What follows belongs to an exercise in optimizing a design on an open flow for small area; a production flow would make more cautious choices.
Only simulation tests tie the RTL to the original design; equivalence was not proved.
Not every run is shown, and edits may drop behaviour that the tests do not exercise.

<file path="design/flow/config.mk">
export PLATFORM = sky130hd
export DESIGN_NAME = fp_dot4
export DESIGN_NICKNAME = fp_dot4
export VERILOG_FILES = /design/flow/design.v
export SDC_FILE = /design/flow/constraint.sdc
export NUM_CORES = 4
export LEC_CHECK = 0
export CAP_MARGIN = 20
export CORE_MARGIN = 2
export CORE_UTILIZATION = 40
export SLEW_MARGIN = 20
</file>
<file path="design/flow/design.v">
module InputIEEE_8_23_to_8_23(clk, rst, X, R);
   input             clk;
   input             rst;
   input [31:0]      X;
   output [8+23+2:0] R;
   wire [7:0]        expX;
   wire [22:0]       fracX;
   wire              sX;
   wire              expZero;
   wire              expInfty;
   wire              fracZero;
   wire              reprSubNormal;
   wire [22:0]       sfracX;
   wire [22:0]       fracR;
   wire [7:0]        expR;
   wire              infinity;
   wire              zero;
   wire              NaN;
   wire [1:0]        exnR;
	assign expX = X[30:23];
   assign fracX = X[22:0];
   assign sX = X[31];
   assign expZero = (expX == 8'b00000000) ? 1'b1 : 
                    1'b0;
   assign expInfty = (expX == 8'b11111111) ? 1'b1 : 
                     1'b0;
   assign fracZero = (fracX == 23'b00000000000000000000000) ? 1'b1 : 
                     1'b0;
   assign reprSubNormal = fracX[22];
   assign sfracX = ((expZero == 1'b1 & reprSubNormal == 1'b1)) ? {fracX[21:0], 1'b0} : 
                   fracX;
   assign fracR = sfracX;
   assign expR = expX;
   assign infinity = expInfty & fracZero;
   assign zero = expZero & (~reprSubNormal);
   assign NaN = expInfty & (~fracZero);
   assign exnR = (zero == 1'b1) ? 2'b00 : 
                 (infinity == 1'b1) ? 2'b10 : 
                 (NaN == 1'b1) ? 2'b11 : 
                 2'b01;		 
   assign R = {exnR, sX, expR, fracR};
endmodule
module OutputIEEE_8_23_to_8_23(clk, rst, X, R);
   input            clk;
   input            rst;
   input [8+23+2:0] X;
   output [31:0]    R;
   wire [7:0]       expX;
   wire [22:0]      fracX;
   wire [1:0]       exnX;
   wire             sX;
   wire             expZero;
   wire [22:0]      sfracX;
   wire [22:0]      fracR;
   wire [7:0]       expR;
   assign expX = X[30:23];
   assign fracX = X[22:0];
   assign exnX = X[33:32];
   assign sX = ((exnX == 2'b01 | exnX == 2'b10 | exnX == 2'b00)) ? X[31] : 
               1'b0;
   assign expZero = (expX == 8'b00000000) ? 1'b1 : 
                    1'b0;
   assign sfracX = ((exnX == 2'b00)) ? 23'b00000000000000000000000 : 
                   ((expZero == 1'b1 & exnX == 2'b01)) ? {1'b1, fracX[22:1]} : 
                   ((exnX == 2'b01)) ? fracX : 
                   {22'b0000000000000000000000, exnX[0]};
   assign fracR = sfracX;
   assign expR = ((exnX == 2'b00)) ? 8'b00000000 : 
                 ((exnX == 2'b01)) ? expX : 
                 8'b11111111;
   assign R = {sX, expR, fracR};
endmodule
module IntAdder_42_f300_uid15(clk, rst, X, Y, Cin, R);
   input         clk;
   input         rst;
   input [41:0]  X;
   input [41:0]  Y;
   input         Cin;
   output [41:0] R;
	assign R = X + Y + Cin;
endmodule
module IntMultiplier_UsingDSP_24_24_48_unsigned_uid4(clk, rst, X, Y, R);
   input         clk;
   input         rst;
   input [23:0]  X;
   input [23:0]  Y;
   output [47:0] R;
   wire [23:0]   XX_m5;
   wire [23:0]   YY_m5;
   wire [40:0]   DSP_bh6_ch0_0;
   wire          heap_bh6_w47_0;
   reg           heap_bh6_w47_0_d1;
   wire          heap_bh6_w46_0;
   reg           heap_bh6_w46_0_d1;
   wire          heap_bh6_w45_0;
   reg           heap_bh6_w45_0_d1;
   wire          heap_bh6_w44_0;
   reg           heap_bh6_w44_0_d1;
   wire          heap_bh6_w43_0;
   reg           heap_bh6_w43_0_d1;
   wire          heap_bh6_w42_0;
   reg           heap_bh6_w42_0_d1;
   wire          heap_bh6_w41_0;
   reg           heap_bh6_w41_0_d1;
   wire          heap_bh6_w40_0;
   reg           heap_bh6_w40_0_d1;
   wire          heap_bh6_w39_0;
   reg           heap_bh6_w39_0_d1;
   wire          heap_bh6_w38_0;
   reg           heap_bh6_w38_0_d1;
   wire          heap_bh6_w37_0;
   reg           heap_bh6_w37_0_d1;
   wire          heap_bh6_w36_0;
   reg           heap_bh6_w36_0_d1;
   wire          heap_bh6_w35_0;
   reg           heap_bh6_w35_0_d1;
   wire          heap_bh6_w34_0;
   reg           heap_bh6_w34_0_d1;
   wire          heap_bh6_w33_0;
   reg           heap_bh6_w33_0_d1;
   wire          heap_bh6_w32_0;
   reg           heap_bh6_w32_0_d1;
   wire          heap_bh6_w31_0;
   reg           heap_bh6_w31_0_d1;
   wire          heap_bh6_w30_0;
   reg           heap_bh6_w30_0_d1;
   wire          heap_bh6_w29_0;
   reg           heap_bh6_w29_0_d1;
   wire          heap_bh6_w28_0;
   reg           heap_bh6_w28_0_d1;
   wire          heap_bh6_w27_0;
   reg           heap_bh6_w27_0_d1;
   wire          heap_bh6_w26_0;
   reg           heap_bh6_w26_0_d1;
   wire          heap_bh6_w25_0;
   reg           heap_bh6_w25_0_d1;
   wire          heap_bh6_w24_0;
   reg           heap_bh6_w24_0_d1;
   wire          heap_bh6_w23_0;
   reg           heap_bh6_w23_0_d1;
   wire          heap_bh6_w22_0;
   reg           heap_bh6_w22_0_d1;
   wire          heap_bh6_w21_0;
   reg           heap_bh6_w21_0_d1;
   wire          heap_bh6_w20_0;
   reg           heap_bh6_w20_0_d1;
   wire          heap_bh6_w19_0;
   reg           heap_bh6_w19_0_d1;
   wire          heap_bh6_w18_0;
   reg           heap_bh6_w18_0_d1;
   wire          heap_bh6_w17_0;
   reg           heap_bh6_w17_0_d1;
   wire          heap_bh6_w16_0;
   reg           heap_bh6_w16_0_d1;
   wire          heap_bh6_w15_0;
   reg           heap_bh6_w15_0_d1;
   wire          heap_bh6_w14_0;
   reg           heap_bh6_w14_0_d1;
   wire          heap_bh6_w13_0;
   reg           heap_bh6_w13_0_d1;
   wire          heap_bh6_w12_0;
   reg           heap_bh6_w12_0_d1;
   wire          heap_bh6_w11_0;
   reg           heap_bh6_w11_0_d1;
   wire          heap_bh6_w10_0;
   reg           heap_bh6_w10_0_d1;
   wire          heap_bh6_w9_0;
   reg           heap_bh6_w9_0_d1;
   wire          heap_bh6_w8_0;
   reg           heap_bh6_w8_0_d1;
   wire          heap_bh6_w7_0;
   reg           heap_bh6_w7_0_d1;
   wire [40:0]   DSP_bh6_ch1_0;
   wire          heap_bh6_w30_1;
   reg           heap_bh6_w30_1_d1;
   wire          heap_bh6_w29_1;
   reg           heap_bh6_w29_1_d1;
   wire          heap_bh6_w28_1;
   reg           heap_bh6_w28_1_d1;
   wire          heap_bh6_w27_1;
   reg           heap_bh6_w27_1_d1;
   wire          heap_bh6_w26_1;
   reg           heap_bh6_w26_1_d1;
   wire          heap_bh6_w25_1;
   reg           heap_bh6_w25_1_d1;
   wire          heap_bh6_w24_1;
   reg           heap_bh6_w24_1_d1;
   wire          heap_bh6_w23_1;
   reg           heap_bh6_w23_1_d1;
   wire          heap_bh6_w22_1;
   reg           heap_bh6_w22_1_d1;
   wire          heap_bh6_w21_1;
   reg           heap_bh6_w21_1_d1;
   wire          heap_bh6_w20_1;
   reg           heap_bh6_w20_1_d1;
   wire          heap_bh6_w19_1;
   reg           heap_bh6_w19_1_d1;
   wire          heap_bh6_w18_1;
   reg           heap_bh6_w18_1_d1;
   wire          heap_bh6_w17_1;
   reg           heap_bh6_w17_1_d1;
   wire          heap_bh6_w16_1;
   reg           heap_bh6_w16_1_d1;
   wire          heap_bh6_w15_1;
   reg           heap_bh6_w15_1_d1;
   wire          heap_bh6_w14_1;
   reg           heap_bh6_w14_1_d1;
   wire          heap_bh6_w13_1;
   reg           heap_bh6_w13_1_d1;
   wire          heap_bh6_w12_1;
   reg           heap_bh6_w12_1_d1;
   wire          heap_bh6_w11_1;
   reg           heap_bh6_w11_1_d1;
   wire          heap_bh6_w10_1;
   reg           heap_bh6_w10_1_d1;
   wire          heap_bh6_w9_1;
   reg           heap_bh6_w9_1_d1;
   wire          heap_bh6_w8_1;
   reg           heap_bh6_w8_1_d1;
   wire          heap_bh6_w7_1;
   reg           heap_bh6_w7_1_d1;
   wire          heap_bh6_w6_0;
   wire          heap_bh6_w5_0;
   wire          heap_bh6_w4_0;
   wire          heap_bh6_w3_0;
   wire          heap_bh6_w2_0;
   wire          heap_bh6_w1_0;
   wire          heap_bh6_w0_0;
   wire [41:0]   finalAdderIn0_bh6;
   wire [41:0]   finalAdderIn1_bh6;
   wire          finalAdderCin_bh6;
   wire [41:0]   finalAdderOut_bh6;
   wire [6:0]    tempR_bh6_0;
   reg [6:0]     tempR_bh6_0_d1;
   wire [48:0]   CompressionResult6;
   always @(posedge clk)
      begin
         heap_bh6_w47_0_d1 <= heap_bh6_w47_0;
         heap_bh6_w46_0_d1 <= heap_bh6_w46_0;
         heap_bh6_w45_0_d1 <= heap_bh6_w45_0;
         heap_bh6_w44_0_d1 <= heap_bh6_w44_0;
         heap_bh6_w43_0_d1 <= heap_bh6_w43_0;
         heap_bh6_w42_0_d1 <= heap_bh6_w42_0;
         heap_bh6_w41_0_d1 <= heap_bh6_w41_0;
         heap_bh6_w40_0_d1 <= heap_bh6_w40_0;
         heap_bh6_w39_0_d1 <= heap_bh6_w39_0;
         heap_bh6_w38_0_d1 <= heap_bh6_w38_0;
         heap_bh6_w37_0_d1 <= heap_bh6_w37_0;
         heap_bh6_w36_0_d1 <= heap_bh6_w36_0;
         heap_bh6_w35_0_d1 <= heap_bh6_w35_0;
         heap_bh6_w34_0_d1 <= heap_bh6_w34_0;
         heap_bh6_w33_0_d1 <= heap_bh6_w33_0;
         heap_bh6_w32_0_d1 <= heap_bh6_w32_0;
         heap_bh6_w31_0_d1 <= heap_bh6_w31_0;
         heap_bh6_w30_0_d1 <= heap_bh6_w30_0;
         heap_bh6_w29_0_d1 <= heap_bh6_w29_0;
         heap_bh6_w28_0_d1 <= heap_bh6_w28_0;
         heap_bh6_w27_0_d1 <= heap_bh6_w27_0;
         heap_bh6_w26_0_d1 <= heap_bh6_w26_0;
         heap_bh6_w25_0_d1 <= heap_bh6_w25_0;
         heap_bh6_w24_0_d1 <= heap_bh6_w24_0;
         heap_bh6_w23_0_d1 <= heap_bh6_w23_0;
         heap_bh6_w22_0_d1 <= heap_bh6_w22_0;
         heap_bh6_w21_0_d1 <= heap_bh6_w21_0;
         heap_bh6_w20_0_d1 <= heap_bh6_w20_0;
         heap_bh6_w19_0_d1 <= heap_bh6_w19_0;
         heap_bh6_w18_0_d1 <= heap_bh6_w18_0;
         heap_bh6_w17_0_d1 <= heap_bh6_w17_0;
         heap_bh6_w16_0_d1 <= heap_bh6_w16_0;
         heap_bh6_w15_0_d1 <= heap_bh6_w15_0;
         heap_bh6_w14_0_d1 <= heap_bh6_w14_0;
         heap_bh6_w13_0_d1 <= heap_bh6_w13_0;
         heap_bh6_w12_0_d1 <= heap_bh6_w12_0;
         heap_bh6_w11_0_d1 <= heap_bh6_w11_0;
         heap_bh6_w10_0_d1 <= heap_bh6_w10_0;
         heap_bh6_w9_0_d1 <= heap_bh6_w9_0;
         heap_bh6_w8_0_d1 <= heap_bh6_w8_0;
         heap_bh6_w7_0_d1 <= heap_bh6_w7_0;
         heap_bh6_w30_1_d1 <= heap_bh6_w30_1;
         heap_bh6_w29_1_d1 <= heap_bh6_w29_1;
         heap_bh6_w28_1_d1 <= heap_bh6_w28_1;
         heap_bh6_w27_1_d1 <= heap_bh6_w27_1;
         heap_bh6_w26_1_d1 <= heap_bh6_w26_1;
         heap_bh6_w25_1_d1 <= heap_bh6_w25_1;
         heap_bh6_w24_1_d1 <= heap_bh6_w24_1;
         heap_bh6_w23_1_d1 <= heap_bh6_w23_1;
         heap_bh6_w22_1_d1 <= heap_bh6_w22_1;
         heap_bh6_w21_1_d1 <= heap_bh6_w21_1;
         heap_bh6_w20_1_d1 <= heap_bh6_w20_1;
         heap_bh6_w19_1_d1 <= heap_bh6_w19_1;
         heap_bh6_w18_1_d1 <= heap_bh6_w18_1;
         heap_bh6_w17_1_d1 <= heap_bh6_w17_1;
         heap_bh6_w16_1_d1 <= heap_bh6_w16_1;
         heap_bh6_w15_1_d1 <= heap_bh6_w15_1;
         heap_bh6_w14_1_d1 <= heap_bh6_w14_1;
         heap_bh6_w13_1_d1 <= heap_bh6_w13_1;
         heap_bh6_w12_1_d1 <= heap_bh6_w12_1;
         heap_bh6_w11_1_d1 <= heap_bh6_w11_1;
         heap_bh6_w10_1_d1 <= heap_bh6_w10_1;
         heap_bh6_w9_1_d1 <= heap_bh6_w9_1;
         heap_bh6_w8_1_d1 <= heap_bh6_w8_1;
         heap_bh6_w7_1_d1 <= heap_bh6_w7_1;
         tempR_bh6_0_d1 <= tempR_bh6_0;
      end
   assign XX_m5 = X;
   assign YY_m5 = Y;
   assign DSP_bh6_ch0_0 = (XX_m5[23:0]) * (YY_m5[23:7]);
   assign heap_bh6_w47_0 = DSP_bh6_ch0_0[40];
   assign heap_bh6_w46_0 = DSP_bh6_ch0_0[39];
   assign heap_bh6_w45_0 = DSP_bh6_ch0_0[38];
   assign heap_bh6_w44_0 = DSP_bh6_ch0_0[37];
   assign heap_bh6_w43_0 = DSP_bh6_ch0_0[36];
   assign heap_bh6_w42_0 = DSP_bh6_ch0_0[35];
   assign heap_bh6_w41_0 = DSP_bh6_ch0_0[34];
   assign heap_bh6_w40_0 = DSP_bh6_ch0_0[33];
   assign heap_bh6_w39_0 = DSP_bh6_ch0_0[32];
   assign heap_bh6_w38_0 = DSP_bh6_ch0_0[31];
   assign heap_bh6_w37_0 = DSP_bh6_ch0_0[30];
   assign heap_bh6_w36_0 = DSP_bh6_ch0_0[29];
   assign heap_bh6_w35_0 = DSP_bh6_ch0_0[28];
   assign heap_bh6_w34_0 = DSP_bh6_ch0_0[27];
   assign heap_bh6_w33_0 = DSP_bh6_ch0_0[26];
   assign heap_bh6_w32_0 = DSP_bh6_ch0_0[25];
   assign heap_bh6_w31_0 = DSP_bh6_ch0_0[24];
   assign heap_bh6_w30_0 = DSP_bh6_ch0_0[23];
   assign heap_bh6_w29_0 = DSP_bh6_ch0_0[22];
   assign heap_bh6_w28_0 = DSP_bh6_ch0_0[21];
   assign heap_bh6_w27_0 = DSP_bh6_ch0_0[20];
   assign heap_bh6_w26_0 = DSP_bh6_ch0_0[19];
   assign heap_bh6_w25_0 = DSP_bh6_ch0_0[18];
   assign heap_bh6_w24_0 = DSP_bh6_ch0_0[17];
   assign heap_bh6_w23_0 = DSP_bh6_ch0_0[16];
   assign heap_bh6_w22_0 = DSP_bh6_ch0_0[15];
   assign heap_bh6_w21_0 = DSP_bh6_ch0_0[14];
   assign heap_bh6_w20_0 = DSP_bh6_ch0_0[13];
   assign heap_bh6_w19_0 = DSP_bh6_ch0_0[12];
   assign heap_bh6_w18_0 = DSP_bh6_ch0_0[11];
   assign heap_bh6_w17_0 = DSP_bh6_ch0_0[10];
   assign heap_bh6_w16_0 = DSP_bh6_ch0_0[9];
   assign heap_bh6_w15_0 = DSP_bh6_ch0_0[8];
   assign heap_bh6_w14_0 = DSP_bh6_ch0_0[7];
   assign heap_bh6_w13_0 = DSP_bh6_ch0_0[6];
   assign heap_bh6_w12_0 = DSP_bh6_ch0_0[5];
   assign heap_bh6_w11_0 = DSP_bh6_ch0_0[4];
   assign heap_bh6_w10_0 = DSP_bh6_ch0_0[3];
   assign heap_bh6_w9_0 = DSP_bh6_ch0_0[2];
   assign heap_bh6_w8_0 = DSP_bh6_ch0_0[1];
   assign heap_bh6_w7_0 = DSP_bh6_ch0_0[0];
   assign DSP_bh6_ch1_0 = (XX_m5[23:0]) * ({YY_m5[6:0], 10'b0000000000});
   assign heap_bh6_w30_1 = DSP_bh6_ch1_0[40];
   assign heap_bh6_w29_1 = DSP_bh6_ch1_0[39];
   assign heap_bh6_w28_1 = DSP_bh6_ch1_0[38];
   assign heap_bh6_w27_1 = DSP_bh6_ch1_0[37];
   assign heap_bh6_w26_1 = DSP_bh6_ch1_0[36];
   assign heap_bh6_w25_1 = DSP_bh6_ch1_0[35];
   assign heap_bh6_w24_1 = DSP_bh6_ch1_0[34];
   assign heap_bh6_w23_1 = DSP_bh6_ch1_0[33];
   assign heap_bh6_w22_1 = DSP_bh6_ch1_0[32];
   assign heap_bh6_w21_1 = DSP_bh6_ch1_0[31];
   assign heap_bh6_w20_1 = DSP_bh6_ch1_0[30];
   assign heap_bh6_w19_1 = DSP_bh6_ch1_0[29];
   assign heap_bh6_w18_1 = DSP_bh6_ch1_0[28];
   assign heap_bh6_w17_1 = DSP_bh6_ch1_0[27];
   assign heap_bh6_w16_1 = DSP_bh6_ch1_0[26];
   assign heap_bh6_w15_1 = DSP_bh6_ch1_0[25];
   assign heap_bh6_w14_1 = DSP_bh6_ch1_0[24];
   assign heap_bh6_w13_1 = DSP_bh6_ch1_0[23];
   assign heap_bh6_w12_1 = DSP_bh6_ch1_0[22];
   assign heap_bh6_w11_1 = DSP_bh6_ch1_0[21];
   assign heap_bh6_w10_1 = DSP_bh6_ch1_0[20];
   assign heap_bh6_w9_1 = DSP_bh6_ch1_0[19];
   assign heap_bh6_w8_1 = DSP_bh6_ch1_0[18];
   assign heap_bh6_w7_1 = DSP_bh6_ch1_0[17];
   assign heap_bh6_w6_0 = DSP_bh6_ch1_0[16];
   assign heap_bh6_w5_0 = DSP_bh6_ch1_0[15];
   assign heap_bh6_w4_0 = DSP_bh6_ch1_0[14];
   assign heap_bh6_w3_0 = DSP_bh6_ch1_0[13];
   assign heap_bh6_w2_0 = DSP_bh6_ch1_0[12];
   assign heap_bh6_w1_0 = DSP_bh6_ch1_0[11];
   assign heap_bh6_w0_0 = DSP_bh6_ch1_0[10];
   assign finalAdderIn0_bh6 = {1'b0, heap_bh6_w47_0_d1, heap_bh6_w46_0_d1, heap_bh6_w45_0_d1, heap_bh6_w44_0_d1, heap_bh6_w43_0_d1, heap_bh6_w42_0_d1, heap_bh6_w41_0_d1, heap_bh6_w40_0_d1, heap_bh6_w39_0_d1, heap_bh6_w38_0_d1, heap_bh6_w37_0_d1, heap_bh6_w36_0_d1, heap_bh6_w35_0_d1, heap_bh6_w34_0_d1, heap_bh6_w33_0_d1, heap_bh6_w32_0_d1, heap_bh6_w31_0_d1, heap_bh6_w30_1_d1, heap_bh6_w29_1_d1, heap_bh6_w28_1_d1, heap_bh6_w27_1_d1, heap_bh6_w26_1_d1, heap_bh6_w25_1_d1, heap_bh6_w24_1_d1, heap_bh6_w23_1_d1, heap_bh6_w22_1_d1, heap_bh6_w21_1_d1, heap_bh6_w20_1_d1, heap_bh6_w19_1_d1, heap_bh6_w18_1_d1, heap_bh6_w17_1_d1, heap_bh6_w16_1_d1, heap_bh6_w15_1_d1, heap_bh6_w14_1_d1, heap_bh6_w13_1_d1, heap_bh6_w12_1_d1, heap_bh6_w11_1_d1, heap_bh6_w10_1_d1, heap_bh6_w9_1_d1, heap_bh6_w8_1_d1, heap_bh6_w7_1_d1};
   assign finalAdderIn1_bh6 = {1'b0, 1'b0, 1'b0, 1'b0, 1'b0, 1'b0, 1'b0, 1'b0, 1'b0, 1'b0, 1'b0, 1'b0, 1'b0, 1'b0, 1'b0, 1'b0, 1'b0, 1'b0, heap_bh6_w30_0_d1, heap_bh6_w29_0_d1, heap_bh6_w28_0_d1, heap_bh6_w27_0_d1, heap_bh6_w26_0_d1, heap_bh6_w25_0_d1, heap_bh6_w24_0_d1, heap_bh6_w23_0_d1, heap_bh6_w22_0_d1, heap_bh6_w21_0_d1, heap_bh6_w20_0_d1, heap_bh6_w19_0_d1, heap_bh6_w18_0_d1, heap_bh6_w17_0_d1, heap_bh6_w16_0_d1, heap_bh6_w15_0_d1, heap_bh6_w14_0_d1, heap_bh6_w13_0_d1, heap_bh6_w12_0_d1, heap_bh6_w11_0_d1, heap_bh6_w10_0_d1, heap_bh6_w9_0_d1, heap_bh6_w8_0_d1, heap_bh6_w7_0_d1};
   assign finalAdderCin_bh6 = 1'b0;
   IntAdder_42_f300_uid15 Adder_final6_0(.clk(clk), .rst(rst), .Cin(finalAdderCin_bh6), .R(finalAdderOut_bh6), .X(finalAdderIn0_bh6), .Y(finalAdderIn1_bh6));
   assign tempR_bh6_0 = {heap_bh6_w6_0, heap_bh6_w5_0, heap_bh6_w4_0, heap_bh6_w3_0, heap_bh6_w2_0, heap_bh6_w1_0, heap_bh6_w0_0};
   assign CompressionResult6 = {finalAdderOut_bh6, tempR_bh6_0_d1};
   assign R = CompressionResult6[47:0];
endmodule
module IntAdder_33_f300_uid23(clk, rst, X, Y, Cin, R);
   input         clk;
   input         rst;
   input [32:0]  X;
   input [32:0]  Y;
   input         Cin;
   output [32:0] R;
   reg [32:0]    X_d1;
   reg [32:0]    Y_d1;
   reg           Cin_d1;
   always @(posedge clk)
      begin
         X_d1 <= X;
         Y_d1 <= Y;
         Cin_d1 <= Cin;
      end
   assign R = X_d1 + Y_d1 + Cin_d1;
endmodule
module FPMultiplier_8_23_8_23_8_23_uid2(clk, rst, X, Y, R);
   input             clk;
   input             rst;
   input [8+23+2:0]  X;
   input [8+23+2:0]  Y;
   output [8+23+2:0] R;
   wire              sign;
   reg               sign_d1;
   reg               sign_d2;
   wire [7:0]        expX;
   wire [7:0]        expY;
   wire [9:0]        expSumPreSub;
   wire [9:0]        bias;
   wire [9:0]        expSum;
   reg [9:0]         expSum_d1;
   wire [23:0]       sigX;
   wire [23:0]       sigY;
   wire [47:0]       sigProd;
   wire [3:0]        excSel;
   wire [1:0]        exc;
   reg [1:0]         exc_d1;
   reg [1:0]         exc_d2;
   wire              norm;
   wire [9:0]        expPostNorm;
   wire [47:0]       sigProdExt;
   wire [32:0]       expSig;
   wire              sticky;
   wire              guard;
   wire              round;
   wire [32:0]       expSigPostRound;
   wire [1:0]        excPostNorm;
   wire [1:0]        finalExc;
   always @(posedge clk)
      begin
         sign_d1 <= sign;
         sign_d2 <= sign_d1;
         expSum_d1 <= expSum;
         exc_d1 <= exc;
         exc_d2 <= exc_d1;
      end
   assign sign = X[31] ^ Y[31];
   assign expX = X[30:23];
   assign expY = Y[30:23];
   assign expSumPreSub = ({2'b00, expX}) + ({2'b00, expY});
   assign bias = 10'd127;
   assign expSum = expSumPreSub - bias;
   assign sigX = {1'b1, X[22:0]};
   assign sigY = {1'b1, Y[22:0]};
   IntMultiplier_UsingDSP_24_24_48_unsigned_uid4 SignificandMultiplication(.clk(clk), .rst(rst), .R(sigProd), .X(sigX), .Y(sigY));
   assign excSel = {X[33:32], Y[33:32]};
   assign exc = (excSel == 4'b0000 || excSel == 4'b0001 || excSel == 4'b0100) ? 2'b00 : 
                (excSel == 4'b0101) ? 2'b01 : 
                (excSel == 4'b0110 || excSel == 4'b1001 || excSel == 4'b1010) ? 2'b10 : 
                2'b11;
   assign norm = sigProd[47];
   assign expPostNorm = expSum_d1 + ({9'b000000000, norm});
   assign sigProdExt = (norm == 1'b1) ? {sigProd[46:0], 1'b0} : 
                       {sigProd[45:0], 2'b00};
   assign expSig = {expPostNorm, sigProdExt[47:25]};
   assign sticky = sigProdExt[24];
   assign guard = (sigProdExt[23:0] == 24'b000000000000000000000000) ? 1'b0 : 
                  1'b1;
   assign round = sticky & ((guard & (~(sigProdExt[25]))) | (sigProdExt[25]));
   IntAdder_33_f300_uid23 RoundingAdder(.clk(clk), .rst(rst), .Cin(round), .R(expSigPostRound), .X(expSig), .Y(33'b000000000000000000000000000000000));
   assign excPostNorm = (expSigPostRound[32:31] == 2'b00) ? 2'b01 : 
                        (expSigPostRound[32:31] == 2'b01) ? 2'b10 : 
                        (expSigPostRound[32:31] == 2'b11 || expSigPostRound[32:31] == 2'b10) ? 2'b00 : 
                        2'b11;
   assign finalExc = (exc_d2 == 2'b11 || exc_d2 == 2'b10 || exc_d2 == 2'b00) ? exc_d2 : 
                     excPostNorm;
   assign R = {finalExc, sign_d2, expSigPostRound[30:0]};
endmodule
module FPAddSub_8_23_uid2_RightShifter(clk, rst, X, S, R);
   input         clk;
   input         rst;
   input [23:0]  X;
   input [4:0]   S;
   output [49:0] R;
   wire [23:0]   level0;
   wire [4:0]    ps;
   wire [24:0]   level1;
   wire [26:0]   level2;
   wire [30:0]   level3;
   wire [38:0]   level4;
   wire [54:0]   level5;
	assign level0 = X;
   assign ps = S;
   assign level1 = (ps[0] == 1'b1) ? {1'b0, level0} : 
                   {level0, 1'b0};
   assign level2 = (ps[1] == 1'b1) ? {2'b00, level1} : 
                   {level1, 2'b00};
   assign level3 = (ps[2] == 1'b1) ? {4'b0000, level2} : 
                   {level2, 4'b0000};
   assign level4 = (ps[3] == 1'b1) ? {8'b00000000, level3} : 
                   {level3, 8'b00000000};
   assign level5 = (ps[4] == 1'b1) ? {16'b0000000000000000, level4} : 
                   {level4, 16'b0000000000000000};
   assign R = level5[54:5];
endmodule
module IntAdder_27_f180_uid7(clk, rst, X, Y, Cin, R);
   input         clk;
   input         rst;
   input [26:0]  X;
   input [26:0]  Y;
   input         Cin;
   output [26:0] R;
   assign R = X + Y + Cin;
endmodule
module LZCShifter_28_to_28_counting_32_uid15(clk, rst, I, Count, O);
   input         clk;
   input         rst;
   input [27:0]  I;
   output [4:0]  Count;
   output [27:0] O;
   wire [27:0]   level5;
   wire          count4;
   reg           count4_d1;
   wire [27:0]   level4;
   wire          count3;
   reg           count3_d1;
   wire [27:0]   level3;
   wire          count2;
   reg           count2_d1;
   wire [27:0]   level2;
   reg [27:0]    level2_d1;
   wire          count1;
   wire [27:0]   level1;
   wire          count0;
   wire [27:0]   level0;
   wire [4:0]    sCount;
   always @(posedge clk)
      begin
         count4_d1 <= count4;
         count3_d1 <= count3;
         count2_d1 <= count2;
         level2_d1 <= level2;
      end
   assign level5 = I;
   assign count4 = (level5[27:12] == 16'b0000000000000000) ? 1'b1 : 
                   1'b0;
   assign level4 = (count4 == 1'b0) ? level5[27:0] : 
                   {level5[11:0], 16'b0000000000000000};
   assign count3 = (level4[27:20] == 8'b00000000) ? 1'b1 : 
                   1'b0;
   assign level3 = (count3 == 1'b0) ? level4[27:0] : 
                   {level4[19:0], 8'b00000000};
   assign count2 = (level3[27:24] == 4'b0000) ? 1'b1 : 
                   1'b0;
   assign level2 = (count2 == 1'b0) ? level3[27:0] : 
                   {level3[23:0], 4'b0000};
   assign count1 = (level2_d1[27:26] == 2'b00) ? 1'b1 : 
                   1'b0;
   assign level1 = (count1 == 1'b0) ? level2_d1[27:0] : 
                   {level2_d1[25:0], 2'b00};
   assign count0 = (level1[27] == 1'b0) ? 1'b1 : 
                   1'b0;
   assign level0 = (count0 == 1'b0) ? level1[27:0] : 
                   {level1[26:0], 1'b0};
   assign O = level0;
   assign sCount = {count4_d1, count3_d1, count2_d1, count1, count0};
   assign Count = sCount;
endmodule
module IntAdder_34_f180_uid18(clk, rst, X, Y, Cin, R);
   input         clk;
   input         rst;
   input [33:0]  X;
   input [33:0]  Y;
   input         Cin;
   output [33:0] R;
	assign R = X + Y + Cin;
endmodule
module FPAddSub_8_23_uid2(clk, rst, X, Y, Radd, Rsub);
   input             clk;
   input             rst;
   input [8+23+2:0]  X;
   input [8+23+2:0]  Y;
   output [8+23+2:0] Radd;
   output [8+23+2:0] Rsub;
   wire [32:0]       excExpFracX;
   wire [32:0]       excExpFracY;
   wire [8:0]        eXmeY;
   wire [8:0]        eYmeX;
   wire              swap;
   wire [33:0]       newX;
   reg [33:0]        newX_d1;
   wire [33:0]       newY;
   wire [7:0]        expX;
   reg [7:0]         expX_d1;
   wire [1:0]        excX;
   wire [1:0]        excY;
   wire              signX;
   wire              signY;
   wire              diffSigns;
   reg               diffSigns_d1;
   reg               diffSigns_d2;
   reg               diffSigns_d3;
   reg               diffSigns_d4;
   wire [5:0]        sXsYExnXY;
   wire [23:0]       fracY;
   wire [1:0]        excRtRAdd;
   reg [1:0]         excRtRAdd_d1;
   reg [1:0]         excRtRAdd_d2;
   reg [1:0]         excRtRAdd_d3;
   reg [1:0]         excRtRAdd_d4;
   wire [1:0]        excRtRSub;
   reg [1:0]         excRtRSub_d1;
   reg [1:0]         excRtRSub_d2;
   reg [1:0]         excRtRSub_d3;
   reg [1:0]         excRtRSub_d4;
   wire              signRAdd;
   reg               signRAdd_d1;
   reg               signRAdd_d2;
   reg               signRAdd_d3;
   reg               signRAdd_d4;
   wire              signRSub;
   reg               signRSub_d1;
   reg               signRSub_d2;
   reg               signRSub_d3;
   reg               signRSub_d4;
   wire [8:0]        expDiff;
   wire              shiftedOut;
   wire [4:0]        shiftVal;
   wire [49:0]       shiftedFracY;
   reg [49:0]        shiftedFracY_d1;
   wire              sticky;
   reg               sticky_d1;
   wire [26:0]       shiftedFracYext;
   wire [26:0]       fracYAdd;
   wire [26:0]       fracYSub;
   wire [26:0]       fracX;
   wire              cInFracAdderSub;
   wire [26:0]       fracAdderResultAdd;
   wire [26:0]       fracAdderResultSub;
   reg [26:0]        fracAdderResultSub_d1;
   wire [9:0]        extendedExp;
   wire [9:0]        extendedExpInc;
   reg [9:0]         extendedExpInc_d1;
   reg [9:0]         extendedExpInc_d2;
   wire [27:0]       fracGRSSub;
   wire [4:0]        nZerosNew;
   wire [27:0]       shiftedFracSub;
   wire [9:0]        updatedExpSub;
   wire              eqdiffsign;
   reg               eqdiffsign_d1;
   wire [33:0]       expFracSub;
   wire              stkSub;
   wire              rndSub;
   wire              grdSub;
   wire              lsbSub;
   wire              addToRoundBitSub;
   wire [33:0]       RoundedExpFracSub;
   reg [33:0]        RoundedExpFracSub_d1;
   wire [1:0]        upExcSub;
   wire [22:0]       fracRSub;
   wire [7:0]        expRSub;
   wire [1:0]        excRtEffSub;
   wire [3:0]        exExpExcSub;
   wire [1:0]        excRt2Sub;
   wire [1:0]        excRSub;
   wire [30:0]       computedRSub;
   wire [27:0]       fracGRSAdd;
   wire [23:0]       updatedFracAdd;
   wire [9:0]        updatedExpAdd;
   wire [33:0]       expFracAdd;
   wire              stkAdd;
   wire              rndAdd;
   wire              grdAdd;
   wire              lsbAdd;
   wire              addToRoundBitAdd;
   wire [33:0]       RoundedExpFracAdd;
   reg [33:0]        RoundedExpFracAdd_d1;
   wire [1:0]        upExcAdd;
   wire [22:0]       fracRAdd;
   wire [7:0]        expRAdd;
   wire [1:0]        excRtEffAdd;
   wire [3:0]        exExpExcAdd;
   wire [1:0]        excRt2Add;
   wire [1:0]        excRAdd;
   reg [1:0]         excRAdd_d1;
   reg [1:0]         excRAdd_d2;
   wire [30:0]       computedRAdd;
   reg [30:0]        computedRAdd_d1;
   reg [30:0]        computedRAdd_d2;
   always @(posedge clk)
      begin
         newX_d1 <= newX;
         expX_d1 <= expX;
         diffSigns_d1 <= diffSigns;
         diffSigns_d2 <= diffSigns_d1;
         diffSigns_d3 <= diffSigns_d2;
         diffSigns_d4 <= diffSigns_d3;
         excRtRAdd_d1 <= excRtRAdd;
         excRtRAdd_d2 <= excRtRAdd_d1;
         excRtRAdd_d3 <= excRtRAdd_d2;
         excRtRAdd_d4 <= excRtRAdd_d3;
         excRtRSub_d1 <= excRtRSub;
         excRtRSub_d2 <= excRtRSub_d1;
         excRtRSub_d3 <= excRtRSub_d2;
         excRtRSub_d4 <= excRtRSub_d3;
         signRAdd_d1 <= signRAdd;
         signRAdd_d2 <= signRAdd_d1;
         signRAdd_d3 <= signRAdd_d2;
         signRAdd_d4 <= signRAdd_d3;
         signRSub_d1 <= signRSub;
         signRSub_d2 <= signRSub_d1;
         signRSub_d3 <= signRSub_d2;
         signRSub_d4 <= signRSub_d3;
         shiftedFracY_d1 <= shiftedFracY;
         sticky_d1 <= sticky;
         fracAdderResultSub_d1 <= fracAdderResultSub;
         extendedExpInc_d1 <= extendedExpInc;
         extendedExpInc_d2 <= extendedExpInc_d1;
         eqdiffsign_d1 <= eqdiffsign;
         RoundedExpFracSub_d1 <= RoundedExpFracSub;
         RoundedExpFracAdd_d1 <= RoundedExpFracAdd;
         excRAdd_d1 <= excRAdd;
         excRAdd_d2 <= excRAdd_d1;
         computedRAdd_d1 <= computedRAdd;
         computedRAdd_d2 <= computedRAdd_d1;
      end
   assign excExpFracX = {X[33:32], X[30:0]};
   assign excExpFracY = {Y[33:32], Y[30:0]};
   assign eXmeY = ({1'b0, X[30:23]}) - ({1'b0, Y[30:23]});
   assign eYmeX = ({1'b0, Y[30:23]}) - ({1'b0, X[30:23]});
   assign swap = (excExpFracX >= excExpFracY) ? 1'b0 : 
                 1'b1;
   assign newX = (swap == 1'b0) ? X : 
                 Y;
   assign newY = (swap == 1'b0) ? Y : 
                 X;
   assign expX = newX[30:23];
   assign excX = newX[33:32];
   assign excY = newY[33:32];
   assign signX = newX[31];
   assign signY = newY[31];
   assign diffSigns = signX ^ signY;
   assign sXsYExnXY = {signX, signY, excX, excY};
   assign fracY = (excY == 2'b00) ? 24'b000000000000000000000000 : 
                  ({1'b1, newY[22:0]});
   assign excRtRAdd = (sXsYExnXY == 6'b000000 || sXsYExnXY == 6'b010000 || sXsYExnXY == 6'b100000 || sXsYExnXY == 6'b110000) ? 2'b00 : 
                      (sXsYExnXY == 6'b000101 || sXsYExnXY == 6'b010101 || sXsYExnXY == 6'b100101 || sXsYExnXY == 6'b110101 || sXsYExnXY == 6'b000100 || sXsYExnXY == 6'b010100 || sXsYExnXY == 6'b100100 || sXsYExnXY == 6'b110100 || sXsYExnXY == 6'b000001 || sXsYExnXY == 6'b010001 || sXsYExnXY == 6'b100001 || sXsYExnXY == 6'b110001) ? 2'b01 : 
                      (sXsYExnXY == 6'b111010 || sXsYExnXY == 6'b001010 || sXsYExnXY == 6'b001000 || sXsYExnXY == 6'b011000 || sXsYExnXY == 6'b101000 || sXsYExnXY == 6'b111000 || sXsYExnXY == 6'b000010 || sXsYExnXY == 6'b010010 || sXsYExnXY == 6'b100010 || sXsYExnXY == 6'b110010 || sXsYExnXY == 6'b001001 || sXsYExnXY == 6'b011001 || sXsYExnXY == 6'b101001 || sXsYExnXY == 6'b111001 || sXsYExnXY == 6'b000110 || sXsYExnXY == 6'b010110 || sXsYExnXY == 6'b100110 || sXsYExnXY == 6'b110110) ? 2'b10 : 
                      2'b11;
   assign excRtRSub = (sXsYExnXY == 6'b000000 || sXsYExnXY == 6'b010000 || sXsYExnXY == 6'b100000 || sXsYExnXY == 6'b110000) ? 2'b00 : 
                      (sXsYExnXY == 6'b000101 || sXsYExnXY == 6'b010101 || sXsYExnXY == 6'b100101 || sXsYExnXY == 6'b110101 || sXsYExnXY == 6'b000100 || sXsYExnXY == 6'b010100 || sXsYExnXY == 6'b100100 || sXsYExnXY == 6'b110100 || sXsYExnXY == 6'b000001 || sXsYExnXY == 6'b010001 || sXsYExnXY == 6'b100001 || sXsYExnXY == 6'b110001) ? 2'b01 : 
                      (sXsYExnXY == 6'b001000 || sXsYExnXY == 6'b011000 || sXsYExnXY == 6'b101000 || sXsYExnXY == 6'b111000 || sXsYExnXY == 6'b000010 || sXsYExnXY == 6'b010010 || sXsYExnXY == 6'b100010 || sXsYExnXY == 6'b110010 || sXsYExnXY == 6'b001001 || sXsYExnXY == 6'b011001 || sXsYExnXY == 6'b101001 || sXsYExnXY == 6'b111001 || sXsYExnXY == 6'b000110 || sXsYExnXY == 6'b010110 || sXsYExnXY == 6'b100110 || sXsYExnXY == 6'b110110 || sXsYExnXY == 6'b101010 || sXsYExnXY == 6'b011010) ? 2'b10 : 
                      2'b11;
   assign signRAdd = ((sXsYExnXY == 6'b100000 | sXsYExnXY == 6'b010000)) ? 1'b0 : 
                     signX;
   assign signRSub = ((sXsYExnXY == 6'b000000 | sXsYExnXY == 6'b110000)) ? 1'b0 : 
                     (signX & ((~swap))) | (((~signX)) & swap);
   assign expDiff = ((swap == 1'b0)) ? eXmeY : 
                    eYmeX;
   assign shiftedOut = ((expDiff >= 25)) ? 1'b1 : 
                       1'b0;
   assign shiftVal = (shiftedOut == 1'b0) ? expDiff[4:0] : 
                     5'b11010;
   FPAddSub_8_23_uid2_RightShifter RightShifterComponent(.clk(clk), .rst(rst), .R(shiftedFracY), .S(shiftVal), .X(fracY));
   assign sticky = ((shiftedFracY_d1[23:0] == 24'b000000000000000000000000)) ? 1'b0 : 
                   1'b1;
   assign shiftedFracYext = {1'b0, shiftedFracY_d1[49:24]};
   assign fracYAdd = shiftedFracYext;
   assign fracYSub = shiftedFracYext ^ 27'b111111111111111111111111111;
   assign fracX = {2'b01, (newX_d1[22:0]), 2'b00};
   assign cInFracAdderSub = (~sticky);
   IntAdder_27_f180_uid7 fracAdderAdd(.clk(clk), .rst(rst), .Cin(1'b0), .R(fracAdderResultAdd), .X(fracX), .Y(fracYAdd));
   IntAdder_27_f180_uid7 fracAdderSub(.clk(clk), .rst(rst), .Cin(cInFracAdderSub), .R(fracAdderResultSub), .X(fracX), .Y(fracYSub));
   assign extendedExp = {2'b00, expX_d1};
   assign extendedExpInc = ({2'b00, expX_d1}) + 1'b1;
   assign fracGRSSub = {fracAdderResultSub_d1, sticky_d1};
   LZCShifter_28_to_28_counting_32_uid15 LZC_component(.clk(clk), .rst(rst), .Count(nZerosNew), .I(fracGRSSub), .O(shiftedFracSub));
   assign updatedExpSub = extendedExpInc_d2 - ({5'b00000, nZerosNew});
   assign eqdiffsign = (nZerosNew == 5'b11111) ? 1'b1 : 
                       1'b0;
   assign expFracSub = {updatedExpSub, shiftedFracSub[26:3]};
   assign stkSub = shiftedFracSub[1] | shiftedFracSub[0];
   assign rndSub = shiftedFracSub[2];
   assign grdSub = shiftedFracSub[3];
   assign lsbSub = shiftedFracSub[4];
   assign addToRoundBitSub = ((lsbSub == 1'b0 & grdSub == 1'b1 & rndSub == 1'b0 & stkSub == 1'b0)) ? 1'b0 : 
                             1'b1;
   IntAdder_34_f180_uid18 roundingAdderSub(.clk(clk), .rst(rst), .Cin(addToRoundBitSub), .R(RoundedExpFracSub), .X(expFracSub), .Y(34'b0000000000000000000000000000000000));
   assign upExcSub = RoundedExpFracSub_d1[33:32];
   assign fracRSub = RoundedExpFracSub_d1[23:1];
   assign expRSub = RoundedExpFracSub_d1[31:24];
   assign excRtEffSub = ((diffSigns_d4 == 1'b1)) ? excRtRAdd_d4 : 
                        excRtRSub_d4;
   assign exExpExcSub = {upExcSub, excRtEffSub};
   assign excRt2Sub = ((exExpExcSub) == 4'b0000 || (exExpExcSub) == 4'b0100 || (exExpExcSub) == 4'b1000 || (exExpExcSub) == 4'b1100 || (exExpExcSub) == 4'b1001 || (exExpExcSub) == 4'b1101) ? 2'b00 : 
                      ((exExpExcSub) == 4'b0001) ? 2'b01 : 
                      ((exExpExcSub) == 4'b0010 || (exExpExcSub) == 4'b0110 || (exExpExcSub) == 4'b0101) ? 2'b10 : 
                      2'b11;
   assign excRSub = ((eqdiffsign_d1 == 1'b1)) ? 2'b00 : 
                    excRt2Sub;
   assign computedRSub = {expRSub, fracRSub};
   assign Rsub = ((diffSigns_d4 == 1'b0)) ? {excRSub, signRSub_d4, computedRSub} : 
                 {excRAdd_d2, signRSub_d4, computedRAdd_d2};
   assign fracGRSAdd = {fracAdderResultAdd, sticky};
   assign updatedFracAdd = ((fracAdderResultAdd[26] == 1'b1)) ? fracGRSAdd[26:3] : 
                           fracGRSAdd[25:2];
   assign updatedExpAdd = ((fracAdderResultAdd[26] == 1'b1)) ? extendedExpInc : 
                          extendedExp;
   assign expFracAdd = {updatedExpAdd, updatedFracAdd};
   assign stkAdd = fracGRSAdd[1] | fracGRSAdd[0];
   assign rndAdd = fracGRSAdd[2];
   assign grdAdd = fracGRSAdd[3];
   assign lsbAdd = fracGRSAdd[4];
   assign addToRoundBitAdd = (grdAdd & rndAdd) | (grdAdd & ((~rndAdd)) & lsbAdd) | (((~grdAdd)) & rndAdd & stkAdd) | (grdAdd & ((~rndAdd)) & stkAdd);
   IntAdder_34_f180_uid18 roundingAdderAdd(.clk(clk), .rst(rst), .Cin(addToRoundBitAdd), .R(RoundedExpFracAdd), .X(expFracAdd), .Y(34'b0000000000000000000000000000000000));
   assign upExcAdd = RoundedExpFracAdd_d1[33:32];
   assign fracRAdd = RoundedExpFracAdd_d1[23:1];
   assign expRAdd = RoundedExpFracAdd_d1[31:24];
   assign excRtEffAdd = ((diffSigns_d2 == 1'b0)) ? excRtRAdd_d2 : 
                        excRtRSub_d2;
   assign exExpExcAdd = {upExcAdd, excRtEffAdd};
   assign excRt2Add = ((exExpExcAdd) == 4'b0000 || (exExpExcAdd) == 4'b0100 || (exExpExcAdd) == 4'b1000 || (exExpExcAdd) == 4'b1100 || (exExpExcAdd) == 4'b1001) ? 2'b00 : 
                      ((exExpExcAdd) == 4'b0001) ? 2'b01 : 
                      ((exExpExcAdd) == 4'b0010 || (exExpExcAdd) == 4'b0110 || (exExpExcAdd) == 4'b0101) ? 2'b10 : 
                      2'b11;
   assign excRAdd = excRt2Add;
   assign computedRAdd = {expRAdd, fracRAdd};
   assign Radd = ((diffSigns_d4 == 1'b0)) ? {excRAdd_d2, signRAdd_d4, computedRAdd_d2} : 
                 {excRSub, signRAdd_d4, computedRSub};
endmodule
`timescale 1 ns / 1 ps
module multiply (A, B, clk, ce, result);
input wire [31:0] A,B;
input clk,ce;
output wire [31:0] result;
wire[33:0] modified_A , modified_B,modified_result ,out;
InputIEEE_8_23_to_8_23 A1 (.clk(clk),.rst(1'b0),.X(A), .R( modified_A));
InputIEEE_8_23_to_8_23 A2 (.clk(clk),.rst(1'b0),.X(B), .R( modified_B));
FPMultiplier_8_23_8_23_8_23_uid2 m(.clk(clk),.rst(~ce),.X(modified_A),.Y(modified_B),.R(out)); 
OutputIEEE_8_23_to_8_23 Out1 (.clk(clk), .rst(1'b0),.X(out),.R(result));
endmodule
`timescale 1 ns / 1 ps
module adder_subtractor (A, B,result,op,clk,ce);
input wire [31:0] A,B;
input clk ,op,ce;
output wire [31:0] result;
wire[33:0] Radd,Rsub;
wire[33:0] modified_A , modified_B,modified_result ;
InputIEEE_8_23_to_8_23 A1 (.clk(clk),.rst(1'b0),.X(A), .R( modified_A));
InputIEEE_8_23_to_8_23 A2 (.clk(clk),.rst(1'b0),.X(B), .R( modified_B));
FPAddSub_8_23_uid2 adder(clk,~ce,modified_A ,modified_B, Radd, Rsub); 
assign modified_result= op? Rsub:Radd;
OutputIEEE_8_23_to_8_23 A3 (.clk(clk),.rst(1'b0),.X(modified_result), .R( result));
endmodule
module fp_dot4 (
    input  wire         clk,
    input  wire         rst,
    input  wire         in_valid,
    input  wire [127:0] a,
    input  wire [127:0] b,
    output wire         out_valid,
    output wire [31:0]  result
);
    localparam LATENCY = 10;  
    wire [127:0] products;
    wire [31:0]  zero_one_sum;
    wire [31:0]  two_three_sum;
    genvar i;
    generate
        for (i = 0; i < 4; i = i + 1) begin : mul
            multiply m (a[32*i+31:32*i], b[32*i+31:32*i], clk, 1'b1, products[32*i+31:32*i]);
        end
    endgenerate
    adder_subtractor zero_one_adder   (products[31:0],  products[63:32],  zero_one_sum,  1'b0, clk, 1'b1);
    adder_subtractor two_three_adder  (products[95:64], products[127:96], two_three_sum, 1'b0, clk, 1'b1);
    adder_subtractor zero_to_three_adder (zero_one_sum, two_three_sum, result, 1'b0, clk, 1'b1);
    reg [LATENCY-1:0] valid_pipe;
    always @(posedge clk) begin
        if (rst)
            valid_pipe <= {LATENCY{1'b0}};
        else
            valid_pipe <= {valid_pipe[LATENCY-2:0], in_valid};
    end
    assign out_valid = valid_pipe[LATENCY-1];
endmodule
</file>
<file path="design/flow/constraint.sdc">
create_clock -name core_clock -period 11.0 [get_ports {clk}]
set_input_delay 2.2000 -clock core_clock [delete_from_list [all_inputs] [get_ports {clk}]]
set_output_delay 2.2000 -clock core_clock [all_outputs]
set_load 0.01 [all_outputs]
</file>
<file path="design/flow/run.sh">
#!/bin/bash
# synth_recipe.tcl (not shown) runs the flow's synth.tcl, then flattens the netlist and writes it again
# the make line also repeats each setting of config.mk as NAME=value (left out here)
make -C /OpenROAD-flow-scripts/flow DESIGN_CONFIG=/design/flow/config.mk WORK_HOME=/design/flow/orfs CLKGATE_MAP_FILE= SYNTH_SCRIPT=/design/flow/synth_recipe.tcl finish
</file>
==> run_1/layer_met2.png <==
The bar under the picture is 200 um long.
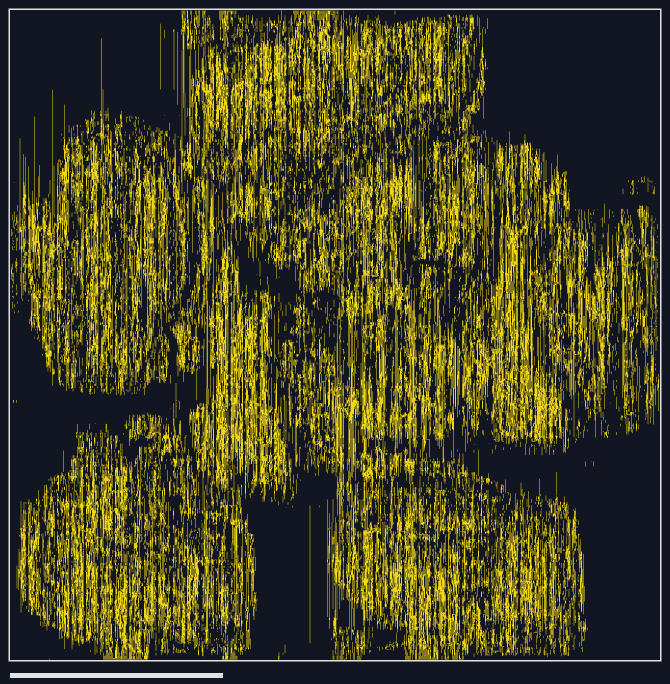
share of all routed wire: 47%
main direction: vertical
nets with wire on the layer: 17061

==> run_1/io_fan.png <==
The bar under the picture is 200 um long.
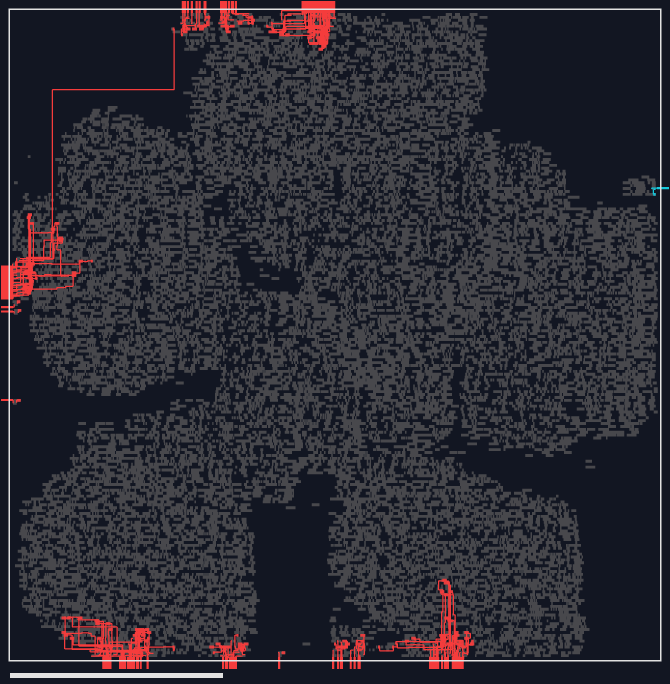
legend:
  a:
    color: red
    direction: input
    edge: 63 bottom, 39 top, 26 left
    end_cells: 176
    buffers: 129
    wire: 6410 um
  in_valid:
    color: cyan
    direction: input
    edge: right
    end_cells: 1
    buffers: 1
    wire: 13.5 um

==> results_dict.tcl, run 1 <==
set metrics [dict create \
    status "finished clean" \
    seq_share_pct 17.60 \
    cp_num_cells 32 \
    yosysTopAreaCell "fa_1" \
    cp-start-kind "input pin" \
    clock_insertion_delay_worst_skew_ps 890 \
    nNonClkBuffers 711 \
    inverters 2326 \
    antenna_found_initial 11 \
    finalHoldViolCount 0 \
    hp-class "reg -> reg" \
    nets 20590 \
    ys_warn_count 6 \
    largest_class "multi-input combinational cells" \
    rrSetupSlack_ps 1180 \
    cts_post_setup_buffers_inserted 0 \
    final_critical_path_setup_slack_ps 986.9 \
    synthTopCellsByArea "fa_1 24%, dfxtp_1 19%, ha_1 9.6%" \
    clkbuf_count 214 \
    syn_area_per_cell_sq_um 8.497 \
    layout.nonclk_buf_share_pct 3.798 \
    cts_resized 0 \
    drc 0 \
    slowest_stage "a211oi_1" \
    crit_path_frequent_cell "fa_1" \
    cts_htree_levels 4 \
    path_clk_slew_ps 60 \
    cts_buffer_depth 4 \
    crit_family "adder cells" \
    synth_edf_count 0 \
    multiInputGateArea_sq_um 106900 \
    place_congestion 0.9474 \
    final_layout_size_suffix_gt1_share_pct 6.463 \
    regArea_sq_um 28530 \
    top_register "mul.m.m.RoundingAdder.X_d1" \
    row_count 222 \
    routed-via-count 118700 \
    slew_violations 0 \
    routed_wirelength_um 419300 \
    ff2ff_path_depth 27 \
    slowest_delay_ps 560 \
    worst_pin_slew_ps 1037 \
    nFlopsAndLatches 1425 \
    antenna_left 0 \
    area_delta_synth_final_pct 10.59 \
    start_util_pct 40.14 \
    die_w_um 609.4 \
    holdPathStages 0 \
    min_from "zero_to_three_adder.adder.computedRAdd_d1[25]$_DFF_P_" \
    drt_pass1_iterations 6 \
    max-slew-margin-rel_pct 29.10 \
    ys_seq_area_share_pct 19.46 \
    pre_cts_ws_ps -16.70 \
    post-route-util_pct 44.39 \
    grt.overflow.total 0 \
    grt_max_degree 77 \
    ios 292 \
    numCtsBuffers 166 \
    synth_ff_type "dfxtp_1" \
    rr_endpoint "two_three_adder.adder.shiftedFracY_d1[20]$_DFF_P_" \
    max_cap_violations 0 \
    crit_required_ps 11710 \
    dieHeight_um 609.4 \
    multi_input_area_share_pct 65.91 \
    crit_start "b[59]" \
    cts.sinks 1425 \
    routed_via_density 5.303 \
    synthDistinctLibCells 107 \
    die_area_sq_um 371400 \
    path_class "in -> reg" \
    grt_pass1_wl_um 664200 \
    netlist_instances 17250 \
    cts_tree "yes" \
    final_cell_mix "2423 x nand2_1, 2288 x inv_1, 1772 x fa_1, 1477 x nor2_1, 1423 x dfxtp_1" \
    whs_endpoint "zero_to_three_adder.adder.computedRAdd_d2[25]$_DFF_P_" \
    dp.cells 22080 \
    synth.cell_area_sq_um 146600 \
    rsz0062_at_grt "false" \
    critPathBufInv 7 \
    clock_cell_area_share_pct 3.585 \
    crit_fanout 24 \
    grt_pass1_vias 118600 \
    final_common_cell "nand2_1" \
    multi_input_gates 12800 \
    clockRootBuffer "clkbuf_16" \
    worstPathArrival_ps 10720 \
    fin_cells 22380 \
    fin_worst_skew_ps 85.87 \
    synth.ff_latch_count 1425 \
    cp-end-kind "flop" \
    taps 4816 \
    dp_hpwl_um 346800 \
    post-route-period-util_pct 91.03 \
    port_buffers 291 \
    largest_reg_flops 132 \
    fmax_mhz 99.87 \
    async_reset_ff_share_pct 0 \
    drtIter0Drc 8540 \
    setup_viol 0 \
    tns_ps 0 \
    period_needed_ps 10010 \
    n_fill_cell 35970 \
    hold_ws_ps 261.6 \
    core_area_sq_um 365300 \
    hold_buffers 0 \
    synth_top_area_share_pct 24.20 \
    insertedDiodeCount 4 \
    r2r-start "mul[2].m.m.RoundingAdder.X_d1[14]$_DFF_P_" \
]
==> run_1/congestion.png <==
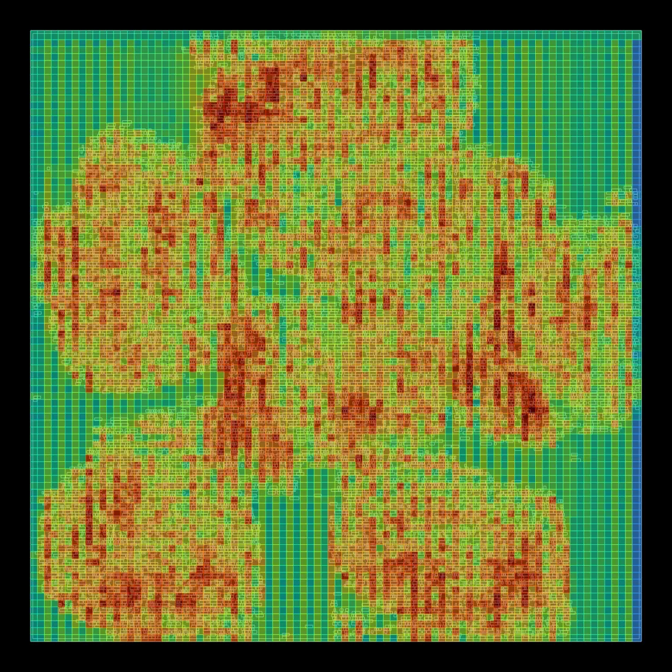
global-route met3 utilization: 2.342%
GRT Overall Usage: 22.30%
drt wl/cell: 18.73 um

==> run_1/layer_met3.png <==
The bar under the picture is 200 um long.
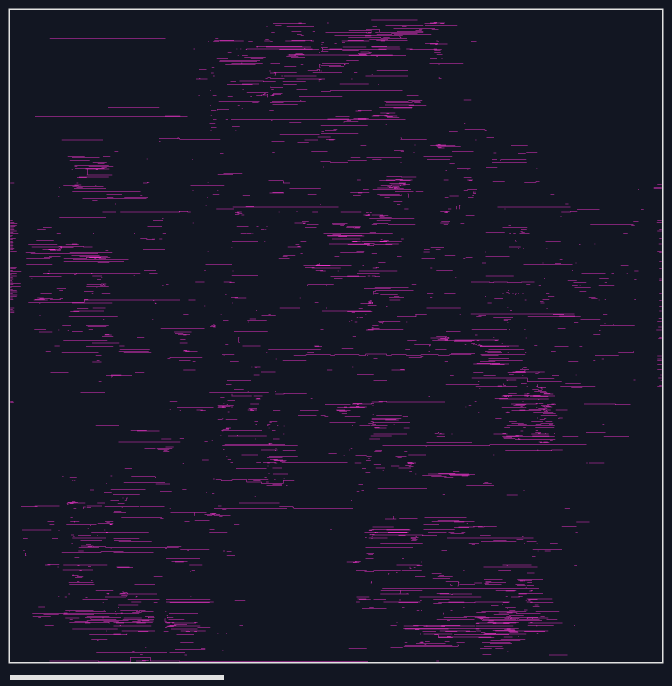
share of all routed wire: 5.3%
longest straight run: 176 um
nets with wire on the layer: 1234
main direction: horizontal
wire length on this layer: 22.1 mm

run 1: logic make-up (layout without fill, tap and decap cells):
kind of cell / after synthesis / after routing / synth area share, %
simple gates: 5805 / 5805 / 17.94
buf+inv: 3028 / 3334 / 7.777
fa+ha+maj: 2895 / 2895 / 33.78
compound gates: 2670 / 2670 / 11.57
flops: 1425 / 1425 / 19.46
xor+xnor: 838 / 838 / 5.006
mux: 592 / 592 / 4.473
other cells: 1 / 7 / 0.002558
run 1: worst reg2reg max path: cells and delay by family, from the launching register on:
family	cells	cell delay [ps]
AO/OA/AOI/OAI	5	1650
AND/OR/NAND/NOR	15	5690
buffers and inverters	2	580
adder cells (fa/ha/maj)	1	320
flip-flops	1	400
multiplexers	4	1120
run 1: cells in the mapped netlist, types with 56 or more instances:
| cell | n |
|---|---|
| xnor2_1 | 560 |
| ha_1 | 1122 |
| fa_1 | 1772 |
| o22ai_1 | 56 |
| or2_2 | 80 |
| nor2b_1 | 164 |
| clkbuf_1 | 609 |
| nor4_1 | 190 |
| and2_1 | 179 |
| nor2_1 | 1483 |
| or3_1 | 94 |
| o211ai_1 | 68 |
| a31oi_1 | 94 |
| xor2_1 | 278 |
| mux2i_1 | 348 |
| o21ai_0 | 645 |
| inv_1 | 2288 |
| nand3_1 | 335 |
| buf_1 | 71 |
| o21a_1 | 125 |
| a21oi_1 | 784 |
| o21bai_1 | 69 |
| dfxtp_1 | 1425 |
| nand4_1 | 127 |
| nand2b_1 | 115 |
| nand2_1 | 2427 |
| and3_1 | 146 |
| a211oi_1 | 110 |
| nor3_1 | 262 |
| a21o_1 | 164 |
| mux2_2 | 214 |
run 1: metal layers:
metal	part of all wire [%]	vias to the layer above	routed length [um]	global-route usage (%)
met3	5.3	671	22100	2.342
li1	-	56920	-	-
met2	47	3326	197400	37.71
met1	44	57770	183600	29.51
met4	3.9	6	16180	7.928
met5	0.0074	-	31	0
run 1: metrics by stage:
| stage | instance area, sq um |
|---|---|
| 2_1_floorplan | 146600 |
| 5_1_grt | 162100 |
| 3_5_place_dp | 156300 |
| 4_1_cts | 162100 |
| 6_report | 162100 |
| 3_3_place_gp | 156200 |
==> run_1/clk_routes.png <==
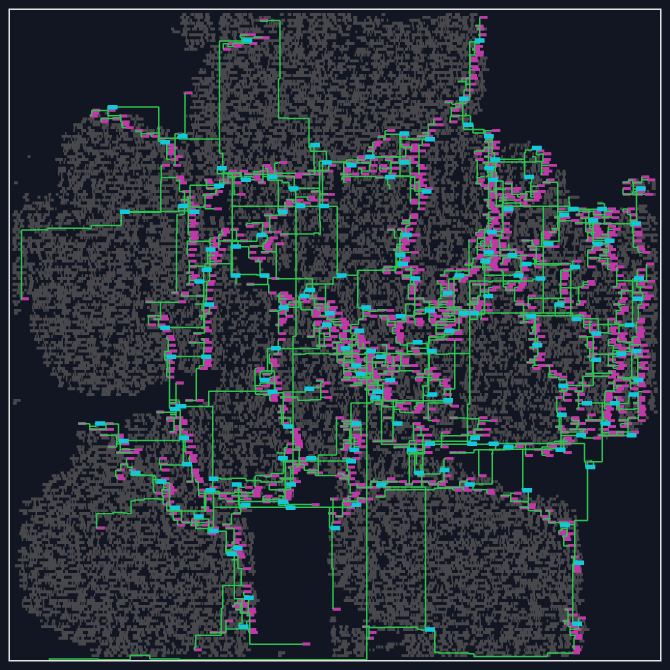

## Run 2: files that changed since run 1, shown whole
==> design/flow/design.v <==
module sigmul (x, y, p);
  input  [22:0] x, y;
  output [47:0] p;
  wire neg1 = y[1];
  wire one2 = y[0] ^ 1'b0;
  wire two3 = (y[1] & ~y[0] & ~1'b0) | (~y[1] & y[0] & 1'b0);
  wire pp4, pp5;
  booth_sel2 u6 (x[1], x[0], 1'b0, one2, two3, neg1, pp5, pp4);
  wire pp7, pp8;
  booth_sel2 u9 (x[3], x[2], x[1], one2, two3, neg1, pp8, pp7);
  wire pp10, pp11;
  booth_sel2 u12 (x[5], x[4], x[3], one2, two3, neg1, pp11, pp10);
  wire pp13, pp14;
  booth_sel2 u15 (x[7], x[6], x[5], one2, two3, neg1, pp14, pp13);
  wire pp16, pp17;
  booth_sel2 u18 (x[9], x[8], x[7], one2, two3, neg1, pp17, pp16);
  wire pp19, pp20;
  booth_sel2 u21 (x[11], x[10], x[9], one2, two3, neg1, pp20, pp19);
  wire pp22, pp23;
  booth_sel2 u24 (x[13], x[12], x[11], one2, two3, neg1, pp23, pp22);
  wire pp25, pp26;
  booth_sel2 u27 (x[15], x[14], x[13], one2, two3, neg1, pp26, pp25);
  wire pp28, pp29;
  booth_sel2 u30 (x[17], x[16], x[15], one2, two3, neg1, pp29, pp28);
  wire pp31, pp32;
  booth_sel2 u33 (x[19], x[18], x[17], one2, two3, neg1, pp32, pp31);
  wire pp34, pp35;
  booth_sel2 u36 (x[21], x[20], x[19], one2, two3, neg1, pp35, pp34);
  wire pp37, pp38;
  booth_sel2 u39 (1'b1, x[22], x[21], one2, two3, neg1, pp38, pp37);
  wire pp40;
  booth_sel u41 (1'b0, 1'b1, one2, two3, neg1, pp40);
  wire ns42 = ~neg1;
  wire neg43 = y[3];
  wire one44 = y[2] ^ y[1];
  wire two45 = (y[3] & ~y[2] & ~y[1]) | (~y[3] & y[2] & y[1]);
  wire pp46, pp47;
  booth_sel2 u48 (x[1], x[0], 1'b0, one44, two45, neg43, pp47, pp46);
  wire pp49, pp50;
  booth_sel2 u51 (x[3], x[2], x[1], one44, two45, neg43, pp50, pp49);
  wire pp52, pp53;
  booth_sel2 u54 (x[5], x[4], x[3], one44, two45, neg43, pp53, pp52);
  wire pp55, pp56;
  booth_sel2 u57 (x[7], x[6], x[5], one44, two45, neg43, pp56, pp55);
  wire pp58, pp59;
  booth_sel2 u60 (x[9], x[8], x[7], one44, two45, neg43, pp59, pp58);
  wire pp61, pp62;
  booth_sel2 u63 (x[11], x[10], x[9], one44, two45, neg43, pp62, pp61);
  wire pp64, pp65;
  booth_sel2 u66 (x[13], x[12], x[11], one44, two45, neg43, pp65, pp64);
  wire pp67, pp68;
  booth_sel2 u69 (x[15], x[14], x[13], one44, two45, neg43, pp68, pp67);
  wire pp70, pp71;
  booth_sel2 u72 (x[17], x[16], x[15], one44, two45, neg43, pp71, pp70);
  wire pp73, pp74;
  booth_sel2 u75 (x[19], x[18], x[17], one44, two45, neg43, pp74, pp73);
  wire pp76, pp77;
  booth_sel2 u78 (x[21], x[20], x[19], one44, two45, neg43, pp77, pp76);
  wire pp79, pp80;
  booth_sel2 u81 (1'b1, x[22], x[21], one44, two45, neg43, pp80, pp79);
  wire pp82;
  booth_sel u83 (1'b0, 1'b1, one44, two45, neg43, pp82);
  wire ns84 = ~neg43;
  wire neg85 = y[5];
  wire one86 = y[4] ^ y[3];
  wire two87 = (y[5] & ~y[4] & ~y[3]) | (~y[5] & y[4] & y[3]);
  wire pp88, pp89;
  booth_sel2 u90 (x[1], x[0], 1'b0, one86, two87, neg85, pp89, pp88);
  wire pp91, pp92;
  booth_sel2 u93 (x[3], x[2], x[1], one86, two87, neg85, pp92, pp91);
  wire pp94, pp95;
  booth_sel2 u96 (x[5], x[4], x[3], one86, two87, neg85, pp95, pp94);
  wire pp97, pp98;
  booth_sel2 u99 (x[7], x[6], x[5], one86, two87, neg85, pp98, pp97);
  wire pp100, pp101;
  booth_sel2 u102 (x[9], x[8], x[7], one86, two87, neg85, pp101, pp100);
  wire pp103, pp104;
  booth_sel2 u105 (x[11], x[10], x[9], one86, two87, neg85, pp104, pp103);
  wire pp106, pp107;
  booth_sel2 u108 (x[13], x[12], x[11], one86, two87, neg85, pp107, pp106);
  wire pp109, pp110;
  booth_sel2 u111 (x[15], x[14], x[13], one86, two87, neg85, pp110, pp109);
  wire pp112, pp113;
  booth_sel2 u114 (x[17], x[16], x[15], one86, two87, neg85, pp113, pp112);
  wire pp115, pp116;
  booth_sel2 u117 (x[19], x[18], x[17], one86, two87, neg85, pp116, pp115);
  wire pp118, pp119;
  booth_sel2 u120 (x[21], x[20], x[19], one86, two87, neg85, pp119, pp118);
  wire pp121, pp122;
  booth_sel2 u123 (1'b1, x[22], x[21], one86, two87, neg85, pp122, pp121);
  wire pp124;
  booth_sel u125 (1'b0, 1'b1, one86, two87, neg85, pp124);
  wire ns126 = ~neg85;
  wire neg127 = y[7];
  wire one128 = y[6] ^ y[5];
  wire two129 = (y[7] & ~y[6] & ~y[5]) | (~y[7] & y[6] & y[5]);
  wire pp130, pp131;
  booth_sel2 u132 (x[1], x[0], 1'b0, one128, two129, neg127, pp131, pp130);
  wire pp133, pp134;
  booth_sel2 u135 (x[3], x[2], x[1], one128, two129, neg127, pp134, pp133);
  wire pp136, pp137;
  booth_sel2 u138 (x[5], x[4], x[3], one128, two129, neg127, pp137, pp136);
  wire pp139, pp140;
  booth_sel2 u141 (x[7], x[6], x[5], one128, two129, neg127, pp140, pp139);
  wire pp142, pp143;
  booth_sel2 u144 (x[9], x[8], x[7], one128, two129, neg127, pp143, pp142);
  wire pp145, pp146;
  booth_sel2 u147 (x[11], x[10], x[9], one128, two129, neg127, pp146, pp145);
  wire pp148, pp149;
  booth_sel2 u150 (x[13], x[12], x[11], one128, two129, neg127, pp149, pp148);
  wire pp151, pp152;
  booth_sel2 u153 (x[15], x[14], x[13], one128, two129, neg127, pp152, pp151);
  wire pp154, pp155;
  booth_sel2 u156 (x[17], x[16], x[15], one128, two129, neg127, pp155, pp154);
  wire pp157, pp158;
  booth_sel2 u159 (x[19], x[18], x[17], one128, two129, neg127, pp158, pp157);
  wire pp160, pp161;
  booth_sel2 u162 (x[21], x[20], x[19], one128, two129, neg127, pp161, pp160);
  wire pp163, pp164;
  booth_sel2 u165 (1'b1, x[22], x[21], one128, two129, neg127, pp164, pp163);
  wire pp166;
  booth_sel u167 (1'b0, 1'b1, one128, two129, neg127, pp166);
  wire ns168 = ~neg127;
  wire neg169 = y[9];
  wire one170 = y[8] ^ y[7];
  wire two171 = (y[9] & ~y[8] & ~y[7]) | (~y[9] & y[8] & y[7]);
  wire pp172, pp173;
  booth_sel2 u174 (x[1], x[0], 1'b0, one170, two171, neg169, pp173, pp172);
  wire pp175, pp176;
  booth_sel2 u177 (x[3], x[2], x[1], one170, two171, neg169, pp176, pp175);
  wire pp178, pp179;
  booth_sel2 u180 (x[5], x[4], x[3], one170, two171, neg169, pp179, pp178);
  wire pp181, pp182;
  booth_sel2 u183 (x[7], x[6], x[5], one170, two171, neg169, pp182, pp181);
  wire pp184, pp185;
  booth_sel2 u186 (x[9], x[8], x[7], one170, two171, neg169, pp185, pp184);
  wire pp187, pp188;
  booth_sel2 u189 (x[11], x[10], x[9], one170, two171, neg169, pp188, pp187);
  wire pp190, pp191;
  booth_sel2 u192 (x[13], x[12], x[11], one170, two171, neg169, pp191, pp190);
  wire pp193, pp194;
  booth_sel2 u195 (x[15], x[14], x[13], one170, two171, neg169, pp194, pp193);
  wire pp196, pp197;
  booth_sel2 u198 (x[17], x[16], x[15], one170, two171, neg169, pp197, pp196);
  wire pp199, pp200;
  booth_sel2 u201 (x[19], x[18], x[17], one170, two171, neg169, pp200, pp199);
  wire pp202, pp203;
  booth_sel2 u204 (x[21], x[20], x[19], one170, two171, neg169, pp203, pp202);
  wire pp205, pp206;
  booth_sel2 u207 (1'b1, x[22], x[21], one170, two171, neg169, pp206, pp205);
  wire pp208;
  booth_sel u209 (1'b0, 1'b1, one170, two171, neg169, pp208);
  wire ns210 = ~neg169;
  wire neg211 = y[11];
  wire one212 = y[10] ^ y[9];
  wire two213 = (y[11] & ~y[10] & ~y[9]) | (~y[11] & y[10] & y[9]);
  wire pp214, pp215;
  booth_sel2 u216 (x[1], x[0], 1'b0, one212, two213, neg211, pp215, pp214);
  wire pp217, pp218;
  booth_sel2 u219 (x[3], x[2], x[1], one212, two213, neg211, pp218, pp217);
  wire pp220, pp221;
  booth_sel2 u222 (x[5], x[4], x[3], one212, two213, neg211, pp221, pp220);
  wire pp223, pp224;
  booth_sel2 u225 (x[7], x[6], x[5], one212, two213, neg211, pp224, pp223);
  wire pp226, pp227;
  booth_sel2 u228 (x[9], x[8], x[7], one212, two213, neg211, pp227, pp226);
  wire pp229, pp230;
  booth_sel2 u231 (x[11], x[10], x[9], one212, two213, neg211, pp230, pp229);
  wire pp232, pp233;
  booth_sel2 u234 (x[13], x[12], x[11], one212, two213, neg211, pp233, pp232);
  wire pp235, pp236;
  booth_sel2 u237 (x[15], x[14], x[13], one212, two213, neg211, pp236, pp235);
  wire pp238, pp239;
  booth_sel2 u240 (x[17], x[16], x[15], one212, two213, neg211, pp239, pp238);
  wire pp241, pp242;
  booth_sel2 u243 (x[19], x[18], x[17], one212, two213, neg211, pp242, pp241);
  wire pp244, pp245;
  booth_sel2 u246 (x[21], x[20], x[19], one212, two213, neg211, pp245, pp244);
  wire pp247, pp248;
  booth_sel2 u249 (1'b1, x[22], x[21], one212, two213, neg211, pp248, pp247);
  wire pp250;
  booth_sel u251 (1'b0, 1'b1, one212, two213, neg211, pp250);
  wire ns252 = ~neg211;
  wire neg253 = y[13];
  wire one254 = y[12] ^ y[11];
  wire two255 = (y[13] & ~y[12] & ~y[11]) | (~y[13] & y[12] & y[11]);
  wire pp256, pp257;
  booth_sel2 u258 (x[1], x[0], 1'b0, one254, two255, neg253, pp257, pp256);
  wire pp259, pp260;
  booth_sel2 u261 (x[3], x[2], x[1], one254, two255, neg253, pp260, pp259);
  wire pp262, pp263;
  booth_sel2 u264 (x[5], x[4], x[3], one254, two255, neg253, pp263, pp262);
  wire pp265, pp266;
  booth_sel2 u267 (x[7], x[6], x[5], one254, two255, neg253, pp266, pp265);
  wire pp268, pp269;
  booth_sel2 u270 (x[9], x[8], x[7], one254, two255, neg253, pp269, pp268);
  wire pp271, pp272;
  booth_sel2 u273 (x[11], x[10], x[9], one254, two255, neg253, pp272, pp271);
  wire pp274, pp275;
  booth_sel2 u276 (x[13], x[12], x[11], one254, two255, neg253, pp275, pp274);
  wire pp277, pp278;
  booth_sel2 u279 (x[15], x[14], x[13], one254, two255, neg253, pp278, pp277);
  wire pp280, pp281;
  booth_sel2 u282 (x[17], x[16], x[15], one254, two255, neg253, pp281, pp280);
  wire pp283, pp284;
  booth_sel2 u285 (x[19], x[18], x[17], one254, two255, neg253, pp284, pp283);
  wire pp286, pp287;
  booth_sel2 u288 (x[21], x[20], x[19], one254, two255, neg253, pp287, pp286);
  wire pp289, pp290;
  booth_sel2 u291 (1'b1, x[22], x[21], one254, two255, neg253, pp290, pp289);
  wire pp292;
  booth_sel u293 (1'b0, 1'b1, one254, two255, neg253, pp292);
  wire ns294 = ~neg253;
  wire neg295 = y[15];
  wire one296 = y[14] ^ y[13];
  wire two297 = (y[15] & ~y[14] & ~y[13]) | (~y[15] & y[14] & y[13]);
  wire pp298, pp299;
  booth_sel2 u300 (x[1], x[0], 1'b0, one296, two297, neg295, pp299, pp298);
  wire pp301, pp302;
  booth_sel2 u303 (x[3], x[2], x[1], one296, two297, neg295, pp302, pp301);
  wire pp304, pp305;
  booth_sel2 u306 (x[5], x[4], x[3], one296, two297, neg295, pp305, pp304);
  wire pp307, pp308;
  booth_sel2 u309 (x[7], x[6], x[5], one296, two297, neg295, pp308, pp307);
  wire pp310, pp311;
  booth_sel2 u312 (x[9], x[8], x[7], one296, two297, neg295, pp311, pp310);
  wire pp313, pp314;
  booth_sel2 u315 (x[11], x[10], x[9], one296, two297, neg295, pp314, pp313);
  wire pp316, pp317;
  booth_sel2 u318 (x[13], x[12], x[11], one296, two297, neg295, pp317, pp316);
  wire pp319, pp320;
  booth_sel2 u321 (x[15], x[14], x[13], one296, two297, neg295, pp320, pp319);
  wire pp322, pp323;
  booth_sel2 u324 (x[17], x[16], x[15], one296, two297, neg295, pp323, pp322);
  wire pp325, pp326;
  booth_sel2 u327 (x[19], x[18], x[17], one296, two297, neg295, pp326, pp325);
  wire pp328, pp329;
  booth_sel2 u330 (x[21], x[20], x[19], one296, two297, neg295, pp329, pp328);
  wire pp331, pp332;
  booth_sel2 u333 (1'b1, x[22], x[21], one296, two297, neg295, pp332, pp331);
  wire pp334;
  booth_sel u335 (1'b0, 1'b1, one296, two297, neg295, pp334);
  wire ns336 = ~neg295;
  wire neg337 = y[17];
  wire one338 = y[16] ^ y[15];
  wire two339 = (y[17] & ~y[16] & ~y[15]) | (~y[17] & y[16] & y[15]);
  wire pp340, pp341;
  booth_sel2 u342 (x[1], x[0], 1'b0, one338, two339, neg337, pp341, pp340);
  wire pp343, pp344;
  booth_sel2 u345 (x[3], x[2], x[1], one338, two339, neg337, pp344, pp343);
  wire pp346, pp347;
  booth_sel2 u348 (x[5], x[4], x[3], one338, two339, neg337, pp347, pp346);
  wire pp349, pp350;
  booth_sel2 u351 (x[7], x[6], x[5], one338, two339, neg337, pp350, pp349);
  wire pp352, pp353;
  booth_sel2 u354 (x[9], x[8], x[7], one338, two339, neg337, pp353, pp352);
  wire pp355, pp356;
  booth_sel2 u357 (x[11], x[10], x[9], one338, two339, neg337, pp356, pp355);
  wire pp358, pp359;
  booth_sel2 u360 (x[13], x[12], x[11], one338, two339, neg337, pp359, pp358);
  wire pp361, pp362;
  booth_sel2 u363 (x[15], x[14], x[13], one338, two339, neg337, pp362, pp361);
  wire pp364, pp365;
  booth_sel2 u366 (x[17], x[16], x[15], one338, two339, neg337, pp365, pp364);
  wire pp367, pp368;
  booth_sel2 u369 (x[19], x[18], x[17], one338, two339, neg337, pp368, pp367);
  wire pp370, pp371;
  booth_sel2 u372 (x[21], x[20], x[19], one338, two339, neg337, pp371, pp370);
  wire pp373, pp374;
  booth_sel2 u375 (1'b1, x[22], x[21], one338, two339, neg337, pp374, pp373);
  wire pp376;
  booth_sel u377 (1'b0, 1'b1, one338, two339, neg337, pp376);
  wire ns378 = ~neg337;
  wire neg379 = y[19];
  wire one380 = y[18] ^ y[17];
  wire two381 = (y[19] & ~y[18] & ~y[17]) | (~y[19] & y[18] & y[17]);
  wire pp382, pp383;
  booth_sel2 u384 (x[1], x[0], 1'b0, one380, two381, neg379, pp383, pp382);
  wire pp385, pp386;
  booth_sel2 u387 (x[3], x[2], x[1], one380, two381, neg379, pp386, pp385);
  wire pp388, pp389;
  booth_sel2 u390 (x[5], x[4], x[3], one380, two381, neg379, pp389, pp388);
  wire pp391, pp392;
  booth_sel2 u393 (x[7], x[6], x[5], one380, two381, neg379, pp392, pp391);
  wire pp394, pp395;
  booth_sel2 u396 (x[9], x[8], x[7], one380, two381, neg379, pp395, pp394);
  wire pp397, pp398;
  booth_sel2 u399 (x[11], x[10], x[9], one380, two381, neg379, pp398, pp397);
  wire pp400, pp401;
  booth_sel2 u402 (x[13], x[12], x[11], one380, two381, neg379, pp401, pp400);
  wire pp403, pp404;
  booth_sel2 u405 (x[15], x[14], x[13], one380, two381, neg379, pp404, pp403);
  wire pp406, pp407;
  booth_sel2 u408 (x[17], x[16], x[15], one380, two381, neg379, pp407, pp406);
  wire pp409, pp410;
  booth_sel2 u411 (x[19], x[18], x[17], one380, two381, neg379, pp410, pp409);
  wire pp412, pp413;
  booth_sel2 u414 (x[21], x[20], x[19], one380, two381, neg379, pp413, pp412);
  wire pp415, pp416;
  booth_sel2 u417 (1'b1, x[22], x[21], one380, two381, neg379, pp416, pp415);
  wire pp418;
  booth_sel u419 (1'b0, 1'b1, one380, two381, neg379, pp418);
  wire ns420 = ~neg379;
  wire neg421 = y[21];
  wire one422 = y[20] ^ y[19];
  wire two423 = (y[21] & ~y[20] & ~y[19]) | (~y[21] & y[20] & y[19]);
  wire pp424, pp425;
  booth_sel2 u426 (x[1], x[0], 1'b0, one422, two423, neg421, pp425, pp424);
  wire pp427, pp428;
  booth_sel2 u429 (x[3], x[2], x[1], one422, two423, neg421, pp428, pp427);
  wire pp430, pp431;
  booth_sel2 u432 (x[5], x[4], x[3], one422, two423, neg421, pp431, pp430);
  wire pp433, pp434;
  booth_sel2 u435 (x[7], x[6], x[5], one422, two423, neg421, pp434, pp433);
  wire pp436, pp437;
  booth_sel2 u438 (x[9], x[8], x[7], one422, two423, neg421, pp437, pp436);
  wire pp439, pp440;
  booth_sel2 u441 (x[11], x[10], x[9], one422, two423, neg421, pp440, pp439);
  wire pp442, pp443;
  booth_sel2 u444 (x[13], x[12], x[11], one422, two423, neg421, pp443, pp442);
  wire pp445, pp446;
  booth_sel2 u447 (x[15], x[14], x[13], one422, two423, neg421, pp446, pp445);
  wire pp448, pp449;
  booth_sel2 u450 (x[17], x[16], x[15], one422, two423, neg421, pp449, pp448);
  wire pp451, pp452;
  booth_sel2 u453 (x[19], x[18], x[17], one422, two423, neg421, pp452, pp451);
  wire pp454, pp455;
  booth_sel2 u456 (x[21], x[20], x[19], one422, two423, neg421, pp455, pp454);
  wire pp457, pp458;
  booth_sel2 u459 (1'b1, x[22], x[21], one422, two423, neg421, pp458, pp457);
  wire pp460;
  booth_sel u461 (1'b0, 1'b1, one422, two423, neg421, pp460);
  wire ns462 = ~neg421;
  wire neg463 = 1'b1;
  wire one464 = y[22] ^ y[21];
  wire two465 = (1'b1 & ~y[22] & ~y[21]) | (~1'b1 & y[22] & y[21]);
  wire pp466, pp467;
  booth_sel2 u468 (x[1], x[0], 1'b0, one464, two465, neg463, pp467, pp466);
  wire pp469, pp470;
  booth_sel2 u471 (x[3], x[2], x[1], one464, two465, neg463, pp470, pp469);
  wire pp472, pp473;
  booth_sel2 u474 (x[5], x[4], x[3], one464, two465, neg463, pp473, pp472);
  wire pp475, pp476;
  booth_sel2 u477 (x[7], x[6], x[5], one464, two465, neg463, pp476, pp475);
  wire pp478, pp479;
  booth_sel2 u480 (x[9], x[8], x[7], one464, two465, neg463, pp479, pp478);
  wire pp481, pp482;
  booth_sel2 u483 (x[11], x[10], x[9], one464, two465, neg463, pp482, pp481);
  wire pp484, pp485;
  booth_sel2 u486 (x[13], x[12], x[11], one464, two465, neg463, pp485, pp484);
  wire pp487, pp488;
  booth_sel2 u489 (x[15], x[14], x[13], one464, two465, neg463, pp488, pp487);
  wire pp490, pp491;
  booth_sel2 u492 (x[17], x[16], x[15], one464, two465, neg463, pp491, pp490);
  wire pp493, pp494;
  booth_sel2 u495 (x[19], x[18], x[17], one464, two465, neg463, pp494, pp493);
  wire pp496, pp497;
  booth_sel2 u498 (x[21], x[20], x[19], one464, two465, neg463, pp497, pp496);
  wire pp499, pp500;
  booth_sel2 u501 (1'b1, x[22], x[21], one464, two465, neg463, pp500, pp499);
  wire pp502;
  booth_sel u503 (1'b0, 1'b1, one464, two465, neg463, pp502);
  wire ns504 = ~neg463;
  wire s505, c506;
  csa_ha u507 (ns42, pp80, s505, c506);
  wire s508, c509;
  csa_ha u510 (pp82, pp121, s508, c509);
  wire s511, c512;
  csa_ha u513 (pp28, pp67, s511, c512);
  wire s514, c515;
  csa_ha u516 (pp29, pp68, s514, c515);
  wire s517, c518;
  csa_fa u519 (pp31, pp70, pp109, s517, c518);
  wire s520, c521;
  csa_ha u522 (pp148, pp187, s520, c521);
  wire s523, c524;
  csa_fa u525 (pp32, pp71, pp110, s523, c524);
  wire s526, c527;
  csa_ha u528 (pp149, pp188, s526, c527);
  wire s529, c530;
  csa_fa u531 (pp34, pp73, pp112, s529, c530);
  wire s532, c533;
  csa_fa u534 (pp151, pp190, pp229, s532, c533);
  wire s535, c536;
  csa_ha u537 (pp268, pp307, s535, c536);
  wire s538, c539;
  csa_fa u540 (pp35, pp74, pp113, s538, c539);
  wire s541, c542;
  csa_fa u543 (pp152, pp191, pp230, s541, c542);
  wire s544, c545;
  csa_ha u546 (pp269, pp308, s544, c545);
  wire s547, c548;
  csa_fa u549 (pp37, pp76, pp115, s547, c548);
  wire s550, c551;
  csa_fa u552 (pp154, pp193, pp232, s550, c551);
  wire s553, c554;
  csa_fa u555 (pp271, pp310, pp349, s553, c554);
  wire s556, c557;
  csa_ha u558 (pp388, pp427, s556, c557);
  wire s559, c560;
  csa_fa u561 (pp38, pp77, pp116, s559, c560);
  wire s562, c563;
  csa_fa u564 (pp155, pp194, pp233, s562, c563);
  wire s565, c566;
  csa_fa u567 (pp272, pp311, pp350, s565, c566);
  wire s568, c569;
  csa_ha u570 (pp389, pp428, s568, c569);
  wire s571, c572;
  csa_fa u573 (pp40, pp79, pp118, s571, c572);
  wire s574, c575;
  csa_fa u576 (pp157, pp196, pp235, s574, c575);
  wire s577, c578;
  csa_fa u579 (pp274, pp313, pp352, s577, c578);
  wire s580, c581;
  csa_fa u582 (pp391, pp430, pp469, s580, c581);
  wire s583, c584;
  csa_fa u585 (pp119, pp158, pp197, s583, c584);
  wire s586, c587;
  csa_fa u588 (pp236, pp275, pp314, s586, c587);
  wire s589, c590;
  csa_fa u591 (pp353, pp392, pp431, s589, c590);
  wire s592, c593;
  assign s592 = ~(pp470 ^ x[1]);
  assign c593 = pp470 | x[1];
  wire s594, c595;
  csa_fa u596 (pp160, pp199, pp238, s594, c595);
  wire s597, c598;
  csa_fa u599 (pp277, pp316, pp355, s597, c598);
  wire s600, c601;
  csa_fa u602 (pp394, pp433, pp472, s600, c601);
  wire s603, c604;
  assign s603 = ~(x[2] ^ s508);
  assign c604 = x[2] | s508;
  wire s605, c606;
  csa_fa u607 (ns84, pp122, pp161, s605, c606);
  wire s608, c609;
  csa_fa u610 (pp200, pp239, pp278, s608, c609);
  wire s611, c612;
  csa_fa u613 (pp317, pp356, pp395, s611, c612);
  wire s614, c615;
  csa_fa u616 (pp434, pp473, x[3], s614, c615);
  wire s617, c618;
  csa_fa u619 (pp124, pp163, pp202, s617, c618);
  wire s620, c621;
  csa_fa u622 (pp241, pp280, pp319, s620, c621);
  wire s623, c624;
  csa_fa u625 (pp358, pp397, pp436, s623, c624);
  wire s626, c627;
  csa_ha u628 (pp475, x[4], s626, c627);
  wire s629, c630;
  csa_fa u631 (ns126, pp164, pp203, s629, c630);
  wire s632, c633;
  csa_fa u634 (pp242, pp281, pp320, s632, c633);
  wire s635, c636;
  csa_fa u637 (pp359, pp398, pp437, s635, c636);
  wire s638, c639;
  csa_fa u640 (pp166, pp205, pp244, s638, c639);
  wire s641, c642;
  csa_fa u643 (pp283, pp322, pp361, s641, c642);
  wire s644, c645;
  csa_ha u646 (pp400, pp439, s644, c645);
  wire s647, c648;
  csa_fa u649 (ns168, pp206, pp245, s647, c648);
  wire s650, c651;
  csa_fa u652 (pp284, pp323, pp362, s650, c651);
  wire s653, c654;
  csa_fa u655 (pp208, pp247, pp286, s653, c654);
  wire s656, c657;
  csa_ha u658 (pp325, pp364, s656, c657);
  wire s659, c660;
  csa_fa u661 (ns210, pp248, pp287, s659, c660);
  wire s662, c663;
  csa_ha u664 (pp250, pp289, s662, c663);
  wire s665, c666;
  csa_ha u667 (pp19, pp58, s665, c666);
  wire s668, c669;
  csa_ha u670 (pp20, pp59, s668, c669);
  wire s671, c672;
  csa_fa u673 (pp22, pp61, pp100, s671, c672);
  wire s674, c675;
  csa_ha u676 (pp139, pp178, s674, c675);
  wire s677, c678;
  csa_fa u679 (pp23, pp62, pp101, s677, c678);
  wire s680, c681;
  csa_ha u682 (pp140, pp179, s680, c681);
  wire s683, c684;
  csa_fa u685 (pp25, pp64, pp103, s683, c684);
  wire s686, c687;
  csa_fa u688 (pp142, pp181, pp220, s686, c687);
  wire s689, c690;
  csa_ha u691 (pp259, pp298, s689, c690);
  wire s692, c693;
  csa_fa u694 (pp26, pp65, pp104, s692, c693);
  wire s695, c696;
  csa_fa u697 (pp143, pp182, pp221, s695, c696);
  wire s698, c699;
  csa_ha u700 (pp260, pp299, s698, c699);
  wire s701, c702;
  csa_fa u703 (pp106, pp145, pp184, s701, c702);
  wire s704, c705;
  csa_fa u706 (pp223, pp262, pp301, s704, c705);
  wire s707, c708;
  csa_fa u709 (pp340, neg337, s511, s707, c708);
  wire s710, c711;
  csa_fa u712 (pp107, pp146, pp185, s710, c711);
  wire s713, c714;
  csa_fa u715 (pp224, pp263, pp302, s713, c714);
  wire s716, c717;
  csa_fa u718 (pp341, s514, c512, s716, c717);
  wire s719, c720;
  csa_fa u721 (pp226, pp265, pp304, s719, c720);
  wire s722, c723;
  csa_fa u724 (pp343, pp382, neg379, s722, c723);
  wire s725, c726;
  csa_fa u727 (s517, s520, c515, s725, c726);
  wire s728, c729;
  csa_fa u730 (pp227, pp266, pp305, s728, c729);
  wire s731, c732;
  csa_fa u733 (pp344, pp383, s523, s731, c732);
  wire s734, c735;
  csa_fa u736 (s526, c518, c521, s734, c735);
  wire s737, c738;
  csa_fa u739 (pp346, pp385, pp424, s737, c738);
  wire s740, c741;
  csa_fa u742 (neg421, s529, s532, s740, c741);
  wire s743, c744;
  csa_fa u745 (s535, c524, c527, s743, c744);
  wire s746, c747;
  csa_fa u748 (pp347, pp386, pp425, s746, c747);
  wire s749, c750;
  csa_fa u751 (s538, s541, s544, s749, c750);
  wire s752, c753;
  csa_fa u754 (c530, c533, c536, s752, c753);
  wire s755, c756;
  csa_fa u757 (pp466, neg463, s547, s755, c756);
  wire s758, c759;
  csa_fa u760 (s550, s553, s556, s758, c759);
  wire s761, c762;
  csa_fa u763 (c539, c542, c545, s761, c762);
  wire s764, c765;
  csa_fa u766 (pp467, s559, s562, s764, c765);
  wire s767, c768;
  csa_fa u769 (s565, s568, c548, s767, c768);
  wire s770, c771;
  csa_fa u772 (c551, c554, c557, s770, c771);
  wire s773, c774;
  csa_fa u775 (x[0], s571, s574, s773, c774);
  wire s776, c777;
  csa_fa u778 (s577, s580, c560, s776, c777);
  wire s779, c780;
  csa_fa u781 (c563, c566, c569, s779, c780);
  wire s782, c783;
  csa_fa u784 (s505, s583, s586, s782, c783);
  wire s785, c786;
  csa_fa u787 (s589, s592, c572, s785, c786);
  wire s788, c789;
  csa_fa u790 (c575, c578, c581, s788, c789);
  wire s791, c792;
  csa_fa u793 (c506, s594, s597, s791, c792);
  wire s794, c795;
  csa_fa u796 (s600, s603, c584, s794, c795);
  wire s797, c798;
  csa_fa u799 (c587, c590, c593, s797, c798);
  wire s800, c801;
  csa_fa u802 (c509, s605, s608, s800, c801);
  wire s803, c804;
  csa_fa u805 (s611, s614, c595, s803, c804);
  wire s806, c807;
  csa_fa u808 (c598, c601, c604, s806, c807);
  wire s809, c810;
  assign s809 = ~(s617 ^ s620);
  assign c810 = s617 | s620;
  wire s811, c812;
  csa_fa u813 (s623, s626, c606, s811, c812);
  wire s814, c815;
  csa_fa u816 (c609, c612, c615, s814, c815);
  wire s817, c818;
  csa_fa u819 (pp476, x[5], s629, s817, c818);
  wire s820, c821;
  csa_fa u822 (s632, s635, c618, s820, c821);
  wire s823, c824;
  csa_fa u825 (c621, c624, c627, s823, c824);
  wire s826, c827;
  assign s826 = ~(pp478 ^ x[6]);
  assign c827 = pp478 | x[6];
  wire s828, c829;
  csa_fa u830 (s638, s641, s644, s828, c829);
  wire s831, c832;
  csa_fa u833 (c630, c633, c636, s831, c832);
  wire s834, c835;
  csa_fa u836 (pp401, pp440, pp479, s834, c835);
  wire s837, c838;
  csa_fa u839 (x[7], s647, s650, s837, c838);
  wire s840, c841;
  csa_fa u842 (c639, c642, c645, s840, c841);
  wire s843, c844;
  csa_fa u845 (pp403, pp442, pp481, s843, c844);
  wire s846, c847;
  assign s846 = ~(x[8] ^ s653);
  assign c847 = x[8] | s653;
  wire s848, c849;
  csa_fa u850 (s656, c648, c651, s848, c849);
  wire s851, c852;
  csa_fa u853 (pp326, pp365, pp404, s851, c852);
  wire s854, c855;
  csa_fa u856 (pp443, pp482, x[9], s854, c855);
  wire s857, c858;
  csa_fa u859 (s659, c654, c657, s857, c858);
  wire s860, c861;
  csa_fa u862 (pp328, pp367, pp406, s860, c861);
  wire s863, c864;
  csa_fa u865 (pp445, pp484, x[10], s863, c864);
  wire s866, c867;
  assign s866 = ~(s662 ^ c660);
  assign c867 = s662 | c660;
  wire s868, c869;
  csa_fa u870 (ns252, pp290, pp329, s868, c869);
  wire s871, c872;
  csa_fa u873 (pp368, pp407, pp446, s871, c872);
  wire s874, c875;
  csa_fa u876 (pp485, x[11], c663, s874, c875);
  wire s877, c878;
  csa_fa u879 (pp292, pp331, pp370, s877, c878);
  wire s880, c881;
  csa_fa u882 (pp409, pp448, pp487, s880, c881);
  wire s883, c884;
  csa_ha u885 (x[12], 1'b1, s883, c884);
  wire s886, c887;
  csa_fa u888 (ns294, pp332, pp371, s886, c887);
  wire s889, c890;
  csa_fa u891 (pp410, pp449, pp488, s889, c890);
  wire s892, c893;
  csa_fa u894 (pp334, pp373, pp412, s892, c893);
  wire s895, c896;
  csa_ha u897 (pp451, pp490, s895, c896);
  wire s898, c899;
  csa_fa u900 (ns336, pp374, pp413, s898, c899);
  wire s901, c902;
  csa_ha u903 (pp376, pp415, s901, c902);
  wire s904, c905;
  csa_ha u906 (pp13, pp52, s904, c905);
  wire s907, c908;
  csa_ha u909 (pp14, pp53, s907, c908);
  wire s910, c911;
  csa_fa u912 (pp16, pp55, pp94, s910, c911);
  wire s913, c914;
  csa_ha u915 (pp133, pp172, s913, c914);
  wire s916, c917;
  csa_fa u918 (pp17, pp56, pp95, s916, c917);
  wire s919, c920;
  csa_ha u921 (pp134, pp173, s919, c920);
  wire s922, c923;
  csa_fa u924 (pp97, pp136, pp175, s922, c923);
  wire s925, c926;
  csa_fa u927 (pp214, neg211, s665, s925, c926);
  wire s928, c929;
  csa_fa u930 (pp98, pp137, pp176, s928, c929);
  wire s931, c932;
  csa_fa u933 (pp215, s668, c666, s931, c932);
  wire s934, c935;
  csa_fa u936 (pp217, pp256, neg253, s934, c935);
  wire s937, c938;
  csa_fa u939 (s671, s674, c669, s937, c938);
  wire s940, c941;
  csa_fa u942 (pp218, pp257, s677, s940, c941);
  wire s943, c944;
  csa_fa u945 (s680, c672, c675, s943, c944);
  wire s946, c947;
  csa_fa u948 (neg295, s683, s686, s946, c947);
  wire s949, c950;
  csa_fa u951 (s689, c678, c681, s949, c950);
  wire s952, c953;
  csa_fa u954 (s692, s695, s698, s952, c953);
  wire s955, c956;
  csa_fa u957 (c684, c687, c690, s955, c956);
  wire s958, c959;
  csa_fa u960 (s701, s704, s707, s958, c959);
  wire s961, c962;
  csa_fa u963 (c693, c696, c699, s961, c962);
  wire s964, c965;
  csa_fa u966 (s710, s713, s716, s964, c965);
  wire s967, c968;
  csa_fa u969 (c702, c705, c708, s967, c968);
  wire s970, c971;
  csa_fa u972 (s719, s722, s725, s970, c971);
  wire s973, c974;
  csa_fa u975 (c711, c714, c717, s973, c974);
  wire s976, c977;
  csa_fa u978 (s728, s731, s734, s976, c977);
  wire s979, c980;
  csa_fa u981 (c720, c723, c726, s979, c980);
  wire s982, c983;
  csa_fa u984 (s737, s740, s743, s982, c983);
  wire s985, c986;
  csa_fa u987 (c729, c732, c735, s985, c986);
  wire s988, c989;
  csa_fa u990 (s746, s749, s752, s988, c989);
  wire s991, c992;
  csa_fa u993 (c738, c741, c744, s991, c992);
  wire s994, c995;
  csa_fa u996 (s755, s758, s761, s994, c995);
  wire s997, c998;
  csa_fa u999 (c747, c750, c753, s997, c998);
  wire s1000, c1001;
  csa_fa u1002 (s764, s767, s770, s1000, c1001);
  wire s1003, c1004;
  csa_fa u1005 (c756, c759, c762, s1003, c1004);
  wire s1006, c1007;
  csa_fa u1008 (s773, s776, s779, s1006, c1007);
  wire s1009, c1010;
  csa_fa u1011 (c765, c768, c771, s1009, c1010);
  wire s1012, c1013;
  csa_fa u1014 (s782, s785, s788, s1012, c1013);
  wire s1015, c1016;
  csa_fa u1017 (c774, c777, c780, s1015, c1016);
  wire s1018, c1019;
  csa_fa u1020 (s791, s794, s797, s1018, c1019);
  wire s1021, c1022;
  csa_fa u1023 (c783, c786, c789, s1021, c1022);
  wire s1024, c1025;
  csa_fa u1026 (s800, s803, s806, s1024, c1025);
  wire s1027, c1028;
  csa_fa u1029 (c792, c795, c798, s1027, c1028);
  wire s1030, c1031;
  csa_fa u1032 (s809, s811, s814, s1030, c1031);
  wire s1033, c1034;
  csa_fa u1035 (c801, c804, c807, s1033, c1034);
  wire s1036, c1037;
  csa_fa u1038 (s817, s820, s823, s1036, c1037);
  wire s1039, c1040;
  csa_fa u1041 (c810, c812, c815, s1039, c1040);
  wire s1042, c1043;
  csa_fa u1044 (s826, s828, s831, s1042, c1043);
  wire s1045, c1046;
  csa_fa u1047 (c818, c821, c824, s1045, c1046);
  wire s1048, c1049;
  csa_fa u1050 (s834, s837, s840, s1048, c1049);
  wire s1051, c1052;
  csa_fa u1053 (c827, c829, c832, s1051, c1052);
  wire s1054, c1055;
  csa_fa u1056 (s843, s846, s848, s1054, c1055);
  wire s1057, c1058;
  csa_fa u1059 (c835, c838, c841, s1057, c1058);
  wire s1060, c1061;
  csa_fa u1062 (s851, s854, s857, s1060, c1061);
  wire s1063, c1064;
  csa_fa u1065 (c844, c847, c849, s1063, c1064);
  wire s1066, c1067;
  csa_fa u1068 (s860, s863, s866, s1066, c1067);
  wire s1069, c1070;
  csa_fa u1071 (c852, c855, c858, s1069, c1070);
  wire s1072, c1073;
  csa_fa u1074 (s868, s871, s874, s1072, c1073);
  wire s1075, c1076;
  csa_fa u1077 (c861, c864, c867, s1075, c1076);
  wire s1078, c1079;
  csa_fa u1080 (s877, s880, s883, s1078, c1079);
  wire s1081, c1082;
  csa_fa u1083 (c869, c872, c875, s1081, c1082);
  wire s1084, c1085;
  csa_fa u1086 (x[13], s886, s889, s1084, c1085);
  wire s1087, c1088;
  csa_fa u1089 (c878, c881, c884, s1087, c1088);
  wire s1090, c1091;
  assign s1090 = ~(x[14] ^ s892);
  assign c1091 = x[14] | s892;
  wire s1092, c1093;
  csa_fa u1094 (s895, c887, c890, s1092, c1093);
  wire s1095, c1096;
  csa_fa u1097 (pp452, pp491, x[15], s1095, c1096);
  wire s1098, c1099;
  csa_fa u1100 (s898, c893, c896, s1098, c1099);
  wire s1101, c1102;
  csa_fa u1103 (pp454, pp493, x[16], s1101, c1102);
  wire s1104, c1105;
  assign s1104 = ~(s901 ^ c899);
  assign c1105 = s901 | c899;
  wire s1106, c1107;
  csa_fa u1108 (ns378, pp416, pp455, s1106, c1107);
  wire s1109, c1110;
  csa_fa u1111 (pp494, x[17], c902, s1109, c1110);
  wire s1112, c1113;
  csa_fa u1114 (pp418, pp457, pp496, s1112, c1113);
  wire s1115, c1116;
  csa_ha u1117 (x[18], 1'b1, s1115, c1116);
  wire s1118, c1119;
  csa_fa u1120 (ns420, pp458, pp497, s1118, c1119);
  wire s1121, c1122;
  csa_ha u1123 (pp460, pp499, s1121, c1122);
  wire s1124, c1125;
  csa_ha u1126 (pp10, pp49, s1124, c1125);
  wire s1127, c1128;
  csa_ha u1129 (pp11, pp50, s1127, c1128);
  wire s1130, c1131;
  csa_fa u1132 (pp91, pp130, neg127, s1130, c1131);
  wire s1133, c1134;
  csa_fa u1135 (pp92, pp131, s907, s1133, c1134);
  wire s1136, c1137;
  csa_fa u1138 (neg169, s910, s913, s1136, c1137);
  wire s1139, c1140;
  csa_fa u1141 (s916, s919, c911, s1139, c1140);
  wire s1142, c1143;
  csa_fa u1144 (s922, s925, c917, s1142, c1143);
  wire s1145, c1146;
  csa_fa u1147 (s928, s931, c923, s1145, c1146);
  wire s1148, c1149;
  csa_fa u1150 (s934, s937, c929, s1148, c1149);
  wire s1151, c1152;
  csa_fa u1153 (s940, s943, c935, s1151, c1152);
  wire s1154, c1155;
  csa_fa u1156 (s946, s949, c941, s1154, c1155);
  wire s1157, c1158;
  csa_fa u1159 (s952, s955, c947, s1157, c1158);
  wire s1160, c1161;
  csa_fa u1162 (s958, s961, c953, s1160, c1161);
  wire s1163, c1164;
  csa_fa u1165 (s964, s967, c959, s1163, c1164);
  wire s1166, c1167;
  csa_fa u1168 (s970, s973, c965, s1166, c1167);
  wire s1169, c1170;
  csa_fa u1171 (s976, s979, c971, s1169, c1170);
  wire s1172, c1173;
  csa_fa u1174 (s982, s985, c977, s1172, c1173);
  wire s1175, c1176;
  csa_fa u1177 (s988, s991, c983, s1175, c1176);
  wire s1178, c1179;
  csa_fa u1180 (s994, s997, c989, s1178, c1179);
  wire s1181, c1182;
  csa_fa u1183 (s1000, s1003, c995, s1181, c1182);
  wire s1184, c1185;
  csa_fa u1186 (s1006, s1009, c1001, s1184, c1185);
  wire s1187, c1188;
  csa_fa u1189 (s1012, s1015, c1007, s1187, c1188);
  wire s1190, c1191;
  csa_fa u1192 (s1018, s1021, c1013, s1190, c1191);
  wire s1193, c1194;
  csa_fa u1195 (s1024, s1027, c1019, s1193, c1194);
  wire s1196, c1197;
  csa_fa u1198 (s1030, s1033, c1025, s1196, c1197);
  wire s1199, c1200;
  csa_fa u1201 (s1036, s1039, c1031, s1199, c1200);
  wire s1202, c1203;
  csa_fa u1204 (s1042, s1045, c1037, s1202, c1203);
  wire s1205, c1206;
  csa_fa u1207 (s1048, s1051, c1043, s1205, c1206);
  wire s1208, c1209;
  csa_fa u1210 (s1054, s1057, c1049, s1208, c1209);
  wire s1211, c1212;
  csa_fa u1213 (s1060, s1063, c1055, s1211, c1212);
  wire s1214, c1215;
  csa_fa u1216 (s1066, s1069, c1061, s1214, c1215);
  wire s1217, c1218;
  csa_fa u1219 (s1072, s1075, c1067, s1217, c1218);
  wire s1220, c1221;
  csa_fa u1222 (s1078, s1081, c1073, s1220, c1221);
  wire s1223, c1224;
  csa_fa u1225 (s1084, s1087, c1079, s1223, c1224);
  wire s1226, c1227;
  csa_fa u1228 (s1090, s1092, c1085, s1226, c1227);
  wire s1229, c1230;
  csa_fa u1231 (s1095, s1098, c1091, s1229, c1230);
  wire s1232, c1233;
  csa_fa u1234 (s1101, s1104, c1096, s1232, c1233);
  wire s1235, c1236;
  csa_fa u1237 (s1106, s1109, c1102, s1235, c1236);
  wire s1238, c1239;
  csa_fa u1240 (s1112, s1115, c1107, s1238, c1239);
  wire s1241, c1242;
  csa_fa u1243 (x[19], s1118, c1113, s1241, c1242);
  wire s1244, c1245;
  assign s1244 = ~(x[20] ^ s1121);
  assign c1245 = x[20] | s1121;
  wire s1246, c1247;
  csa_fa u1248 (ns462, pp500, x[21], s1246, c1247);
  wire s1249, c1250;
  csa_ha u1251 (pp502, x[22], s1249, c1250);
  wire s1252, c1253;
  csa_ha u1254 (pp7, pp46, s1252, c1253);
  wire s1255, c1256;
  csa_ha u1257 (pp8, pp47, s1255, c1256);
  wire s1258, c1259;
  csa_fa u1260 (pp88, neg85, s1124, s1258, c1259);
  wire s1261, c1262;
  csa_fa u1263 (pp89, s1127, c1125, s1261, c1262);
  wire s1264, c1265;
  csa_fa u1266 (s904, s1130, c1128, s1264, c1265);
  wire s1267, c1268;
  csa_fa u1269 (c905, s1133, c1131, s1267, c1268);
  wire s1270, c1271;
  csa_fa u1272 (c908, s1136, c1134, s1270, c1271);
  wire s1273, c1274;
  csa_fa u1275 (c914, s1139, c1137, s1273, c1274);
  wire s1276, c1277;
  csa_fa u1278 (c920, s1142, c1140, s1276, c1277);
  wire s1279, c1280;
  csa_fa u1281 (c926, s1145, c1143, s1279, c1280);
  wire s1282, c1283;
  csa_fa u1284 (c932, s1148, c1146, s1282, c1283);
  wire s1285, c1286;
  csa_fa u1287 (c938, s1151, c1149, s1285, c1286);
  wire s1288, c1289;
  csa_fa u1290 (c944, s1154, c1152, s1288, c1289);
  wire s1291, c1292;
  csa_fa u1293 (c950, s1157, c1155, s1291, c1292);
  wire s1294, c1295;
  csa_fa u1296 (c956, s1160, c1158, s1294, c1295);
  wire s1297, c1298;
  csa_fa u1299 (c962, s1163, c1161, s1297, c1298);
  wire s1300, c1301;
  csa_fa u1302 (c968, s1166, c1164, s1300, c1301);
  wire s1303, c1304;
  csa_fa u1305 (c974, s1169, c1167, s1303, c1304);
  wire s1306, c1307;
  csa_fa u1308 (c980, s1172, c1170, s1306, c1307);
  wire s1309, c1310;
  csa_fa u1311 (c986, s1175, c1173, s1309, c1310);
  wire s1312, c1313;
  csa_fa u1314 (c992, s1178, c1176, s1312, c1313);
  wire s1315, c1316;
  csa_fa u1317 (c998, s1181, c1179, s1315, c1316);
  wire s1318, c1319;
  csa_fa u1320 (c1004, s1184, c1182, s1318, c1319);
  wire s1321, c1322;
  csa_fa u1323 (c1010, s1187, c1185, s1321, c1322);
  wire s1324, c1325;
  csa_fa u1326 (c1016, s1190, c1188, s1324, c1325);
  wire s1327, c1328;
  csa_fa u1329 (c1022, s1193, c1191, s1327, c1328);
  wire s1330, c1331;
  csa_fa u1332 (c1028, s1196, c1194, s1330, c1331);
  wire s1333, c1334;
  csa_fa u1335 (c1034, s1199, c1197, s1333, c1334);
  wire s1336, c1337;
  csa_fa u1338 (c1040, s1202, c1200, s1336, c1337);
  wire s1339, c1340;
  csa_fa u1341 (c1046, s1205, c1203, s1339, c1340);
  wire s1342, c1343;
  csa_fa u1344 (c1052, s1208, c1206, s1342, c1343);
  wire s1345, c1346;
  csa_fa u1347 (c1058, s1211, c1209, s1345, c1346);
  wire s1348, c1349;
  csa_fa u1350 (c1064, s1214, c1212, s1348, c1349);
  wire s1351, c1352;
  csa_fa u1353 (c1070, s1217, c1215, s1351, c1352);
  wire s1354, c1355;
  csa_fa u1356 (c1076, s1220, c1218, s1354, c1355);
  wire s1357, c1358;
  csa_fa u1359 (c1082, s1223, c1221, s1357, c1358);
  wire s1360, c1361;
  csa_fa u1362 (c1088, s1226, c1224, s1360, c1361);
  wire s1363, c1364;
  csa_fa u1365 (c1093, s1229, c1227, s1363, c1364);
  wire s1366, c1367;
  csa_fa u1368 (c1099, s1232, c1230, s1366, c1367);
  wire s1369, c1370;
  csa_fa u1371 (c1105, s1235, c1233, s1369, c1370);
  wire s1372, c1373;
  csa_fa u1374 (c1110, s1238, c1236, s1372, c1373);
  wire s1375, c1376;
  csa_fa u1377 (c1116, s1241, c1239, s1375, c1376);
  wire s1378, c1379;
  csa_fa u1380 (c1119, s1244, c1242, s1378, c1379);
  wire s1381, c1382;
  csa_fa u1383 (c1122, s1246, c1245, s1381, c1382);
  wire s1384, c1385;
  assign s1384 = ~(s1249 ^ c1247);
  assign c1385 = s1249 | c1247;
  wire s1386, c1387;
  assign s1386 = ~(ns504 ^ c1250);
  assign c1387 = ns504 | c1250;
  wire [47:0] an = {s1386, s1384, s1381, s1378, s1375, s1372, s1369, s1366, s1363, s1360, s1357, s1354, s1351, s1348, s1345, s1342, s1339, s1336, s1333, s1330, s1327, s1324, s1321, s1318, s1315, s1312, s1309, s1306, s1303, s1300, s1297, s1294, s1291, s1288, s1285, s1282, s1279, s1276, s1273, s1270, s1267, s1264, s1261, s1258, s1255, neg43, pp5, pp4};
  wire [47:0] bn = {c1385, c1382, c1379, c1376, c1373, c1370, c1367, c1364, c1361, c1358, c1355, c1352, c1349, c1346, c1343, c1340, c1337, c1334, c1331, c1328, c1325, c1322, c1319, c1316, c1313, c1310, c1307, c1304, c1301, c1298, c1295, c1292, c1289, c1286, c1283, c1280, c1277, c1274, c1271, c1268, c1265, c1262, c1259, c1256, c1253, s1252, 1'b0, neg1};
  assign p = an + bn;
endmodule
module csa_fa (a, b, c, s, co);
  input a, b, c;
  output s, co;
  assign {co, s} = a + b + c;
endmodule
module csa_ha (a, b, s, co);
  input a, b;
  output s, co;
  assign {co, s} = a + b;
endmodule
module booth_sel2 (a, b, c, one, two, neg, p, q);
  input a, b, c, one, two, neg;
  output p, q;
  assign p = ((a & one) | (b & two)) ^ neg;
  assign q = ((b & one) | (c & two)) ^ neg;
endmodule
module booth_sel (a, b, one, two, neg, p);
  input a, b, one, two, neg;
  output p;
  assign p = ((a & one) | (b & two)) ^ neg;
endmodule
module mul_front (A, B, MS);
   input  [31:0] A, B;
   output [40:0] MS;    
   function [33:0] to_flopoco;
      input [31:0] w;
      reg expZero, expInfty, fracZero, sub;
      begin
         expZero  = (w[30:23] == 8'h00);
         expInfty = (w[30:23] == 8'hff);
         fracZero = (w[22:0] == 23'd0);
         sub = w[22];
         to_flopoco[31:23] = w[31:23];
         to_flopoco[22:0]  = (expZero & sub) ? {w[21:0], 1'b0} : w[22:0];
         to_flopoco[33:32] = (expZero & ~sub) ? 2'b00 :
                             (expInfty & fracZero) ? 2'b10 :
                             (expInfty & ~fracZero) ? 2'b11 : 2'b01;
      end
   endfunction
   wire [33:0] X = to_flopoco(A);
   wire [33:0] Y = to_flopoco(B);
   wire sign = X[31] ^ Y[31];
   wire [9:0] expSum = {2'b00, X[30:23]} + {2'b00, Y[30:23]} - 10'd127;
   wire [3:0] excSel = {X[33:32], Y[33:32]};
   wire [1:0] exc = (excSel == 4'b0000 || excSel == 4'b0001 || excSel == 4'b0100) ? 2'b00 :
                    (excSel == 4'b0101) ? 2'b01 :
                    (excSel == 4'b0110 || excSel == 4'b1001 || excSel == 4'b1010) ? 2'b10 :
                    2'b11;
   wire [47:0] P;
   sigmul sm (.x(X[22:0]), .y(Y[22:0]), .p(P));
   assign MS = {exc, sign, expSum, P[47:21], |P[20:0]};
endmodule
module mul_back (MS, result);
   input  [40:0] MS;
   output [31:0] result;
   wire [1:0] exc = MS[40:39];
   wire sign = MS[38];
   wire [9:0] expSum = MS[37:28];
   wire [47:21] P = MS[27:1];
   wire stk20 = MS[0];            
   wire norm = P[47];
   wire [22:0] frac = norm ? P[46:24] : P[45:23];
   wire sticky = norm ? P[23] : P[22];
   wire guard = norm ? (P[22] | P[21] | stk20) : (P[21] | stk20);
   wire lsb = norm ? P[24] : P[23];
   wire round = sticky & (guard | lsb);
   wire [32:0] expSigPostRound;
   wire [33:0] c;
   assign c[0] = round;
   genvar i;
   generate
      for (i = 0; i < 23; i = i + 1) begin : rf
         csa_ha h (.a(frac[i]), .b(c[i]), .s(expSigPostRound[i]), .co(c[i+1]));
      end
   endgenerate
   csa_fa e0 (.a(expSum[0]), .b(norm), .c(c[23]), .s(expSigPostRound[23]), .co(c[24]));
   generate
      for (i = 1; i < 10; i = i + 1) begin : re
         csa_ha h (.a(expSum[i]), .b(c[23+i]), .s(expSigPostRound[23+i]), .co(c[24+i]));
      end
   endgenerate
   wire [1:0] excPostNorm = (expSigPostRound[32:31] == 2'b00) ? 2'b01 :
                            (expSigPostRound[32:31] == 2'b01) ? 2'b10 : 2'b00;
   wire [1:0] finalExc = (exc == 2'b11 || exc == 2'b10 || exc == 2'b00) ? exc : excPostNorm;
   wire [33:0] R = {finalExc, sign, expSigPostRound[30:0]};
   wire [1:0] exnX = R[33:32];
   wire expZero = (R[30:23] == 8'h00);
   assign result[31] = (exnX == 2'b11) ? 1'b0 : R[31];
   assign result[30:23] = (exnX == 2'b00) ? 8'h00 : (exnX == 2'b01) ? R[30:23] : 8'hff;
   assign result[22:0] = (exnX == 2'b00) ? 23'd0 :
                         (expZero & exnX == 2'b01) ? {1'b1, R[22:1]} :
                         (exnX == 2'b01) ? R[22:0] :
                         {22'd0, exnX[0]};
endmodule
module add_front (A, B, St);
   input  [31:0] A, B;
   output [38:0] St;    
   function [33:0] to_flopoco;
      input [31:0] w;
      reg expZero, expInfty, fracZero, sub;
      begin
         expZero  = (w[30:23] == 8'h00);
         expInfty = (w[30:23] == 8'hff);
         fracZero = (w[22:0] == 23'd0);
         sub = w[22];
         to_flopoco[31:23] = w[31:23];
         to_flopoco[22:0]  = (expZero & sub) ? {w[21:0], 1'b0} : w[22:0];
         to_flopoco[33:32] = (expZero & ~sub) ? 2'b00 :
                             (expInfty & fracZero) ? 2'b10 :
                             (expInfty & ~fracZero) ? 2'b11 : 2'b01;
      end
   endfunction
   wire [33:0] X = to_flopoco(A);
   wire [33:0] Y = to_flopoco(B);
   wire swap = ({X[33:32], X[30:0]} < {Y[33:32], Y[30:0]});
   wire [33:0] newX = swap ? Y : X;
   wire [33:0] newY = swap ? X : Y;
   wire [1:0] excX = newX[33:32];
   wire [1:0] excY = newY[33:32];
   wire signX = newX[31];
   wire signY = newY[31];
   wire diffSigns = signX ^ signY;
   wire [5:0] sXsYExnXY = {signX, signY, excX, excY};
   wire [1:0] excRt = (sXsYExnXY == 6'b000000 || sXsYExnXY == 6'b010000 || sXsYExnXY == 6'b100000 || sXsYExnXY == 6'b110000) ? 2'b00 :
                      (sXsYExnXY == 6'b000101 || sXsYExnXY == 6'b010101 || sXsYExnXY == 6'b100101 || sXsYExnXY == 6'b110101 || sXsYExnXY == 6'b000100 || sXsYExnXY == 6'b010100 || sXsYExnXY == 6'b100100 || sXsYExnXY == 6'b110100 || sXsYExnXY == 6'b000001 || sXsYExnXY == 6'b010001 || sXsYExnXY == 6'b100001 || sXsYExnXY == 6'b110001) ? 2'b01 :
                      (sXsYExnXY == 6'b111010 || sXsYExnXY == 6'b001010 || sXsYExnXY == 6'b001000 || sXsYExnXY == 6'b011000 || sXsYExnXY == 6'b101000 || sXsYExnXY == 6'b111000 || sXsYExnXY == 6'b000010 || sXsYExnXY == 6'b010010 || sXsYExnXY == 6'b100010 || sXsYExnXY == 6'b110010 || sXsYExnXY == 6'b001001 || sXsYExnXY == 6'b011001 || sXsYExnXY == 6'b101001 || sXsYExnXY == 6'b111001 || sXsYExnXY == 6'b000110 || sXsYExnXY == 6'b010110 || sXsYExnXY == 6'b100110 || sXsYExnXY == 6'b110110) ? 2'b10 :
                      2'b11;
   wire signR = (sXsYExnXY == 6'b100000 | sXsYExnXY == 6'b010000) ? 1'b0 : signX;
   wire [8:0] eXmeY = {1'b0, X[30:23]} - {1'b0, Y[30:23]};
   wire [8:0] eYmeX = {1'b0, Y[30:23]} - {1'b0, X[30:23]};
   wire [8:0] expDiff = swap ? eYmeX : eXmeY;
   wire [4:0] shiftVal = (expDiff >= 25) ? 5'd26 : expDiff[4:0];
   wire [23:0] fracY = (excY == 2'b00) ? 24'd0 : {1'b1, newY[22:0]};
   wire [25:0] fracYshift = {fracY, 2'b00} >> shiftVal;
   wire [23:0] stickyMask = ~(24'hffffff << ((shiftVal > 5'd2) ? (shiftVal - 5'd2) : 5'd0));
   wire sticky = |(fracY & stickyMask);
   wire [26:0] fracX = {2'b01, newX[22:0], 2'b00};
   wire [27:0] Tc = {fracX, 1'b1} + {({1'b0, fracYshift} ^ {27{diffSigns}}), diffSigns & ~sticky};
   assign St = {Tc[27:1], sticky, newX[30:23], signR, excRt};
endmodule
module add_back (St, result);
   input  [38:0] St;
   output [31:0] result;
   wire [27:0] G = St[38:11];
   wire [7:0] expX = St[10:3];
   wire signR = St[2];
   wire [1:0] excRt = St[1:0];
   wire count4 = (G[27:12] == 16'd0);
   wire [27:0] level4 = count4 ? {G[11:0], 16'd0} : G;
   wire count3 = (level4[27:20] == 8'd0);
   wire [27:0] level3 = count3 ? {level4[19:0], 8'd0} : level4;
   wire count2 = (level3[27:24] == 4'd0);
   wire [27:0] level2 = count2 ? {level3[23:0], 4'd0} : level3;
   wire count1 = (level2[27:26] == 2'd0);
   wire [27:0] level1 = count1 ? {level2[25:0], 2'd0} : level2;
   wire count0 = ~level1[27];
   wire [27:0] O = count0 ? {level1[26:0], 1'b0} : level1;
   wire [4:0] nZeros = {count4, count3, count2, count1, count0};
   wire [9:0] updatedExp = {2'b00, expX} + 10'd1 - {5'b00000, nZeros};
   wire zero = (nZeros == 5'b11111);
   wire stk = O[1] | O[0];
   wire rnd = O[2];
   wire grd = O[3];
   wire lsb = O[4];
   wire addToRoundBit = (~lsb & grd & ~rnd & ~stk) ? 1'b0 : 1'b1;
   wire [33:0] Rounded = {updatedExp, O[26:3]} + {33'd0, addToRoundBit};
   wire [3:0] exExpExc = {Rounded[33:32], excRt};
   wire [1:0] excRt2 = (exExpExc == 4'b0000 || exExpExc == 4'b0100 || exExpExc == 4'b1000 || exExpExc == 4'b1100 || exExpExc == 4'b1001 || exExpExc == 4'b1101) ? 2'b00 :
                       (exExpExc == 4'b0001) ? 2'b01 :
                       (exExpExc == 4'b0010 || exExpExc == 4'b0110 || exExpExc == 4'b0101) ? 2'b10 :
                       2'b11;
   wire [1:0] exnX = zero ? 2'b00 : excRt2;
   wire [7:0] expR = Rounded[31:24];
   wire [22:0] fracR = Rounded[23:1];
   assign result[31] = (exnX == 2'b11) ? 1'b0 : signR;
   assign result[30:23] = (exnX == 2'b00) ? 8'h00 : (exnX == 2'b01) ? expR : 8'hff;
   assign result[22:0] = (exnX == 2'b00) ? 23'd0 :
                         ((expR == 8'h00) & exnX == 2'b01) ? {1'b1, fracR[22:1]} :
                         (exnX == 2'b01) ? fracR :
                         {22'd0, exnX[0]};
endmodule
module add_back_ripple (St, result);
   input  [38:0] St;
   output [31:0] result;
   wire [27:0] G = St[38:11];
   wire [7:0] expX = St[10:3];
   wire signR = St[2];
   wire [1:0] excRt = St[1:0];
   wire count4 = (G[27:12] == 16'd0);
   wire [27:0] level4 = count4 ? {G[11:0], 16'd0} : G;
   wire count3 = (level4[27:20] == 8'd0);
   wire [27:0] level3 = count3 ? {level4[19:0], 8'd0} : level4;
   wire count2 = (level3[27:24] == 4'd0);
   wire [27:0] level2 = count2 ? {level3[23:0], 4'd0} : level3;
   wire count1 = (level2[27:26] == 2'd0);
   wire [27:0] level1 = count1 ? {level2[25:0], 2'd0} : level2;
   wire count0 = ~level1[27];
   wire [27:0] O = count0 ? {level1[26:0], 1'b0} : level1;
   wire [4:0] nZeros = {count4, count3, count2, count1, count0};
   wire [9:0] updatedExp = {2'b00, expX} + 10'd1 - {5'b00000, nZeros};
   wire zero = (nZeros == 5'b11111);
   wire stk = O[1] | O[0];
   wire rnd = O[2];
   wire grd = O[3];
   wire lsb = O[4];
   wire addToRoundBit = (~lsb & grd & ~rnd & ~stk) ? 1'b0 : 1'b1;
   wire [33:0] Rounded;
   wire [34:0] c;
   assign c[0] = addToRoundBit;
   wire [33:0] v = {updatedExp, O[26:3]};
   genvar i;
   generate
      for (i = 0; i < 34; i = i + 1) begin : ri
         csa_ha h (.a(v[i]), .b(c[i]), .s(Rounded[i]), .co(c[i+1]));
      end
   endgenerate
   wire [3:0] exExpExc = {Rounded[33:32], excRt};
   wire [1:0] excRt2 = (exExpExc == 4'b0000 || exExpExc == 4'b0100 || exExpExc == 4'b1000 || exExpExc == 4'b1100 || exExpExc == 4'b1001 || exExpExc == 4'b1101) ? 2'b00 :
                       (exExpExc == 4'b0001) ? 2'b01 :
                       (exExpExc == 4'b0010 || exExpExc == 4'b0110 || exExpExc == 4'b0101) ? 2'b10 :
                       2'b11;
   wire [1:0] exnX = zero ? 2'b00 : excRt2;
   wire [7:0] expR = Rounded[31:24];
   wire [22:0] fracR = Rounded[23:1];
   assign result[31] = (exnX == 2'b11) ? 1'b0 : signR;
   assign result[30:23] = (exnX == 2'b00) ? 8'h00 : (exnX == 2'b01) ? expR : 8'hff;
   assign result[22:0] = (exnX == 2'b00) ? 23'd0 :
                         ((expR == 8'h00) & exnX == 2'b01) ? {1'b1, fracR[22:1]} :
                         (exnX == 2'b01) ? fracR :
                         {22'd0, exnX[0]};
endmodule
module fp_dot4 (
    input  wire         clk,
    input  wire         rst,
    input  wire         in_valid,
    input  wire [127:0] a,
    input  wire [127:0] b,
    output wire         out_valid,
    output wire [31:0]  result
);
    localparam LATENCY = 5;
    wire [163:0] ms;
    reg  [163:0] ms_r;
    wire [127:0] prod;
    reg  [127:0] prod_r;
    wire [38:0]  st01, st23, st;
    reg  [38:0]  st01_r, st23_r, st_r;
    wire [31:0]  sum01, sum23;
    reg  [31:0]  sum01_r, sum23_r;
    reg  [LATENCY-1:0] valid_pipe;
    genvar i;
    generate
        for (i = 0; i < 4; i = i + 1) begin : mul
            mul_front mf (.A(a[32*i+31:32*i]), .B(b[32*i+31:32*i]), .MS(ms[41*i+40:41*i]));
            mul_back  mb (.MS(ms_r[41*i+40:41*i]), .result(prod[32*i+31:32*i]));
        end
    endgenerate
    add_front af01 (.A(prod_r[31:0]),  .B(prod_r[63:32]),  .St(st01));
    add_front af23 (.A(prod_r[95:64]), .B(prod_r[127:96]), .St(st23));
    add_back_ripple ab01 (.St(st01_r), .result(sum01));
    add_back_ripple ab23 (.St(st23_r), .result(sum23));
    add_front af   (.A(sum01_r), .B(sum23_r), .St(st));
    add_back  ab   (.St(st_r), .result(result));
    always @(posedge clk) begin
        ms_r    <= ms;
        prod_r  <= prod;
        st01_r  <= st01;
        st23_r  <= st23;
        sum01_r <= sum01;
        sum23_r <= sum23;
        st_r    <= st;
    end
    always @(posedge clk) begin
        if (rst)
            valid_pipe <= {LATENCY{1'b0}};
        else
            valid_pipe <= {valid_pipe[LATENCY-2:0], in_valid};
    end
    assign out_valid = valid_pipe[LATENCY-1];
endmodule
==> design/flow/config.mk <==
export PLATFORM = sky130hd
export DESIGN_NAME = fp_dot4
export DESIGN_NICKNAME = fp_dot4
export VERILOG_FILES = /design/flow/design.v
export SDC_FILE = /design/flow/constraint.sdc
export NUM_CORES = 4
export LEC_CHECK = 0
export CAP_MARGIN = 20
export CORE_MARGIN = 2
export CORE_UTILIZATION = 40
export SLEW_MARGIN = 20
export SYNTH_HIERARCHICAL = 1
export SYNTH_MINIMUM_KEEP_SIZE = 0
==> run_2/clk_routes.png <==
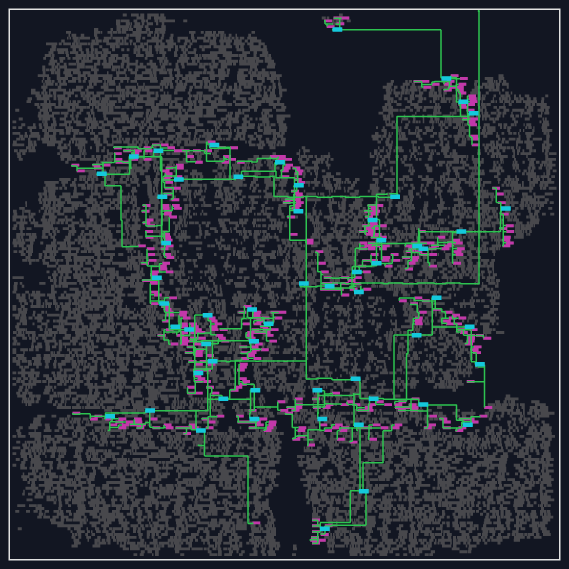
legend:
  flip-flops:
    color: magenta
    count: 478
  clock wires:
    color: green
    length: 7680 um
  clock drivers:
    color: cyan
    count: 57
routed clock nets: 58

==> run 2 against run 1 <==
Net effect: largest cell class unchanged; non-clock buffer count fell by 103; global-route usage rose by 4.7 points; wire length fell by 11%.
==> results_dict.tcl, run 2 <==
set metrics [dict create \
    status "finished clean" \
    synth.cell_area_sq_um 105500 \
    syn_area_per_cell_sq_um 8.975 \
    synthDistinctLibCells 138 \
    dp.cells 15760 \
    ios 292 \
    ys_seq_area_share_pct 9.073 \
    synth_top_area_share_pct 19.53 \
    cts_tree "yes" \
    synth_edf_count 0 \
    grt_max_degree 69 \
    top_regs "ms_r: 164 flops, prod_r: 128 flops" \
    post-route-util_pct 44.55 \
    placed_area_sq_um 114600 \
    routed_via_density 6.109 \
    async_reset_ff_share_pct 0 \
    min_from "valid_pipe[3]$_SDFF_PP0_" \
    path_clk_slew_ps 60 \
    tns_ps 0 \
    hold_ws_ps 442.4 \
    slowest_delay_ps 740 \
    place_congestion 0.9724 \
    core_area_sq_um 262300 \
    post-route-period-util_pct 94.14 \
    yosysTopAreaCell "fa_1" \
    ys_warn_count 9 \
    hp-class "reg -> reg" \
    worst_pin_slew_ps 1144 \
    drt_pass1_iterations 6 \
    cts_htree_levels 2 \
    cts.sinks 478 \
    crit_family "adder cells" \
    synth_common_cells "1498 x xnor2_1, 1170 x a22oi_1, 1029 x fa_1" \
    max_cap_violations 0 \
    port_buffers 291 \
    nets 14460 \
    grt_pass1_wl_um 576200 \
    antenna_left 0 \
    worstPathArrival_ps 10950 \
    dp_hpwl_um 293200 \
    area_delta_synth_final_pct 10.79 \
    rrSetupSlack_ps 640 \
    fin_area_sq_um 116800 \
    slowest_stage "or4_1" \
    synth.ff_latch_count 478 \
    crit_path_frequent_cell "ha_1" \
    r2r-start "st01_r[38]$_DFF_P_" \
    max-slew-margin-rel_pct 22.93 \
    cp-end-kind "flop" \
    row_count 188 \
    crit_start "st01_r[38]$_DFF_P_" \
    final_layout_size_suffix_gt1_share_pct 9.729 \
    drc 0 \
    antenna_found_initial 16 \
    drtIter0Drc 9436 \
    finalHoldViolCount 0 \
    ff2ff_path_depth 49 \
    start_util_pct 40.21 \
    grt_pass1_vias 96690 \
    cp-start-kind "flop" \
    fmax_mhz 96.57 \
    clockRootBuffer "clkbuf_16" \
    crit_required_ps 11600 \
    clock_insertion_delay_worst_skew_ps 700 \
    grt.overflow.total 0 \
    top_register "ms_r" \
    die_w_um 517.5 \
    holdPathStages 1 \
    routed_wirelength_um 371300 \
    setup_viol 0 \
    routed-via-count 96970 \
    synthTopCellsByArea "fa_1 20%, xnor2_1 12%, ha_1 10%" \
    cts_buffer_depth 3 \
    largest_reg_flops 164 \
    die_area_sq_um 267800 \
    crit_fanout 11 \
    critPathBufInv 4 \
    final_cell_mix "1498 x xnor2_1, 1170 x a22oi_1, 1029 x fa_1, 867 x ha_1, 685 x nor2_1" \
    whs_endpoint "valid_pipe[4]$_SDFF_PP0_" \
    wl_per_cell_um 23.39 \
    path_class "reg -> reg" \
    yosysMostFrequentCell "xnor2_1" \
    period_needed_ps 10360 \
    fin_worst_skew_ps 58.55 \
    grt_usage_pct 26.98 \
    dieHeight_um 517.5 \
    final_common_cell "xnor2_1" \
    fin_cells 15870 \
    rr_endpoint "sum01_r[28]$_DFF_P_" \
]
==> run_2/layer_met3.png <==
The bar under the picture is 200 um long.
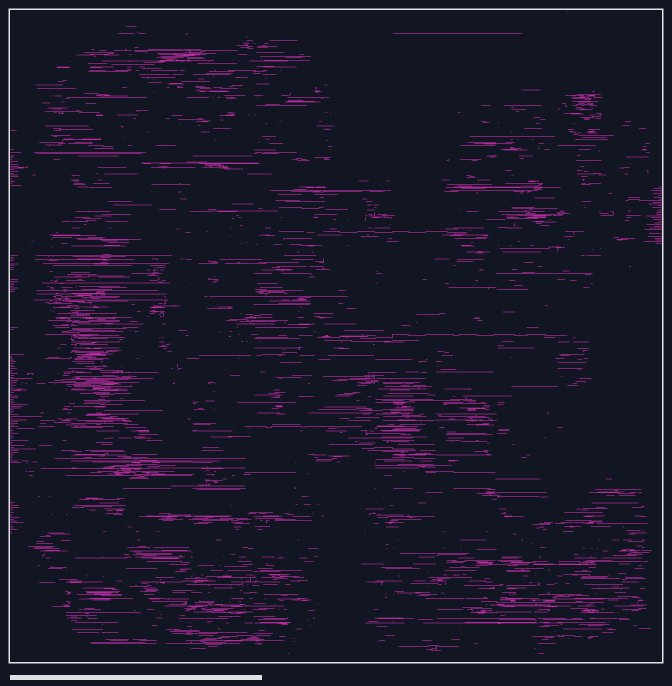
nets with wire on the layer: 1493
longest straight run: 151 um
share of all routed wire: 7.5%
main direction: horizontal
wire length on this layer: 27.8 mm

run 2: per-module statistics from Yosys (local to each module, per instance), a selection:
module | flip-flops and latches | cells | cell area [sq um] | times used
mul_front | 0 | 149 | 1229 | 4
booth_sel | 0 | 2 | 21.27 | 48
add_back | 0 | 575 | 3770 | 1
add_front | 0 | 1082 | 7226 | 3
csa_fa | 0 | 1 | 20.02 | 1016
sigmul | 0 | 467 | 3232 | 4
add_back_ripple | 0 | 342 | 2387 | 2
booth_sel2 | 0 | 4 | 32.53 | 576
fp_dot4 | 478 | 483 | 9600 | 1
csa_ha | 0 | 1 | 12.51 | 332
run 2: what timing repair did:
action                                 CTS  global route
hold buffers                             0             0
setup endpoints to repair                0            24
buffers inserted                         0             1
endpoints found under the hold margin    0             0
resized for setup                        0             2
run 2: routing by layer:
metal / up-vias / GRT usage [%] / part of all wire [%]
met5: - / 0 / 0.012
met4: 6 / 9.059 / 3.7
met3: 751 / 3.405 / 7.5
met2: 4455 / 43.17 / 45
met1: 47730 / 37.39 / 44
li1: 44030 / - / -
run 2: worst max-delay path by stage:
stage	end	slack, ps	cells after the start
6_report	sum01_r[28]$_DFF_P_	640	49
4_1_cts	sum23_r[17]$_DFF_P_	470	49
2_1_floorplan	ms_r[106]$_DFF_P_	670	24
3_3_place_gp	ms_r[66]$_DFF_P_	470	26
3_5_place_dp	ms_r[148]$_DFF_P_	210	27
5_1_grt	sum23_r[11]$_DFF_P_	-0.07	49
run 2: final cells by class:
| type | instances | area (sq um) |
|---|---|---|
| flip-flops and latches | 478 | 9570 |
| clock inverters | 38 | 558.0 |
| fillers | 25500 | 145400 |
| inverters | 514 | 1932 |
| repair buffers | 608 | 5328 |
| well taps | 3515 | 4398 |
| diodes | 4 | 10.01 |
| clock buffers | 69 | 1551 |
| multi-input cells | 10650 | 93500 |
run 2: kinds of logic after synthesis:
group                      after synthesis  synth area share (%)
DFF                                    478                 9.073
xor gates and xnor gates              1667                 13.86
AOI/OAI and AO/OA                     3470                 23.35
muxes                                  745                 7.721
buffers and inverters                  922                 3.788
other                                    8               0.02847
adders and majority gates             1896                 29.82
and+or+nand+nor                       2566                 12.36
==> run_2/flops_by_reg.png <==
Other sequential cells in the stronger gray, the rest of the logic in the fainter gray.
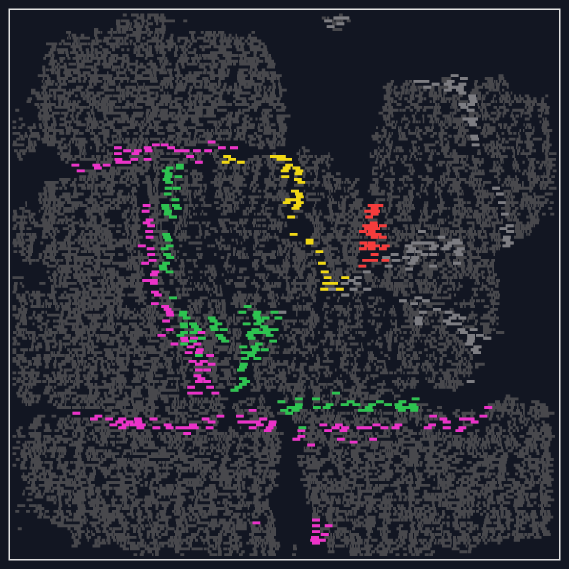

==> run 3: changes to the inputs <==
--- a/design/flow/config.mk
+++ b/design/flow/config.mk
@@ -9,3 +9,4 @@
 export CORE_MARGIN = 2
-export CORE_UTILIZATION = 40
+export CORE_UTILIZATION = 60
+export PLACE_DENSITY = 0.72
 export SLEW_MARGIN = 20
==> run_3/flops_by_reg.png <==
Other sequential cells in the stronger gray, the rest of the logic in the fainter gray.
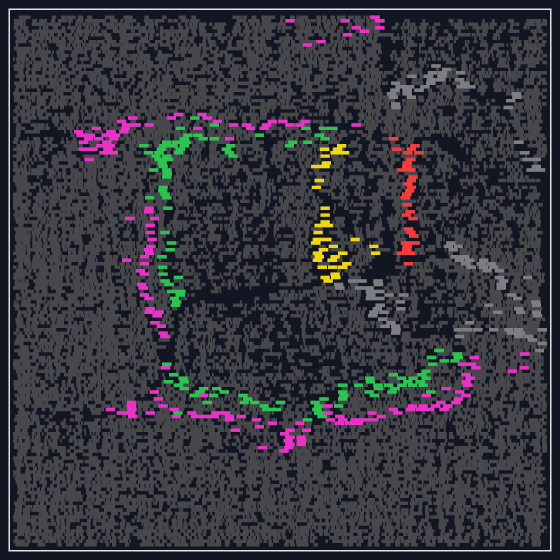
legend:
  st23_r:
    color: yellow
    sequential_cells: 39
    where: middle
  ms_r:
    color: magenta
    sequential_cells: 164
  prod_r:
    color: green
    sequential_cells: 128
  sum23_r:
    color: red
    sequential_cells: 32
not colored: 115

==> run 3 against run 2 <==
Net effect: still clean on timing, DRC and antenna; wire length decreased by 3.9%; die area decreased by 33%; flip-flop and latch count unchanged; hold slack got worse by 4.6 ps; global-route usage increased by 12 points; worst setup slack got worse by 40 ps.
==> results_dict.tcl, run 3 <==
set metrics [dict create \
    grt-busiest-layer "met2" \
    use_met1_pct 52.80 \
    final_cell_mix "1498 x xnor2_1, 1170 x a22oi_1, 1029 x fa_1, 867 x ha_1, 687 x nor2_1" \
    path_class "reg -> reg" \
    synth.ff_latch_count 478 \
    slowest_stage "or4_1" \
    clockRootBuffer "clkbuf_16" \
    cp-start-kind "flop" \
    area_delta_synth_final_pct 9.030 \
    tns_ps 0 \
    synth_edf_count 0 \
    ys_seq_area_share_pct 9.073 \
    yosys.area_share.simple_pct 12.36 \
    synth_compound_area_share_pct 23.35 \
    async_reset_ff_share_pct 0 \
    pre_cts_ws_ps 46.02 \
    grt_use_met2_pct 58.62 \
    synthDistinctLibCells 138 \
    synth_top_area_share_pct 19.53 \
    final_critical_path_setup_slack_ps 605.3 \
    max_cap_violations 0 \
    grt_max_degree 137 \
    top_register "ms_r" \
    grt.overflow.total 0 \
    slew_violations 0 \
    routed-via-count 98900 \
    row_count 153 \
    routed_wirelength_um 356700 \
    post-route-period-util_pct 94.50 \
    grtUsageMet3_pct 7.823 \
    synth_common_cells "1498 x xnor2_1, 1170 x a22oi_1, 1029 x fa_1" \
    core_area_sq_um 174200 \
    path_clk_slew_ps 60 \
    dieHeight_um 423.3 \
    crit_path_frequent_cell "ha_1" \
    met2WireLength_um 154900 \
    yosysTopAreaCell "fa_1" \
    final_common_cell "xnor2_1" \
    drt_pass1_iterations 10 \
    fin_cells 14640 \
    numCtsBuffers 54 \
    worstPathArrival_ps 11010 \
    netlist_instances 11750 \
    synth_xor_area_share_pct 13.86 \
    grt_pass1_wl_um 558700 \
    synth_ff_type "dfxtp_1" \
    slowest_delay_ps 710 \
    fmax_mhz 96.20 \
    ys_warn_count 9 \
    post-route-util_pct 66.01 \
    place_congestion 1.007 \
    cts.sinks 478 \
    grt_usage_pct 38.65 \
    status "finished clean" \
    die_area_sq_um 179200 \
    max-slew-margin-rel_pct 25.19 \
    synth.cell_area_sq_um 105500 \
    crit_required_ps 11620 \
    port_buffers 291 \
    yosysMostFrequentCell "xnor2_1" \
    rsz0062_at_grt "false" \
    top_layer "met5" \
    fin_worst_skew_ps 60.66 \
    dp.cells 14520 \
    crit_fanout 22 \
    finalHoldViolCount 0 \
    synthMuxAreaShare_pct 7.721 \
    hold_buffers 0 \
    start_util_pct 60.54 \
    top_regs "ms_r: 164 flops, prod_r: 128 flops" \
    antenna_left 0 \
    syn_area_per_cell_sq_um 8.975 \
    clock_insertion_delay_worst_skew_ps 700 \
    synthTopCellsByArea "fa_1 20%, xnor2_1 12%, ha_1 10%" \
    synthAdderAreaFrac_pct 29.82 \
    ios 292 \
    antenna_found_initial 12 \
    largest_reg_flops 164 \
    wirelength_met1_um 145600 \
    cp-end-kind "flop" \
    synth_top_family_by_area "adder cells" \
    wl_per_cell_um 24.36 \
    final_layout_size_suffix_gt1_share_pct 9.371 \
    nets 14410 \
    cts_htree_levels 2 \
    grt_pass1_vias 98350 \
    cts_tree "yes" \
    die_w_um 423.3 \
    period_needed_ps 10390 \
    cts_buffer_depth 3 \
    routed_via_density 6.755 \
    routed-wl-met3_um 37610 \
    dp_hpwl_um 277800 \
    setup_viol 0 \
    drtIter0Drc 11850 \
    hp-class "reg -> reg" \
    worst_pin_slew_ps 1115 \
    drc 0 \
]
==> run_3/layer_met3.png <==
The bar under the picture is 100 um long.
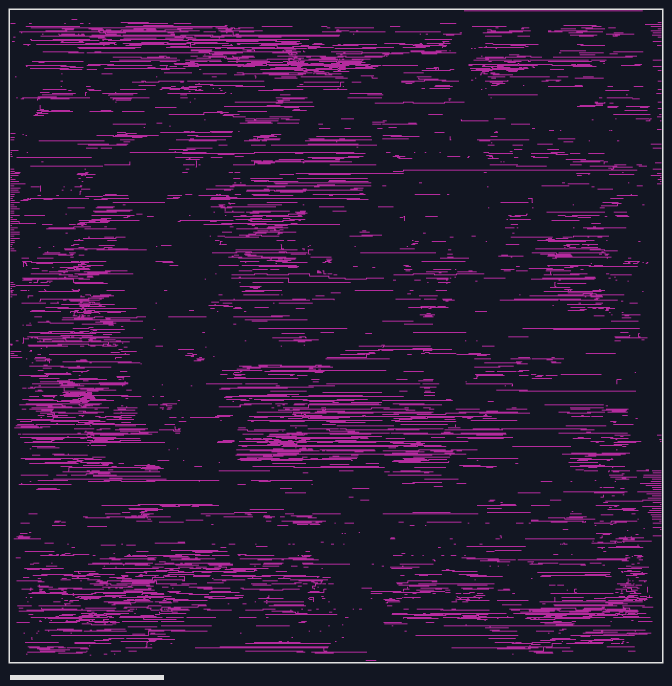
share of all routed wire: 11%
wire length on this layer: 37.6 mm
main direction: horizontal

run 3: cell types whose count changed in the layout (fill, tap and decap cells not counted), sizes merged:
cell,before,now
buf,314,267
diode,4,13
inv,525,521
bufinv,10,9
clkinv,10,11
run 3: critical path, delay by kind of cell (launching register included):
kind | cells | cell delay (ps)
compound gates | 5 | 860
simple gates | 6 | 2250
fa+ha+maj | 34 | 6290
flops | 1 | 360
buf+inv | 4 | 540
run 3: worst paths after layout:
kind | end | from | cells after the start | slack [ps]
setup / recovery | sum01_r[8]$_DFF_P_ | st01_r[38]$_DFF_P_ | 49 | 610
hold / removal | valid_pipe[4]$_SDFF_PP0_ | valid_pipe[3]$_SDFF_PP0_ | 1 | 440
setup reg to reg | sum01_r[8]$_DFF_P_ | st01_r[38]$_DFF_P_ | 49 | 610
hold reg to reg | valid_pipe[4]$_SDFF_PP0_ | valid_pipe[3]$_SDFF_PP0_ | 1 | 440
run 3: through the flow:
step	area [sq um]	hold WS, ps
after floorplan	106600	405.7
after global placement	112800	425.3
after detailed placement	112800	423.9
after CTS	114800	441.8
after global routing	115000	462.5
final	115000	437.8
run 3: Yosys stat by module, one instance, submodules excluded, excerpt:
| module | cells inside | copies in the design |
|---|---|---|
| add_back_ripple | 342 | 2 |
| add_front | 1082 | 3 |
| fp_dot4 | 483 | 1 |
| csa_fa | 1 | 1016 |
| csa_ha | 1 | 332 |
| sigmul | 467 | 4 |
| mul_front | 149 | 4 |
| mul_back | 138 | 4 |
| booth_sel | 2 | 48 |
run 3: cells by family (layout without fill, tap and decap cells):
family	count (synthesis)	count (layout)
buf+inv	922	1178
mux	745	745
xor+xnor	1667	1667
simple gates	2566	2566
fa+ha+maj	1896	1896
compound gates	3470	3470
other cells	8	317
flops	478	478
run 3: area by class of cell:
class	instances	area, sq um
inverters	514	1932
repair buffers	563	4999
fillers	14620	59210
multi-input cells	10650	93500
diodes	13	32.53
flip-flops and latches	478	9569
well taps	2325	2909
clock buffers	67	1510
clock inverters	34	541.8
run 3: what timing repair did:
item | CTS | global route
buffers inserted | 0 | 2
setup endpoints to repair | 0 | 54
gates resized for setup | 0 | 8
==> run_3/congestion.png <==
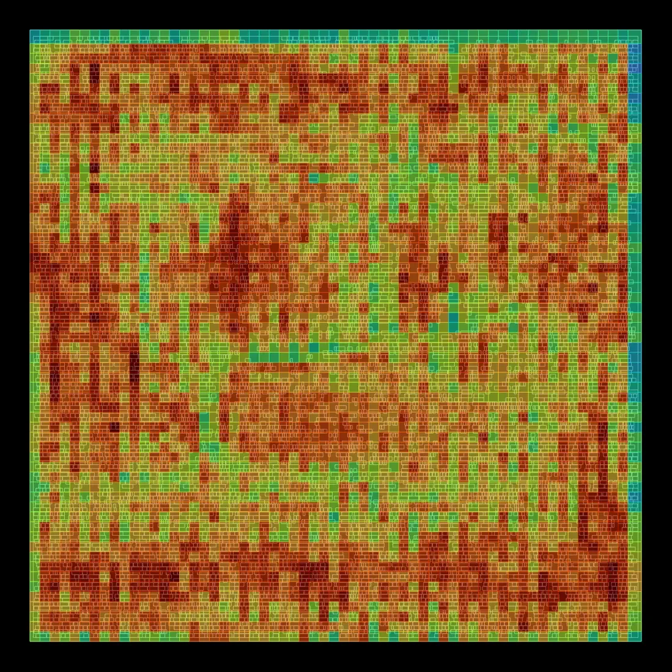

## Run 4: files that changed since run 3, shown whole
==> design/flow/design.v <==
module sigmul (x, y, p);
  input  [22:0] x, y;
  output [47:0] p;
  wire neg1 = y[1];
  wire one2 = y[0] ^ 1'b0;
  wire two3 = (y[1] & ~y[0] & ~1'b0) | (~y[1] & y[0] & 1'b0);
  wire pp4, pp5;
  booth_sel2 u6 (x[1], x[0], 1'b0, one2, two3, neg1, pp5, pp4);
  wire pp7, pp8;
  booth_sel2 u9 (x[3], x[2], x[1], one2, two3, neg1, pp8, pp7);
  wire pp10, pp11;
  booth_sel2 u12 (x[5], x[4], x[3], one2, two3, neg1, pp11, pp10);
  wire pp13, pp14;
  booth_sel2 u15 (x[7], x[6], x[5], one2, two3, neg1, pp14, pp13);
  wire pp16, pp17;
  booth_sel2 u18 (x[9], x[8], x[7], one2, two3, neg1, pp17, pp16);
  wire pp19, pp20;
  booth_sel2 u21 (x[11], x[10], x[9], one2, two3, neg1, pp20, pp19);
  wire pp22, pp23;
  booth_sel2 u24 (x[13], x[12], x[11], one2, two3, neg1, pp23, pp22);
  wire pp25, pp26;
  booth_sel2 u27 (x[15], x[14], x[13], one2, two3, neg1, pp26, pp25);
  wire pp28, pp29;
  booth_sel2 u30 (x[17], x[16], x[15], one2, two3, neg1, pp29, pp28);
  wire pp31, pp32;
  booth_sel2 u33 (x[19], x[18], x[17], one2, two3, neg1, pp32, pp31);
  wire pp34, pp35;
  booth_sel2 u36 (x[21], x[20], x[19], one2, two3, neg1, pp35, pp34);
  wire pp37, pp38;
  booth_sel2 u39 (1'b1, x[22], x[21], one2, two3, neg1, pp38, pp37);
  wire pp40;
  booth_sel u41 (1'b0, 1'b1, one2, two3, neg1, pp40);
  wire ns42 = ~neg1;
  wire neg43 = y[3];
  wire one44 = y[2] ^ y[1];
  wire two45 = (y[3] & ~y[2] & ~y[1]) | (~y[3] & y[2] & y[1]);
  wire pp46, pp47;
  booth_sel2 u48 (x[1], x[0], 1'b0, one44, two45, neg43, pp47, pp46);
  wire pp49, pp50;
  booth_sel2 u51 (x[3], x[2], x[1], one44, two45, neg43, pp50, pp49);
  wire pp52, pp53;
  booth_sel2 u54 (x[5], x[4], x[3], one44, two45, neg43, pp53, pp52);
  wire pp55, pp56;
  booth_sel2 u57 (x[7], x[6], x[5], one44, two45, neg43, pp56, pp55);
  wire pp58, pp59;
  booth_sel2 u60 (x[9], x[8], x[7], one44, two45, neg43, pp59, pp58);
  wire pp61, pp62;
  booth_sel2 u63 (x[11], x[10], x[9], one44, two45, neg43, pp62, pp61);
  wire pp64, pp65;
  booth_sel2 u66 (x[13], x[12], x[11], one44, two45, neg43, pp65, pp64);
  wire pp67, pp68;
  booth_sel2 u69 (x[15], x[14], x[13], one44, two45, neg43, pp68, pp67);
  wire pp70, pp71;
  booth_sel2 u72 (x[17], x[16], x[15], one44, two45, neg43, pp71, pp70);
  wire pp73, pp74;
  booth_sel2 u75 (x[19], x[18], x[17], one44, two45, neg43, pp74, pp73);
  wire pp76, pp77;
  booth_sel2 u78 (x[21], x[20], x[19], one44, two45, neg43, pp77, pp76);
  wire pp79, pp80;
  booth_sel2 u81 (1'b1, x[22], x[21], one44, two45, neg43, pp80, pp79);
  wire pp82;
  booth_sel u83 (1'b0, 1'b1, one44, two45, neg43, pp82);
  wire ns84 = ~neg43;
  wire neg85 = y[5];
  wire one86 = y[4] ^ y[3];
  wire two87 = (y[5] & ~y[4] & ~y[3]) | (~y[5] & y[4] & y[3]);
  wire pp88, pp89;
  booth_sel2 u90 (x[1], x[0], 1'b0, one86, two87, neg85, pp89, pp88);
  wire pp91, pp92;
  booth_sel2 u93 (x[3], x[2], x[1], one86, two87, neg85, pp92, pp91);
  wire pp94, pp95;
  booth_sel2 u96 (x[5], x[4], x[3], one86, two87, neg85, pp95, pp94);
  wire pp97, pp98;
  booth_sel2 u99 (x[7], x[6], x[5], one86, two87, neg85, pp98, pp97);
  wire pp100, pp101;
  booth_sel2 u102 (x[9], x[8], x[7], one86, two87, neg85, pp101, pp100);
  wire pp103, pp104;
  booth_sel2 u105 (x[11], x[10], x[9], one86, two87, neg85, pp104, pp103);
  wire pp106, pp107;
  booth_sel2 u108 (x[13], x[12], x[11], one86, two87, neg85, pp107, pp106);
  wire pp109, pp110;
  booth_sel2 u111 (x[15], x[14], x[13], one86, two87, neg85, pp110, pp109);
  wire pp112, pp113;
  booth_sel2 u114 (x[17], x[16], x[15], one86, two87, neg85, pp113, pp112);
  wire pp115, pp116;
  booth_sel2 u117 (x[19], x[18], x[17], one86, two87, neg85, pp116, pp115);
  wire pp118, pp119;
  booth_sel2 u120 (x[21], x[20], x[19], one86, two87, neg85, pp119, pp118);
  wire pp121, pp122;
  booth_sel2 u123 (1'b1, x[22], x[21], one86, two87, neg85, pp122, pp121);
  wire pp124;
  booth_sel u125 (1'b0, 1'b1, one86, two87, neg85, pp124);
  wire ns126 = ~neg85;
  wire neg127 = y[7];
  wire one128 = y[6] ^ y[5];
  wire two129 = (y[7] & ~y[6] & ~y[5]) | (~y[7] & y[6] & y[5]);
  wire pp130, pp131;
  booth_sel2 u132 (x[1], x[0], 1'b0, one128, two129, neg127, pp131, pp130);
  wire pp133, pp134;
  booth_sel2 u135 (x[3], x[2], x[1], one128, two129, neg127, pp134, pp133);
  wire pp136, pp137;
  booth_sel2 u138 (x[5], x[4], x[3], one128, two129, neg127, pp137, pp136);
  wire pp139, pp140;
  booth_sel2 u141 (x[7], x[6], x[5], one128, two129, neg127, pp140, pp139);
  wire pp142, pp143;
  booth_sel2 u144 (x[9], x[8], x[7], one128, two129, neg127, pp143, pp142);
  wire pp145, pp146;
  booth_sel2 u147 (x[11], x[10], x[9], one128, two129, neg127, pp146, pp145);
  wire pp148, pp149;
  booth_sel2 u150 (x[13], x[12], x[11], one128, two129, neg127, pp149, pp148);
  wire pp151, pp152;
  booth_sel2 u153 (x[15], x[14], x[13], one128, two129, neg127, pp152, pp151);
  wire pp154, pp155;
  booth_sel2 u156 (x[17], x[16], x[15], one128, two129, neg127, pp155, pp154);
  wire pp157, pp158;
  booth_sel2 u159 (x[19], x[18], x[17], one128, two129, neg127, pp158, pp157);
  wire pp160, pp161;
  booth_sel2 u162 (x[21], x[20], x[19], one128, two129, neg127, pp161, pp160);
  wire pp163, pp164;
  booth_sel2 u165 (1'b1, x[22], x[21], one128, two129, neg127, pp164, pp163);
  wire pp166;
  booth_sel u167 (1'b0, 1'b1, one128, two129, neg127, pp166);
  wire ns168 = ~neg127;
  wire neg169 = y[9];
  wire one170 = y[8] ^ y[7];
  wire two171 = (y[9] & ~y[8] & ~y[7]) | (~y[9] & y[8] & y[7]);
  wire pp172, pp173;
  booth_sel2 u174 (x[1], x[0], 1'b0, one170, two171, neg169, pp173, pp172);
  wire pp175, pp176;
  booth_sel2 u177 (x[3], x[2], x[1], one170, two171, neg169, pp176, pp175);
  wire pp178, pp179;
  booth_sel2 u180 (x[5], x[4], x[3], one170, two171, neg169, pp179, pp178);
  wire pp181, pp182;
  booth_sel2 u183 (x[7], x[6], x[5], one170, two171, neg169, pp182, pp181);
  wire pp184, pp185;
  booth_sel2 u186 (x[9], x[8], x[7], one170, two171, neg169, pp185, pp184);
  wire pp187, pp188;
  booth_sel2 u189 (x[11], x[10], x[9], one170, two171, neg169, pp188, pp187);
  wire pp190, pp191;
  booth_sel2 u192 (x[13], x[12], x[11], one170, two171, neg169, pp191, pp190);
  wire pp193, pp194;
  booth_sel2 u195 (x[15], x[14], x[13], one170, two171, neg169, pp194, pp193);
  wire pp196, pp197;
  booth_sel2 u198 (x[17], x[16], x[15], one170, two171, neg169, pp197, pp196);
  wire pp199, pp200;
  booth_sel2 u201 (x[19], x[18], x[17], one170, two171, neg169, pp200, pp199);
  wire pp202, pp203;
  booth_sel2 u204 (x[21], x[20], x[19], one170, two171, neg169, pp203, pp202);
  wire pp205, pp206;
  booth_sel2 u207 (1'b1, x[22], x[21], one170, two171, neg169, pp206, pp205);
  wire pp208;
  booth_sel u209 (1'b0, 1'b1, one170, two171, neg169, pp208);
  wire ns210 = ~neg169;
  wire neg211 = y[11];
  wire one212 = y[10] ^ y[9];
  wire two213 = (y[11] & ~y[10] & ~y[9]) | (~y[11] & y[10] & y[9]);
  wire pp214, pp215;
  booth_sel2 u216 (x[1], x[0], 1'b0, one212, two213, neg211, pp215, pp214);
  wire pp217, pp218;
  booth_sel2 u219 (x[3], x[2], x[1], one212, two213, neg211, pp218, pp217);
  wire pp220, pp221;
  booth_sel2 u222 (x[5], x[4], x[3], one212, two213, neg211, pp221, pp220);
  wire pp223, pp224;
  booth_sel2 u225 (x[7], x[6], x[5], one212, two213, neg211, pp224, pp223);
  wire pp226, pp227;
  booth_sel2 u228 (x[9], x[8], x[7], one212, two213, neg211, pp227, pp226);
  wire pp229, pp230;
  booth_sel2 u231 (x[11], x[10], x[9], one212, two213, neg211, pp230, pp229);
  wire pp232, pp233;
  booth_sel2 u234 (x[13], x[12], x[11], one212, two213, neg211, pp233, pp232);
  wire pp235, pp236;
  booth_sel2 u237 (x[15], x[14], x[13], one212, two213, neg211, pp236, pp235);
  wire pp238, pp239;
  booth_sel2 u240 (x[17], x[16], x[15], one212, two213, neg211, pp239, pp238);
  wire pp241, pp242;
  booth_sel2 u243 (x[19], x[18], x[17], one212, two213, neg211, pp242, pp241);
  wire pp244, pp245;
  booth_sel2 u246 (x[21], x[20], x[19], one212, two213, neg211, pp245, pp244);
  wire pp247, pp248;
  booth_sel2 u249 (1'b1, x[22], x[21], one212, two213, neg211, pp248, pp247);
  wire pp250;
  booth_sel u251 (1'b0, 1'b1, one212, two213, neg211, pp250);
  wire ns252 = ~neg211;
  wire neg253 = y[13];
  wire one254 = y[12] ^ y[11];
  wire two255 = (y[13] & ~y[12] & ~y[11]) | (~y[13] & y[12] & y[11]);
  wire pp256, pp257;
  booth_sel2 u258 (x[1], x[0], 1'b0, one254, two255, neg253, pp257, pp256);
  wire pp259, pp260;
  booth_sel2 u261 (x[3], x[2], x[1], one254, two255, neg253, pp260, pp259);
  wire pp262, pp263;
  booth_sel2 u264 (x[5], x[4], x[3], one254, two255, neg253, pp263, pp262);
  wire pp265, pp266;
  booth_sel2 u267 (x[7], x[6], x[5], one254, two255, neg253, pp266, pp265);
  wire pp268, pp269;
  booth_sel2 u270 (x[9], x[8], x[7], one254, two255, neg253, pp269, pp268);
  wire pp271, pp272;
  booth_sel2 u273 (x[11], x[10], x[9], one254, two255, neg253, pp272, pp271);
  wire pp274, pp275;
  booth_sel2 u276 (x[13], x[12], x[11], one254, two255, neg253, pp275, pp274);
  wire pp277, pp278;
  booth_sel2 u279 (x[15], x[14], x[13], one254, two255, neg253, pp278, pp277);
  wire pp280, pp281;
  booth_sel2 u282 (x[17], x[16], x[15], one254, two255, neg253, pp281, pp280);
  wire pp283, pp284;
  booth_sel2 u285 (x[19], x[18], x[17], one254, two255, neg253, pp284, pp283);
  wire pp286, pp287;
  booth_sel2 u288 (x[21], x[20], x[19], one254, two255, neg253, pp287, pp286);
  wire pp289, pp290;
  booth_sel2 u291 (1'b1, x[22], x[21], one254, two255, neg253, pp290, pp289);
  wire pp292;
  booth_sel u293 (1'b0, 1'b1, one254, two255, neg253, pp292);
  wire ns294 = ~neg253;
  wire neg295 = y[15];
  wire one296 = y[14] ^ y[13];
  wire two297 = (y[15] & ~y[14] & ~y[13]) | (~y[15] & y[14] & y[13]);
  wire pp298, pp299;
  booth_sel2 u300 (x[1], x[0], 1'b0, one296, two297, neg295, pp299, pp298);
  wire pp301, pp302;
  booth_sel2 u303 (x[3], x[2], x[1], one296, two297, neg295, pp302, pp301);
  wire pp304, pp305;
  booth_sel2 u306 (x[5], x[4], x[3], one296, two297, neg295, pp305, pp304);
  wire pp307, pp308;
  booth_sel2 u309 (x[7], x[6], x[5], one296, two297, neg295, pp308, pp307);
  wire pp310, pp311;
  booth_sel2 u312 (x[9], x[8], x[7], one296, two297, neg295, pp311, pp310);
  wire pp313, pp314;
  booth_sel2 u315 (x[11], x[10], x[9], one296, two297, neg295, pp314, pp313);
  wire pp316, pp317;
  booth_sel2 u318 (x[13], x[12], x[11], one296, two297, neg295, pp317, pp316);
  wire pp319, pp320;
  booth_sel2 u321 (x[15], x[14], x[13], one296, two297, neg295, pp320, pp319);
  wire pp322, pp323;
  booth_sel2 u324 (x[17], x[16], x[15], one296, two297, neg295, pp323, pp322);
  wire pp325, pp326;
  booth_sel2 u327 (x[19], x[18], x[17], one296, two297, neg295, pp326, pp325);
  wire pp328, pp329;
  booth_sel2 u330 (x[21], x[20], x[19], one296, two297, neg295, pp329, pp328);
  wire pp331, pp332;
  booth_sel2 u333 (1'b1, x[22], x[21], one296, two297, neg295, pp332, pp331);
  wire pp334;
  booth_sel u335 (1'b0, 1'b1, one296, two297, neg295, pp334);
  wire ns336 = ~neg295;
  wire neg337 = y[17];
  wire one338 = y[16] ^ y[15];
  wire two339 = (y[17] & ~y[16] & ~y[15]) | (~y[17] & y[16] & y[15]);
  wire pp340, pp341;
  booth_sel2 u342 (x[1], x[0], 1'b0, one338, two339, neg337, pp341, pp340);
  wire pp343, pp344;
  booth_sel2 u345 (x[3], x[2], x[1], one338, two339, neg337, pp344, pp343);
  wire pp346, pp347;
  booth_sel2 u348 (x[5], x[4], x[3], one338, two339, neg337, pp347, pp346);
  wire pp349, pp350;
  booth_sel2 u351 (x[7], x[6], x[5], one338, two339, neg337, pp350, pp349);
  wire pp352, pp353;
  booth_sel2 u354 (x[9], x[8], x[7], one338, two339, neg337, pp353, pp352);
  wire pp355, pp356;
  booth_sel2 u357 (x[11], x[10], x[9], one338, two339, neg337, pp356, pp355);
  wire pp358, pp359;
  booth_sel2 u360 (x[13], x[12], x[11], one338, two339, neg337, pp359, pp358);
  wire pp361, pp362;
  booth_sel2 u363 (x[15], x[14], x[13], one338, two339, neg337, pp362, pp361);
  wire pp364, pp365;
  booth_sel2 u366 (x[17], x[16], x[15], one338, two339, neg337, pp365, pp364);
  wire pp367, pp368;
  booth_sel2 u369 (x[19], x[18], x[17], one338, two339, neg337, pp368, pp367);
  wire pp370, pp371;
  booth_sel2 u372 (x[21], x[20], x[19], one338, two339, neg337, pp371, pp370);
  wire pp373, pp374;
  booth_sel2 u375 (1'b1, x[22], x[21], one338, two339, neg337, pp374, pp373);
  wire pp376;
  booth_sel u377 (1'b0, 1'b1, one338, two339, neg337, pp376);
  wire ns378 = ~neg337;
  wire neg379 = y[19];
  wire one380 = y[18] ^ y[17];
  wire two381 = (y[19] & ~y[18] & ~y[17]) | (~y[19] & y[18] & y[17]);
  wire pp382, pp383;
  booth_sel2 u384 (x[1], x[0], 1'b0, one380, two381, neg379, pp383, pp382);
  wire pp385, pp386;
  booth_sel2 u387 (x[3], x[2], x[1], one380, two381, neg379, pp386, pp385);
  wire pp388, pp389;
  booth_sel2 u390 (x[5], x[4], x[3], one380, two381, neg379, pp389, pp388);
  wire pp391, pp392;
  booth_sel2 u393 (x[7], x[6], x[5], one380, two381, neg379, pp392, pp391);
  wire pp394, pp395;
  booth_sel2 u396 (x[9], x[8], x[7], one380, two381, neg379, pp395, pp394);
  wire pp397, pp398;
  booth_sel2 u399 (x[11], x[10], x[9], one380, two381, neg379, pp398, pp397);
  wire pp400, pp401;
  booth_sel2 u402 (x[13], x[12], x[11], one380, two381, neg379, pp401, pp400);
  wire pp403, pp404;
  booth_sel2 u405 (x[15], x[14], x[13], one380, two381, neg379, pp404, pp403);
  wire pp406, pp407;
  booth_sel2 u408 (x[17], x[16], x[15], one380, two381, neg379, pp407, pp406);
  wire pp409, pp410;
  booth_sel2 u411 (x[19], x[18], x[17], one380, two381, neg379, pp410, pp409);
  wire pp412, pp413;
  booth_sel2 u414 (x[21], x[20], x[19], one380, two381, neg379, pp413, pp412);
  wire pp415, pp416;
  booth_sel2 u417 (1'b1, x[22], x[21], one380, two381, neg379, pp416, pp415);
  wire pp418;
  booth_sel u419 (1'b0, 1'b1, one380, two381, neg379, pp418);
  wire ns420 = ~neg379;
  wire neg421 = y[21];
  wire one422 = y[20] ^ y[19];
  wire two423 = (y[21] & ~y[20] & ~y[19]) | (~y[21] & y[20] & y[19]);
  wire pp424, pp425;
  booth_sel2 u426 (x[1], x[0], 1'b0, one422, two423, neg421, pp425, pp424);
  wire pp427, pp428;
  booth_sel2 u429 (x[3], x[2], x[1], one422, two423, neg421, pp428, pp427);
  wire pp430, pp431;
  booth_sel2 u432 (x[5], x[4], x[3], one422, two423, neg421, pp431, pp430);
  wire pp433, pp434;
  booth_sel2 u435 (x[7], x[6], x[5], one422, two423, neg421, pp434, pp433);
  wire pp436, pp437;
  booth_sel2 u438 (x[9], x[8], x[7], one422, two423, neg421, pp437, pp436);
  wire pp439, pp440;
  booth_sel2 u441 (x[11], x[10], x[9], one422, two423, neg421, pp440, pp439);
  wire pp442, pp443;
  booth_sel2 u444 (x[13], x[12], x[11], one422, two423, neg421, pp443, pp442);
  wire pp445, pp446;
  booth_sel2 u447 (x[15], x[14], x[13], one422, two423, neg421, pp446, pp445);
  wire pp448, pp449;
  booth_sel2 u450 (x[17], x[16], x[15], one422, two423, neg421, pp449, pp448);
  wire pp451, pp452;
  booth_sel2 u453 (x[19], x[18], x[17], one422, two423, neg421, pp452, pp451);
  wire pp454, pp455;
  booth_sel2 u456 (x[21], x[20], x[19], one422, two423, neg421, pp455, pp454);
  wire pp457, pp458;
  booth_sel2 u459 (1'b1, x[22], x[21], one422, two423, neg421, pp458, pp457);
  wire pp460;
  booth_sel u461 (1'b0, 1'b1, one422, two423, neg421, pp460);
  wire ns462 = ~neg421;
  wire neg463 = 1'b1;
  wire one464 = y[22] ^ y[21];
  wire two465 = (1'b1 & ~y[22] & ~y[21]) | (~1'b1 & y[22] & y[21]);
  wire pp466, pp467;
  booth_sel2 u468 (x[1], x[0], 1'b0, one464, two465, neg463, pp467, pp466);
  wire pp469, pp470;
  booth_sel2 u471 (x[3], x[2], x[1], one464, two465, neg463, pp470, pp469);
  wire pp472, pp473;
  booth_sel2 u474 (x[5], x[4], x[3], one464, two465, neg463, pp473, pp472);
  wire pp475, pp476;
  booth_sel2 u477 (x[7], x[6], x[5], one464, two465, neg463, pp476, pp475);
  wire pp478, pp479;
  booth_sel2 u480 (x[9], x[8], x[7], one464, two465, neg463, pp479, pp478);
  wire pp481, pp482;
  booth_sel2 u483 (x[11], x[10], x[9], one464, two465, neg463, pp482, pp481);
  wire pp484, pp485;
  booth_sel2 u486 (x[13], x[12], x[11], one464, two465, neg463, pp485, pp484);
  wire pp487, pp488;
  booth_sel2 u489 (x[15], x[14], x[13], one464, two465, neg463, pp488, pp487);
  wire pp490, pp491;
  booth_sel2 u492 (x[17], x[16], x[15], one464, two465, neg463, pp491, pp490);
  wire pp493, pp494;
  booth_sel2 u495 (x[19], x[18], x[17], one464, two465, neg463, pp494, pp493);
  wire pp496, pp497;
  booth_sel2 u498 (x[21], x[20], x[19], one464, two465, neg463, pp497, pp496);
  wire pp499, pp500;
  booth_sel2 u501 (1'b1, x[22], x[21], one464, two465, neg463, pp500, pp499);
  wire pp502;
  booth_sel u503 (1'b0, 1'b1, one464, two465, neg463, pp502);
  wire ns504 = ~neg463;
  wire s505, c506;
  csa_fa u507 (pp7, pp46, neg43, s505, c506);
  wire s508, c509;
  csa_fa u510 (pp10, pp49, pp88, s508, c509);
  wire s511, c512;
  csa_fa u513 (pp11, pp50, pp89, s511, c512);
  wire s514, c515;
  csa_fa u516 (pp13, pp52, pp91, s514, c515);
  wire s517, c518;
  csa_fa u519 (pp14, pp53, pp92, s517, c518);
  wire s520, c521;
  csa_fa u522 (pp16, pp55, pp94, s520, c521);
  wire s523, c524;
  csa_fa u525 (pp133, pp172, neg169, s523, c524);
  wire s526, c527;
  csa_fa u528 (pp17, pp56, pp95, s526, c527);
  wire s529, c530;
  csa_fa u531 (pp19, pp58, pp97, s529, c530);
  wire s532, c533;
  csa_fa u534 (pp136, pp175, pp214, s532, c533);
  wire s535, c536;
  csa_fa u537 (pp20, pp59, pp98, s535, c536);
  wire s538, c539;
  csa_fa u540 (pp137, pp176, pp215, s538, c539);
  wire s541, c542;
  csa_fa u543 (pp22, pp61, pp100, s541, c542);
  wire s544, c545;
  csa_fa u546 (pp139, pp178, pp217, s544, c545);
  wire s547, c548;
  csa_fa u549 (pp23, pp62, pp101, s547, c548);
  wire s550, c551;
  csa_fa u552 (pp140, pp179, pp218, s550, c551);
  wire s553, c554;
  csa_fa u555 (pp25, pp64, pp103, s553, c554);
  wire s556, c557;
  csa_fa u558 (pp142, pp181, pp220, s556, c557);
  wire s559, c560;
  csa_fa u561 (pp259, pp298, neg295, s559, c560);
  wire s562, c563;
  csa_fa u564 (pp26, pp65, pp104, s562, c563);
  wire s565, c566;
  csa_fa u567 (pp143, pp182, pp221, s565, c566);
  wire s568, c569;
  csa_fa u570 (pp28, pp67, pp106, s568, c569);
  wire s571, c572;
  csa_fa u573 (pp145, pp184, pp223, s571, c572);
  wire s574, c575;
  csa_fa u576 (pp262, pp301, pp340, s574, c575);
  wire s577, c578;
  csa_fa u579 (pp29, pp68, pp107, s577, c578);
  wire s580, c581;
  csa_fa u582 (pp146, pp185, pp224, s580, c581);
  wire s583, c584;
  csa_fa u585 (pp263, pp302, pp341, s583, c584);
  wire s586, c587;
  csa_fa u588 (pp31, pp70, pp109, s586, c587);
  wire s589, c590;
  csa_fa u591 (pp148, pp187, pp226, s589, c590);
  wire s592, c593;
  csa_fa u594 (pp265, pp304, pp343, s592, c593);
  wire s595, c596;
  csa_fa u597 (pp32, pp71, pp110, s595, c596);
  wire s598, c599;
  csa_fa u600 (pp149, pp188, pp227, s598, c599);
  wire s601, c602;
  csa_fa u603 (pp266, pp305, pp344, s601, c602);
  wire s604, c605;
  csa_fa u606 (pp34, pp73, pp112, s604, c605);
  wire s607, c608;
  csa_fa u609 (pp151, pp190, pp229, s607, c608);
  wire s610, c611;
  csa_fa u612 (pp268, pp307, pp346, s610, c611);
  wire s613, c614;
  csa_fa u615 (pp385, pp424, neg421, s613, c614);
  wire s616, c617;
  csa_fa u618 (pp35, pp74, pp113, s616, c617);
  wire s619, c620;
  csa_fa u621 (pp152, pp191, pp230, s619, c620);
  wire s622, c623;
  csa_fa u624 (pp269, pp308, pp347, s622, c623);
  wire s625, c626;
  csa_fa u627 (pp37, pp76, pp115, s625, c626);
  wire s628, c629;
  csa_fa u630 (pp154, pp193, pp232, s628, c629);
  wire s631, c632;
  csa_fa u633 (pp271, pp310, pp349, s631, c632);
  wire s634, c635;
  csa_fa u636 (pp388, pp427, pp466, s634, c635);
  wire s637, c638;
  csa_fa u639 (pp38, pp77, pp116, s637, c638);
  wire s640, c641;
  csa_fa u642 (pp155, pp194, pp233, s640, c641);
  wire s643, c644;
  csa_fa u645 (pp272, pp311, pp350, s643, c644);
  wire s646, c647;
  csa_fa u648 (pp389, pp428, pp467, s646, c647);
  wire s649, c650;
  csa_fa u651 (pp40, pp79, pp118, s649, c650);
  wire s652, c653;
  csa_fa u654 (pp157, pp196, pp235, s652, c653);
  wire s655, c656;
  csa_fa u657 (pp274, pp313, pp352, s655, c656);
  wire s658, c659;
  csa_fa u660 (pp391, pp430, pp469, s658, c659);
  wire s661, c662;
  csa_fa u663 (ns42, pp80, pp119, s661, c662);
  wire s664, c665;
  csa_fa u666 (pp158, pp197, pp236, s664, c665);
  wire s667, c668;
  csa_fa u669 (pp275, pp314, pp353, s667, c668);
  wire s670, c671;
  csa_fa u672 (pp392, pp431, pp470, s670, c671);
  wire s673, c674;
  csa_fa u675 (pp82, pp121, pp160, s673, c674);
  wire s676, c677;
  csa_fa u678 (pp199, pp238, pp277, s676, c677);
  wire s679, c680;
  csa_fa u681 (pp316, pp355, pp394, s679, c680);
  wire s682, c683;
  csa_fa u684 (pp433, pp472, x[2], s682, c683);
  wire s685, c686;
  csa_fa u687 (ns84, pp122, pp161, s685, c686);
  wire s688, c689;
  csa_fa u690 (pp200, pp239, pp278, s688, c689);
  wire s691, c692;
  csa_fa u693 (pp317, pp356, pp395, s691, c692);
  wire s694, c695;
  csa_fa u696 (pp434, pp473, x[3], s694, c695);
  wire s697, c698;
  csa_fa u699 (pp124, pp163, pp202, s697, c698);
  wire s700, c701;
  csa_fa u702 (pp241, pp280, pp319, s700, c701);
  wire s703, c704;
  csa_fa u705 (pp358, pp397, pp436, s703, c704);
  wire s706, c707;
  assign s706 = ~(pp475 ^ x[4]);
  assign c707 = pp475 | x[4];
  wire s708, c709;
  csa_fa u710 (ns126, pp164, pp203, s708, c709);
  wire s711, c712;
  csa_fa u713 (pp242, pp281, pp320, s711, c712);
  wire s714, c715;
  csa_fa u716 (pp359, pp398, pp437, s714, c715);
  wire s717, c718;
  csa_fa u719 (pp166, pp205, pp244, s717, c718);
  wire s720, c721;
  csa_fa u722 (pp283, pp322, pp361, s720, c721);
  wire s723, c724;
  csa_fa u725 (pp400, pp439, pp478, s723, c724);
  wire s726, c727;
  csa_fa u728 (ns168, pp206, pp245, s726, c727);
  wire s729, c730;
  csa_fa u731 (pp284, pp323, pp362, s729, c730);
  wire s732, c733;
  csa_fa u734 (pp401, pp440, pp479, s732, c733);
  wire s735, c736;
  csa_fa u737 (pp208, pp247, pp286, s735, c736);
  wire s738, c739;
  csa_fa u740 (pp325, pp364, pp403, s738, c739);
  wire s741, c742;
  csa_fa u743 (pp442, pp481, x[8], s741, c742);
  wire s744, c745;
  csa_fa u746 (ns210, pp248, pp287, s744, c745);
  wire s747, c748;
  csa_fa u749 (pp326, pp365, pp404, s747, c748);
  wire s750, c751;
  csa_fa u752 (pp443, pp482, x[9], s750, c751);
  wire s753, c754;
  csa_fa u755 (pp250, pp289, pp328, s753, c754);
  wire s756, c757;
  csa_fa u758 (pp367, pp406, pp445, s756, c757);
  wire s759, c760;
  assign s759 = ~(pp484 ^ x[10]);
  assign c760 = pp484 | x[10];
  wire s761, c762;
  csa_fa u763 (ns252, pp290, pp329, s761, c762);
  wire s764, c765;
  csa_fa u766 (pp368, pp407, pp446, s764, c765);
  wire s767, c768;
  csa_fa u769 (pp292, pp331, pp370, s767, c768);
  wire s770, c771;
  csa_fa u772 (pp409, pp448, pp487, s770, c771);
  wire s773, c774;
  csa_fa u775 (ns294, pp332, pp371, s773, c774);
  wire s776, c777;
  csa_fa u778 (pp410, pp449, pp488, s776, c777);
  wire s779, c780;
  csa_fa u781 (pp334, pp373, pp412, s779, c780);
  wire s782, c783;
  csa_fa u784 (pp451, pp490, x[14], s782, c783);
  wire s785, c786;
  csa_fa u787 (ns336, pp374, pp413, s785, c786);
  wire s788, c789;
  csa_fa u790 (pp452, pp491, x[15], s788, c789);
  wire s791, c792;
  csa_fa u793 (pp376, pp415, pp454, s791, c792);
  wire s794, c795;
  assign s794 = ~(pp493 ^ x[16]);
  assign c795 = pp493 | x[16];
  wire s796, c797;
  csa_fa u798 (ns378, pp416, pp455, s796, c797);
  wire s799, c800;
  csa_fa u801 (pp418, pp457, pp496, s799, c800);
  wire s802, c803;
  csa_fa u804 (ns420, pp458, pp497, s802, c803);
  wire s805, c806;
  csa_fa u807 (pp460, pp499, x[20], s805, c806);
  wire s808, c809;
  csa_fa u810 (ns462, pp500, x[21], s808, c809);
  wire s811, c812;
  assign s811 = ~(pp502 ^ x[22]);
  assign c812 = pp502 | x[22];
  wire s813, c814;
  csa_fa u815 (pp8, pp47, c506, s813, c814);
  wire s816, c817;
  csa_fa u818 (pp130, neg127, s514, s816, c817);
  wire s819, c820;
  csa_fa u821 (pp131, s517, c515, s819, c820);
  wire s822, c823;
  csa_fa u824 (s520, s523, c518, s822, c823);
  wire s825, c826;
  csa_fa u827 (pp134, pp173, s526, s825, c826);
  wire s828, c829;
  csa_fa u830 (neg211, s529, s532, s828, c829);
  wire s831, c832;
  csa_fa u833 (s535, s538, c530, s831, c832);
  wire s834, c835;
  csa_fa u836 (pp256, neg253, s541, s834, c835);
  wire s837, c838;
  csa_fa u839 (s544, c536, c539, s837, c838);
  wire s840, c841;
  csa_fa u842 (pp257, s547, s550, s840, c841);
  wire s843, c844;
  csa_fa u845 (s553, s556, s559, s843, c844);
  wire s846, c847;
  csa_fa u848 (pp260, pp299, s562, s846, c847);
  wire s849, c850;
  csa_fa u851 (s565, c554, c557, s849, c850);
  wire s852, c853;
  csa_fa u854 (neg337, s568, s571, s852, c853);
  wire s855, c856;
  csa_fa u857 (s574, c563, c566, s855, c856);
  wire s858, c859;
  csa_fa u860 (s577, s580, s583, s858, c859);
  wire s861, c862;
  csa_fa u863 (c569, c572, c575, s861, c862);
  wire s864, c865;
  csa_fa u866 (pp382, neg379, s586, s864, c865);
  wire s867, c868;
  csa_fa u869 (s589, s592, c578, s867, c868);
  wire s870, c871;
  csa_fa u872 (pp383, s595, s598, s870, c871);
  wire s873, c874;
  csa_fa u875 (s601, c587, c590, s873, c874);
  wire s876, c877;
  csa_fa u878 (s604, s607, s610, s876, c877);
  wire s879, c880;
  csa_fa u881 (s613, c596, c599, s879, c880);
  wire s882, c883;
  csa_fa u884 (pp386, pp425, s616, s882, c883);
  wire s885, c886;
  csa_fa u887 (s619, s622, c605, s885, c886);
  wire s888, c889;
  csa_fa u890 (c608, c611, c614, s888, c889);
  wire s891, c892;
  csa_fa u893 (neg463, s625, s628, s891, c892);
  wire s894, c895;
  csa_fa u896 (s631, s634, c617, s894, c895);
  wire s897, c898;
  csa_fa u899 (s637, s640, s643, s897, c898);
  wire s900, c901;
  csa_fa u902 (s646, c626, c629, s900, c901);
  wire s903, c904;
  csa_fa u905 (x[0], s649, s652, s903, c904);
  wire s906, c907;
  csa_fa u908 (s655, s658, c638, s906, c907);
  wire s909, c910;
  csa_fa u911 (c641, c644, c647, s909, c910);
  wire s912, c913;
  assign s912 = ~(x[1] ^ s661);
  assign c913 = x[1] | s661;
  wire s914, c915;
  csa_fa u916 (s664, s667, s670, s914, c915);
  wire s917, c918;
  csa_fa u919 (c650, c653, c656, s917, c918);
  wire s920, c921;
  assign s920 = ~(s673 ^ s676);
  assign c921 = s673 | s676;
  wire s922, c923;
  csa_fa u924 (s679, s682, c662, s922, c923);
  wire s925, c926;
  csa_fa u927 (c665, c668, c671, s925, c926);
  wire s928, c929;
  csa_fa u930 (s685, s688, s691, s928, c929);
  wire s931, c932;
  csa_fa u933 (s694, c674, c677, s931, c932);
  wire s934, c935;
  csa_fa u936 (s697, s700, s703, s934, c935);
  wire s937, c938;
  csa_fa u939 (s706, c686, c689, s937, c938);
  wire s940, c941;
  csa_fa u942 (pp476, x[5], s708, s940, c941);
  wire s943, c944;
  csa_fa u945 (s711, s714, c698, s943, c944);
  wire s946, c947;
  csa_fa u948 (c701, c704, c707, s946, c947);
  wire s949, c950;
  assign s949 = ~(x[6] ^ s717);
  assign c950 = x[6] | s717;
  wire s951, c952;
  csa_fa u953 (s720, s723, c709, s951, c952);
  wire s954, c955;
  csa_fa u956 (x[7], s726, s729, s954, c955);
  wire s957, c958;
  csa_fa u959 (s732, c718, c721, s957, c958);
  wire s960, c961;
  assign s960 = ~(s735 ^ s738);
  assign c961 = s735 | s738;
  wire s962, c963;
  csa_fa u964 (s741, c727, c730, s962, c963);
  wire s965, c966;
  csa_fa u967 (s744, s747, s750, s965, c966);
  wire s968, c969;
  csa_fa u970 (c736, c739, c742, s968, c969);
  wire s971, c972;
  csa_fa u973 (s753, s756, s759, s971, c972);
  wire s974, c975;
  csa_fa u976 (c745, c748, c751, s974, c975);
  wire s977, c978;
  csa_fa u979 (pp485, x[11], s761, s977, c978);
  wire s980, c981;
  csa_fa u982 (s764, c754, c757, s980, c981);
  wire s983, c984;
  assign s983 = ~(x[12] ^ s767);
  assign c984 = x[12] | s767;
  wire s985, c986;
  csa_fa u987 (s770, c762, c765, s985, c986);
  wire s988, c989;
  csa_fa u990 (x[13], s773, s776, s988, c989);
  wire s991, c992;
  assign s991 = ~(s779 ^ s782);
  assign c992 = s779 | s782;
  wire s993, c994;
  csa_fa u995 (s785, s788, c780, s993, c994);
  wire s996, c997;
  csa_fa u998 (s791, s794, c786, s996, c997);
  wire s999, c1000;
  csa_fa u1001 (pp494, x[17], s796, s999, c1000);
  wire s1002, c1003;
  assign s1002 = ~(x[18] ^ s799);
  assign c1003 = x[18] | s799;
  wire s1004, c1005;
  csa_fa u1006 (x[19], s802, c800, s1004, c1005);
  wire s1007, c1008;
  assign s1007 = ~(s805 ^ c803);
  assign c1008 = s805 | c803;
  wire s1009, c1010;
  assign s1009 = ~(ns504 ^ c812);
  assign c1010 = ns504 | c812;
  wire s1011, c1012;
  csa_fa u1013 (neg85, s508, c814, s1011, c1012);
  wire s1014, c1015;
  csa_fa u1016 (c521, c524, s825, s1014, c1015);
  wire s1017, c1018;
  csa_fa u1019 (c527, s828, c826, s1017, c1018);
  wire s1020, c1021;
  csa_fa u1022 (c533, s831, c829, s1020, c1021);
  wire s1023, c1024;
  csa_fa u1025 (s834, s837, c832, s1023, c1024);
  wire s1026, c1027;
  csa_fa u1028 (c542, c545, s840, s1026, c1027);
  wire s1029, c1030;
  csa_fa u1031 (c548, c551, s843, s1029, c1030);
  wire s1032, c1033;
  csa_fa u1034 (c560, s846, s849, s1032, c1033);
  wire s1035, c1036;
  csa_fa u1037 (s852, s855, c847, s1035, c1036);
  wire s1038, c1039;
  csa_fa u1040 (s858, s861, c853, s1038, c1039);
  wire s1041, c1042;
  csa_fa u1043 (c581, c584, s864, s1041, c1042);
  wire s1044, c1045;
  csa_fa u1046 (s867, c859, c862, s1044, c1045);
  wire s1047, c1048;
  csa_fa u1049 (c593, s870, s873, s1047, c1048);
  wire s1050, c1051;
  csa_fa u1052 (c602, s876, s879, s1050, c1051);
  wire s1053, c1054;
  csa_fa u1055 (s882, s885, s888, s1053, c1054);
  wire s1056, c1057;
  csa_fa u1058 (c620, c623, s891, s1056, c1057);
  wire s1059, c1060;
  csa_fa u1061 (s894, c883, c886, s1059, c1060);
  wire s1062, c1063;
  csa_fa u1064 (c632, c635, s897, s1062, c1063);
  wire s1065, c1066;
  csa_fa u1067 (s900, c892, c895, s1065, c1066);
  wire s1068, c1069;
  csa_fa u1070 (s903, s906, s909, s1068, c1069);
  wire s1071, c1072;
  csa_fa u1073 (c659, s912, s914, s1071, c1072);
  wire s1074, c1075;
  csa_fa u1076 (s917, c904, c907, s1074, c1075);
  wire s1077, c1078;
  csa_fa u1079 (s920, s922, s925, s1077, c1078);
  wire s1080, c1081;
  csa_fa u1082 (c913, c915, c918, s1080, c1081);
  wire s1083, c1084;
  csa_fa u1085 (c680, c683, s928, s1083, c1084);
  wire s1086, c1087;
  csa_fa u1088 (s931, c921, c923, s1086, c1087);
  wire s1089, c1090;
  csa_fa u1091 (c692, c695, s934, s1089, c1090);
  wire s1092, c1093;
  csa_fa u1094 (s937, c929, c932, s1092, c1093);
  wire s1095, c1096;
  csa_fa u1097 (s940, s943, s946, s1095, c1096);
  wire s1098, c1099;
  csa_fa u1100 (c712, c715, s949, s1098, c1099);
  wire s1101, c1102;
  csa_fa u1103 (s951, c941, c944, s1101, c1102);
  wire s1104, c1105;
  csa_fa u1106 (c724, s954, s957, s1104, c1105);
  wire s1107, c1108;
  csa_fa u1109 (c733, s960, s962, s1107, c1108);
  wire s1110, c1111;
  csa_fa u1112 (s965, s968, c961, s1110, c1111);
  wire s1113, c1114;
  csa_fa u1115 (s971, s974, c966, s1113, c1114);
  wire s1116, c1117;
  csa_fa u1118 (c760, s977, s980, s1116, c1117);
  wire s1119, c1120;
  csa_fa u1121 (s983, s985, c978, s1119, c1120);
  wire s1122, c1123;
  csa_fa u1124 (c768, c771, s988, s1122, c1123);
  wire s1125, c1126;
  csa_fa u1127 (c774, c777, s991, s1125, c1126);
  wire s1128, c1129;
  csa_fa u1130 (c783, s993, c992, s1128, c1129);
  wire s1131, c1132;
  csa_fa u1133 (c789, s996, c994, s1131, c1132);
  wire s1134, c1135;
  csa_fa u1136 (c792, c795, s999, s1134, c1135);
  wire s1137, c1138;
  csa_fa u1139 (c797, s1002, c1000, s1137, c1138);
  wire s1140, c1141;
  csa_fa u1142 (s808, c806, c1008, s1140, c1141);
  wire s1143, c1144;
  csa_fa u1145 (s511, c509, c1012, s1143, c1144);
  wire s1146, c1147;
  csa_fa u1148 (c835, c838, s1026, s1146, c1147);
  wire s1149, c1150;
  csa_fa u1151 (c841, s1029, c1027, s1149, c1150);
  wire s1152, c1153;
  csa_fa u1154 (c844, s1032, c1030, s1152, c1153);
  wire s1155, c1156;
  csa_fa u1157 (c850, s1035, c1033, s1155, c1156);
  wire s1158, c1159;
  csa_fa u1160 (c856, s1038, c1036, s1158, c1159);
  wire s1161, c1162;
  csa_fa u1163 (s1041, s1044, c1039, s1161, c1162);
  wire s1164, c1165;
  csa_fa u1166 (c865, c868, s1047, s1164, c1165);
  wire s1167, c1168;
  csa_fa u1169 (c871, c874, s1050, s1167, c1168);
  wire s1170, c1171;
  csa_fa u1172 (c877, c880, s1053, s1170, c1171);
  wire s1173, c1174;
  csa_fa u1175 (c889, s1056, s1059, s1173, c1174);
  wire s1176, c1177;
  csa_fa u1178 (s1062, s1065, c1057, s1176, c1177);
  wire s1179, c1180;
  csa_fa u1181 (c898, c901, s1068, s1179, c1180);
  wire s1182, c1183;
  csa_fa u1184 (c910, s1071, s1074, s1182, c1183);
  wire s1185, c1186;
  csa_fa u1187 (s1077, s1080, c1072, s1185, c1186);
  wire s1188, c1189;
  csa_fa u1190 (c926, s1083, s1086, s1188, c1189);
  wire s1191, c1192;
  csa_fa u1193 (s1089, s1092, c1084, s1191, c1192);
  wire s1194, c1195;
  csa_fa u1196 (c935, c938, s1095, s1194, c1195);
  wire s1197, c1198;
  csa_fa u1199 (c947, s1098, s1101, s1197, c1198);
  wire s1200, c1201;
  csa_fa u1202 (c950, c952, s1104, s1200, c1201);
  wire s1203, c1204;
  csa_fa u1205 (c955, c958, s1107, s1203, c1204);
  wire s1206, c1207;
  csa_fa u1208 (c963, s1110, c1108, s1206, c1207);
  wire s1209, c1210;
  csa_fa u1211 (c969, s1113, c1111, s1209, c1210);
  wire s1212, c1213;
  csa_fa u1214 (c972, c975, s1116, s1212, c1213);
  wire s1215, c1216;
  csa_fa u1217 (c981, s1119, c1117, s1215, c1216);
  wire s1218, c1219;
  csa_fa u1220 (c984, c986, s1122, s1218, c1219);
  wire s1221, c1222;
  csa_fa u1223 (c989, s1125, c1123, s1221, c1222);
  wire s1224, c1225;
  csa_fa u1226 (c997, s1134, c1132, s1224, c1225);
  wire s1227, c1228;
  csa_fa u1229 (s1004, c1003, c1138, s1227, c1228);
  wire s1230, c1231;
  csa_fa u1232 (s811, c809, c1141, s1230, c1231);
  wire s1233, c1234;
  csa_fa u1235 (c512, s816, c1144, s1233, c1234);
  wire s1236, c1237;
  csa_fa u1238 (c1042, c1045, s1164, s1236, c1237);
  wire s1239, c1240;
  csa_fa u1241 (c1048, s1167, c1165, s1239, c1240);
  wire s1242, c1243;
  csa_fa u1244 (c1051, s1170, c1168, s1242, c1243);
  wire s1245, c1246;
  csa_fa u1247 (c1054, s1173, c1171, s1245, c1246);
  wire s1248, c1249;
  csa_fa u1250 (c1060, s1176, c1174, s1248, c1249);
  wire s1251, c1252;
  csa_fa u1253 (c1063, c1066, s1179, s1251, c1252);
  wire s1254, c1255;
  csa_fa u1256 (c1069, s1182, c1180, s1254, c1255);
  wire s1257, c1258;
  csa_fa u1259 (c1075, s1185, c1183, s1257, c1258);
  wire s1260, c1261;
  csa_fa u1262 (c1078, c1081, s1188, s1260, c1261);
  wire s1263, c1264;
  csa_fa u1265 (c1087, s1191, c1189, s1263, c1264);
  wire s1266, c1267;
  csa_fa u1268 (c1090, c1093, s1194, s1266, c1267);
  wire s1269, c1270;
  csa_fa u1271 (c1096, s1197, c1195, s1269, c1270);
  wire s1272, c1273;
  csa_fa u1274 (c1099, c1102, s1200, s1272, c1273);
  wire s1275, c1276;
  csa_fa u1277 (c1105, s1203, c1201, s1275, c1276);
  wire s1278, c1279;
  csa_fa u1280 (c1114, s1212, c1210, s1278, c1279);
  wire s1281, c1282;
  csa_fa u1283 (c1120, s1218, c1216, s1281, c1282);
  wire s1284, c1285;
  csa_fa u1286 (s1128, c1126, c1222, s1284, c1285);
  wire s1287, c1288;
  csa_fa u1289 (s1137, c1135, c1225, s1287, c1288);
  wire s1290, c1291;
  csa_fa u1292 (s1007, c1005, c1228, s1290, c1291);
  wire s1293, c1294;
  csa_fa u1295 (s819, c817, c1234, s1293, c1294);
  wire s1296, c1297;
  csa_ha u1298 (s822, c820, s1296, c1297);
  wire s1299, c1300;
  csa_ha u1301 (c823, s1014, s1299, c1300);
  wire s1302, c1303;
  csa_ha u1304 (s1017, c1015, s1302, c1303);
  wire s1305, c1306;
  csa_ha u1307 (s1020, c1018, s1305, c1306);
  wire s1308, c1309;
  csa_ha u1310 (s1023, c1021, s1308, c1309);
  wire s1311, c1312;
  csa_ha u1313 (c1024, s1146, s1311, c1312);
  wire s1314, c1315;
  csa_ha u1316 (s1149, c1147, s1314, c1315);
  wire s1317, c1318;
  csa_ha u1319 (s1152, c1150, s1317, c1318);
  wire s1320, c1321;
  csa_ha u1322 (s1155, c1153, s1320, c1321);
  wire s1323, c1324;
  csa_ha u1325 (s1158, c1156, s1323, c1324);
  wire s1326, c1327;
  csa_ha u1328 (s1161, c1159, s1326, c1327);
  wire s1329, c1330;
  csa_ha u1331 (c1162, s1236, s1329, c1330);
  wire s1332, c1333;
  csa_ha u1334 (s1239, c1237, s1332, c1333);
  wire s1335, c1336;
  csa_ha u1337 (s1242, c1240, s1335, c1336);
  wire s1338, c1339;
  csa_ha u1340 (s1245, c1243, s1338, c1339);
  wire s1341, c1342;
  csa_ha u1343 (s1248, c1246, s1341, c1342);
  wire s1344, c1345;
  csa_fa u1346 (c1177, s1251, c1249, s1344, c1345);
  wire s1347, c1348;
  csa_ha u1349 (s1254, c1252, s1347, c1348);
  wire s1350, c1351;
  csa_ha u1352 (s1257, c1255, s1350, c1351);
  wire s1353, c1354;
  csa_fa u1355 (c1186, s1260, c1258, s1353, c1354);
  wire s1356, c1357;
  csa_ha u1358 (s1263, c1261, s1356, c1357);
  wire s1359, c1360;
  csa_fa u1361 (c1192, s1266, c1264, s1359, c1360);
  wire s1362, c1363;
  csa_ha u1364 (s1269, c1267, s1362, c1363);
  wire s1365, c1366;
  csa_fa u1367 (c1198, s1272, c1270, s1365, c1366);
  wire s1368, c1369;
  csa_ha u1370 (s1275, c1273, s1368, c1369);
  wire s1371, c1372;
  csa_fa u1373 (s1206, c1204, c1276, s1371, c1372);
  wire s1374, c1375;
  csa_ha u1376 (s1209, c1207, s1374, c1375);
  wire s1377, c1378;
  csa_fa u1379 (s1215, c1213, c1279, s1377, c1378);
  wire s1380, c1381;
  csa_fa u1382 (s1221, c1219, c1282, s1380, c1381);
  wire s1383, c1384;
  csa_fa u1385 (s1131, c1129, c1285, s1383, c1384);
  wire [47:0] an = {s1009, s1230, s1140, s1290, s1227, s1287, s1224, s1383, s1284, s1380, s1281, s1377, s1278, s1374, s1371, s1368, s1365, s1362, s1359, s1356, s1353, s1350, s1347, s1344, s1341, s1338, s1335, s1332, s1329, s1326, s1323, s1320, s1317, s1314, s1311, s1308, s1305, s1302, s1299, s1296, s1293, s1233, s1143, s1011, s813, s505, pp5, pp4};
  wire [47:0] bn = {c1231, 1'b0, c1291, 1'b0, c1288, 1'b0, c1384, 1'b0, c1381, 1'b0, c1378, 1'b0, c1375, c1372, c1369, c1366, c1363, c1360, c1357, c1354, c1351, c1348, c1345, c1342, c1339, c1336, c1333, c1330, c1327, c1324, c1321, c1318, c1315, c1312, c1309, c1306, c1303, c1300, c1297, c1294, 1'b0, 1'b0, 1'b0, 1'b0, 1'b0, 1'b0, 1'b0, neg1};
  assign p = an + bn;
endmodule
module csa_fa (a, b, c, s, co);
  input a, b, c;
  output s, co;
  assign {co, s} = a + b + c;
endmodule
module csa_ha (a, b, s, co);
  input a, b;
  output s, co;
  assign {co, s} = a + b;
endmodule
module booth_sel2 (a, b, c, one, two, neg, p, q);
  input a, b, c, one, two, neg;
  output p, q;
  assign p = ((a & one) | (b & two)) ^ neg;
  assign q = ((b & one) | (c & two)) ^ neg;
endmodule
module booth_sel (a, b, one, two, neg, p);
  input a, b, one, two, neg;
  output p;
  assign p = ((a & one) | (b & two)) ^ neg;
endmodule
module mul_front (A, B, MS);
   input  [31:0] A, B;
   output [40:0] MS;    
   function [33:0] to_flopoco;
      input [31:0] w;
      reg expZero, expInfty, fracZero, sub;
      begin
         expZero  = (w[30:23] == 8'h00);
         expInfty = (w[30:23] == 8'hff);
         fracZero = (w[22:0] == 23'd0);
         sub = w[22];
         to_flopoco[31:23] = w[31:23];
         to_flopoco[22:0]  = (expZero & sub) ? {w[21:0], 1'b0} : w[22:0];
         to_flopoco[33:32] = (expZero & ~sub) ? 2'b00 :
                             (expInfty & fracZero) ? 2'b10 :
                             (expInfty & ~fracZero) ? 2'b11 : 2'b01;
      end
   endfunction
   wire [33:0] X = to_flopoco(A);
   wire [33:0] Y = to_flopoco(B);
   wire sign = X[31] ^ Y[31];
   wire [9:0] expSum = {2'b00, X[30:23]} + {2'b00, Y[30:23]} - 10'd127;
   wire [3:0] excSel = {X[33:32], Y[33:32]};
   wire [1:0] exc = (excSel == 4'b0000 || excSel == 4'b0001 || excSel == 4'b0100) ? 2'b00 :
                    (excSel == 4'b0101) ? 2'b01 :
                    (excSel == 4'b0110 || excSel == 4'b1001 || excSel == 4'b1010) ? 2'b10 :
                    2'b11;
   wire [47:0] P;
   sigmul sm (.x(X[22:0]), .y(Y[22:0]), .p(P));
   assign MS = {exc, sign, expSum, P[47:21], |P[20:0]};
endmodule
module mul_back (MS, result);
   input  [40:0] MS;
   output [31:0] result;
   wire [1:0] exc = MS[40:39];
   wire sign = MS[38];
   wire [9:0] expSum = MS[37:28];
   wire [47:21] P = MS[27:1];
   wire stk20 = MS[0];            
   wire norm = P[47];
   wire [22:0] frac = norm ? P[46:24] : P[45:23];
   wire sticky = norm ? P[23] : P[22];
   wire guard = norm ? (P[22] | P[21] | stk20) : (P[21] | stk20);
   wire lsb = norm ? P[24] : P[23];
   wire round = sticky & (guard | lsb);
   wire [32:0] expSigPostRound;
   wire [33:0] c;
   assign c[0] = round;
   genvar i;
   generate
      for (i = 0; i < 23; i = i + 1) begin : rf
         csa_ha h (.a(frac[i]), .b(c[i]), .s(expSigPostRound[i]), .co(c[i+1]));
      end
   endgenerate
   csa_fa e0 (.a(expSum[0]), .b(norm), .c(c[23]), .s(expSigPostRound[23]), .co(c[24]));
   generate
      for (i = 1; i < 10; i = i + 1) begin : re
         csa_ha h (.a(expSum[i]), .b(c[23+i]), .s(expSigPostRound[23+i]), .co(c[24+i]));
      end
   endgenerate
   wire [1:0] excPostNorm = (expSigPostRound[32:31] == 2'b00) ? 2'b01 :
                            (expSigPostRound[32:31] == 2'b01) ? 2'b10 : 2'b00;
   wire [1:0] finalExc = (exc == 2'b11 || exc == 2'b10 || exc == 2'b00) ? exc : excPostNorm;
   wire [33:0] R = {finalExc, sign, expSigPostRound[30:0]};
   wire [1:0] exnX = R[33:32];
   wire expZero = (R[30:23] == 8'h00);
   assign result[31] = (exnX == 2'b11) ? 1'b0 : R[31];
   assign result[30:23] = (exnX == 2'b00) ? 8'h00 : (exnX == 2'b01) ? R[30:23] : 8'hff;
   assign result[22:0] = (exnX == 2'b00) ? 23'd0 :
                         (expZero & exnX == 2'b01) ? {1'b1, R[22:1]} :
                         (exnX == 2'b01) ? R[22:0] :
                         {22'd0, exnX[0]};
endmodule
module add_front (A, B, St);
   input  [31:0] A, B;
   output [38:0] St;    
   function [33:0] to_flopoco;
      input [31:0] w;
      reg expZero, expInfty, fracZero, sub;
      begin
         expZero  = (w[30:23] == 8'h00);
         expInfty = (w[30:23] == 8'hff);
         fracZero = (w[22:0] == 23'd0);
         sub = w[22];
         to_flopoco[31:23] = w[31:23];
         to_flopoco[22:0]  = (expZero & sub) ? {w[21:0], 1'b0} : w[22:0];
         to_flopoco[33:32] = (expZero & ~sub) ? 2'b00 :
                             (expInfty & fracZero) ? 2'b10 :
                             (expInfty & ~fracZero) ? 2'b11 : 2'b01;
      end
   endfunction
   wire [33:0] X = to_flopoco(A);
   wire [33:0] Y = to_flopoco(B);
   wire swap = ({X[33:32], X[30:0]} < {Y[33:32], Y[30:0]});
   wire [33:0] newX = swap ? Y : X;
   wire [33:0] newY = swap ? X : Y;
   wire [1:0] excX = newX[33:32];
   wire [1:0] excY = newY[33:32];
   wire signX = newX[31];
   wire signY = newY[31];
   wire diffSigns = signX ^ signY;
   wire [5:0] sXsYExnXY = {signX, signY, excX, excY};
   wire [1:0] excRt = (sXsYExnXY == 6'b000000 || sXsYExnXY == 6'b010000 || sXsYExnXY == 6'b100000 || sXsYExnXY == 6'b110000) ? 2'b00 :
                      (sXsYExnXY == 6'b000101 || sXsYExnXY == 6'b010101 || sXsYExnXY == 6'b100101 || sXsYExnXY == 6'b110101 || sXsYExnXY == 6'b000100 || sXsYExnXY == 6'b010100 || sXsYExnXY == 6'b100100 || sXsYExnXY == 6'b110100 || sXsYExnXY == 6'b000001 || sXsYExnXY == 6'b010001 || sXsYExnXY == 6'b100001 || sXsYExnXY == 6'b110001) ? 2'b01 :
                      (sXsYExnXY == 6'b111010 || sXsYExnXY == 6'b001010 || sXsYExnXY == 6'b001000 || sXsYExnXY == 6'b011000 || sXsYExnXY == 6'b101000 || sXsYExnXY == 6'b111000 || sXsYExnXY == 6'b000010 || sXsYExnXY == 6'b010010 || sXsYExnXY == 6'b100010 || sXsYExnXY == 6'b110010 || sXsYExnXY == 6'b001001 || sXsYExnXY == 6'b011001 || sXsYExnXY == 6'b101001 || sXsYExnXY == 6'b111001 || sXsYExnXY == 6'b000110 || sXsYExnXY == 6'b010110 || sXsYExnXY == 6'b100110 || sXsYExnXY == 6'b110110) ? 2'b10 :
                      2'b11;
   wire signR = (sXsYExnXY == 6'b100000 | sXsYExnXY == 6'b010000) ? 1'b0 : signX;
   wire [8:0] eXmeY = {1'b0, X[30:23]} - {1'b0, Y[30:23]};
   wire [8:0] eYmeX = {1'b0, Y[30:23]} - {1'b0, X[30:23]};
   wire [8:0] expDiff = swap ? eYmeX : eXmeY;
   wire [4:0] shiftVal = (expDiff >= 25) ? 5'd26 : expDiff[4:0];
   wire [23:0] fracY = (excY == 2'b00) ? 24'd0 : {1'b1, newY[22:0]};
   wire [25:0] fracYshift = {fracY, 2'b00} >> shiftVal;
   wire [23:0] stickyMask = ~(24'hffffff << ((shiftVal > 5'd2) ? (shiftVal - 5'd2) : 5'd0));
   wire sticky = |(fracY & stickyMask);
   wire [26:0] fracX = {2'b01, newX[22:0], 2'b00};
   wire [27:0] Tc = {fracX, 1'b1} + {({1'b0, fracYshift} ^ {27{diffSigns}}), diffSigns & ~sticky};
   assign St = {Tc[27:1], sticky, newX[30:23], signR, excRt};
endmodule
module add_back (St, result);
   input  [38:0] St;
   output [31:0] result;
   wire [27:0] G = St[38:11];
   wire [7:0] expX = St[10:3];
   wire signR = St[2];
   wire [1:0] excRt = St[1:0];
   wire count4 = (G[27:12] == 16'd0);
   wire [27:0] level4 = count4 ? {G[11:0], 16'd0} : G;
   wire count3 = (level4[27:20] == 8'd0);
   wire [27:0] level3 = count3 ? {level4[19:0], 8'd0} : level4;
   wire count2 = (level3[27:24] == 4'd0);
   wire [27:0] level2 = count2 ? {level3[23:0], 4'd0} : level3;
   wire count1 = (level2[27:26] == 2'd0);
   wire [27:0] level1 = count1 ? {level2[25:0], 2'd0} : level2;
   wire count0 = ~level1[27];
   wire [27:0] O = count0 ? {level1[26:0], 1'b0} : level1;
   wire [4:0] nZeros = {count4, count3, count2, count1, count0};
   wire [9:0] updatedExp = {2'b00, expX} + 10'd1 - {5'b00000, nZeros};
   wire zero = (nZeros == 5'b11111);
   wire stk = O[1] | O[0];
   wire rnd = O[2];
   wire grd = O[3];
   wire lsb = O[4];
   wire addToRoundBit = (~lsb & grd & ~rnd & ~stk) ? 1'b0 : 1'b1;
   wire [33:0] Rounded = {updatedExp, O[26:3]} + {33'd0, addToRoundBit};
   wire [3:0] exExpExc = {Rounded[33:32], excRt};
   wire [1:0] excRt2 = (exExpExc == 4'b0000 || exExpExc == 4'b0100 || exExpExc == 4'b1000 || exExpExc == 4'b1100 || exExpExc == 4'b1001 || exExpExc == 4'b1101) ? 2'b00 :
                       (exExpExc == 4'b0001) ? 2'b01 :
                       (exExpExc == 4'b0010 || exExpExc == 4'b0110 || exExpExc == 4'b0101) ? 2'b10 :
                       2'b11;
   wire [1:0] exnX = zero ? 2'b00 : excRt2;
   wire [7:0] expR = Rounded[31:24];
   wire [22:0] fracR = Rounded[23:1];
   assign result[31] = (exnX == 2'b11) ? 1'b0 : signR;
   assign result[30:23] = (exnX == 2'b00) ? 8'h00 : (exnX == 2'b01) ? expR : 8'hff;
   assign result[22:0] = (exnX == 2'b00) ? 23'd0 :
                         ((expR == 8'h00) & exnX == 2'b01) ? {1'b1, fracR[22:1]} :
                         (exnX == 2'b01) ? fracR :
                         {22'd0, exnX[0]};
endmodule
module add_back_ripple (St, result);
   input  [38:0] St;
   output [31:0] result;
   wire [27:0] G = St[38:11];
   wire [7:0] expX = St[10:3];
   wire signR = St[2];
   wire [1:0] excRt = St[1:0];
   wire count4 = (G[27:12] == 16'd0);
   wire [27:0] level4 = count4 ? {G[11:0], 16'd0} : G;
   wire count3 = (level4[27:20] == 8'd0);
   wire [27:0] level3 = count3 ? {level4[19:0], 8'd0} : level4;
   wire count2 = (level3[27:24] == 4'd0);
   wire [27:0] level2 = count2 ? {level3[23:0], 4'd0} : level3;
   wire count1 = (level2[27:26] == 2'd0);
   wire [27:0] level1 = count1 ? {level2[25:0], 2'd0} : level2;
   wire count0 = ~level1[27];
   wire [27:0] O = count0 ? {level1[26:0], 1'b0} : level1;
   wire [4:0] nZeros = {count4, count3, count2, count1, count0};
   wire [9:0] updatedExp = {2'b00, expX} + 10'd1 - {5'b00000, nZeros};
   wire zero = (nZeros == 5'b11111);
   wire stk = O[1] | O[0];
   wire rnd = O[2];
   wire grd = O[3];
   wire lsb = O[4];
   wire addToRoundBit = (~lsb & grd & ~rnd & ~stk) ? 1'b0 : 1'b1;
   wire [33:0] Rounded;
   wire [34:0] c;
   assign c[0] = addToRoundBit;
   wire [33:0] v = {updatedExp, O[26:3]};
   genvar i;
   generate
      for (i = 0; i < 34; i = i + 1) begin : ri
         csa_ha h (.a(v[i]), .b(c[i]), .s(Rounded[i]), .co(c[i+1]));
      end
   endgenerate
   wire [3:0] exExpExc = {Rounded[33:32], excRt};
   wire [1:0] excRt2 = (exExpExc == 4'b0000 || exExpExc == 4'b0100 || exExpExc == 4'b1000 || exExpExc == 4'b1100 || exExpExc == 4'b1001 || exExpExc == 4'b1101) ? 2'b00 :
                       (exExpExc == 4'b0001) ? 2'b01 :
                       (exExpExc == 4'b0010 || exExpExc == 4'b0110 || exExpExc == 4'b0101) ? 2'b10 :
                       2'b11;
   wire [1:0] exnX = zero ? 2'b00 : excRt2;
   wire [7:0] expR = Rounded[31:24];
   wire [22:0] fracR = Rounded[23:1];
   assign result[31] = (exnX == 2'b11) ? 1'b0 : signR;
   assign result[30:23] = (exnX == 2'b00) ? 8'h00 : (exnX == 2'b01) ? expR : 8'hff;
   assign result[22:0] = (exnX == 2'b00) ? 23'd0 :
                         ((expR == 8'h00) & exnX == 2'b01) ? {1'b1, fracR[22:1]} :
                         (exnX == 2'b01) ? fracR :
                         {22'd0, exnX[0]};
endmodule
module fp_dot4 (
    input  wire         clk,
    input  wire         rst,
    input  wire         in_valid,
    input  wire [127:0] a,
    input  wire [127:0] b,
    output wire         out_valid,
    output wire [31:0]  result
);
    localparam LATENCY = 5;
    wire [163:0] ms;
    reg  [163:0] ms_r;
    wire [127:0] prod;
    reg  [127:0] prod_r;
    wire [38:0]  st01, st23, st;
    reg  [38:0]  st01_r, st23_r, st_r;
    wire [31:0]  sum01, sum23;
    reg  [31:0]  sum01_r, sum23_r;
    reg  [LATENCY-1:0] valid_pipe;
    genvar i;
    generate
        for (i = 0; i < 4; i = i + 1) begin : mul
            mul_front mf (.A(a[32*i+31:32*i]), .B(b[32*i+31:32*i]), .MS(ms[41*i+40:41*i]));
            mul_back  mb (.MS(ms_r[41*i+40:41*i]), .result(prod[32*i+31:32*i]));
        end
    endgenerate
    add_front af01 (.A(prod_r[31:0]),  .B(prod_r[63:32]),  .St(st01));
    add_front af23 (.A(prod_r[95:64]), .B(prod_r[127:96]), .St(st23));
    add_back_ripple ab01 (.St(st01_r), .result(sum01));
    add_back_ripple ab23 (.St(st23_r), .result(sum23));
    add_front af   (.A(sum01_r), .B(sum23_r), .St(st));
    add_back  ab   (.St(st_r), .result(result));
    always @(posedge clk) begin
        ms_r    <= ms;
        prod_r  <= prod;
        st01_r  <= st01;
        st23_r  <= st23;
        sum01_r <= sum01;
        sum23_r <= sum23;
        st_r    <= st;
    end
    always @(posedge clk) begin
        if (rst)
            valid_pipe <= {LATENCY{1'b0}};
        else
            valid_pipe <= {valid_pipe[LATENCY-2:0], in_valid};
    end
    assign out_valid = valid_pipe[LATENCY-1];
endmodule
==> design/flow/config.mk <==
export PLATFORM = sky130hd
export DESIGN_NAME = fp_dot4
export DESIGN_NICKNAME = fp_dot4
export VERILOG_FILES = /design/flow/design.v
export SDC_FILE = /design/flow/constraint.sdc
export NUM_CORES = 4
export LEC_CHECK = 0
export CAP_MARGIN = 20
export CORE_MARGIN = 2
export CORE_UTILIZATION = 68
export PLACE_DENSITY = 0.78
export SLEW_MARGIN = 20
export SYNTH_HIERARCHICAL = 1
export SYNTH_MINIMUM_KEEP_SIZE = 0
==> run_4/congestion.png <==
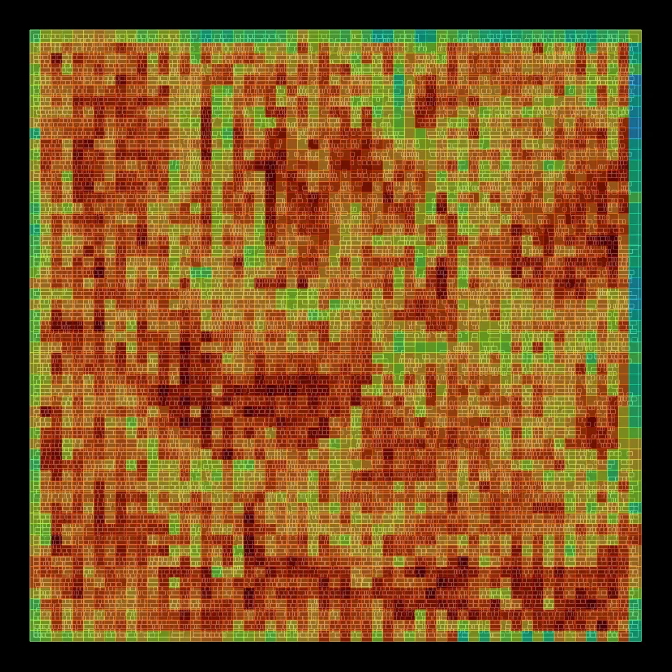
GRT Overall Usage: 44.61%
GR Util met1: 58.25%
GR Util met2: 68.08%
GRT busiest layer: met2
global-route met3 utilization: 12.91%

==> run_4/layer_met3.png <==
The bar under the picture is 100 um long.
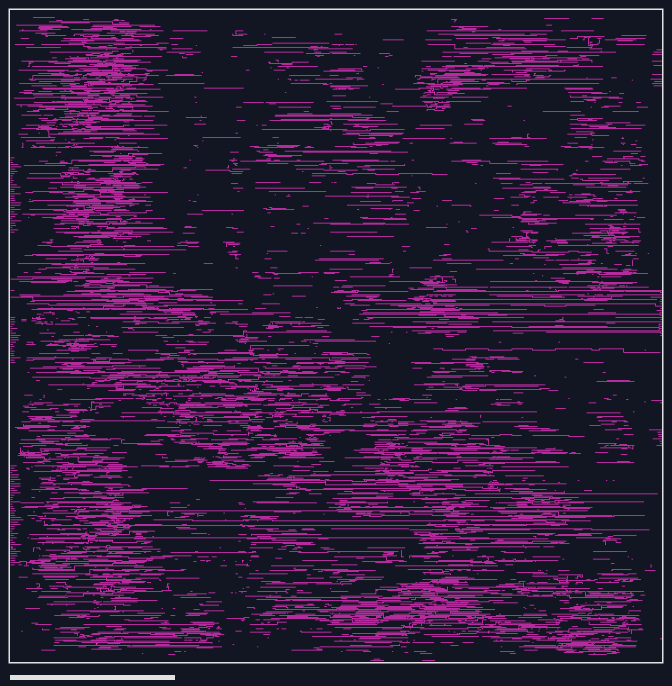
main direction: horizontal
longest straight run: 247 um
share of all routed wire: 14%

==> run 4 against run 3 <==
Net effect: critical path depth down 1; non-clock buffer count up 59; global-route usage up 6.0 points; synthesized cell count down 1.7%; sequential share of layout area up 0.13 points; critical path type unchanged; critical endpoint is now sum23_r[12]$_DFF_P_.
==> results_dict.tcl, run 4 <==
set metrics [dict create \
    yosysTopAreaCell "fa_1" \
    synth_common_cells "1502 x xnor2_1, 1174 x a22oi_1, 1069 x fa_1" \
    fin_area_sq_um 113200 \
    routed_wirelength_um 359900 \
    area_delta_synth_final_pct 9.248 \
    final_common_cell "xnor2_1" \
    cts.sinks 478 \
    antenna_found_initial 23 \
    yosysMostFrequentCell "xnor2_1" \
    multiInputGateArea_sq_um 91720 \
    ys_warn_count 9 \
    fmax_mhz 94.53 \
    core_area_sq_um 151700 \
    slowest_delay_ps 650 \
    synth_ff_type "dfxtp_1" \
    slowest_stage "nor4_2" \
    fin_cells 14240 \
    drc 0 \
    worst_pin_slew_ps 1289 \
    cp-end-kind "flop" \
    status "finished clean" \
    numCtsBuffers 50 \
    drtIter0Drc 13930 \
    rsz0062_at_grt "true" \
    post-route-period-util_pct 96.17 \
    synthDistinctLibCells 132 \
    clock_insertion_delay_worst_skew_ps 680 \
    ys_seq_area_share_pct 9.234 \
    top_regs "ms_r: 164 flops, prod_r: 128 flops" \
    path_clk_slew_ps 70 \
    crit_required_ps 11570 \
    regArea_sq_um 9569 \
    routed-via-count 100500 \
    path_class "reg -> reg" \
    grt_pass1_wl_um 558500 \
    crit_start "st23_r[35]$_DFF_P_" \
    final_cell_mix "1502 x xnor2_1, 1174 x a22oi_1, 1069 x fa_1, 779 x ha_1, 705 x nor2_1" \
    hp-class "reg -> reg" \
    row_count 143 \
    start_util_pct 68.30 \
    clockRootBuffer "clkbuf_16" \
    largest_reg_flops 164 \
    cts_post_setup_buffers_inserted 0 \
    top_register "ms_r" \
    ios 292 \
    setup_viol 0 \
    r2r-start "st23_r[35]$_DFF_P_" \
    max-slew-margin-rel_pct 13.27 \
    hold_buffers 0 \
    crit_path_frequent_cell "ha_1" \
    cts_tree "yes" \
    pre_cts_ws_ps 159.7 \
    tns_ps 0 \
    fin_worst_skew_ps 38.97 \
    post-route-util_pct 74.62 \
    synth_edf_count 0 \
    synth_top_area_share_pct 20.65 \
    synth.cell_area_sq_um 103600 \
    cts_resized 0 \
    final_layout_size_suffix_gt1_share_pct 9.358 \
    die_area_sq_um 155500 \
    synthTopCellsByArea "fa_1 21%, xnor2_1 13%, ha_1 9.4%" \
    nets 14270 \
    grt_max_degree 109 \
    cts_buffer_depth 3 \
    wl_per_cell_um 25.27 \
    crit_fanout 22 \
    period_needed_ps 10580 \
    place_congestion 1.037 \
    worstPathArrival_ps 11150 \
    hold_ws_ps 452.8 \
    max_cap_violations 0 \
    placed_area_sq_um 111300 \
    syn_area_per_cell_sq_um 8.971 \
    dp_hpwl_um 278500 \
    dieHeight_um 394.4 \
    cts_htree_levels 2 \
    n_fill_cell 11060 \
    finalHoldViolCount 0 \
    port_buffers 291 \
    dp.cells 14130 \
    synth.ff_latch_count 478 \
    cp-start-kind "flop" \
    grt.overflow.total 0 \
    routed_via_density 7.057 \
    async_reset_ff_share_pct 0 \
    grt_pass1_vias 100600 \
    slew_violations 0 \
    drt_pass1_iterations 9 \
    final_critical_path_setup_slack_ps 421.5 \
    die_w_um 394.4 \
    antenna_left 0 \
    netlist_instances 11550 \
    min_from "valid_pipe[1]$_SDFF_PP0_" \
]
## run 4: cell count changes in the layout (fill, tap and decap cells not counted), sizes merged, moves of 35 or more
cell	delta
ha	-88
buf	+64
a21o	-44
fa	+40
a21oi	-36
inv	+35
## run 4: critical path: cells and delay by family, from the launching register on
kind | cells | cell delay [ps]
AND/OR/NAND/NOR | 5 | 1880
flip-flops | 1 | 330
adder cells (fa/ha/maj) | 34 | 6330
AO/OA/AOI/OAI | 6 | 1550
buffers and inverters | 3 | 360
## run 4: cell families after synthesis
logic type	after synthesis	share of synthesized area, %
AO/OA/AOI/OAI	3326	22.38
XOR/XNOR	1663	14.08
adder cells (fa/ha/maj)	1848	30.06
buffers and inverters	902	3.763
flip-flops	478	9.234
multiplexers	745	7.857
other	8	0.02898
AND/OR/NAND/NOR	2582	12.61
## run 4: per-module statistics from Yosys (local to each module, per instance)
module / copies in the design / flip-flops and latches / area [sq um] / cells
add_back_ripple: 2 / 0 / 2387 / 342
mul_back: 4 / 0 / 888.4 / 138
csa_fa: 1056 / 0 / 20.02 / 1
add_back: 1 / 0 / 3770 / 575
add_front: 3 / 0 / 7226 / 1082
fp_dot4: 1 / 478 / 9600 / 483
csa_ha: 284 / 0 / 12.51 / 1
sigmul: 4 / 0 / 2723 / 419
mul_front: 4 / 0 / 1229 / 149
booth_sel2: 576 / 0 / 32.53 / 4
booth_sel: 48 / 0 / 21.27 / 2
## run 4: layout make-up
class | instances | share of cell area (%)
clock inverters | 30 | 0.3868
well taps | 2030 | 2.243
repair buffers | 622 | 4.855
multi-input cells | 10460 | 81.01
inverters | 550 | 1.826
clock buffers | 63 | 1.201
flip-flops and latches | 478 | 8.452
diodes | 10 | 0.02210
## run 4: layer usage
layer	share of wire (%)	routed length (um)
met5	0.034	124
met4	5.6	20150
met3	14	49280
met2	43	155700
met1	37	134600
## run 4: final timing paths
check / end / slack [ps] / cells past startpoint
worst max register to register: sum23_r[12]$_DFF_P_ / 420 / 48
worst min register to register: valid_pipe[2]$_SDFF_PP0_ / 450 / 1
worst min-delay path: valid_pipe[2]$_SDFF_PP0_ / 450 / 1
worst max-delay path: sum23_r[12]$_DFF_P_ / 420 / 48
==> run_4/layer_met2.png <==
The bar under the picture is 100 um long.
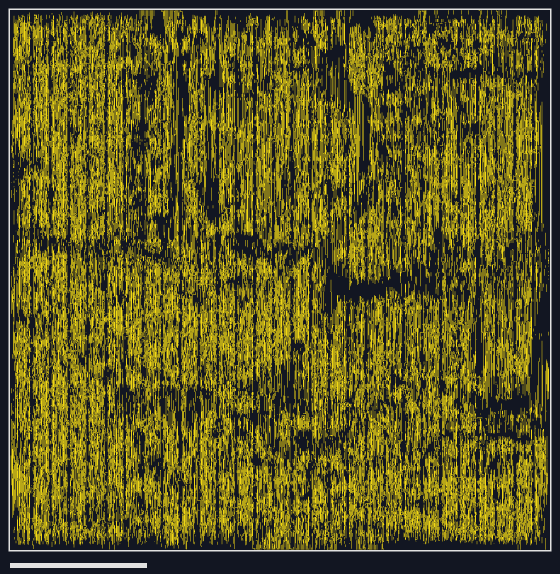

==> run 5: changes to the inputs <==
--- a/design/flow/design.v
+++ b/design/flow/design.v
@@ -1110,6 +1110,12 @@
    wire [25:0] fracYshift = {fracY, 2'b00} >> shiftVal;
-   wire [23:0] stickyMask = ~(24'hffffff << ((shiftVal > 5'd2) ? (shiftVal - 5'd2) : 5'd0));
-   wire sticky = |(fracY & stickyMask);
+   reg [4:0] tz;
+   integer k;
+   always @* begin
+      tz = 5'd24;
+      for (k = 23; k >= 0; k = k - 1) if (fracY[k]) tz = k[4:0];
+   end
+   wire sticky = ({1'b0, shiftVal} > {1'b0, tz} + 6'd2);
    wire [26:0] fracX = {2'b01, newX[22:0], 2'b00};
-   wire [27:0] Tc = {fracX, 1'b1} + {({1'b0, fracYshift} ^ {27{diffSigns}}), diffSigns & ~sticky};
+   wire [27:0] Tc;
+   bk_add28 tadd (.a({fracX, 1'b1}), .b({({1'b0, fracYshift} ^ {27{diffSigns}}), diffSigns & ~sticky}), .s(Tc));
    assign St = {Tc[27:1], sticky, newX[30:23], signR, excRt};
@@ -1141,3 +1147,4 @@
    wire addToRoundBit = (~lsb & grd & ~rnd & ~stk) ? 1'b0 : 1'b1;
-   wire [33:0] Rounded = {updatedExp, O[26:3]} + {33'd0, addToRoundBit};
+   wire [33:0] Rounded;
+   bk_inc34 rinc (.a({updatedExp, O[26:3]}), .cin(addToRoundBit), .s(Rounded));
    wire [3:0] exExpExc = {Rounded[33:32], excRt};
@@ -1207,2 +1214,171 @@
 endmodule
+module bk_add28 (a, b, s);
+   input [27:0] a, b;
+   output [27:0] s;
+   wire [27:0] g = a & b;
+   wire [27:0] p = a ^ b;
+   wire G1 = g[1] | (p[1] & g[0]);
+   wire P1 = p[1] & p[0];
+   wire G2 = g[3] | (p[3] & g[2]);
+   wire P2 = p[3] & p[2];
+   wire G3 = g[5] | (p[5] & g[4]);
+   wire P3 = p[5] & p[4];
+   wire G4 = g[7] | (p[7] & g[6]);
+   wire P4 = p[7] & p[6];
+   wire G5 = g[9] | (p[9] & g[8]);
+   wire P5 = p[9] & p[8];
+   wire G6 = g[11] | (p[11] & g[10]);
+   wire P6 = p[11] & p[10];
+   wire G7 = g[13] | (p[13] & g[12]);
+   wire P7 = p[13] & p[12];
+   wire G8 = g[15] | (p[15] & g[14]);
+   wire P8 = p[15] & p[14];
+   wire G9 = g[17] | (p[17] & g[16]);
+   wire P9 = p[17] & p[16];
+   wire G10 = g[19] | (p[19] & g[18]);
+   wire P10 = p[19] & p[18];
+   wire G11 = g[21] | (p[21] & g[20]);
+   wire P11 = p[21] & p[20];
+   wire G12 = g[23] | (p[23] & g[22]);
+   wire P12 = p[23] & p[22];
+   wire G13 = g[25] | (p[25] & g[24]);
+   wire P13 = p[25] & p[24];
+   wire G14 = g[27] | (p[27] & g[26]);
+   wire P14 = p[27] & p[26];
+   wire G15 = G2 | (P2 & G1);
+   wire P15 = P2 & P1;
+   wire G16 = G4 | (P4 & G3);
+   wire P16 = P4 & P3;
+   wire G17 = G6 | (P6 & G5);
+   wire P17 = P6 & P5;
+   wire G18 = G8 | (P8 & G7);
+   wire P18 = P8 & P7;
+   wire G19 = G10 | (P10 & G9);
+   wire P19 = P10 & P9;
+   wire G20 = G12 | (P12 & G11);
+   wire P20 = P12 & P11;
+   wire G21 = G14 | (P14 & G13);
+   wire P21 = P14 & P13;
+   wire G22 = G16 | (P16 & G15);
+   wire P22 = P16 & P15;
+   wire G23 = G18 | (P18 & G17);
+   wire P23 = P18 & P17;
+   wire G24 = G20 | (P20 & G19);
+   wire P24 = P20 & P19;
+   wire G25 = G23 | (P23 & G22);
+   wire P25 = P23 & P22;
+   wire G26 = G24 | (P24 & G25);
+   wire P26 = P24 & P25;
+   wire G27 = G17 | (P17 & G22);
+   wire P27 = P17 & P22;
+   wire G28 = G19 | (P19 & G25);
+   wire P28 = P19 & P25;
+   wire G29 = G21 | (P21 & G26);
+   wire P29 = P21 & P26;
+   wire G30 = G3 | (P3 & G15);
+   wire P30 = P3 & P15;
+   wire G31 = G5 | (P5 & G22);
+   wire P31 = P5 & P22;
+   wire G32 = G7 | (P7 & G27);
+   wire P32 = P7 & P27;
+   wire G33 = G9 | (P9 & G25);
+   wire P33 = P9 & P25;
+   wire G34 = G11 | (P11 & G28);
+   wire P34 = P11 & P28;
+   wire G35 = G13 | (P13 & G26);
+   wire P35 = P13 & P26;
+   wire G36 = g[2] | (p[2] & G1);
+   wire P36 = p[2] & P1;
+   wire G37 = g[4] | (p[4] & G15);
+   wire P37 = p[4] & P15;
+   wire G38 = g[6] | (p[6] & G30);
+   wire P38 = p[6] & P30;
+   wire G39 = g[8] | (p[8] & G22);
+   wire P39 = p[8] & P22;
+   wire G40 = g[10] | (p[10] & G31);
+   wire P40 = p[10] & P31;
+   wire G41 = g[12] | (p[12] & G27);
+   wire P41 = p[12] & P27;
+   wire G42 = g[14] | (p[14] & G32);
+   wire P42 = p[14] & P32;
+   wire G43 = g[16] | (p[16] & G25);
+   wire P43 = p[16] & P25;
+   wire G44 = g[18] | (p[18] & G33);
+   wire P44 = p[18] & P33;
+   wire G45 = g[20] | (p[20] & G28);
+   wire P45 = p[20] & P28;
+   wire G46 = g[22] | (p[22] & G34);
+   wire P46 = p[22] & P34;
+   wire G47 = g[24] | (p[24] & G26);
+   wire P47 = p[24] & P26;
+   wire G48 = g[26] | (p[26] & G35);
+   wire P48 = p[26] & P35;
+   assign s = p ^ {G48, G35, G47, G26, G46, G34, G45, G28, G44, G33, G43, G25, G42, G32, G41, G27, G40, G31, G39, G22, G38, G30, G37, G15, G36, G1, g[0], 1'b0};
+endmodule
+module bk_inc34 (a, cin, s);
+   input [33:0] a;
+   input cin;
+   output [33:0] s;
+   wire P1 = a[1] & a[0];
+   wire P2 = a[3] & a[2];
+   wire P3 = a[5] & a[4];
+   wire P4 = a[7] & a[6];
+   wire P5 = a[9] & a[8];
+   wire P6 = a[11] & a[10];
+   wire P7 = a[13] & a[12];
+   wire P8 = a[15] & a[14];
+   wire P9 = a[17] & a[16];
+   wire P10 = a[19] & a[18];
+   wire P11 = a[21] & a[20];
+   wire P12 = a[23] & a[22];
+   wire P13 = a[25] & a[24];
+   wire P14 = a[27] & a[26];
+   wire P15 = a[29] & a[28];
+   wire P16 = a[31] & a[30];
+   wire P17 = a[33] & a[32];
+   wire P18 = P2 & P1;
+   wire P19 = P4 & P3;
+   wire P20 = P6 & P5;
+   wire P21 = P8 & P7;
+   wire P22 = P10 & P9;
+   wire P23 = P12 & P11;
+   wire P24 = P14 & P13;
+   wire P25 = P16 & P15;
+   wire P26 = P19 & P18;
+   wire P27 = P21 & P20;
+   wire P28 = P23 & P22;
+   wire P29 = P25 & P24;
+   wire P30 = P27 & P26;
+   wire P31 = P29 & P28;
+   wire P32 = P31 & P30;
+   wire P33 = P28 & P30;
+   wire P34 = P20 & P26;
+   wire P35 = P22 & P30;
+   wire P36 = P24 & P33;
+   wire P37 = P3 & P18;
+   wire P38 = P5 & P26;
+   wire P39 = P7 & P34;
+   wire P40 = P9 & P30;
+   wire P41 = P11 & P35;
+   wire P42 = P13 & P33;
+   wire P43 = P15 & P36;
+   wire P44 = P17 & P32;
+   wire P45 = a[2] & P1;
+   wire P46 = a[4] & P18;
+   wire P47 = a[6] & P37;
+   wire P48 = a[8] & P26;
+   wire P49 = a[10] & P38;
+   wire P50 = a[12] & P34;
+   wire P51 = a[14] & P39;
+   wire P52 = a[16] & P30;
+   wire P53 = a[18] & P40;
+   wire P54 = a[20] & P35;
+   wire P55 = a[22] & P41;
+   wire P56 = a[24] & P33;
+   wire P57 = a[26] & P42;
+   wire P58 = a[28] & P36;
+   wire P59 = a[30] & P43;
+   wire P60 = a[32] & P32;
+   assign s = a ^ ({P60, P32, P59, P43, P58, P36, P57, P42, P56, P33, P55, P41, P54, P35, P53, P40, P52, P30, P51, P39, P50, P34, P49, P38, P48, P26, P47, P37, P46, P18, P45, P1, a[0], 1'b1} & {34{cin}});
+endmodule
 module fp_dot4 (
==> run_5/layer_met2.png <==
The bar under the picture is 100 um long.
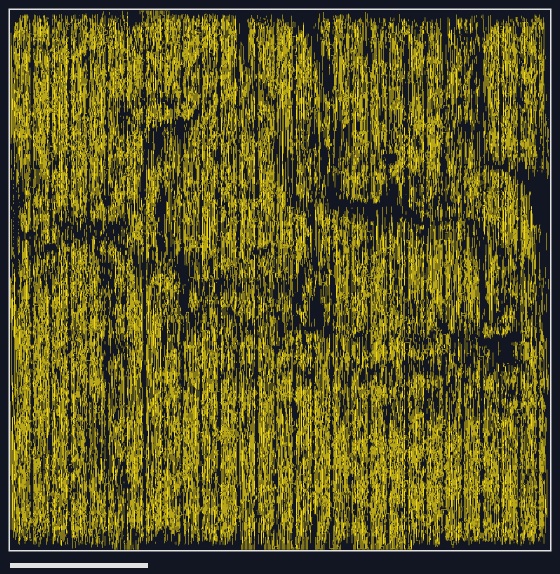
nets with wire on the layer: 12181
share of all routed wire: 45%
longest straight run: 90.4 um
main direction: vertical
wire length on this layer: 156 mm

==> run_5/congestion.png <==
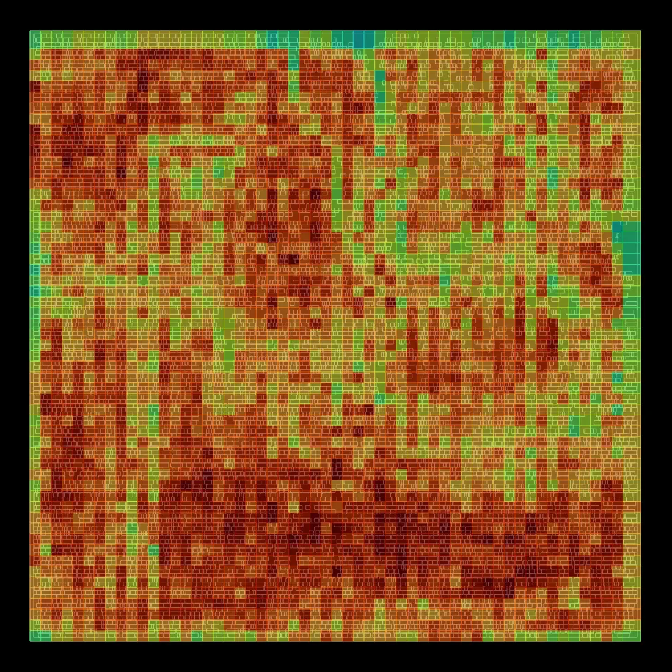
GRT Overall Usage: 44.29%
GR Util met1: 54.61%

==> run 5 against run 4 <==
Net effect: clock skew grew 0.76 ps; sequential share of layout area grew 0.11 points; cell count shrank 3.8%; critical path depth grew 1; synthesized area shrank 1.7%; via count shrank 4.3%; first-iteration DRC count shrank 16%.
==> results_dict.tcl, run 5 <==
set metrics [dict create \
    status "finished clean" \
    antenna_left 0 \
    top_regs "ms_r: 164 flops, prod_r: 128 flops" \
    r2r-start "st01_r[35]$_DFF_P_" \
    grt-busiest-layer "met2" \
    regArea_sq_um 9569 \
    drc 0 \
    core_area_sq_um 149200 \
    numCtsBuffers 52 \
    dieHeight_um 391.1 \
    multiInputGateArea_sq_um 89930 \
    slowest_delay_ps 710 \
    drt_pass1_iterations 10 \
    max-slew-margin-rel_pct 25.99 \
    port_buffers 291 \
    async_reset_ff_share_pct 0 \
    cp_num_cells 49 \
    period_needed_ps 10510 \
    grt_use_met2_pct 70.53 \
    crit_family "adder cells" \
    slew_violations 0 \
    cts_htree_levels 2 \
    grt_pass1_vias 97150 \
    crit_fanout 23 \
    crit_path_frequent_cell "ha_1" \
    hp-class "reg -> reg" \
    worst_pin_slew_ps 1102 \
    place_congestion 1.029 \
    grtUsageMet3_pct 10.50 \
    syn_area_per_cell_sq_um 9.231 \
    grt.overflow.total 0 \
    synthDistinctLibCells 118 \
    synth.ff_latch_count 478 \
    whs_endpoint "sum01_r[31]$_DFF_P_" \
    cts_tree "yes" \
    routed-via-count 96200 \
    fmax_mhz 95.13 \
    drtIter0Drc 11680 \
    post-route-period-util_pct 95.56 \
    max_cap_violations 0 \
    ff2ff_path_depth 49 \
    dp.cells 13590 \
    holdPathStages 1 \
    dp_hpwl_um 267800 \
    area_delta_synth_final_pct 9.770 \
    fin_cells 13710 \
    cts_buffer_depth 3 \
    final_layout_size_suffix_gt1_share_pct 10.09 \
    min_from "st01_r[2]$_DFF_P_" \
    cp-start-kind "flop" \
    row_count 142 \
    routed_via_density 7.018 \
    netlist_instances 11040 \
    wl_per_cell_um 25.32 \
    n_fill_cell 10710 \
    start_util_pct 68.26 \
    cts.sinks 478 \
    path_clk_slew_ps 70 \
    ys_seq_area_share_pct 9.393 \
    ys_warn_count 9 \
    rrSetupSlack_ps 490 \
    synthTopCellsByArea "fa_1 22%, xnor2_1 13%, ha_1 9.7%" \
    die_area_sq_um 152900 \
    critPathBufInv 2 \
]
[run 5: cell count changes in the layout (fill, tap and decap cells not counted), sizes merged, moves of 63 or more]
| cell | change |
|---|---|
| a21oi | -113 |
| nor2 | -170 |
| inv | +80 |
| mux2i | -68 |
| o21ai | -63 |
| nand2 | -177 |
[run 5: Yosys stat by module, one instance, submodules excluded, excerpt]
module           times used  flip-flops and latches
mul_front                 4                       0
add_front                 3                       0
sigmul                    4                       0
bk_add28                  3                       0
csa_ha                  284                       0
fp_dot4                   1                     478
add_back_ripple           2                       0
booth_sel                48                       0
mul_back                  4                       0
booth_sel2              576                       0
add_back                  1                       0
csa_fa                 1056                       0
[run 5: per-layer routing]
layer	routed length, um	vias to the layer above	part of all wire (%)
met2	156200	6730	45
met3	39560	1765	11
met4	24990	12	7.2
li1	-	41580	-
met5	84	-	0.024
met1	126200	46110	36
[run 5: final cells by class]
type	instances	share of cell area, %
multi-input combinational	9908	80.42
sequential	478	8.557
clock buffer	61	1.248
antenna	4	0.008951
clock inverter	37	0.4733
tap	1944	2.175
timing repair buffer	643	4.998
inverter	632	2.121
[run 5: cells by family after synthesis]
family | Yosys count | synth area share, %
AO/OA/AOI/OAI | 3175 | 22.41
XOR/XNOR | 1626 | 13.98
adder cells (fa/ha/maj) | 1903 | 31.56
buffers and inverters | 951 | 3.852
flip-flops | 478 | 9.393
multiplexers | 653 | 7.159
other | 14 | 0.05158
AND/OR/NAND/NOR | 2236 | 11.60
[run 5: worst max path at each step]
stage | startpoint | endpoint
finish | st01_r[35]$_DFF_P_ | sum01_r[1]$_DFF_P_
global placement | b[87] | ms_r[106]$_DFF_P_
floorplan | b[92] | ms_r[106]$_DFF_P_
detailed placement | b[124] | ms_r[147]$_DFF_P_
CTS | st01_r[35]$_DFF_P_ | sum01_r[1]$_DFF_P_
global route | st01_r[35]$_DFF_P_ | sum01_r[1]$_DFF_P_
[run 5: repair_timing]
item,4_1_cts,5_1_grt
resized for setup,0,5
buffers inserted,0,4
endpoints found under the setup margin,0,67
==> run_5/layer_met3.png <==
The bar under the picture is 100 um long.
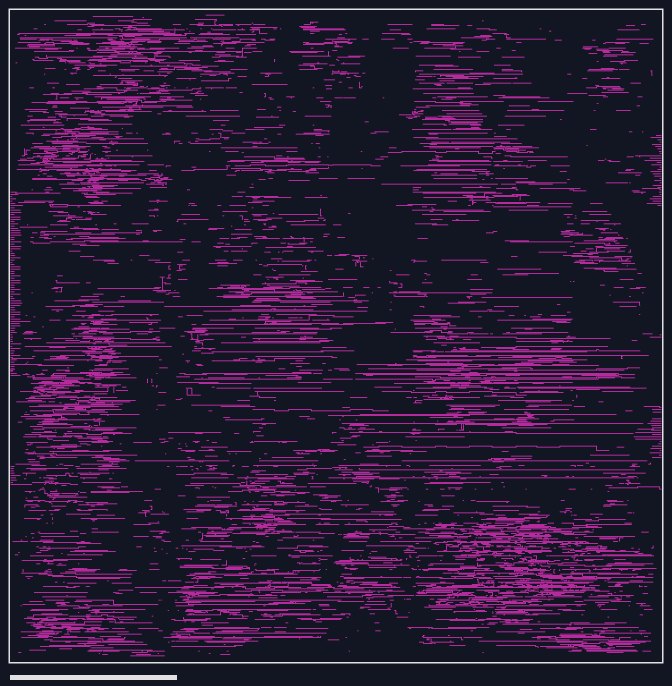

==> run 6: too many edits to list; what changed since run 5 <==
design/flow/design.v: 1432 -> 1462 lines; modules unchanged: 12
  sigmul: edited, 976 -> 1000 lines
  booth_sel2n: new, 6 lines
==> module booth_sel2n as of run 6 <==
module booth_sel2n (a, b, c, one, two, p, q);
  input a, b, c, one, two;
  output p, q;
  assign p = ~((a & one) | (b & two));
  assign q = ~((b & one) | (c & two));
endmodule
==> run_6/layer_met3.png <==
The bar under the picture is 100 um long.
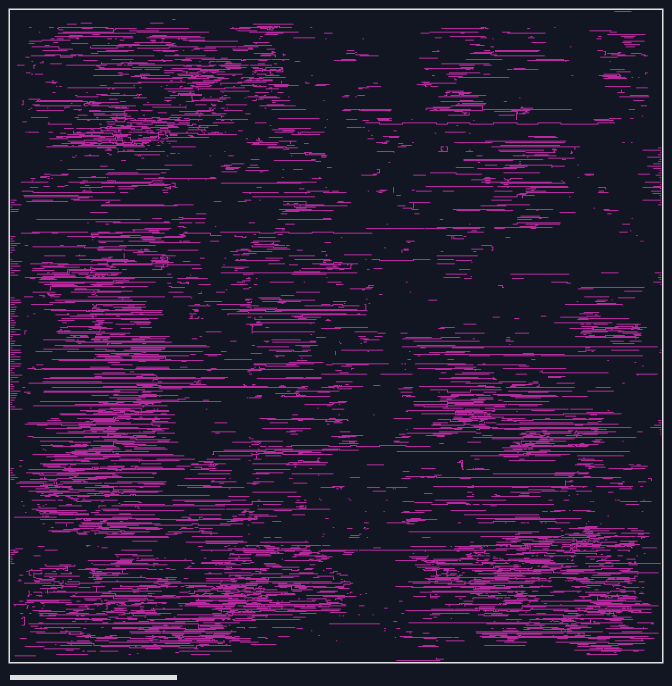
longest straight run: 162 um
wire length on this layer: 40.4 mm
main direction: horizontal

==> run_6/layer_met2.png <==
The bar under the picture is 100 um long.
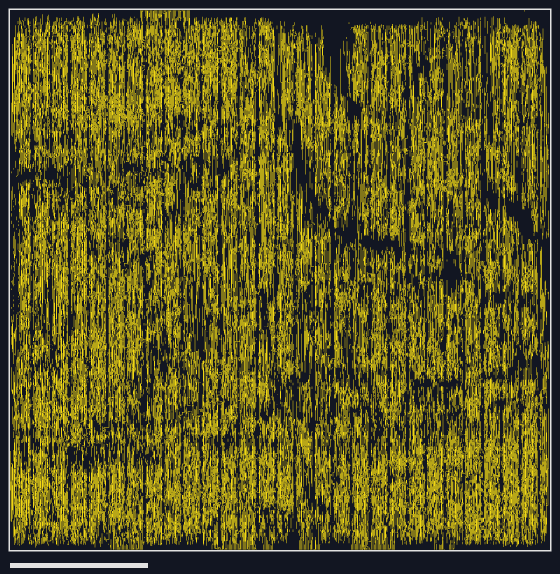
wire length on this layer: 153 mm
nets with wire on the layer: 12057
share of all routed wire: 45%
longest straight run: 83.0 um

==> run 6 against run 5 <==
Net effect: clock skew fell by 14 ps; via count fell by 0.11%; flip-flop and latch count did not move; final area fell by 2.0%; sequential share of layout area rose by 0.18 points; synthesized area fell by 0.40%; largest cell class unchanged; critical path type is now reg -> out; critical endpoint is now result[8].
==> results_dict.tcl, run 6 <==
set metrics [dict create \
    setup_viol 0 \
    synth_common_cells "1305 x xnor2_1, 1111 x fa_1, 997 x a22oi_1" \
    final_cell_mix "1305 x xnor2_1, 1111 x fa_1, 997 x a22oi_1, 796 x ha_1, 589 x inv_1" \
    cts_htree_levels 2 \
    cts.sinks 478 \
    area_delta_synth_final_pct 7.949 \
    hold_ws_ps 443.1 \
    row_count 141 \
    finalHoldViolCount 0 \
    max_cap_violations 0 \
    clockRootBuffer "clkbuf_16" \
    numCtsBuffers 54 \
    routed_wirelength_um 341900 \
    ys_seq_area_share_pct 9.431 \
    cts_post_setup_buffers_inserted 0 \
    synth_top_area_share_pct 21.92 \
    worst_pin_slew_ps 1192 \
    crit_required_ps 8800 \
    grt_pass1_vias 95960 \
    cts_resized 0 \
    antenna_found_initial 10 \
    syn_area_per_cell_sq_um 9.088 \
    top_regs "ms_r: 164 flops, prod_r: 128 flops" \
    final_critical_path_setup_slack_ps 545.6 \
    wl_per_cell_um 25.43 \
    synth_ff_type "dfxtp_1" \
    period_needed_ps 10450 \
    synthDistinctLibCells 121 \
    placed_area_sq_um 107500 \
    fin_worst_skew_ps 25.33 \
    cp-start-kind "flop" \
    routed-via-count 96090 \
    routed_via_density 7.147 \
    drt_pass1_iterations 10 \
    ios 292 \
    status "finished clean" \
    start_util_pct 68.55 \
    final_layout_size_suffix_gt1_share_pct 10.21 \
    drtIter0Drc 13440 \
    worstPathArrival_ps 8250 \
    core_area_sq_um 148000 \
    synthTopCellsByArea "fa_1 22%, xnor2_1 11%, ha_1 9.8%" \
    dieHeight_um 390.3 \
    fin_area_sq_um 109500 \
    fin_cells 13450 \
    cts_tree "yes" \
    pre_cts_ws_ps 74.75 \
    synth.ff_latch_count 478 \
    rsz0062_at_grt "false" \
    hp-class "reg -> reg" \
    synth_edf_count 0 \
    fmax_mhz 95.65 \
    yosysMostFrequentCell "xnor2_1" \
    nets 13630 \
    final_common_cell "xnor2_1" \
    crit_fanout 33 \
    slew_violations 0 \
    async_reset_ff_share_pct 0 \
    post-route-util_pct 74.00 \
    antenna_left 0 \
    die_area_sq_um 152300 \
    top_register "ms_r" \
    max-slew-margin-rel_pct 20.31 \
    place_congestion 0.9973 \
    n_fill_cell 10630 \
    grt_pass1_wl_um 537000 \
    die_w_um 390.3 \
    ys_warn_count 9 \
    port_buffers 291 \
    dp_hpwl_um 263600 \
    cts_buffer_depth 3 \
    path_clk_slew_ps 60 \
    grt_usage_pct 43.90 \
    synth.cell_area_sq_um 101500 \
    grt.overflow.total 0 \
    path_class "reg -> out" \
    cp-end-kind "primary output" \
    tns_ps 0 \
    clock_insertion_delay_worst_skew_ps 670 \
    largest_reg_flops 164 \
    drc 0 \
    yosysTopAreaCell "fa_1" \
    netlist_instances 11170 \
    post-route-period-util_pct 95.04 \
    hold_buffers 0 \
    dp.cells 13330 \
    grt_max_degree 41 \
]
run 6: layer usage:
| layer | GRT usage [%] | vias up | share of wire, % |
|---|---|---|---|
| li1 | - | 41510 | - |
| met5 | 0.03190 | - | 0.033 |
| met1 | 55.77 | 46230 | 37 |
| met4 | 22.28 | 16 | 6.3 |
| met3 | 11.16 | 1628 | 12 |
| met2 | 69.24 | 6707 | 45 |
run 6: path summary, 6_finish.rpt:
| kind | to | startpoint | slack (ps) | cells after the start |
|---|---|---|---|---|
| worst min register to register | sum23_r[31]$_DFF_P_ | st23_r[2]$_DFF_P_ | 440 | 1 |
| worst max-delay path | result[8] | st_r[25]$_DFF_P_ | 550 | 25 |
| worst min-delay path | sum23_r[31]$_DFF_P_ | st23_r[2]$_DFF_P_ | 440 | 1 |
| worst max register to register | sum23_r[19]$_DFF_P_ | st23_r[31]$_DFF_P_ | 620 | 50 |
run 6: cell type report:
type	count	area, sq um	area share (%)
tap	1930	2415	2.205
inverter	620	2327	2.125
sequential	478	9570	8.737
multi-input combinational	9700	87960	80.30
clock inverter	36	430.4	0.3929
timing repair buffer	614	5345	4.880
antenna	2	5.005	0.004569
clock buffer	65	1486	1.357
run 6: worst max-delay path, cell delays in order (launching register included):
cell and delay, ps:
dfxtp_1 370, or4_1 640, or3_1 410, a21oi_1 140
nor2_1 50, buf_4 230, inv_2 260, o21ai_2 250
o21ai_4 820, ha_1 290, ha_1 170, inv_1 60
fa_1 400, inv_1 100, a21oi_1 70, o21bai_1 210
xor2_1 240, nand3_1 100, or4_1 530, nor3_2 230
xor2_1 250, inv_1 70, a31oi_1 470, nand2_2 360
nor2_1 280, clkdlybuf4s50_1 580
run 6: cell families after synthesis:
logic type | share of synthesized area, %
compound gates | 22.26
xor+xnor | 12.41
fa+ha+maj | 32.05
buf+inv | 4.049
flops | 9.431
mux | 7.188
other cells | 0.03700
simple gates | 12.57
run 6: modules after synthesis, one instance, submodules excluded:
module | flip-flops and latches | copies in the design
mul_back | 0 | 4
booth_sel | 0 | 88
bk_add28 | 0 | 3
add_back_ripple | 0 | 2
add_back | 0 | 1
bk_inc34 | 0 | 1
sigmul | 0 | 4
csa_ha | 0 | 284
csa_fa | 0 | 1056
fp_dot4 | 478 | 1
add_front | 0 | 3
mul_front | 0 | 4
booth_sel2n | 0 | 40
booth_sel2 | 0 | 440
==> run_6/flops_by_reg.png <==
Other sequential cells in the stronger gray, the rest of the logic in the fainter gray.
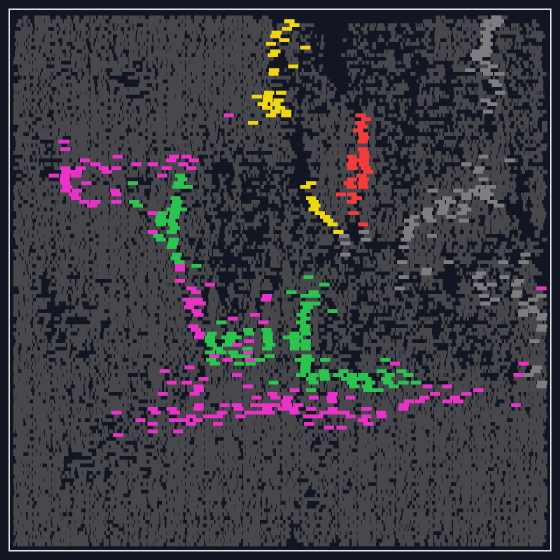

==> run 7: changes to the inputs <==
--- a/design/flow/config.mk
+++ b/design/flow/config.mk
@@ -7,3 +7,3 @@
 export LEC_CHECK = 0
-export CAP_MARGIN = 20
+export CAP_MARGIN = 5
 export CORE_MARGIN = 2
@@ -11,3 +11,3 @@
 export PLACE_DENSITY = 0.78
-export SLEW_MARGIN = 20
+export SLEW_MARGIN = 5
 export SYNTH_HIERARCHICAL = 1
==> run_7/flops_by_reg.png <==
Other sequential cells in the stronger gray, the rest of the logic in the fainter gray.
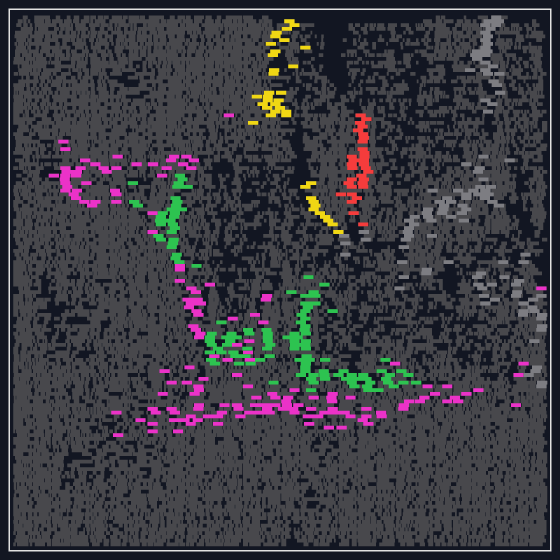
legend:
  prod_r:
    color: green
    sequential_cells: 128
  ms_r:
    color: magenta
    sequential_cells: 164
  sum23_r:
    color: red
    sequential_cells: 32
  st23_r:
    color: yellow
    sequential_cells: 39
    where: top middle
not colored: 115

==> run 7 against run 6 <==
Net effect: core utilization barely moved; cell count is essentially flat; first-iteration DRC count is 2.2% lower; synthesized cell count did not move; still clean.
==> results_dict.tcl, run 7 <==
set metrics [dict create \
    top_layer "met5" \
    clock_insertion_delay_worst_skew_ps 670 \
    synth_edf_count 0 \
    fin_cells 13440 \
    core_area_sq_um 148000 \
    synth_top_area_share_pct 21.92 \
    final_layout_size_suffix_gt1_share_pct 10.17 \
    setup_viol 0 \
    hold_ws_ps 443.1 \
    finalHoldViolCount 0 \
    grt_usage_pct 43.90 \
    n_fill_cell 10630 \
    drc 0 \
    netlist_instances 11170 \
    routed-wl-met3_um 40170 \
    largest_reg_flops 164 \
    dp.cells 13330 \
    cts_post_setup_buffers_inserted 0 \
    max-slew-margin-rel_pct 21.34 \
    dp_hpwl_um 263600 \
    fin_worst_skew_ps 24.22 \
    fmax_mhz 95.50 \
    use_met1_pct 55.77 \
    grt_use_met2_pct 69.24 \
    max_cap_violations 0 \
    path_clk_slew_ps 60 \
    final_common_cell "xnor2_1" \
    routed-via-count 96210 \
    worst_pin_slew_ps 1176 \
    path_class "reg -> out" \
    cp-end-kind "primary output" \
    status "finished clean" \
    grt_pass1_wl_um 537000 \
    post-route-period-util_pct 95.19 \
    synth_common_cells "1305 x xnor2_1, 1111 x fa_1, 997 x a22oi_1" \
    wl_per_cell_um 25.44 \
    dieHeight_um 390.3 \
    crit_chain "or4_1 -> nor4_4 -> inv_2 -> o221a_2 -> o21ai_2 -> inv_2 -> ha_1 -> inv_1 -> ha_1 -> inv_1 -> fa_1 -> inv_1 -> a21oi_1 -> o21bai_1 -> xor2_1 -> nand3_1 -> or4_1 -> nor3_2 -> xor2_1 -> inv_1 -> a31oi_1 -> nand2_2 -> nor2_1 -> clkdlybuf4s50_1" \
    ys_warn_count 9 \
    cp-start-kind "flop" \
    cts_resized 0 \
    slowest_delay_ps 770 \
    crit_path_frequent_cell "inv_1" \
    row_count 141 \
    syn_area_per_cell_sq_um 9.088 \
    pre_cts_ws_ps 74.75 \
    antenna_found_initial 10 \
    hold_buffers 0 \
    rsz0062_at_grt "false" \
    drt_pass1_iterations 10 \
    hp-class "reg -> reg" \
    place_congestion 0.9973 \
    port_buffers 291 \
    top_regs "ms_r: 164 flops, prod_r: 128 flops" \
    numCtsBuffers 54 \
    die_area_sq_um 152300 \
    antenna_left 0 \
    slowest_stage "or4_1" \
    met2WireLength_um 152800 \
    wirelength_met1_um 127600 \
]
==> run_7/layer_met2.png <==
The bar under the picture is 100 um long.
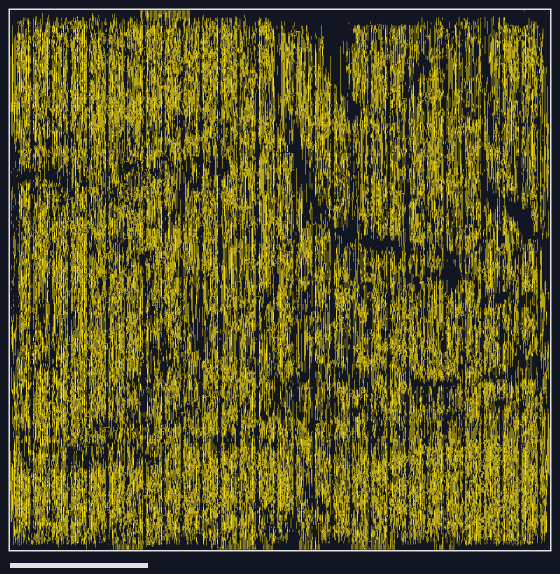
nets with wire on the layer: 12042
main direction: vertical
longest straight run: 83.0 um
share of all routed wire: 45%
wire length on this layer: 153 mm

==> run 7: changes by cell type in the layout (fill, tap and decap cells not counted) <==
cell and change:
buf_6 -2, buf_4 -2, dfxtp_1 +1, dfxtp_2 -1
==> run 7: cell type report <==
cell class / count / area [sq um] / share of cell area, %
inverter: 620 / 2327 / 2.125
tap: 1930 / 2415 / 2.205
clock buffer: 65 / 1486 / 1.357
multi-input combinational: 9700 / 87960 / 80.33
clock inverter: 36 / 430.4 / 0.3931
sequential: 478 / 9569 / 8.739
antenna: 2 / 5.005 / 0.004571
timing repair buffer: 610 / 5308 / 4.847
==> run 7: stage by stage <==
stage / cell area (sq um) / util [%]
floorplan: 101500 / -
global placement: 107500 / 72.60
detailed placement: 107500 / 72.60
CTS: 109400 / 73.90
global route: 109500 / 73.97
finish: 109500 / 73.98
==> run 7: modules after synthesis (local to each module, per instance), excerpt <==
module	area, sq um	copies in the design	flops+latches	cells inside
bk_inc34	674.4	1	0	93
bk_add28	1159	3	0	139
add_back_ripple	2387	2	0	342
mul_front	1313	4	0	147
fp_dot4	9600	1	478	483
csa_fa	20.02	1056	0	1
booth_sel2n	15.01	40	0	2
add_back	2387	1	0	342
sigmul	3421	4	0	534
booth_sel	21.27	88	0	2
add_front	5530	3	0	838
mul_back	888.4	4	0	138
==> run 7: logic make-up (layout without fill, tap and decap cells) <==
group	after synthesis	after routing	share of synthesized area, %
buffers and inverters	999	1331	4.049
flip-flops	478	478	9.431
XOR/XNOR	1438	1438	12.41
AO/OA/AOI/OAI	3172	3172	22.26
AND/OR/NAND/NOR	2476	2476	12.57
other	10	24	0.03700
multiplexers	653	653	7.188
adder cells (fa/ha/maj)	1939	1939	32.05
==> run 7: critical path, delay by kind of cell, from the launching register on <==
family	cells	cell delay [ps]
and+or+nand+nor	7	2800
DFF	1	340
buffers and inverters	7	1470
AOI/OAI and AO/OA	5	1530
adders and majority gates	3	960
xor gates and xnor gates	2	480
==> run 7: final timing paths <==
path | endpoint | slack (ps) | cells past startpoint | from
max | result[8] | 530 | 24 | st_r[35]$_DFF_P_
min | sum23_r[31]$_DFF_P_ | 440 | 1 | st23_r[2]$_DFF_P_
max reg2reg | sum23_r[19]$_DFF_P_ | 640 | 50 | st23_r[31]$_DFF_P_
min reg2reg | sum23_r[31]$_DFF_P_ | 440 | 1 | st23_r[2]$_DFF_P_
==> run_7/congestion.png <==
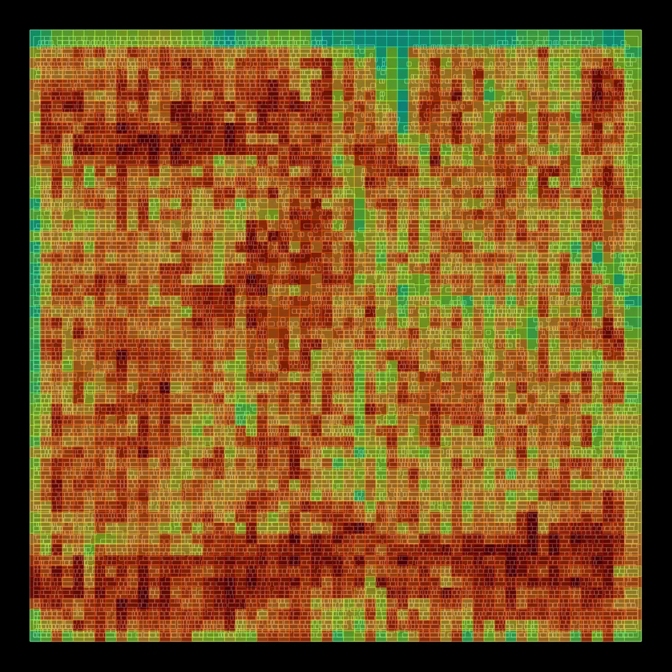

==> run 8: changes to the inputs <==
==> design/flow/flow/run.sh (new file) <==
#!/bin/bash
# The standard layout (standard.sh: ORFS from synthesis to the final
# layout), with two ORFS options the standard layout leaves at their
# defaults:
#  - the port buffers are sky130_fd_sc_hd__buf_1 instead of the delay cell
#    buffer_ports picks by default (the resizer still upsizes them where
#    timing or slew needs it);
#  - after synthesis, flow/downsize.tcl sets combinational cells to drive
#    strength 1 (ORFS's POST_SYNTH_TCL hook), leaving sizing to the resizer.
# make's full output goes to standard_make.log in this folder; each ORFS step
# also keeps its own log under orfs/logs/.
set -euo pipefail
export BUFFER_PORTS_ARGS="-buffer_cell sky130_fd_sc_hd__buf_1"
export POST_SYNTH_TCL="$PWD/flow/downsize.tcl"
bash standard.sh > standard_make.log 2>&1
==> design/flow/flow/downsize.tcl (new file) <==
# Sourced by ORFS's synth_odb step (POST_SYNTH_TCL), after the synthesised
# netlist is loaded: every combinational cell that synthesis mapped to a
# drive strength above 1 goes back to the drive-1 cell of the same function
# and pins (ABC sizes gates for loads it only guesses at). Flip-flops, clock
# cells and tie cells keep theirs. The resizer in the later steps sizes up
# again where slew, capacitance or timing need it.
set db [ord::get_db]
set n 0
foreach inst [[ord::get_db_block] getInsts] {
  set name [[$inst getMaster] getName]
  if {![regexp {^(sky130_fd_sc_hd__[a-z0-9]+)_([0-9]+)$} $name -> base drive]} { continue }
  if {$drive <= 1} { continue }
  if {[regexp {dfxtp|dfrtp|dfstp|clk|conb|lpflow|probe|tap|fill|decap|dlygate|dlymetal} $base]} { continue }
  set nm [$db findMaster ${base}_1]
  if {$nm eq "NULL"} { continue }
  if {[catch {$inst swapMaster $nm} err]} { puts "downsize: kept $name ([$inst getName]): $err"; continue }
  incr n
}
puts "downsize: $n instances set to drive strength 1"
==> design/flow/standard.sh (new file) <==
#!/bin/bash
# synth_recipe.tcl (not shown) runs the flow's synth.tcl, then flattens the netlist and writes it again
# the make line also repeats each setting of config.mk as NAME=value (left out here)
make -C /OpenROAD-flow-scripts/flow DESIGN_CONFIG=/design/flow/config.mk WORK_HOME=/design/flow/orfs CLKGATE_MAP_FILE= SYNTH_SCRIPT=/design/flow/synth_recipe.tcl "${@:-finish}"
--- a/design/flow/config.mk
+++ b/design/flow/config.mk
@@ -7,3 +7,3 @@
 export LEC_CHECK = 0
-export CAP_MARGIN = 5
+export CAP_MARGIN = 20
 export CORE_MARGIN = 2
@@ -11,3 +11,3 @@
 export PLACE_DENSITY = 0.78
-export SLEW_MARGIN = 5
+export SLEW_MARGIN = 20
 export SYNTH_HIERARCHICAL = 1
removed: design/flow/run.sh
==> run_8/congestion.png <==
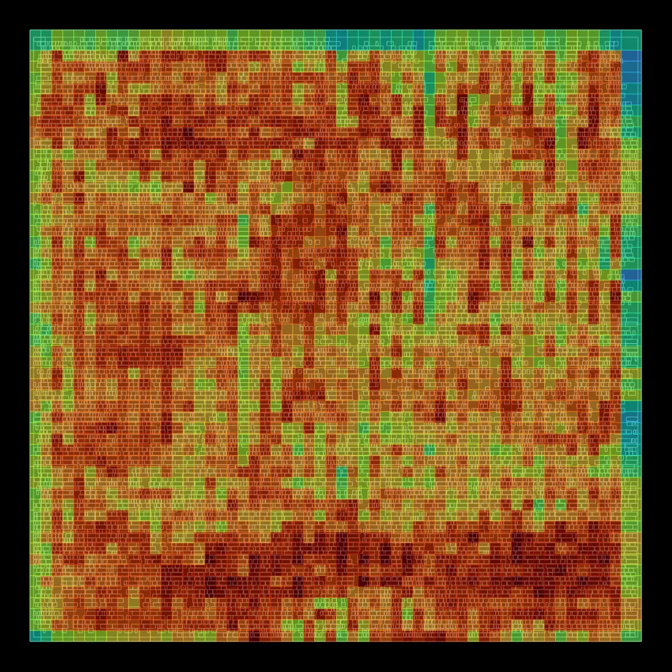
GRT Overall Usage: 43.83%
global-route met3 utilization: 11.54%
GR Util met1: 56.19%
Core Util, Final: 73.52%

==> run_8/clk_routes.png <==
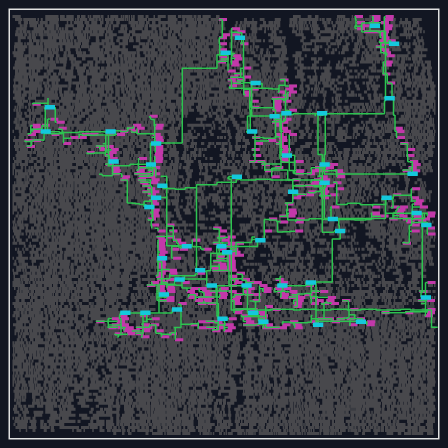
legend:
  clock wires:
    color: green
    length: 6560 um
  clock drivers:
    color: cyan
    count: 51
  flip-flops:
    color: magenta
    count: 478
routed clock nets: 52

==> run 8 against run 7 <==
Net effect: first-iteration DRC count increased by 0.57%; cell count increased by 0.37%; flip-flop and latch count unchanged; synthesized cell count unchanged; maximum frequency increased by 0.74%; register-to-register slack got worse by 30 ps.
==> results_dict.tcl, run 8 <==
set metrics [dict create \
    final_common_cell "xnor2_1" \
    wl_per_cell_um 24.69 \
    slew_violations 0 \
    grt-busiest-layer "met2" \
    hp-class "reg -> reg" \
    core_area_sq_um 144000 \
    post-route-period-util_pct 94.49 \
    drt_pass1_iterations 10 \
    status "finished clean" \
    netlist_instances 11170 \
    area_delta_synth_final_pct 7.036 \
    routed_via_density 7.092 \
    worstPathArrival_ps 10970 \
    cts_htree_levels 2 \
    max-slew-margin-rel_pct 22.62 \
    tns_ps 0 \
    n_fill_cell 10780 \
    clock_insertion_delay_worst_skew_ps 660 \
    final_layout_size_suffix_gt1_share_pct 4.440 \
    fin_worst_skew_ps 33.03 \
    final_cell_mix "1305 x xnor2_1, 1111 x fa_1, 1085 x a22oi_1, 796 x ha_1, 612 x inv_1" \
    top_regs "ms_r: 164 flops, prod_r: 128 flops" \
    top_register "ms_r" \
    ios 292 \
    path_clk_slew_ps 70 \
    start_util_pct 68.68 \
    cts_buffer_depth 3 \
    drtIter0Drc 13220 \
    ys_warn_count 9 \
    setup_viol 0 \
    grt.overflow.total 0 \
    largest_reg_flops 164 \
    finalHoldViolCount 0 \
    path_class "reg -> reg" \
    dieHeight_um 385.4 \
    fin_area_sq_um 105900 \
    crit_fanout 22 \
    nets 13700 \
    row_count 139 \
    cts.sinks 478 \
    dp_hpwl_um 259600 \
    die_area_sq_um 148500 \
    antenna_found_initial 17 \
    clockRootBuffer "clkbuf_16" \
    grt_max_degree 75 \
    fmax_mhz 96.21 \
    period_needed_ps 10390 \
    cp-start-kind "flop" \
    crit_required_ps 11570 \
    synth.cell_area_sq_um 98900 \
    placed_area_sq_um 104100 \
    crit_path_frequent_cell "ha_1" \
    drc 0 \
    cts_tree "yes" \
    critPathBufInv 1 \
    routed_wirelength_um 333100 \
    slowest_stage "nor4_1" \
    rsz0062_at_grt "false" \
    worst_pin_slew_ps 1161 \
    place_congestion 1.037 \
    crit_family "adder cells" \
    port_buffers 291 \
    slowest_delay_ps 620 \
    max_cap_violations 0 \
    cp-end-kind "flop" \
    antenna_left 0 \
    grt_use_met2_pct 68.03 \
    grt_pass1_vias 94760 \
    syn_area_per_cell_sq_um 8.858 \
    grt_pass1_wl_um 522500 \
    routed-via-count 95680 \
    die_w_um 385.4 \
    numCtsBuffers 51 \
]
-- run 8: through the flow --
step / utilization (%) / std cells / hold slack [ps] / setup slack, ps
5_1_grt: 73.51 / 13490 / 457.2 / 5.756
4_1_cts: 73.43 / 13480 / 433.6 / 247.0
2_1_floorplan: - / 11180 / 405.7 / 30.52
3_3_place_gp: 72.26 / 13380 / 418.4 / 549.0
3_5_place_dp: 72.27 / 13380 / 417.8 / 290.3
6_report: 73.52 / 13490 / 434.4 / 606.3
-- run 8: path summary, 6_finish.rpt --
kind | slack (ps) | from | to | cells after the start
max | 610 | st01_r[31]$_DFF_P_ | sum01_r[22]$_DFF_P_ | 48
min | 430 | st01_r[2]$_DFF_P_ | sum01_r[31]$_DFF_P_ | 1
max reg2reg | 610 | st01_r[31]$_DFF_P_ | sum01_r[22]$_DFF_P_ | 48
min reg2reg | 430 | st01_r[2]$_DFF_P_ | sum01_r[31]$_DFF_P_ | 1
-- run 8: per-layer routing --
layer | share of wire, % | up-vias
met2 | 44 | 6608
met4 | 6.2 | 16
met3 | 12 | 1478
met1 | 37 | 45920
li1 | - | 41650
met5 | 0.028 | -
-- run 8: repair_timing --
| item | 4_1_cts | 5_1_grt |
|---|---|---|
| hold buffers | 0 | 0 |
| setup endpoints to repair | 0 | 64 |
| buffers inserted | 0 | 0 |
| gates resized for setup | 0 | 15 |
-- run 8: worst reg2reg max path: cells and delay by family, from the launching register on --
| kind | cells | cell delay [ps] |
|---|---|---|
| fa+ha+maj | 34 | 6370 |
| compound gates | 7 | 1520 |
| simple gates | 6 | 1920 |
| flops | 1 | 320 |
| buf+inv | 1 | 180 |
-- run 8: final cells by class --
cell class	instances	area [sq um]	area share [%]
tap	1903	2381	2.249
clock buffer	66	1383	1.306
multi-input combinational	9700	85830	81.07
clock inverter	29	299.0	0.2825
antenna	12	30.03	0.02837
inverter	620	2327	2.198
sequential	478	9570	9.040
timing repair buffer	683	4048	3.823

==> static timing again, ports no longer ideal <==
The results above use ideal ports. As a check the final layouts listed here were re-extracted and re-timed, cells and wires unchanged. Step 1 assumes that a clkbuf_16 drives the clock port and a buf_2 every other input. Step 2 adds t to the input delays and takes it off the output delays; t is the mean of the earliest and latest rising clock arrival at the registers after step 1. Input paths then give back, and output paths get back, about the clock's delay inside the block. Three values: no drivers, after step 1, after step 2; two values: the first two.
| run | t (ns) | slack for setup (ns) | clock arrival spread, ns | slew at the worst register clock pin (ns) | pins driven straight from the clock port |
|---|---|---|---|---|---|
| run 1 | 0.954 | 0.987 / 1.074 / 0.120 | 0.097 / 0.098 | 0.09 / 0.09 | 1 |
| run 2 | 0.778 | 0.645 / 0.645 / 0.080 | 0.061 / 0.061 | 0.07 / 0.07 | 1 |
| run 3 | 0.738 | 0.605 / 0.605 / -0.053 | 0.061 / 0.061 | 0.07 / 0.07 | 1 |
| run 4 | 0.720 | 0.421 / 0.421 / -0.192 | 0.057 / 0.057 | 0.08 / 0.08 | 1 |
| run 5 | 0.744 | 0.488 / 0.488 / -0.052 | 0.040 / 0.040 | 0.09 / 0.09 | 1 |
| run 6 | 0.737 | 0.546 / 0.467 / 0.003 | 0.026 / 0.026 | 0.08 / 0.08 | 1 |
| run 7 | 0.737 | 0.529 / 0.451 / -0.041 | 0.028 / 0.028 | 0.08 / 0.08 | 1 |
| run 8 | 0.726 | 0.606 / 0.606 / 0.045 | 0.038 / 0.037 | 0.07 / 0.07 | 1 |
Met with ideal ports but missed after step 2: setup timing in run 3, run 4, run 5 and run 7. The setup slack of run 1, which loses most, moves by +0.087 ns with the drivers and by -0.867 ns with both steps.
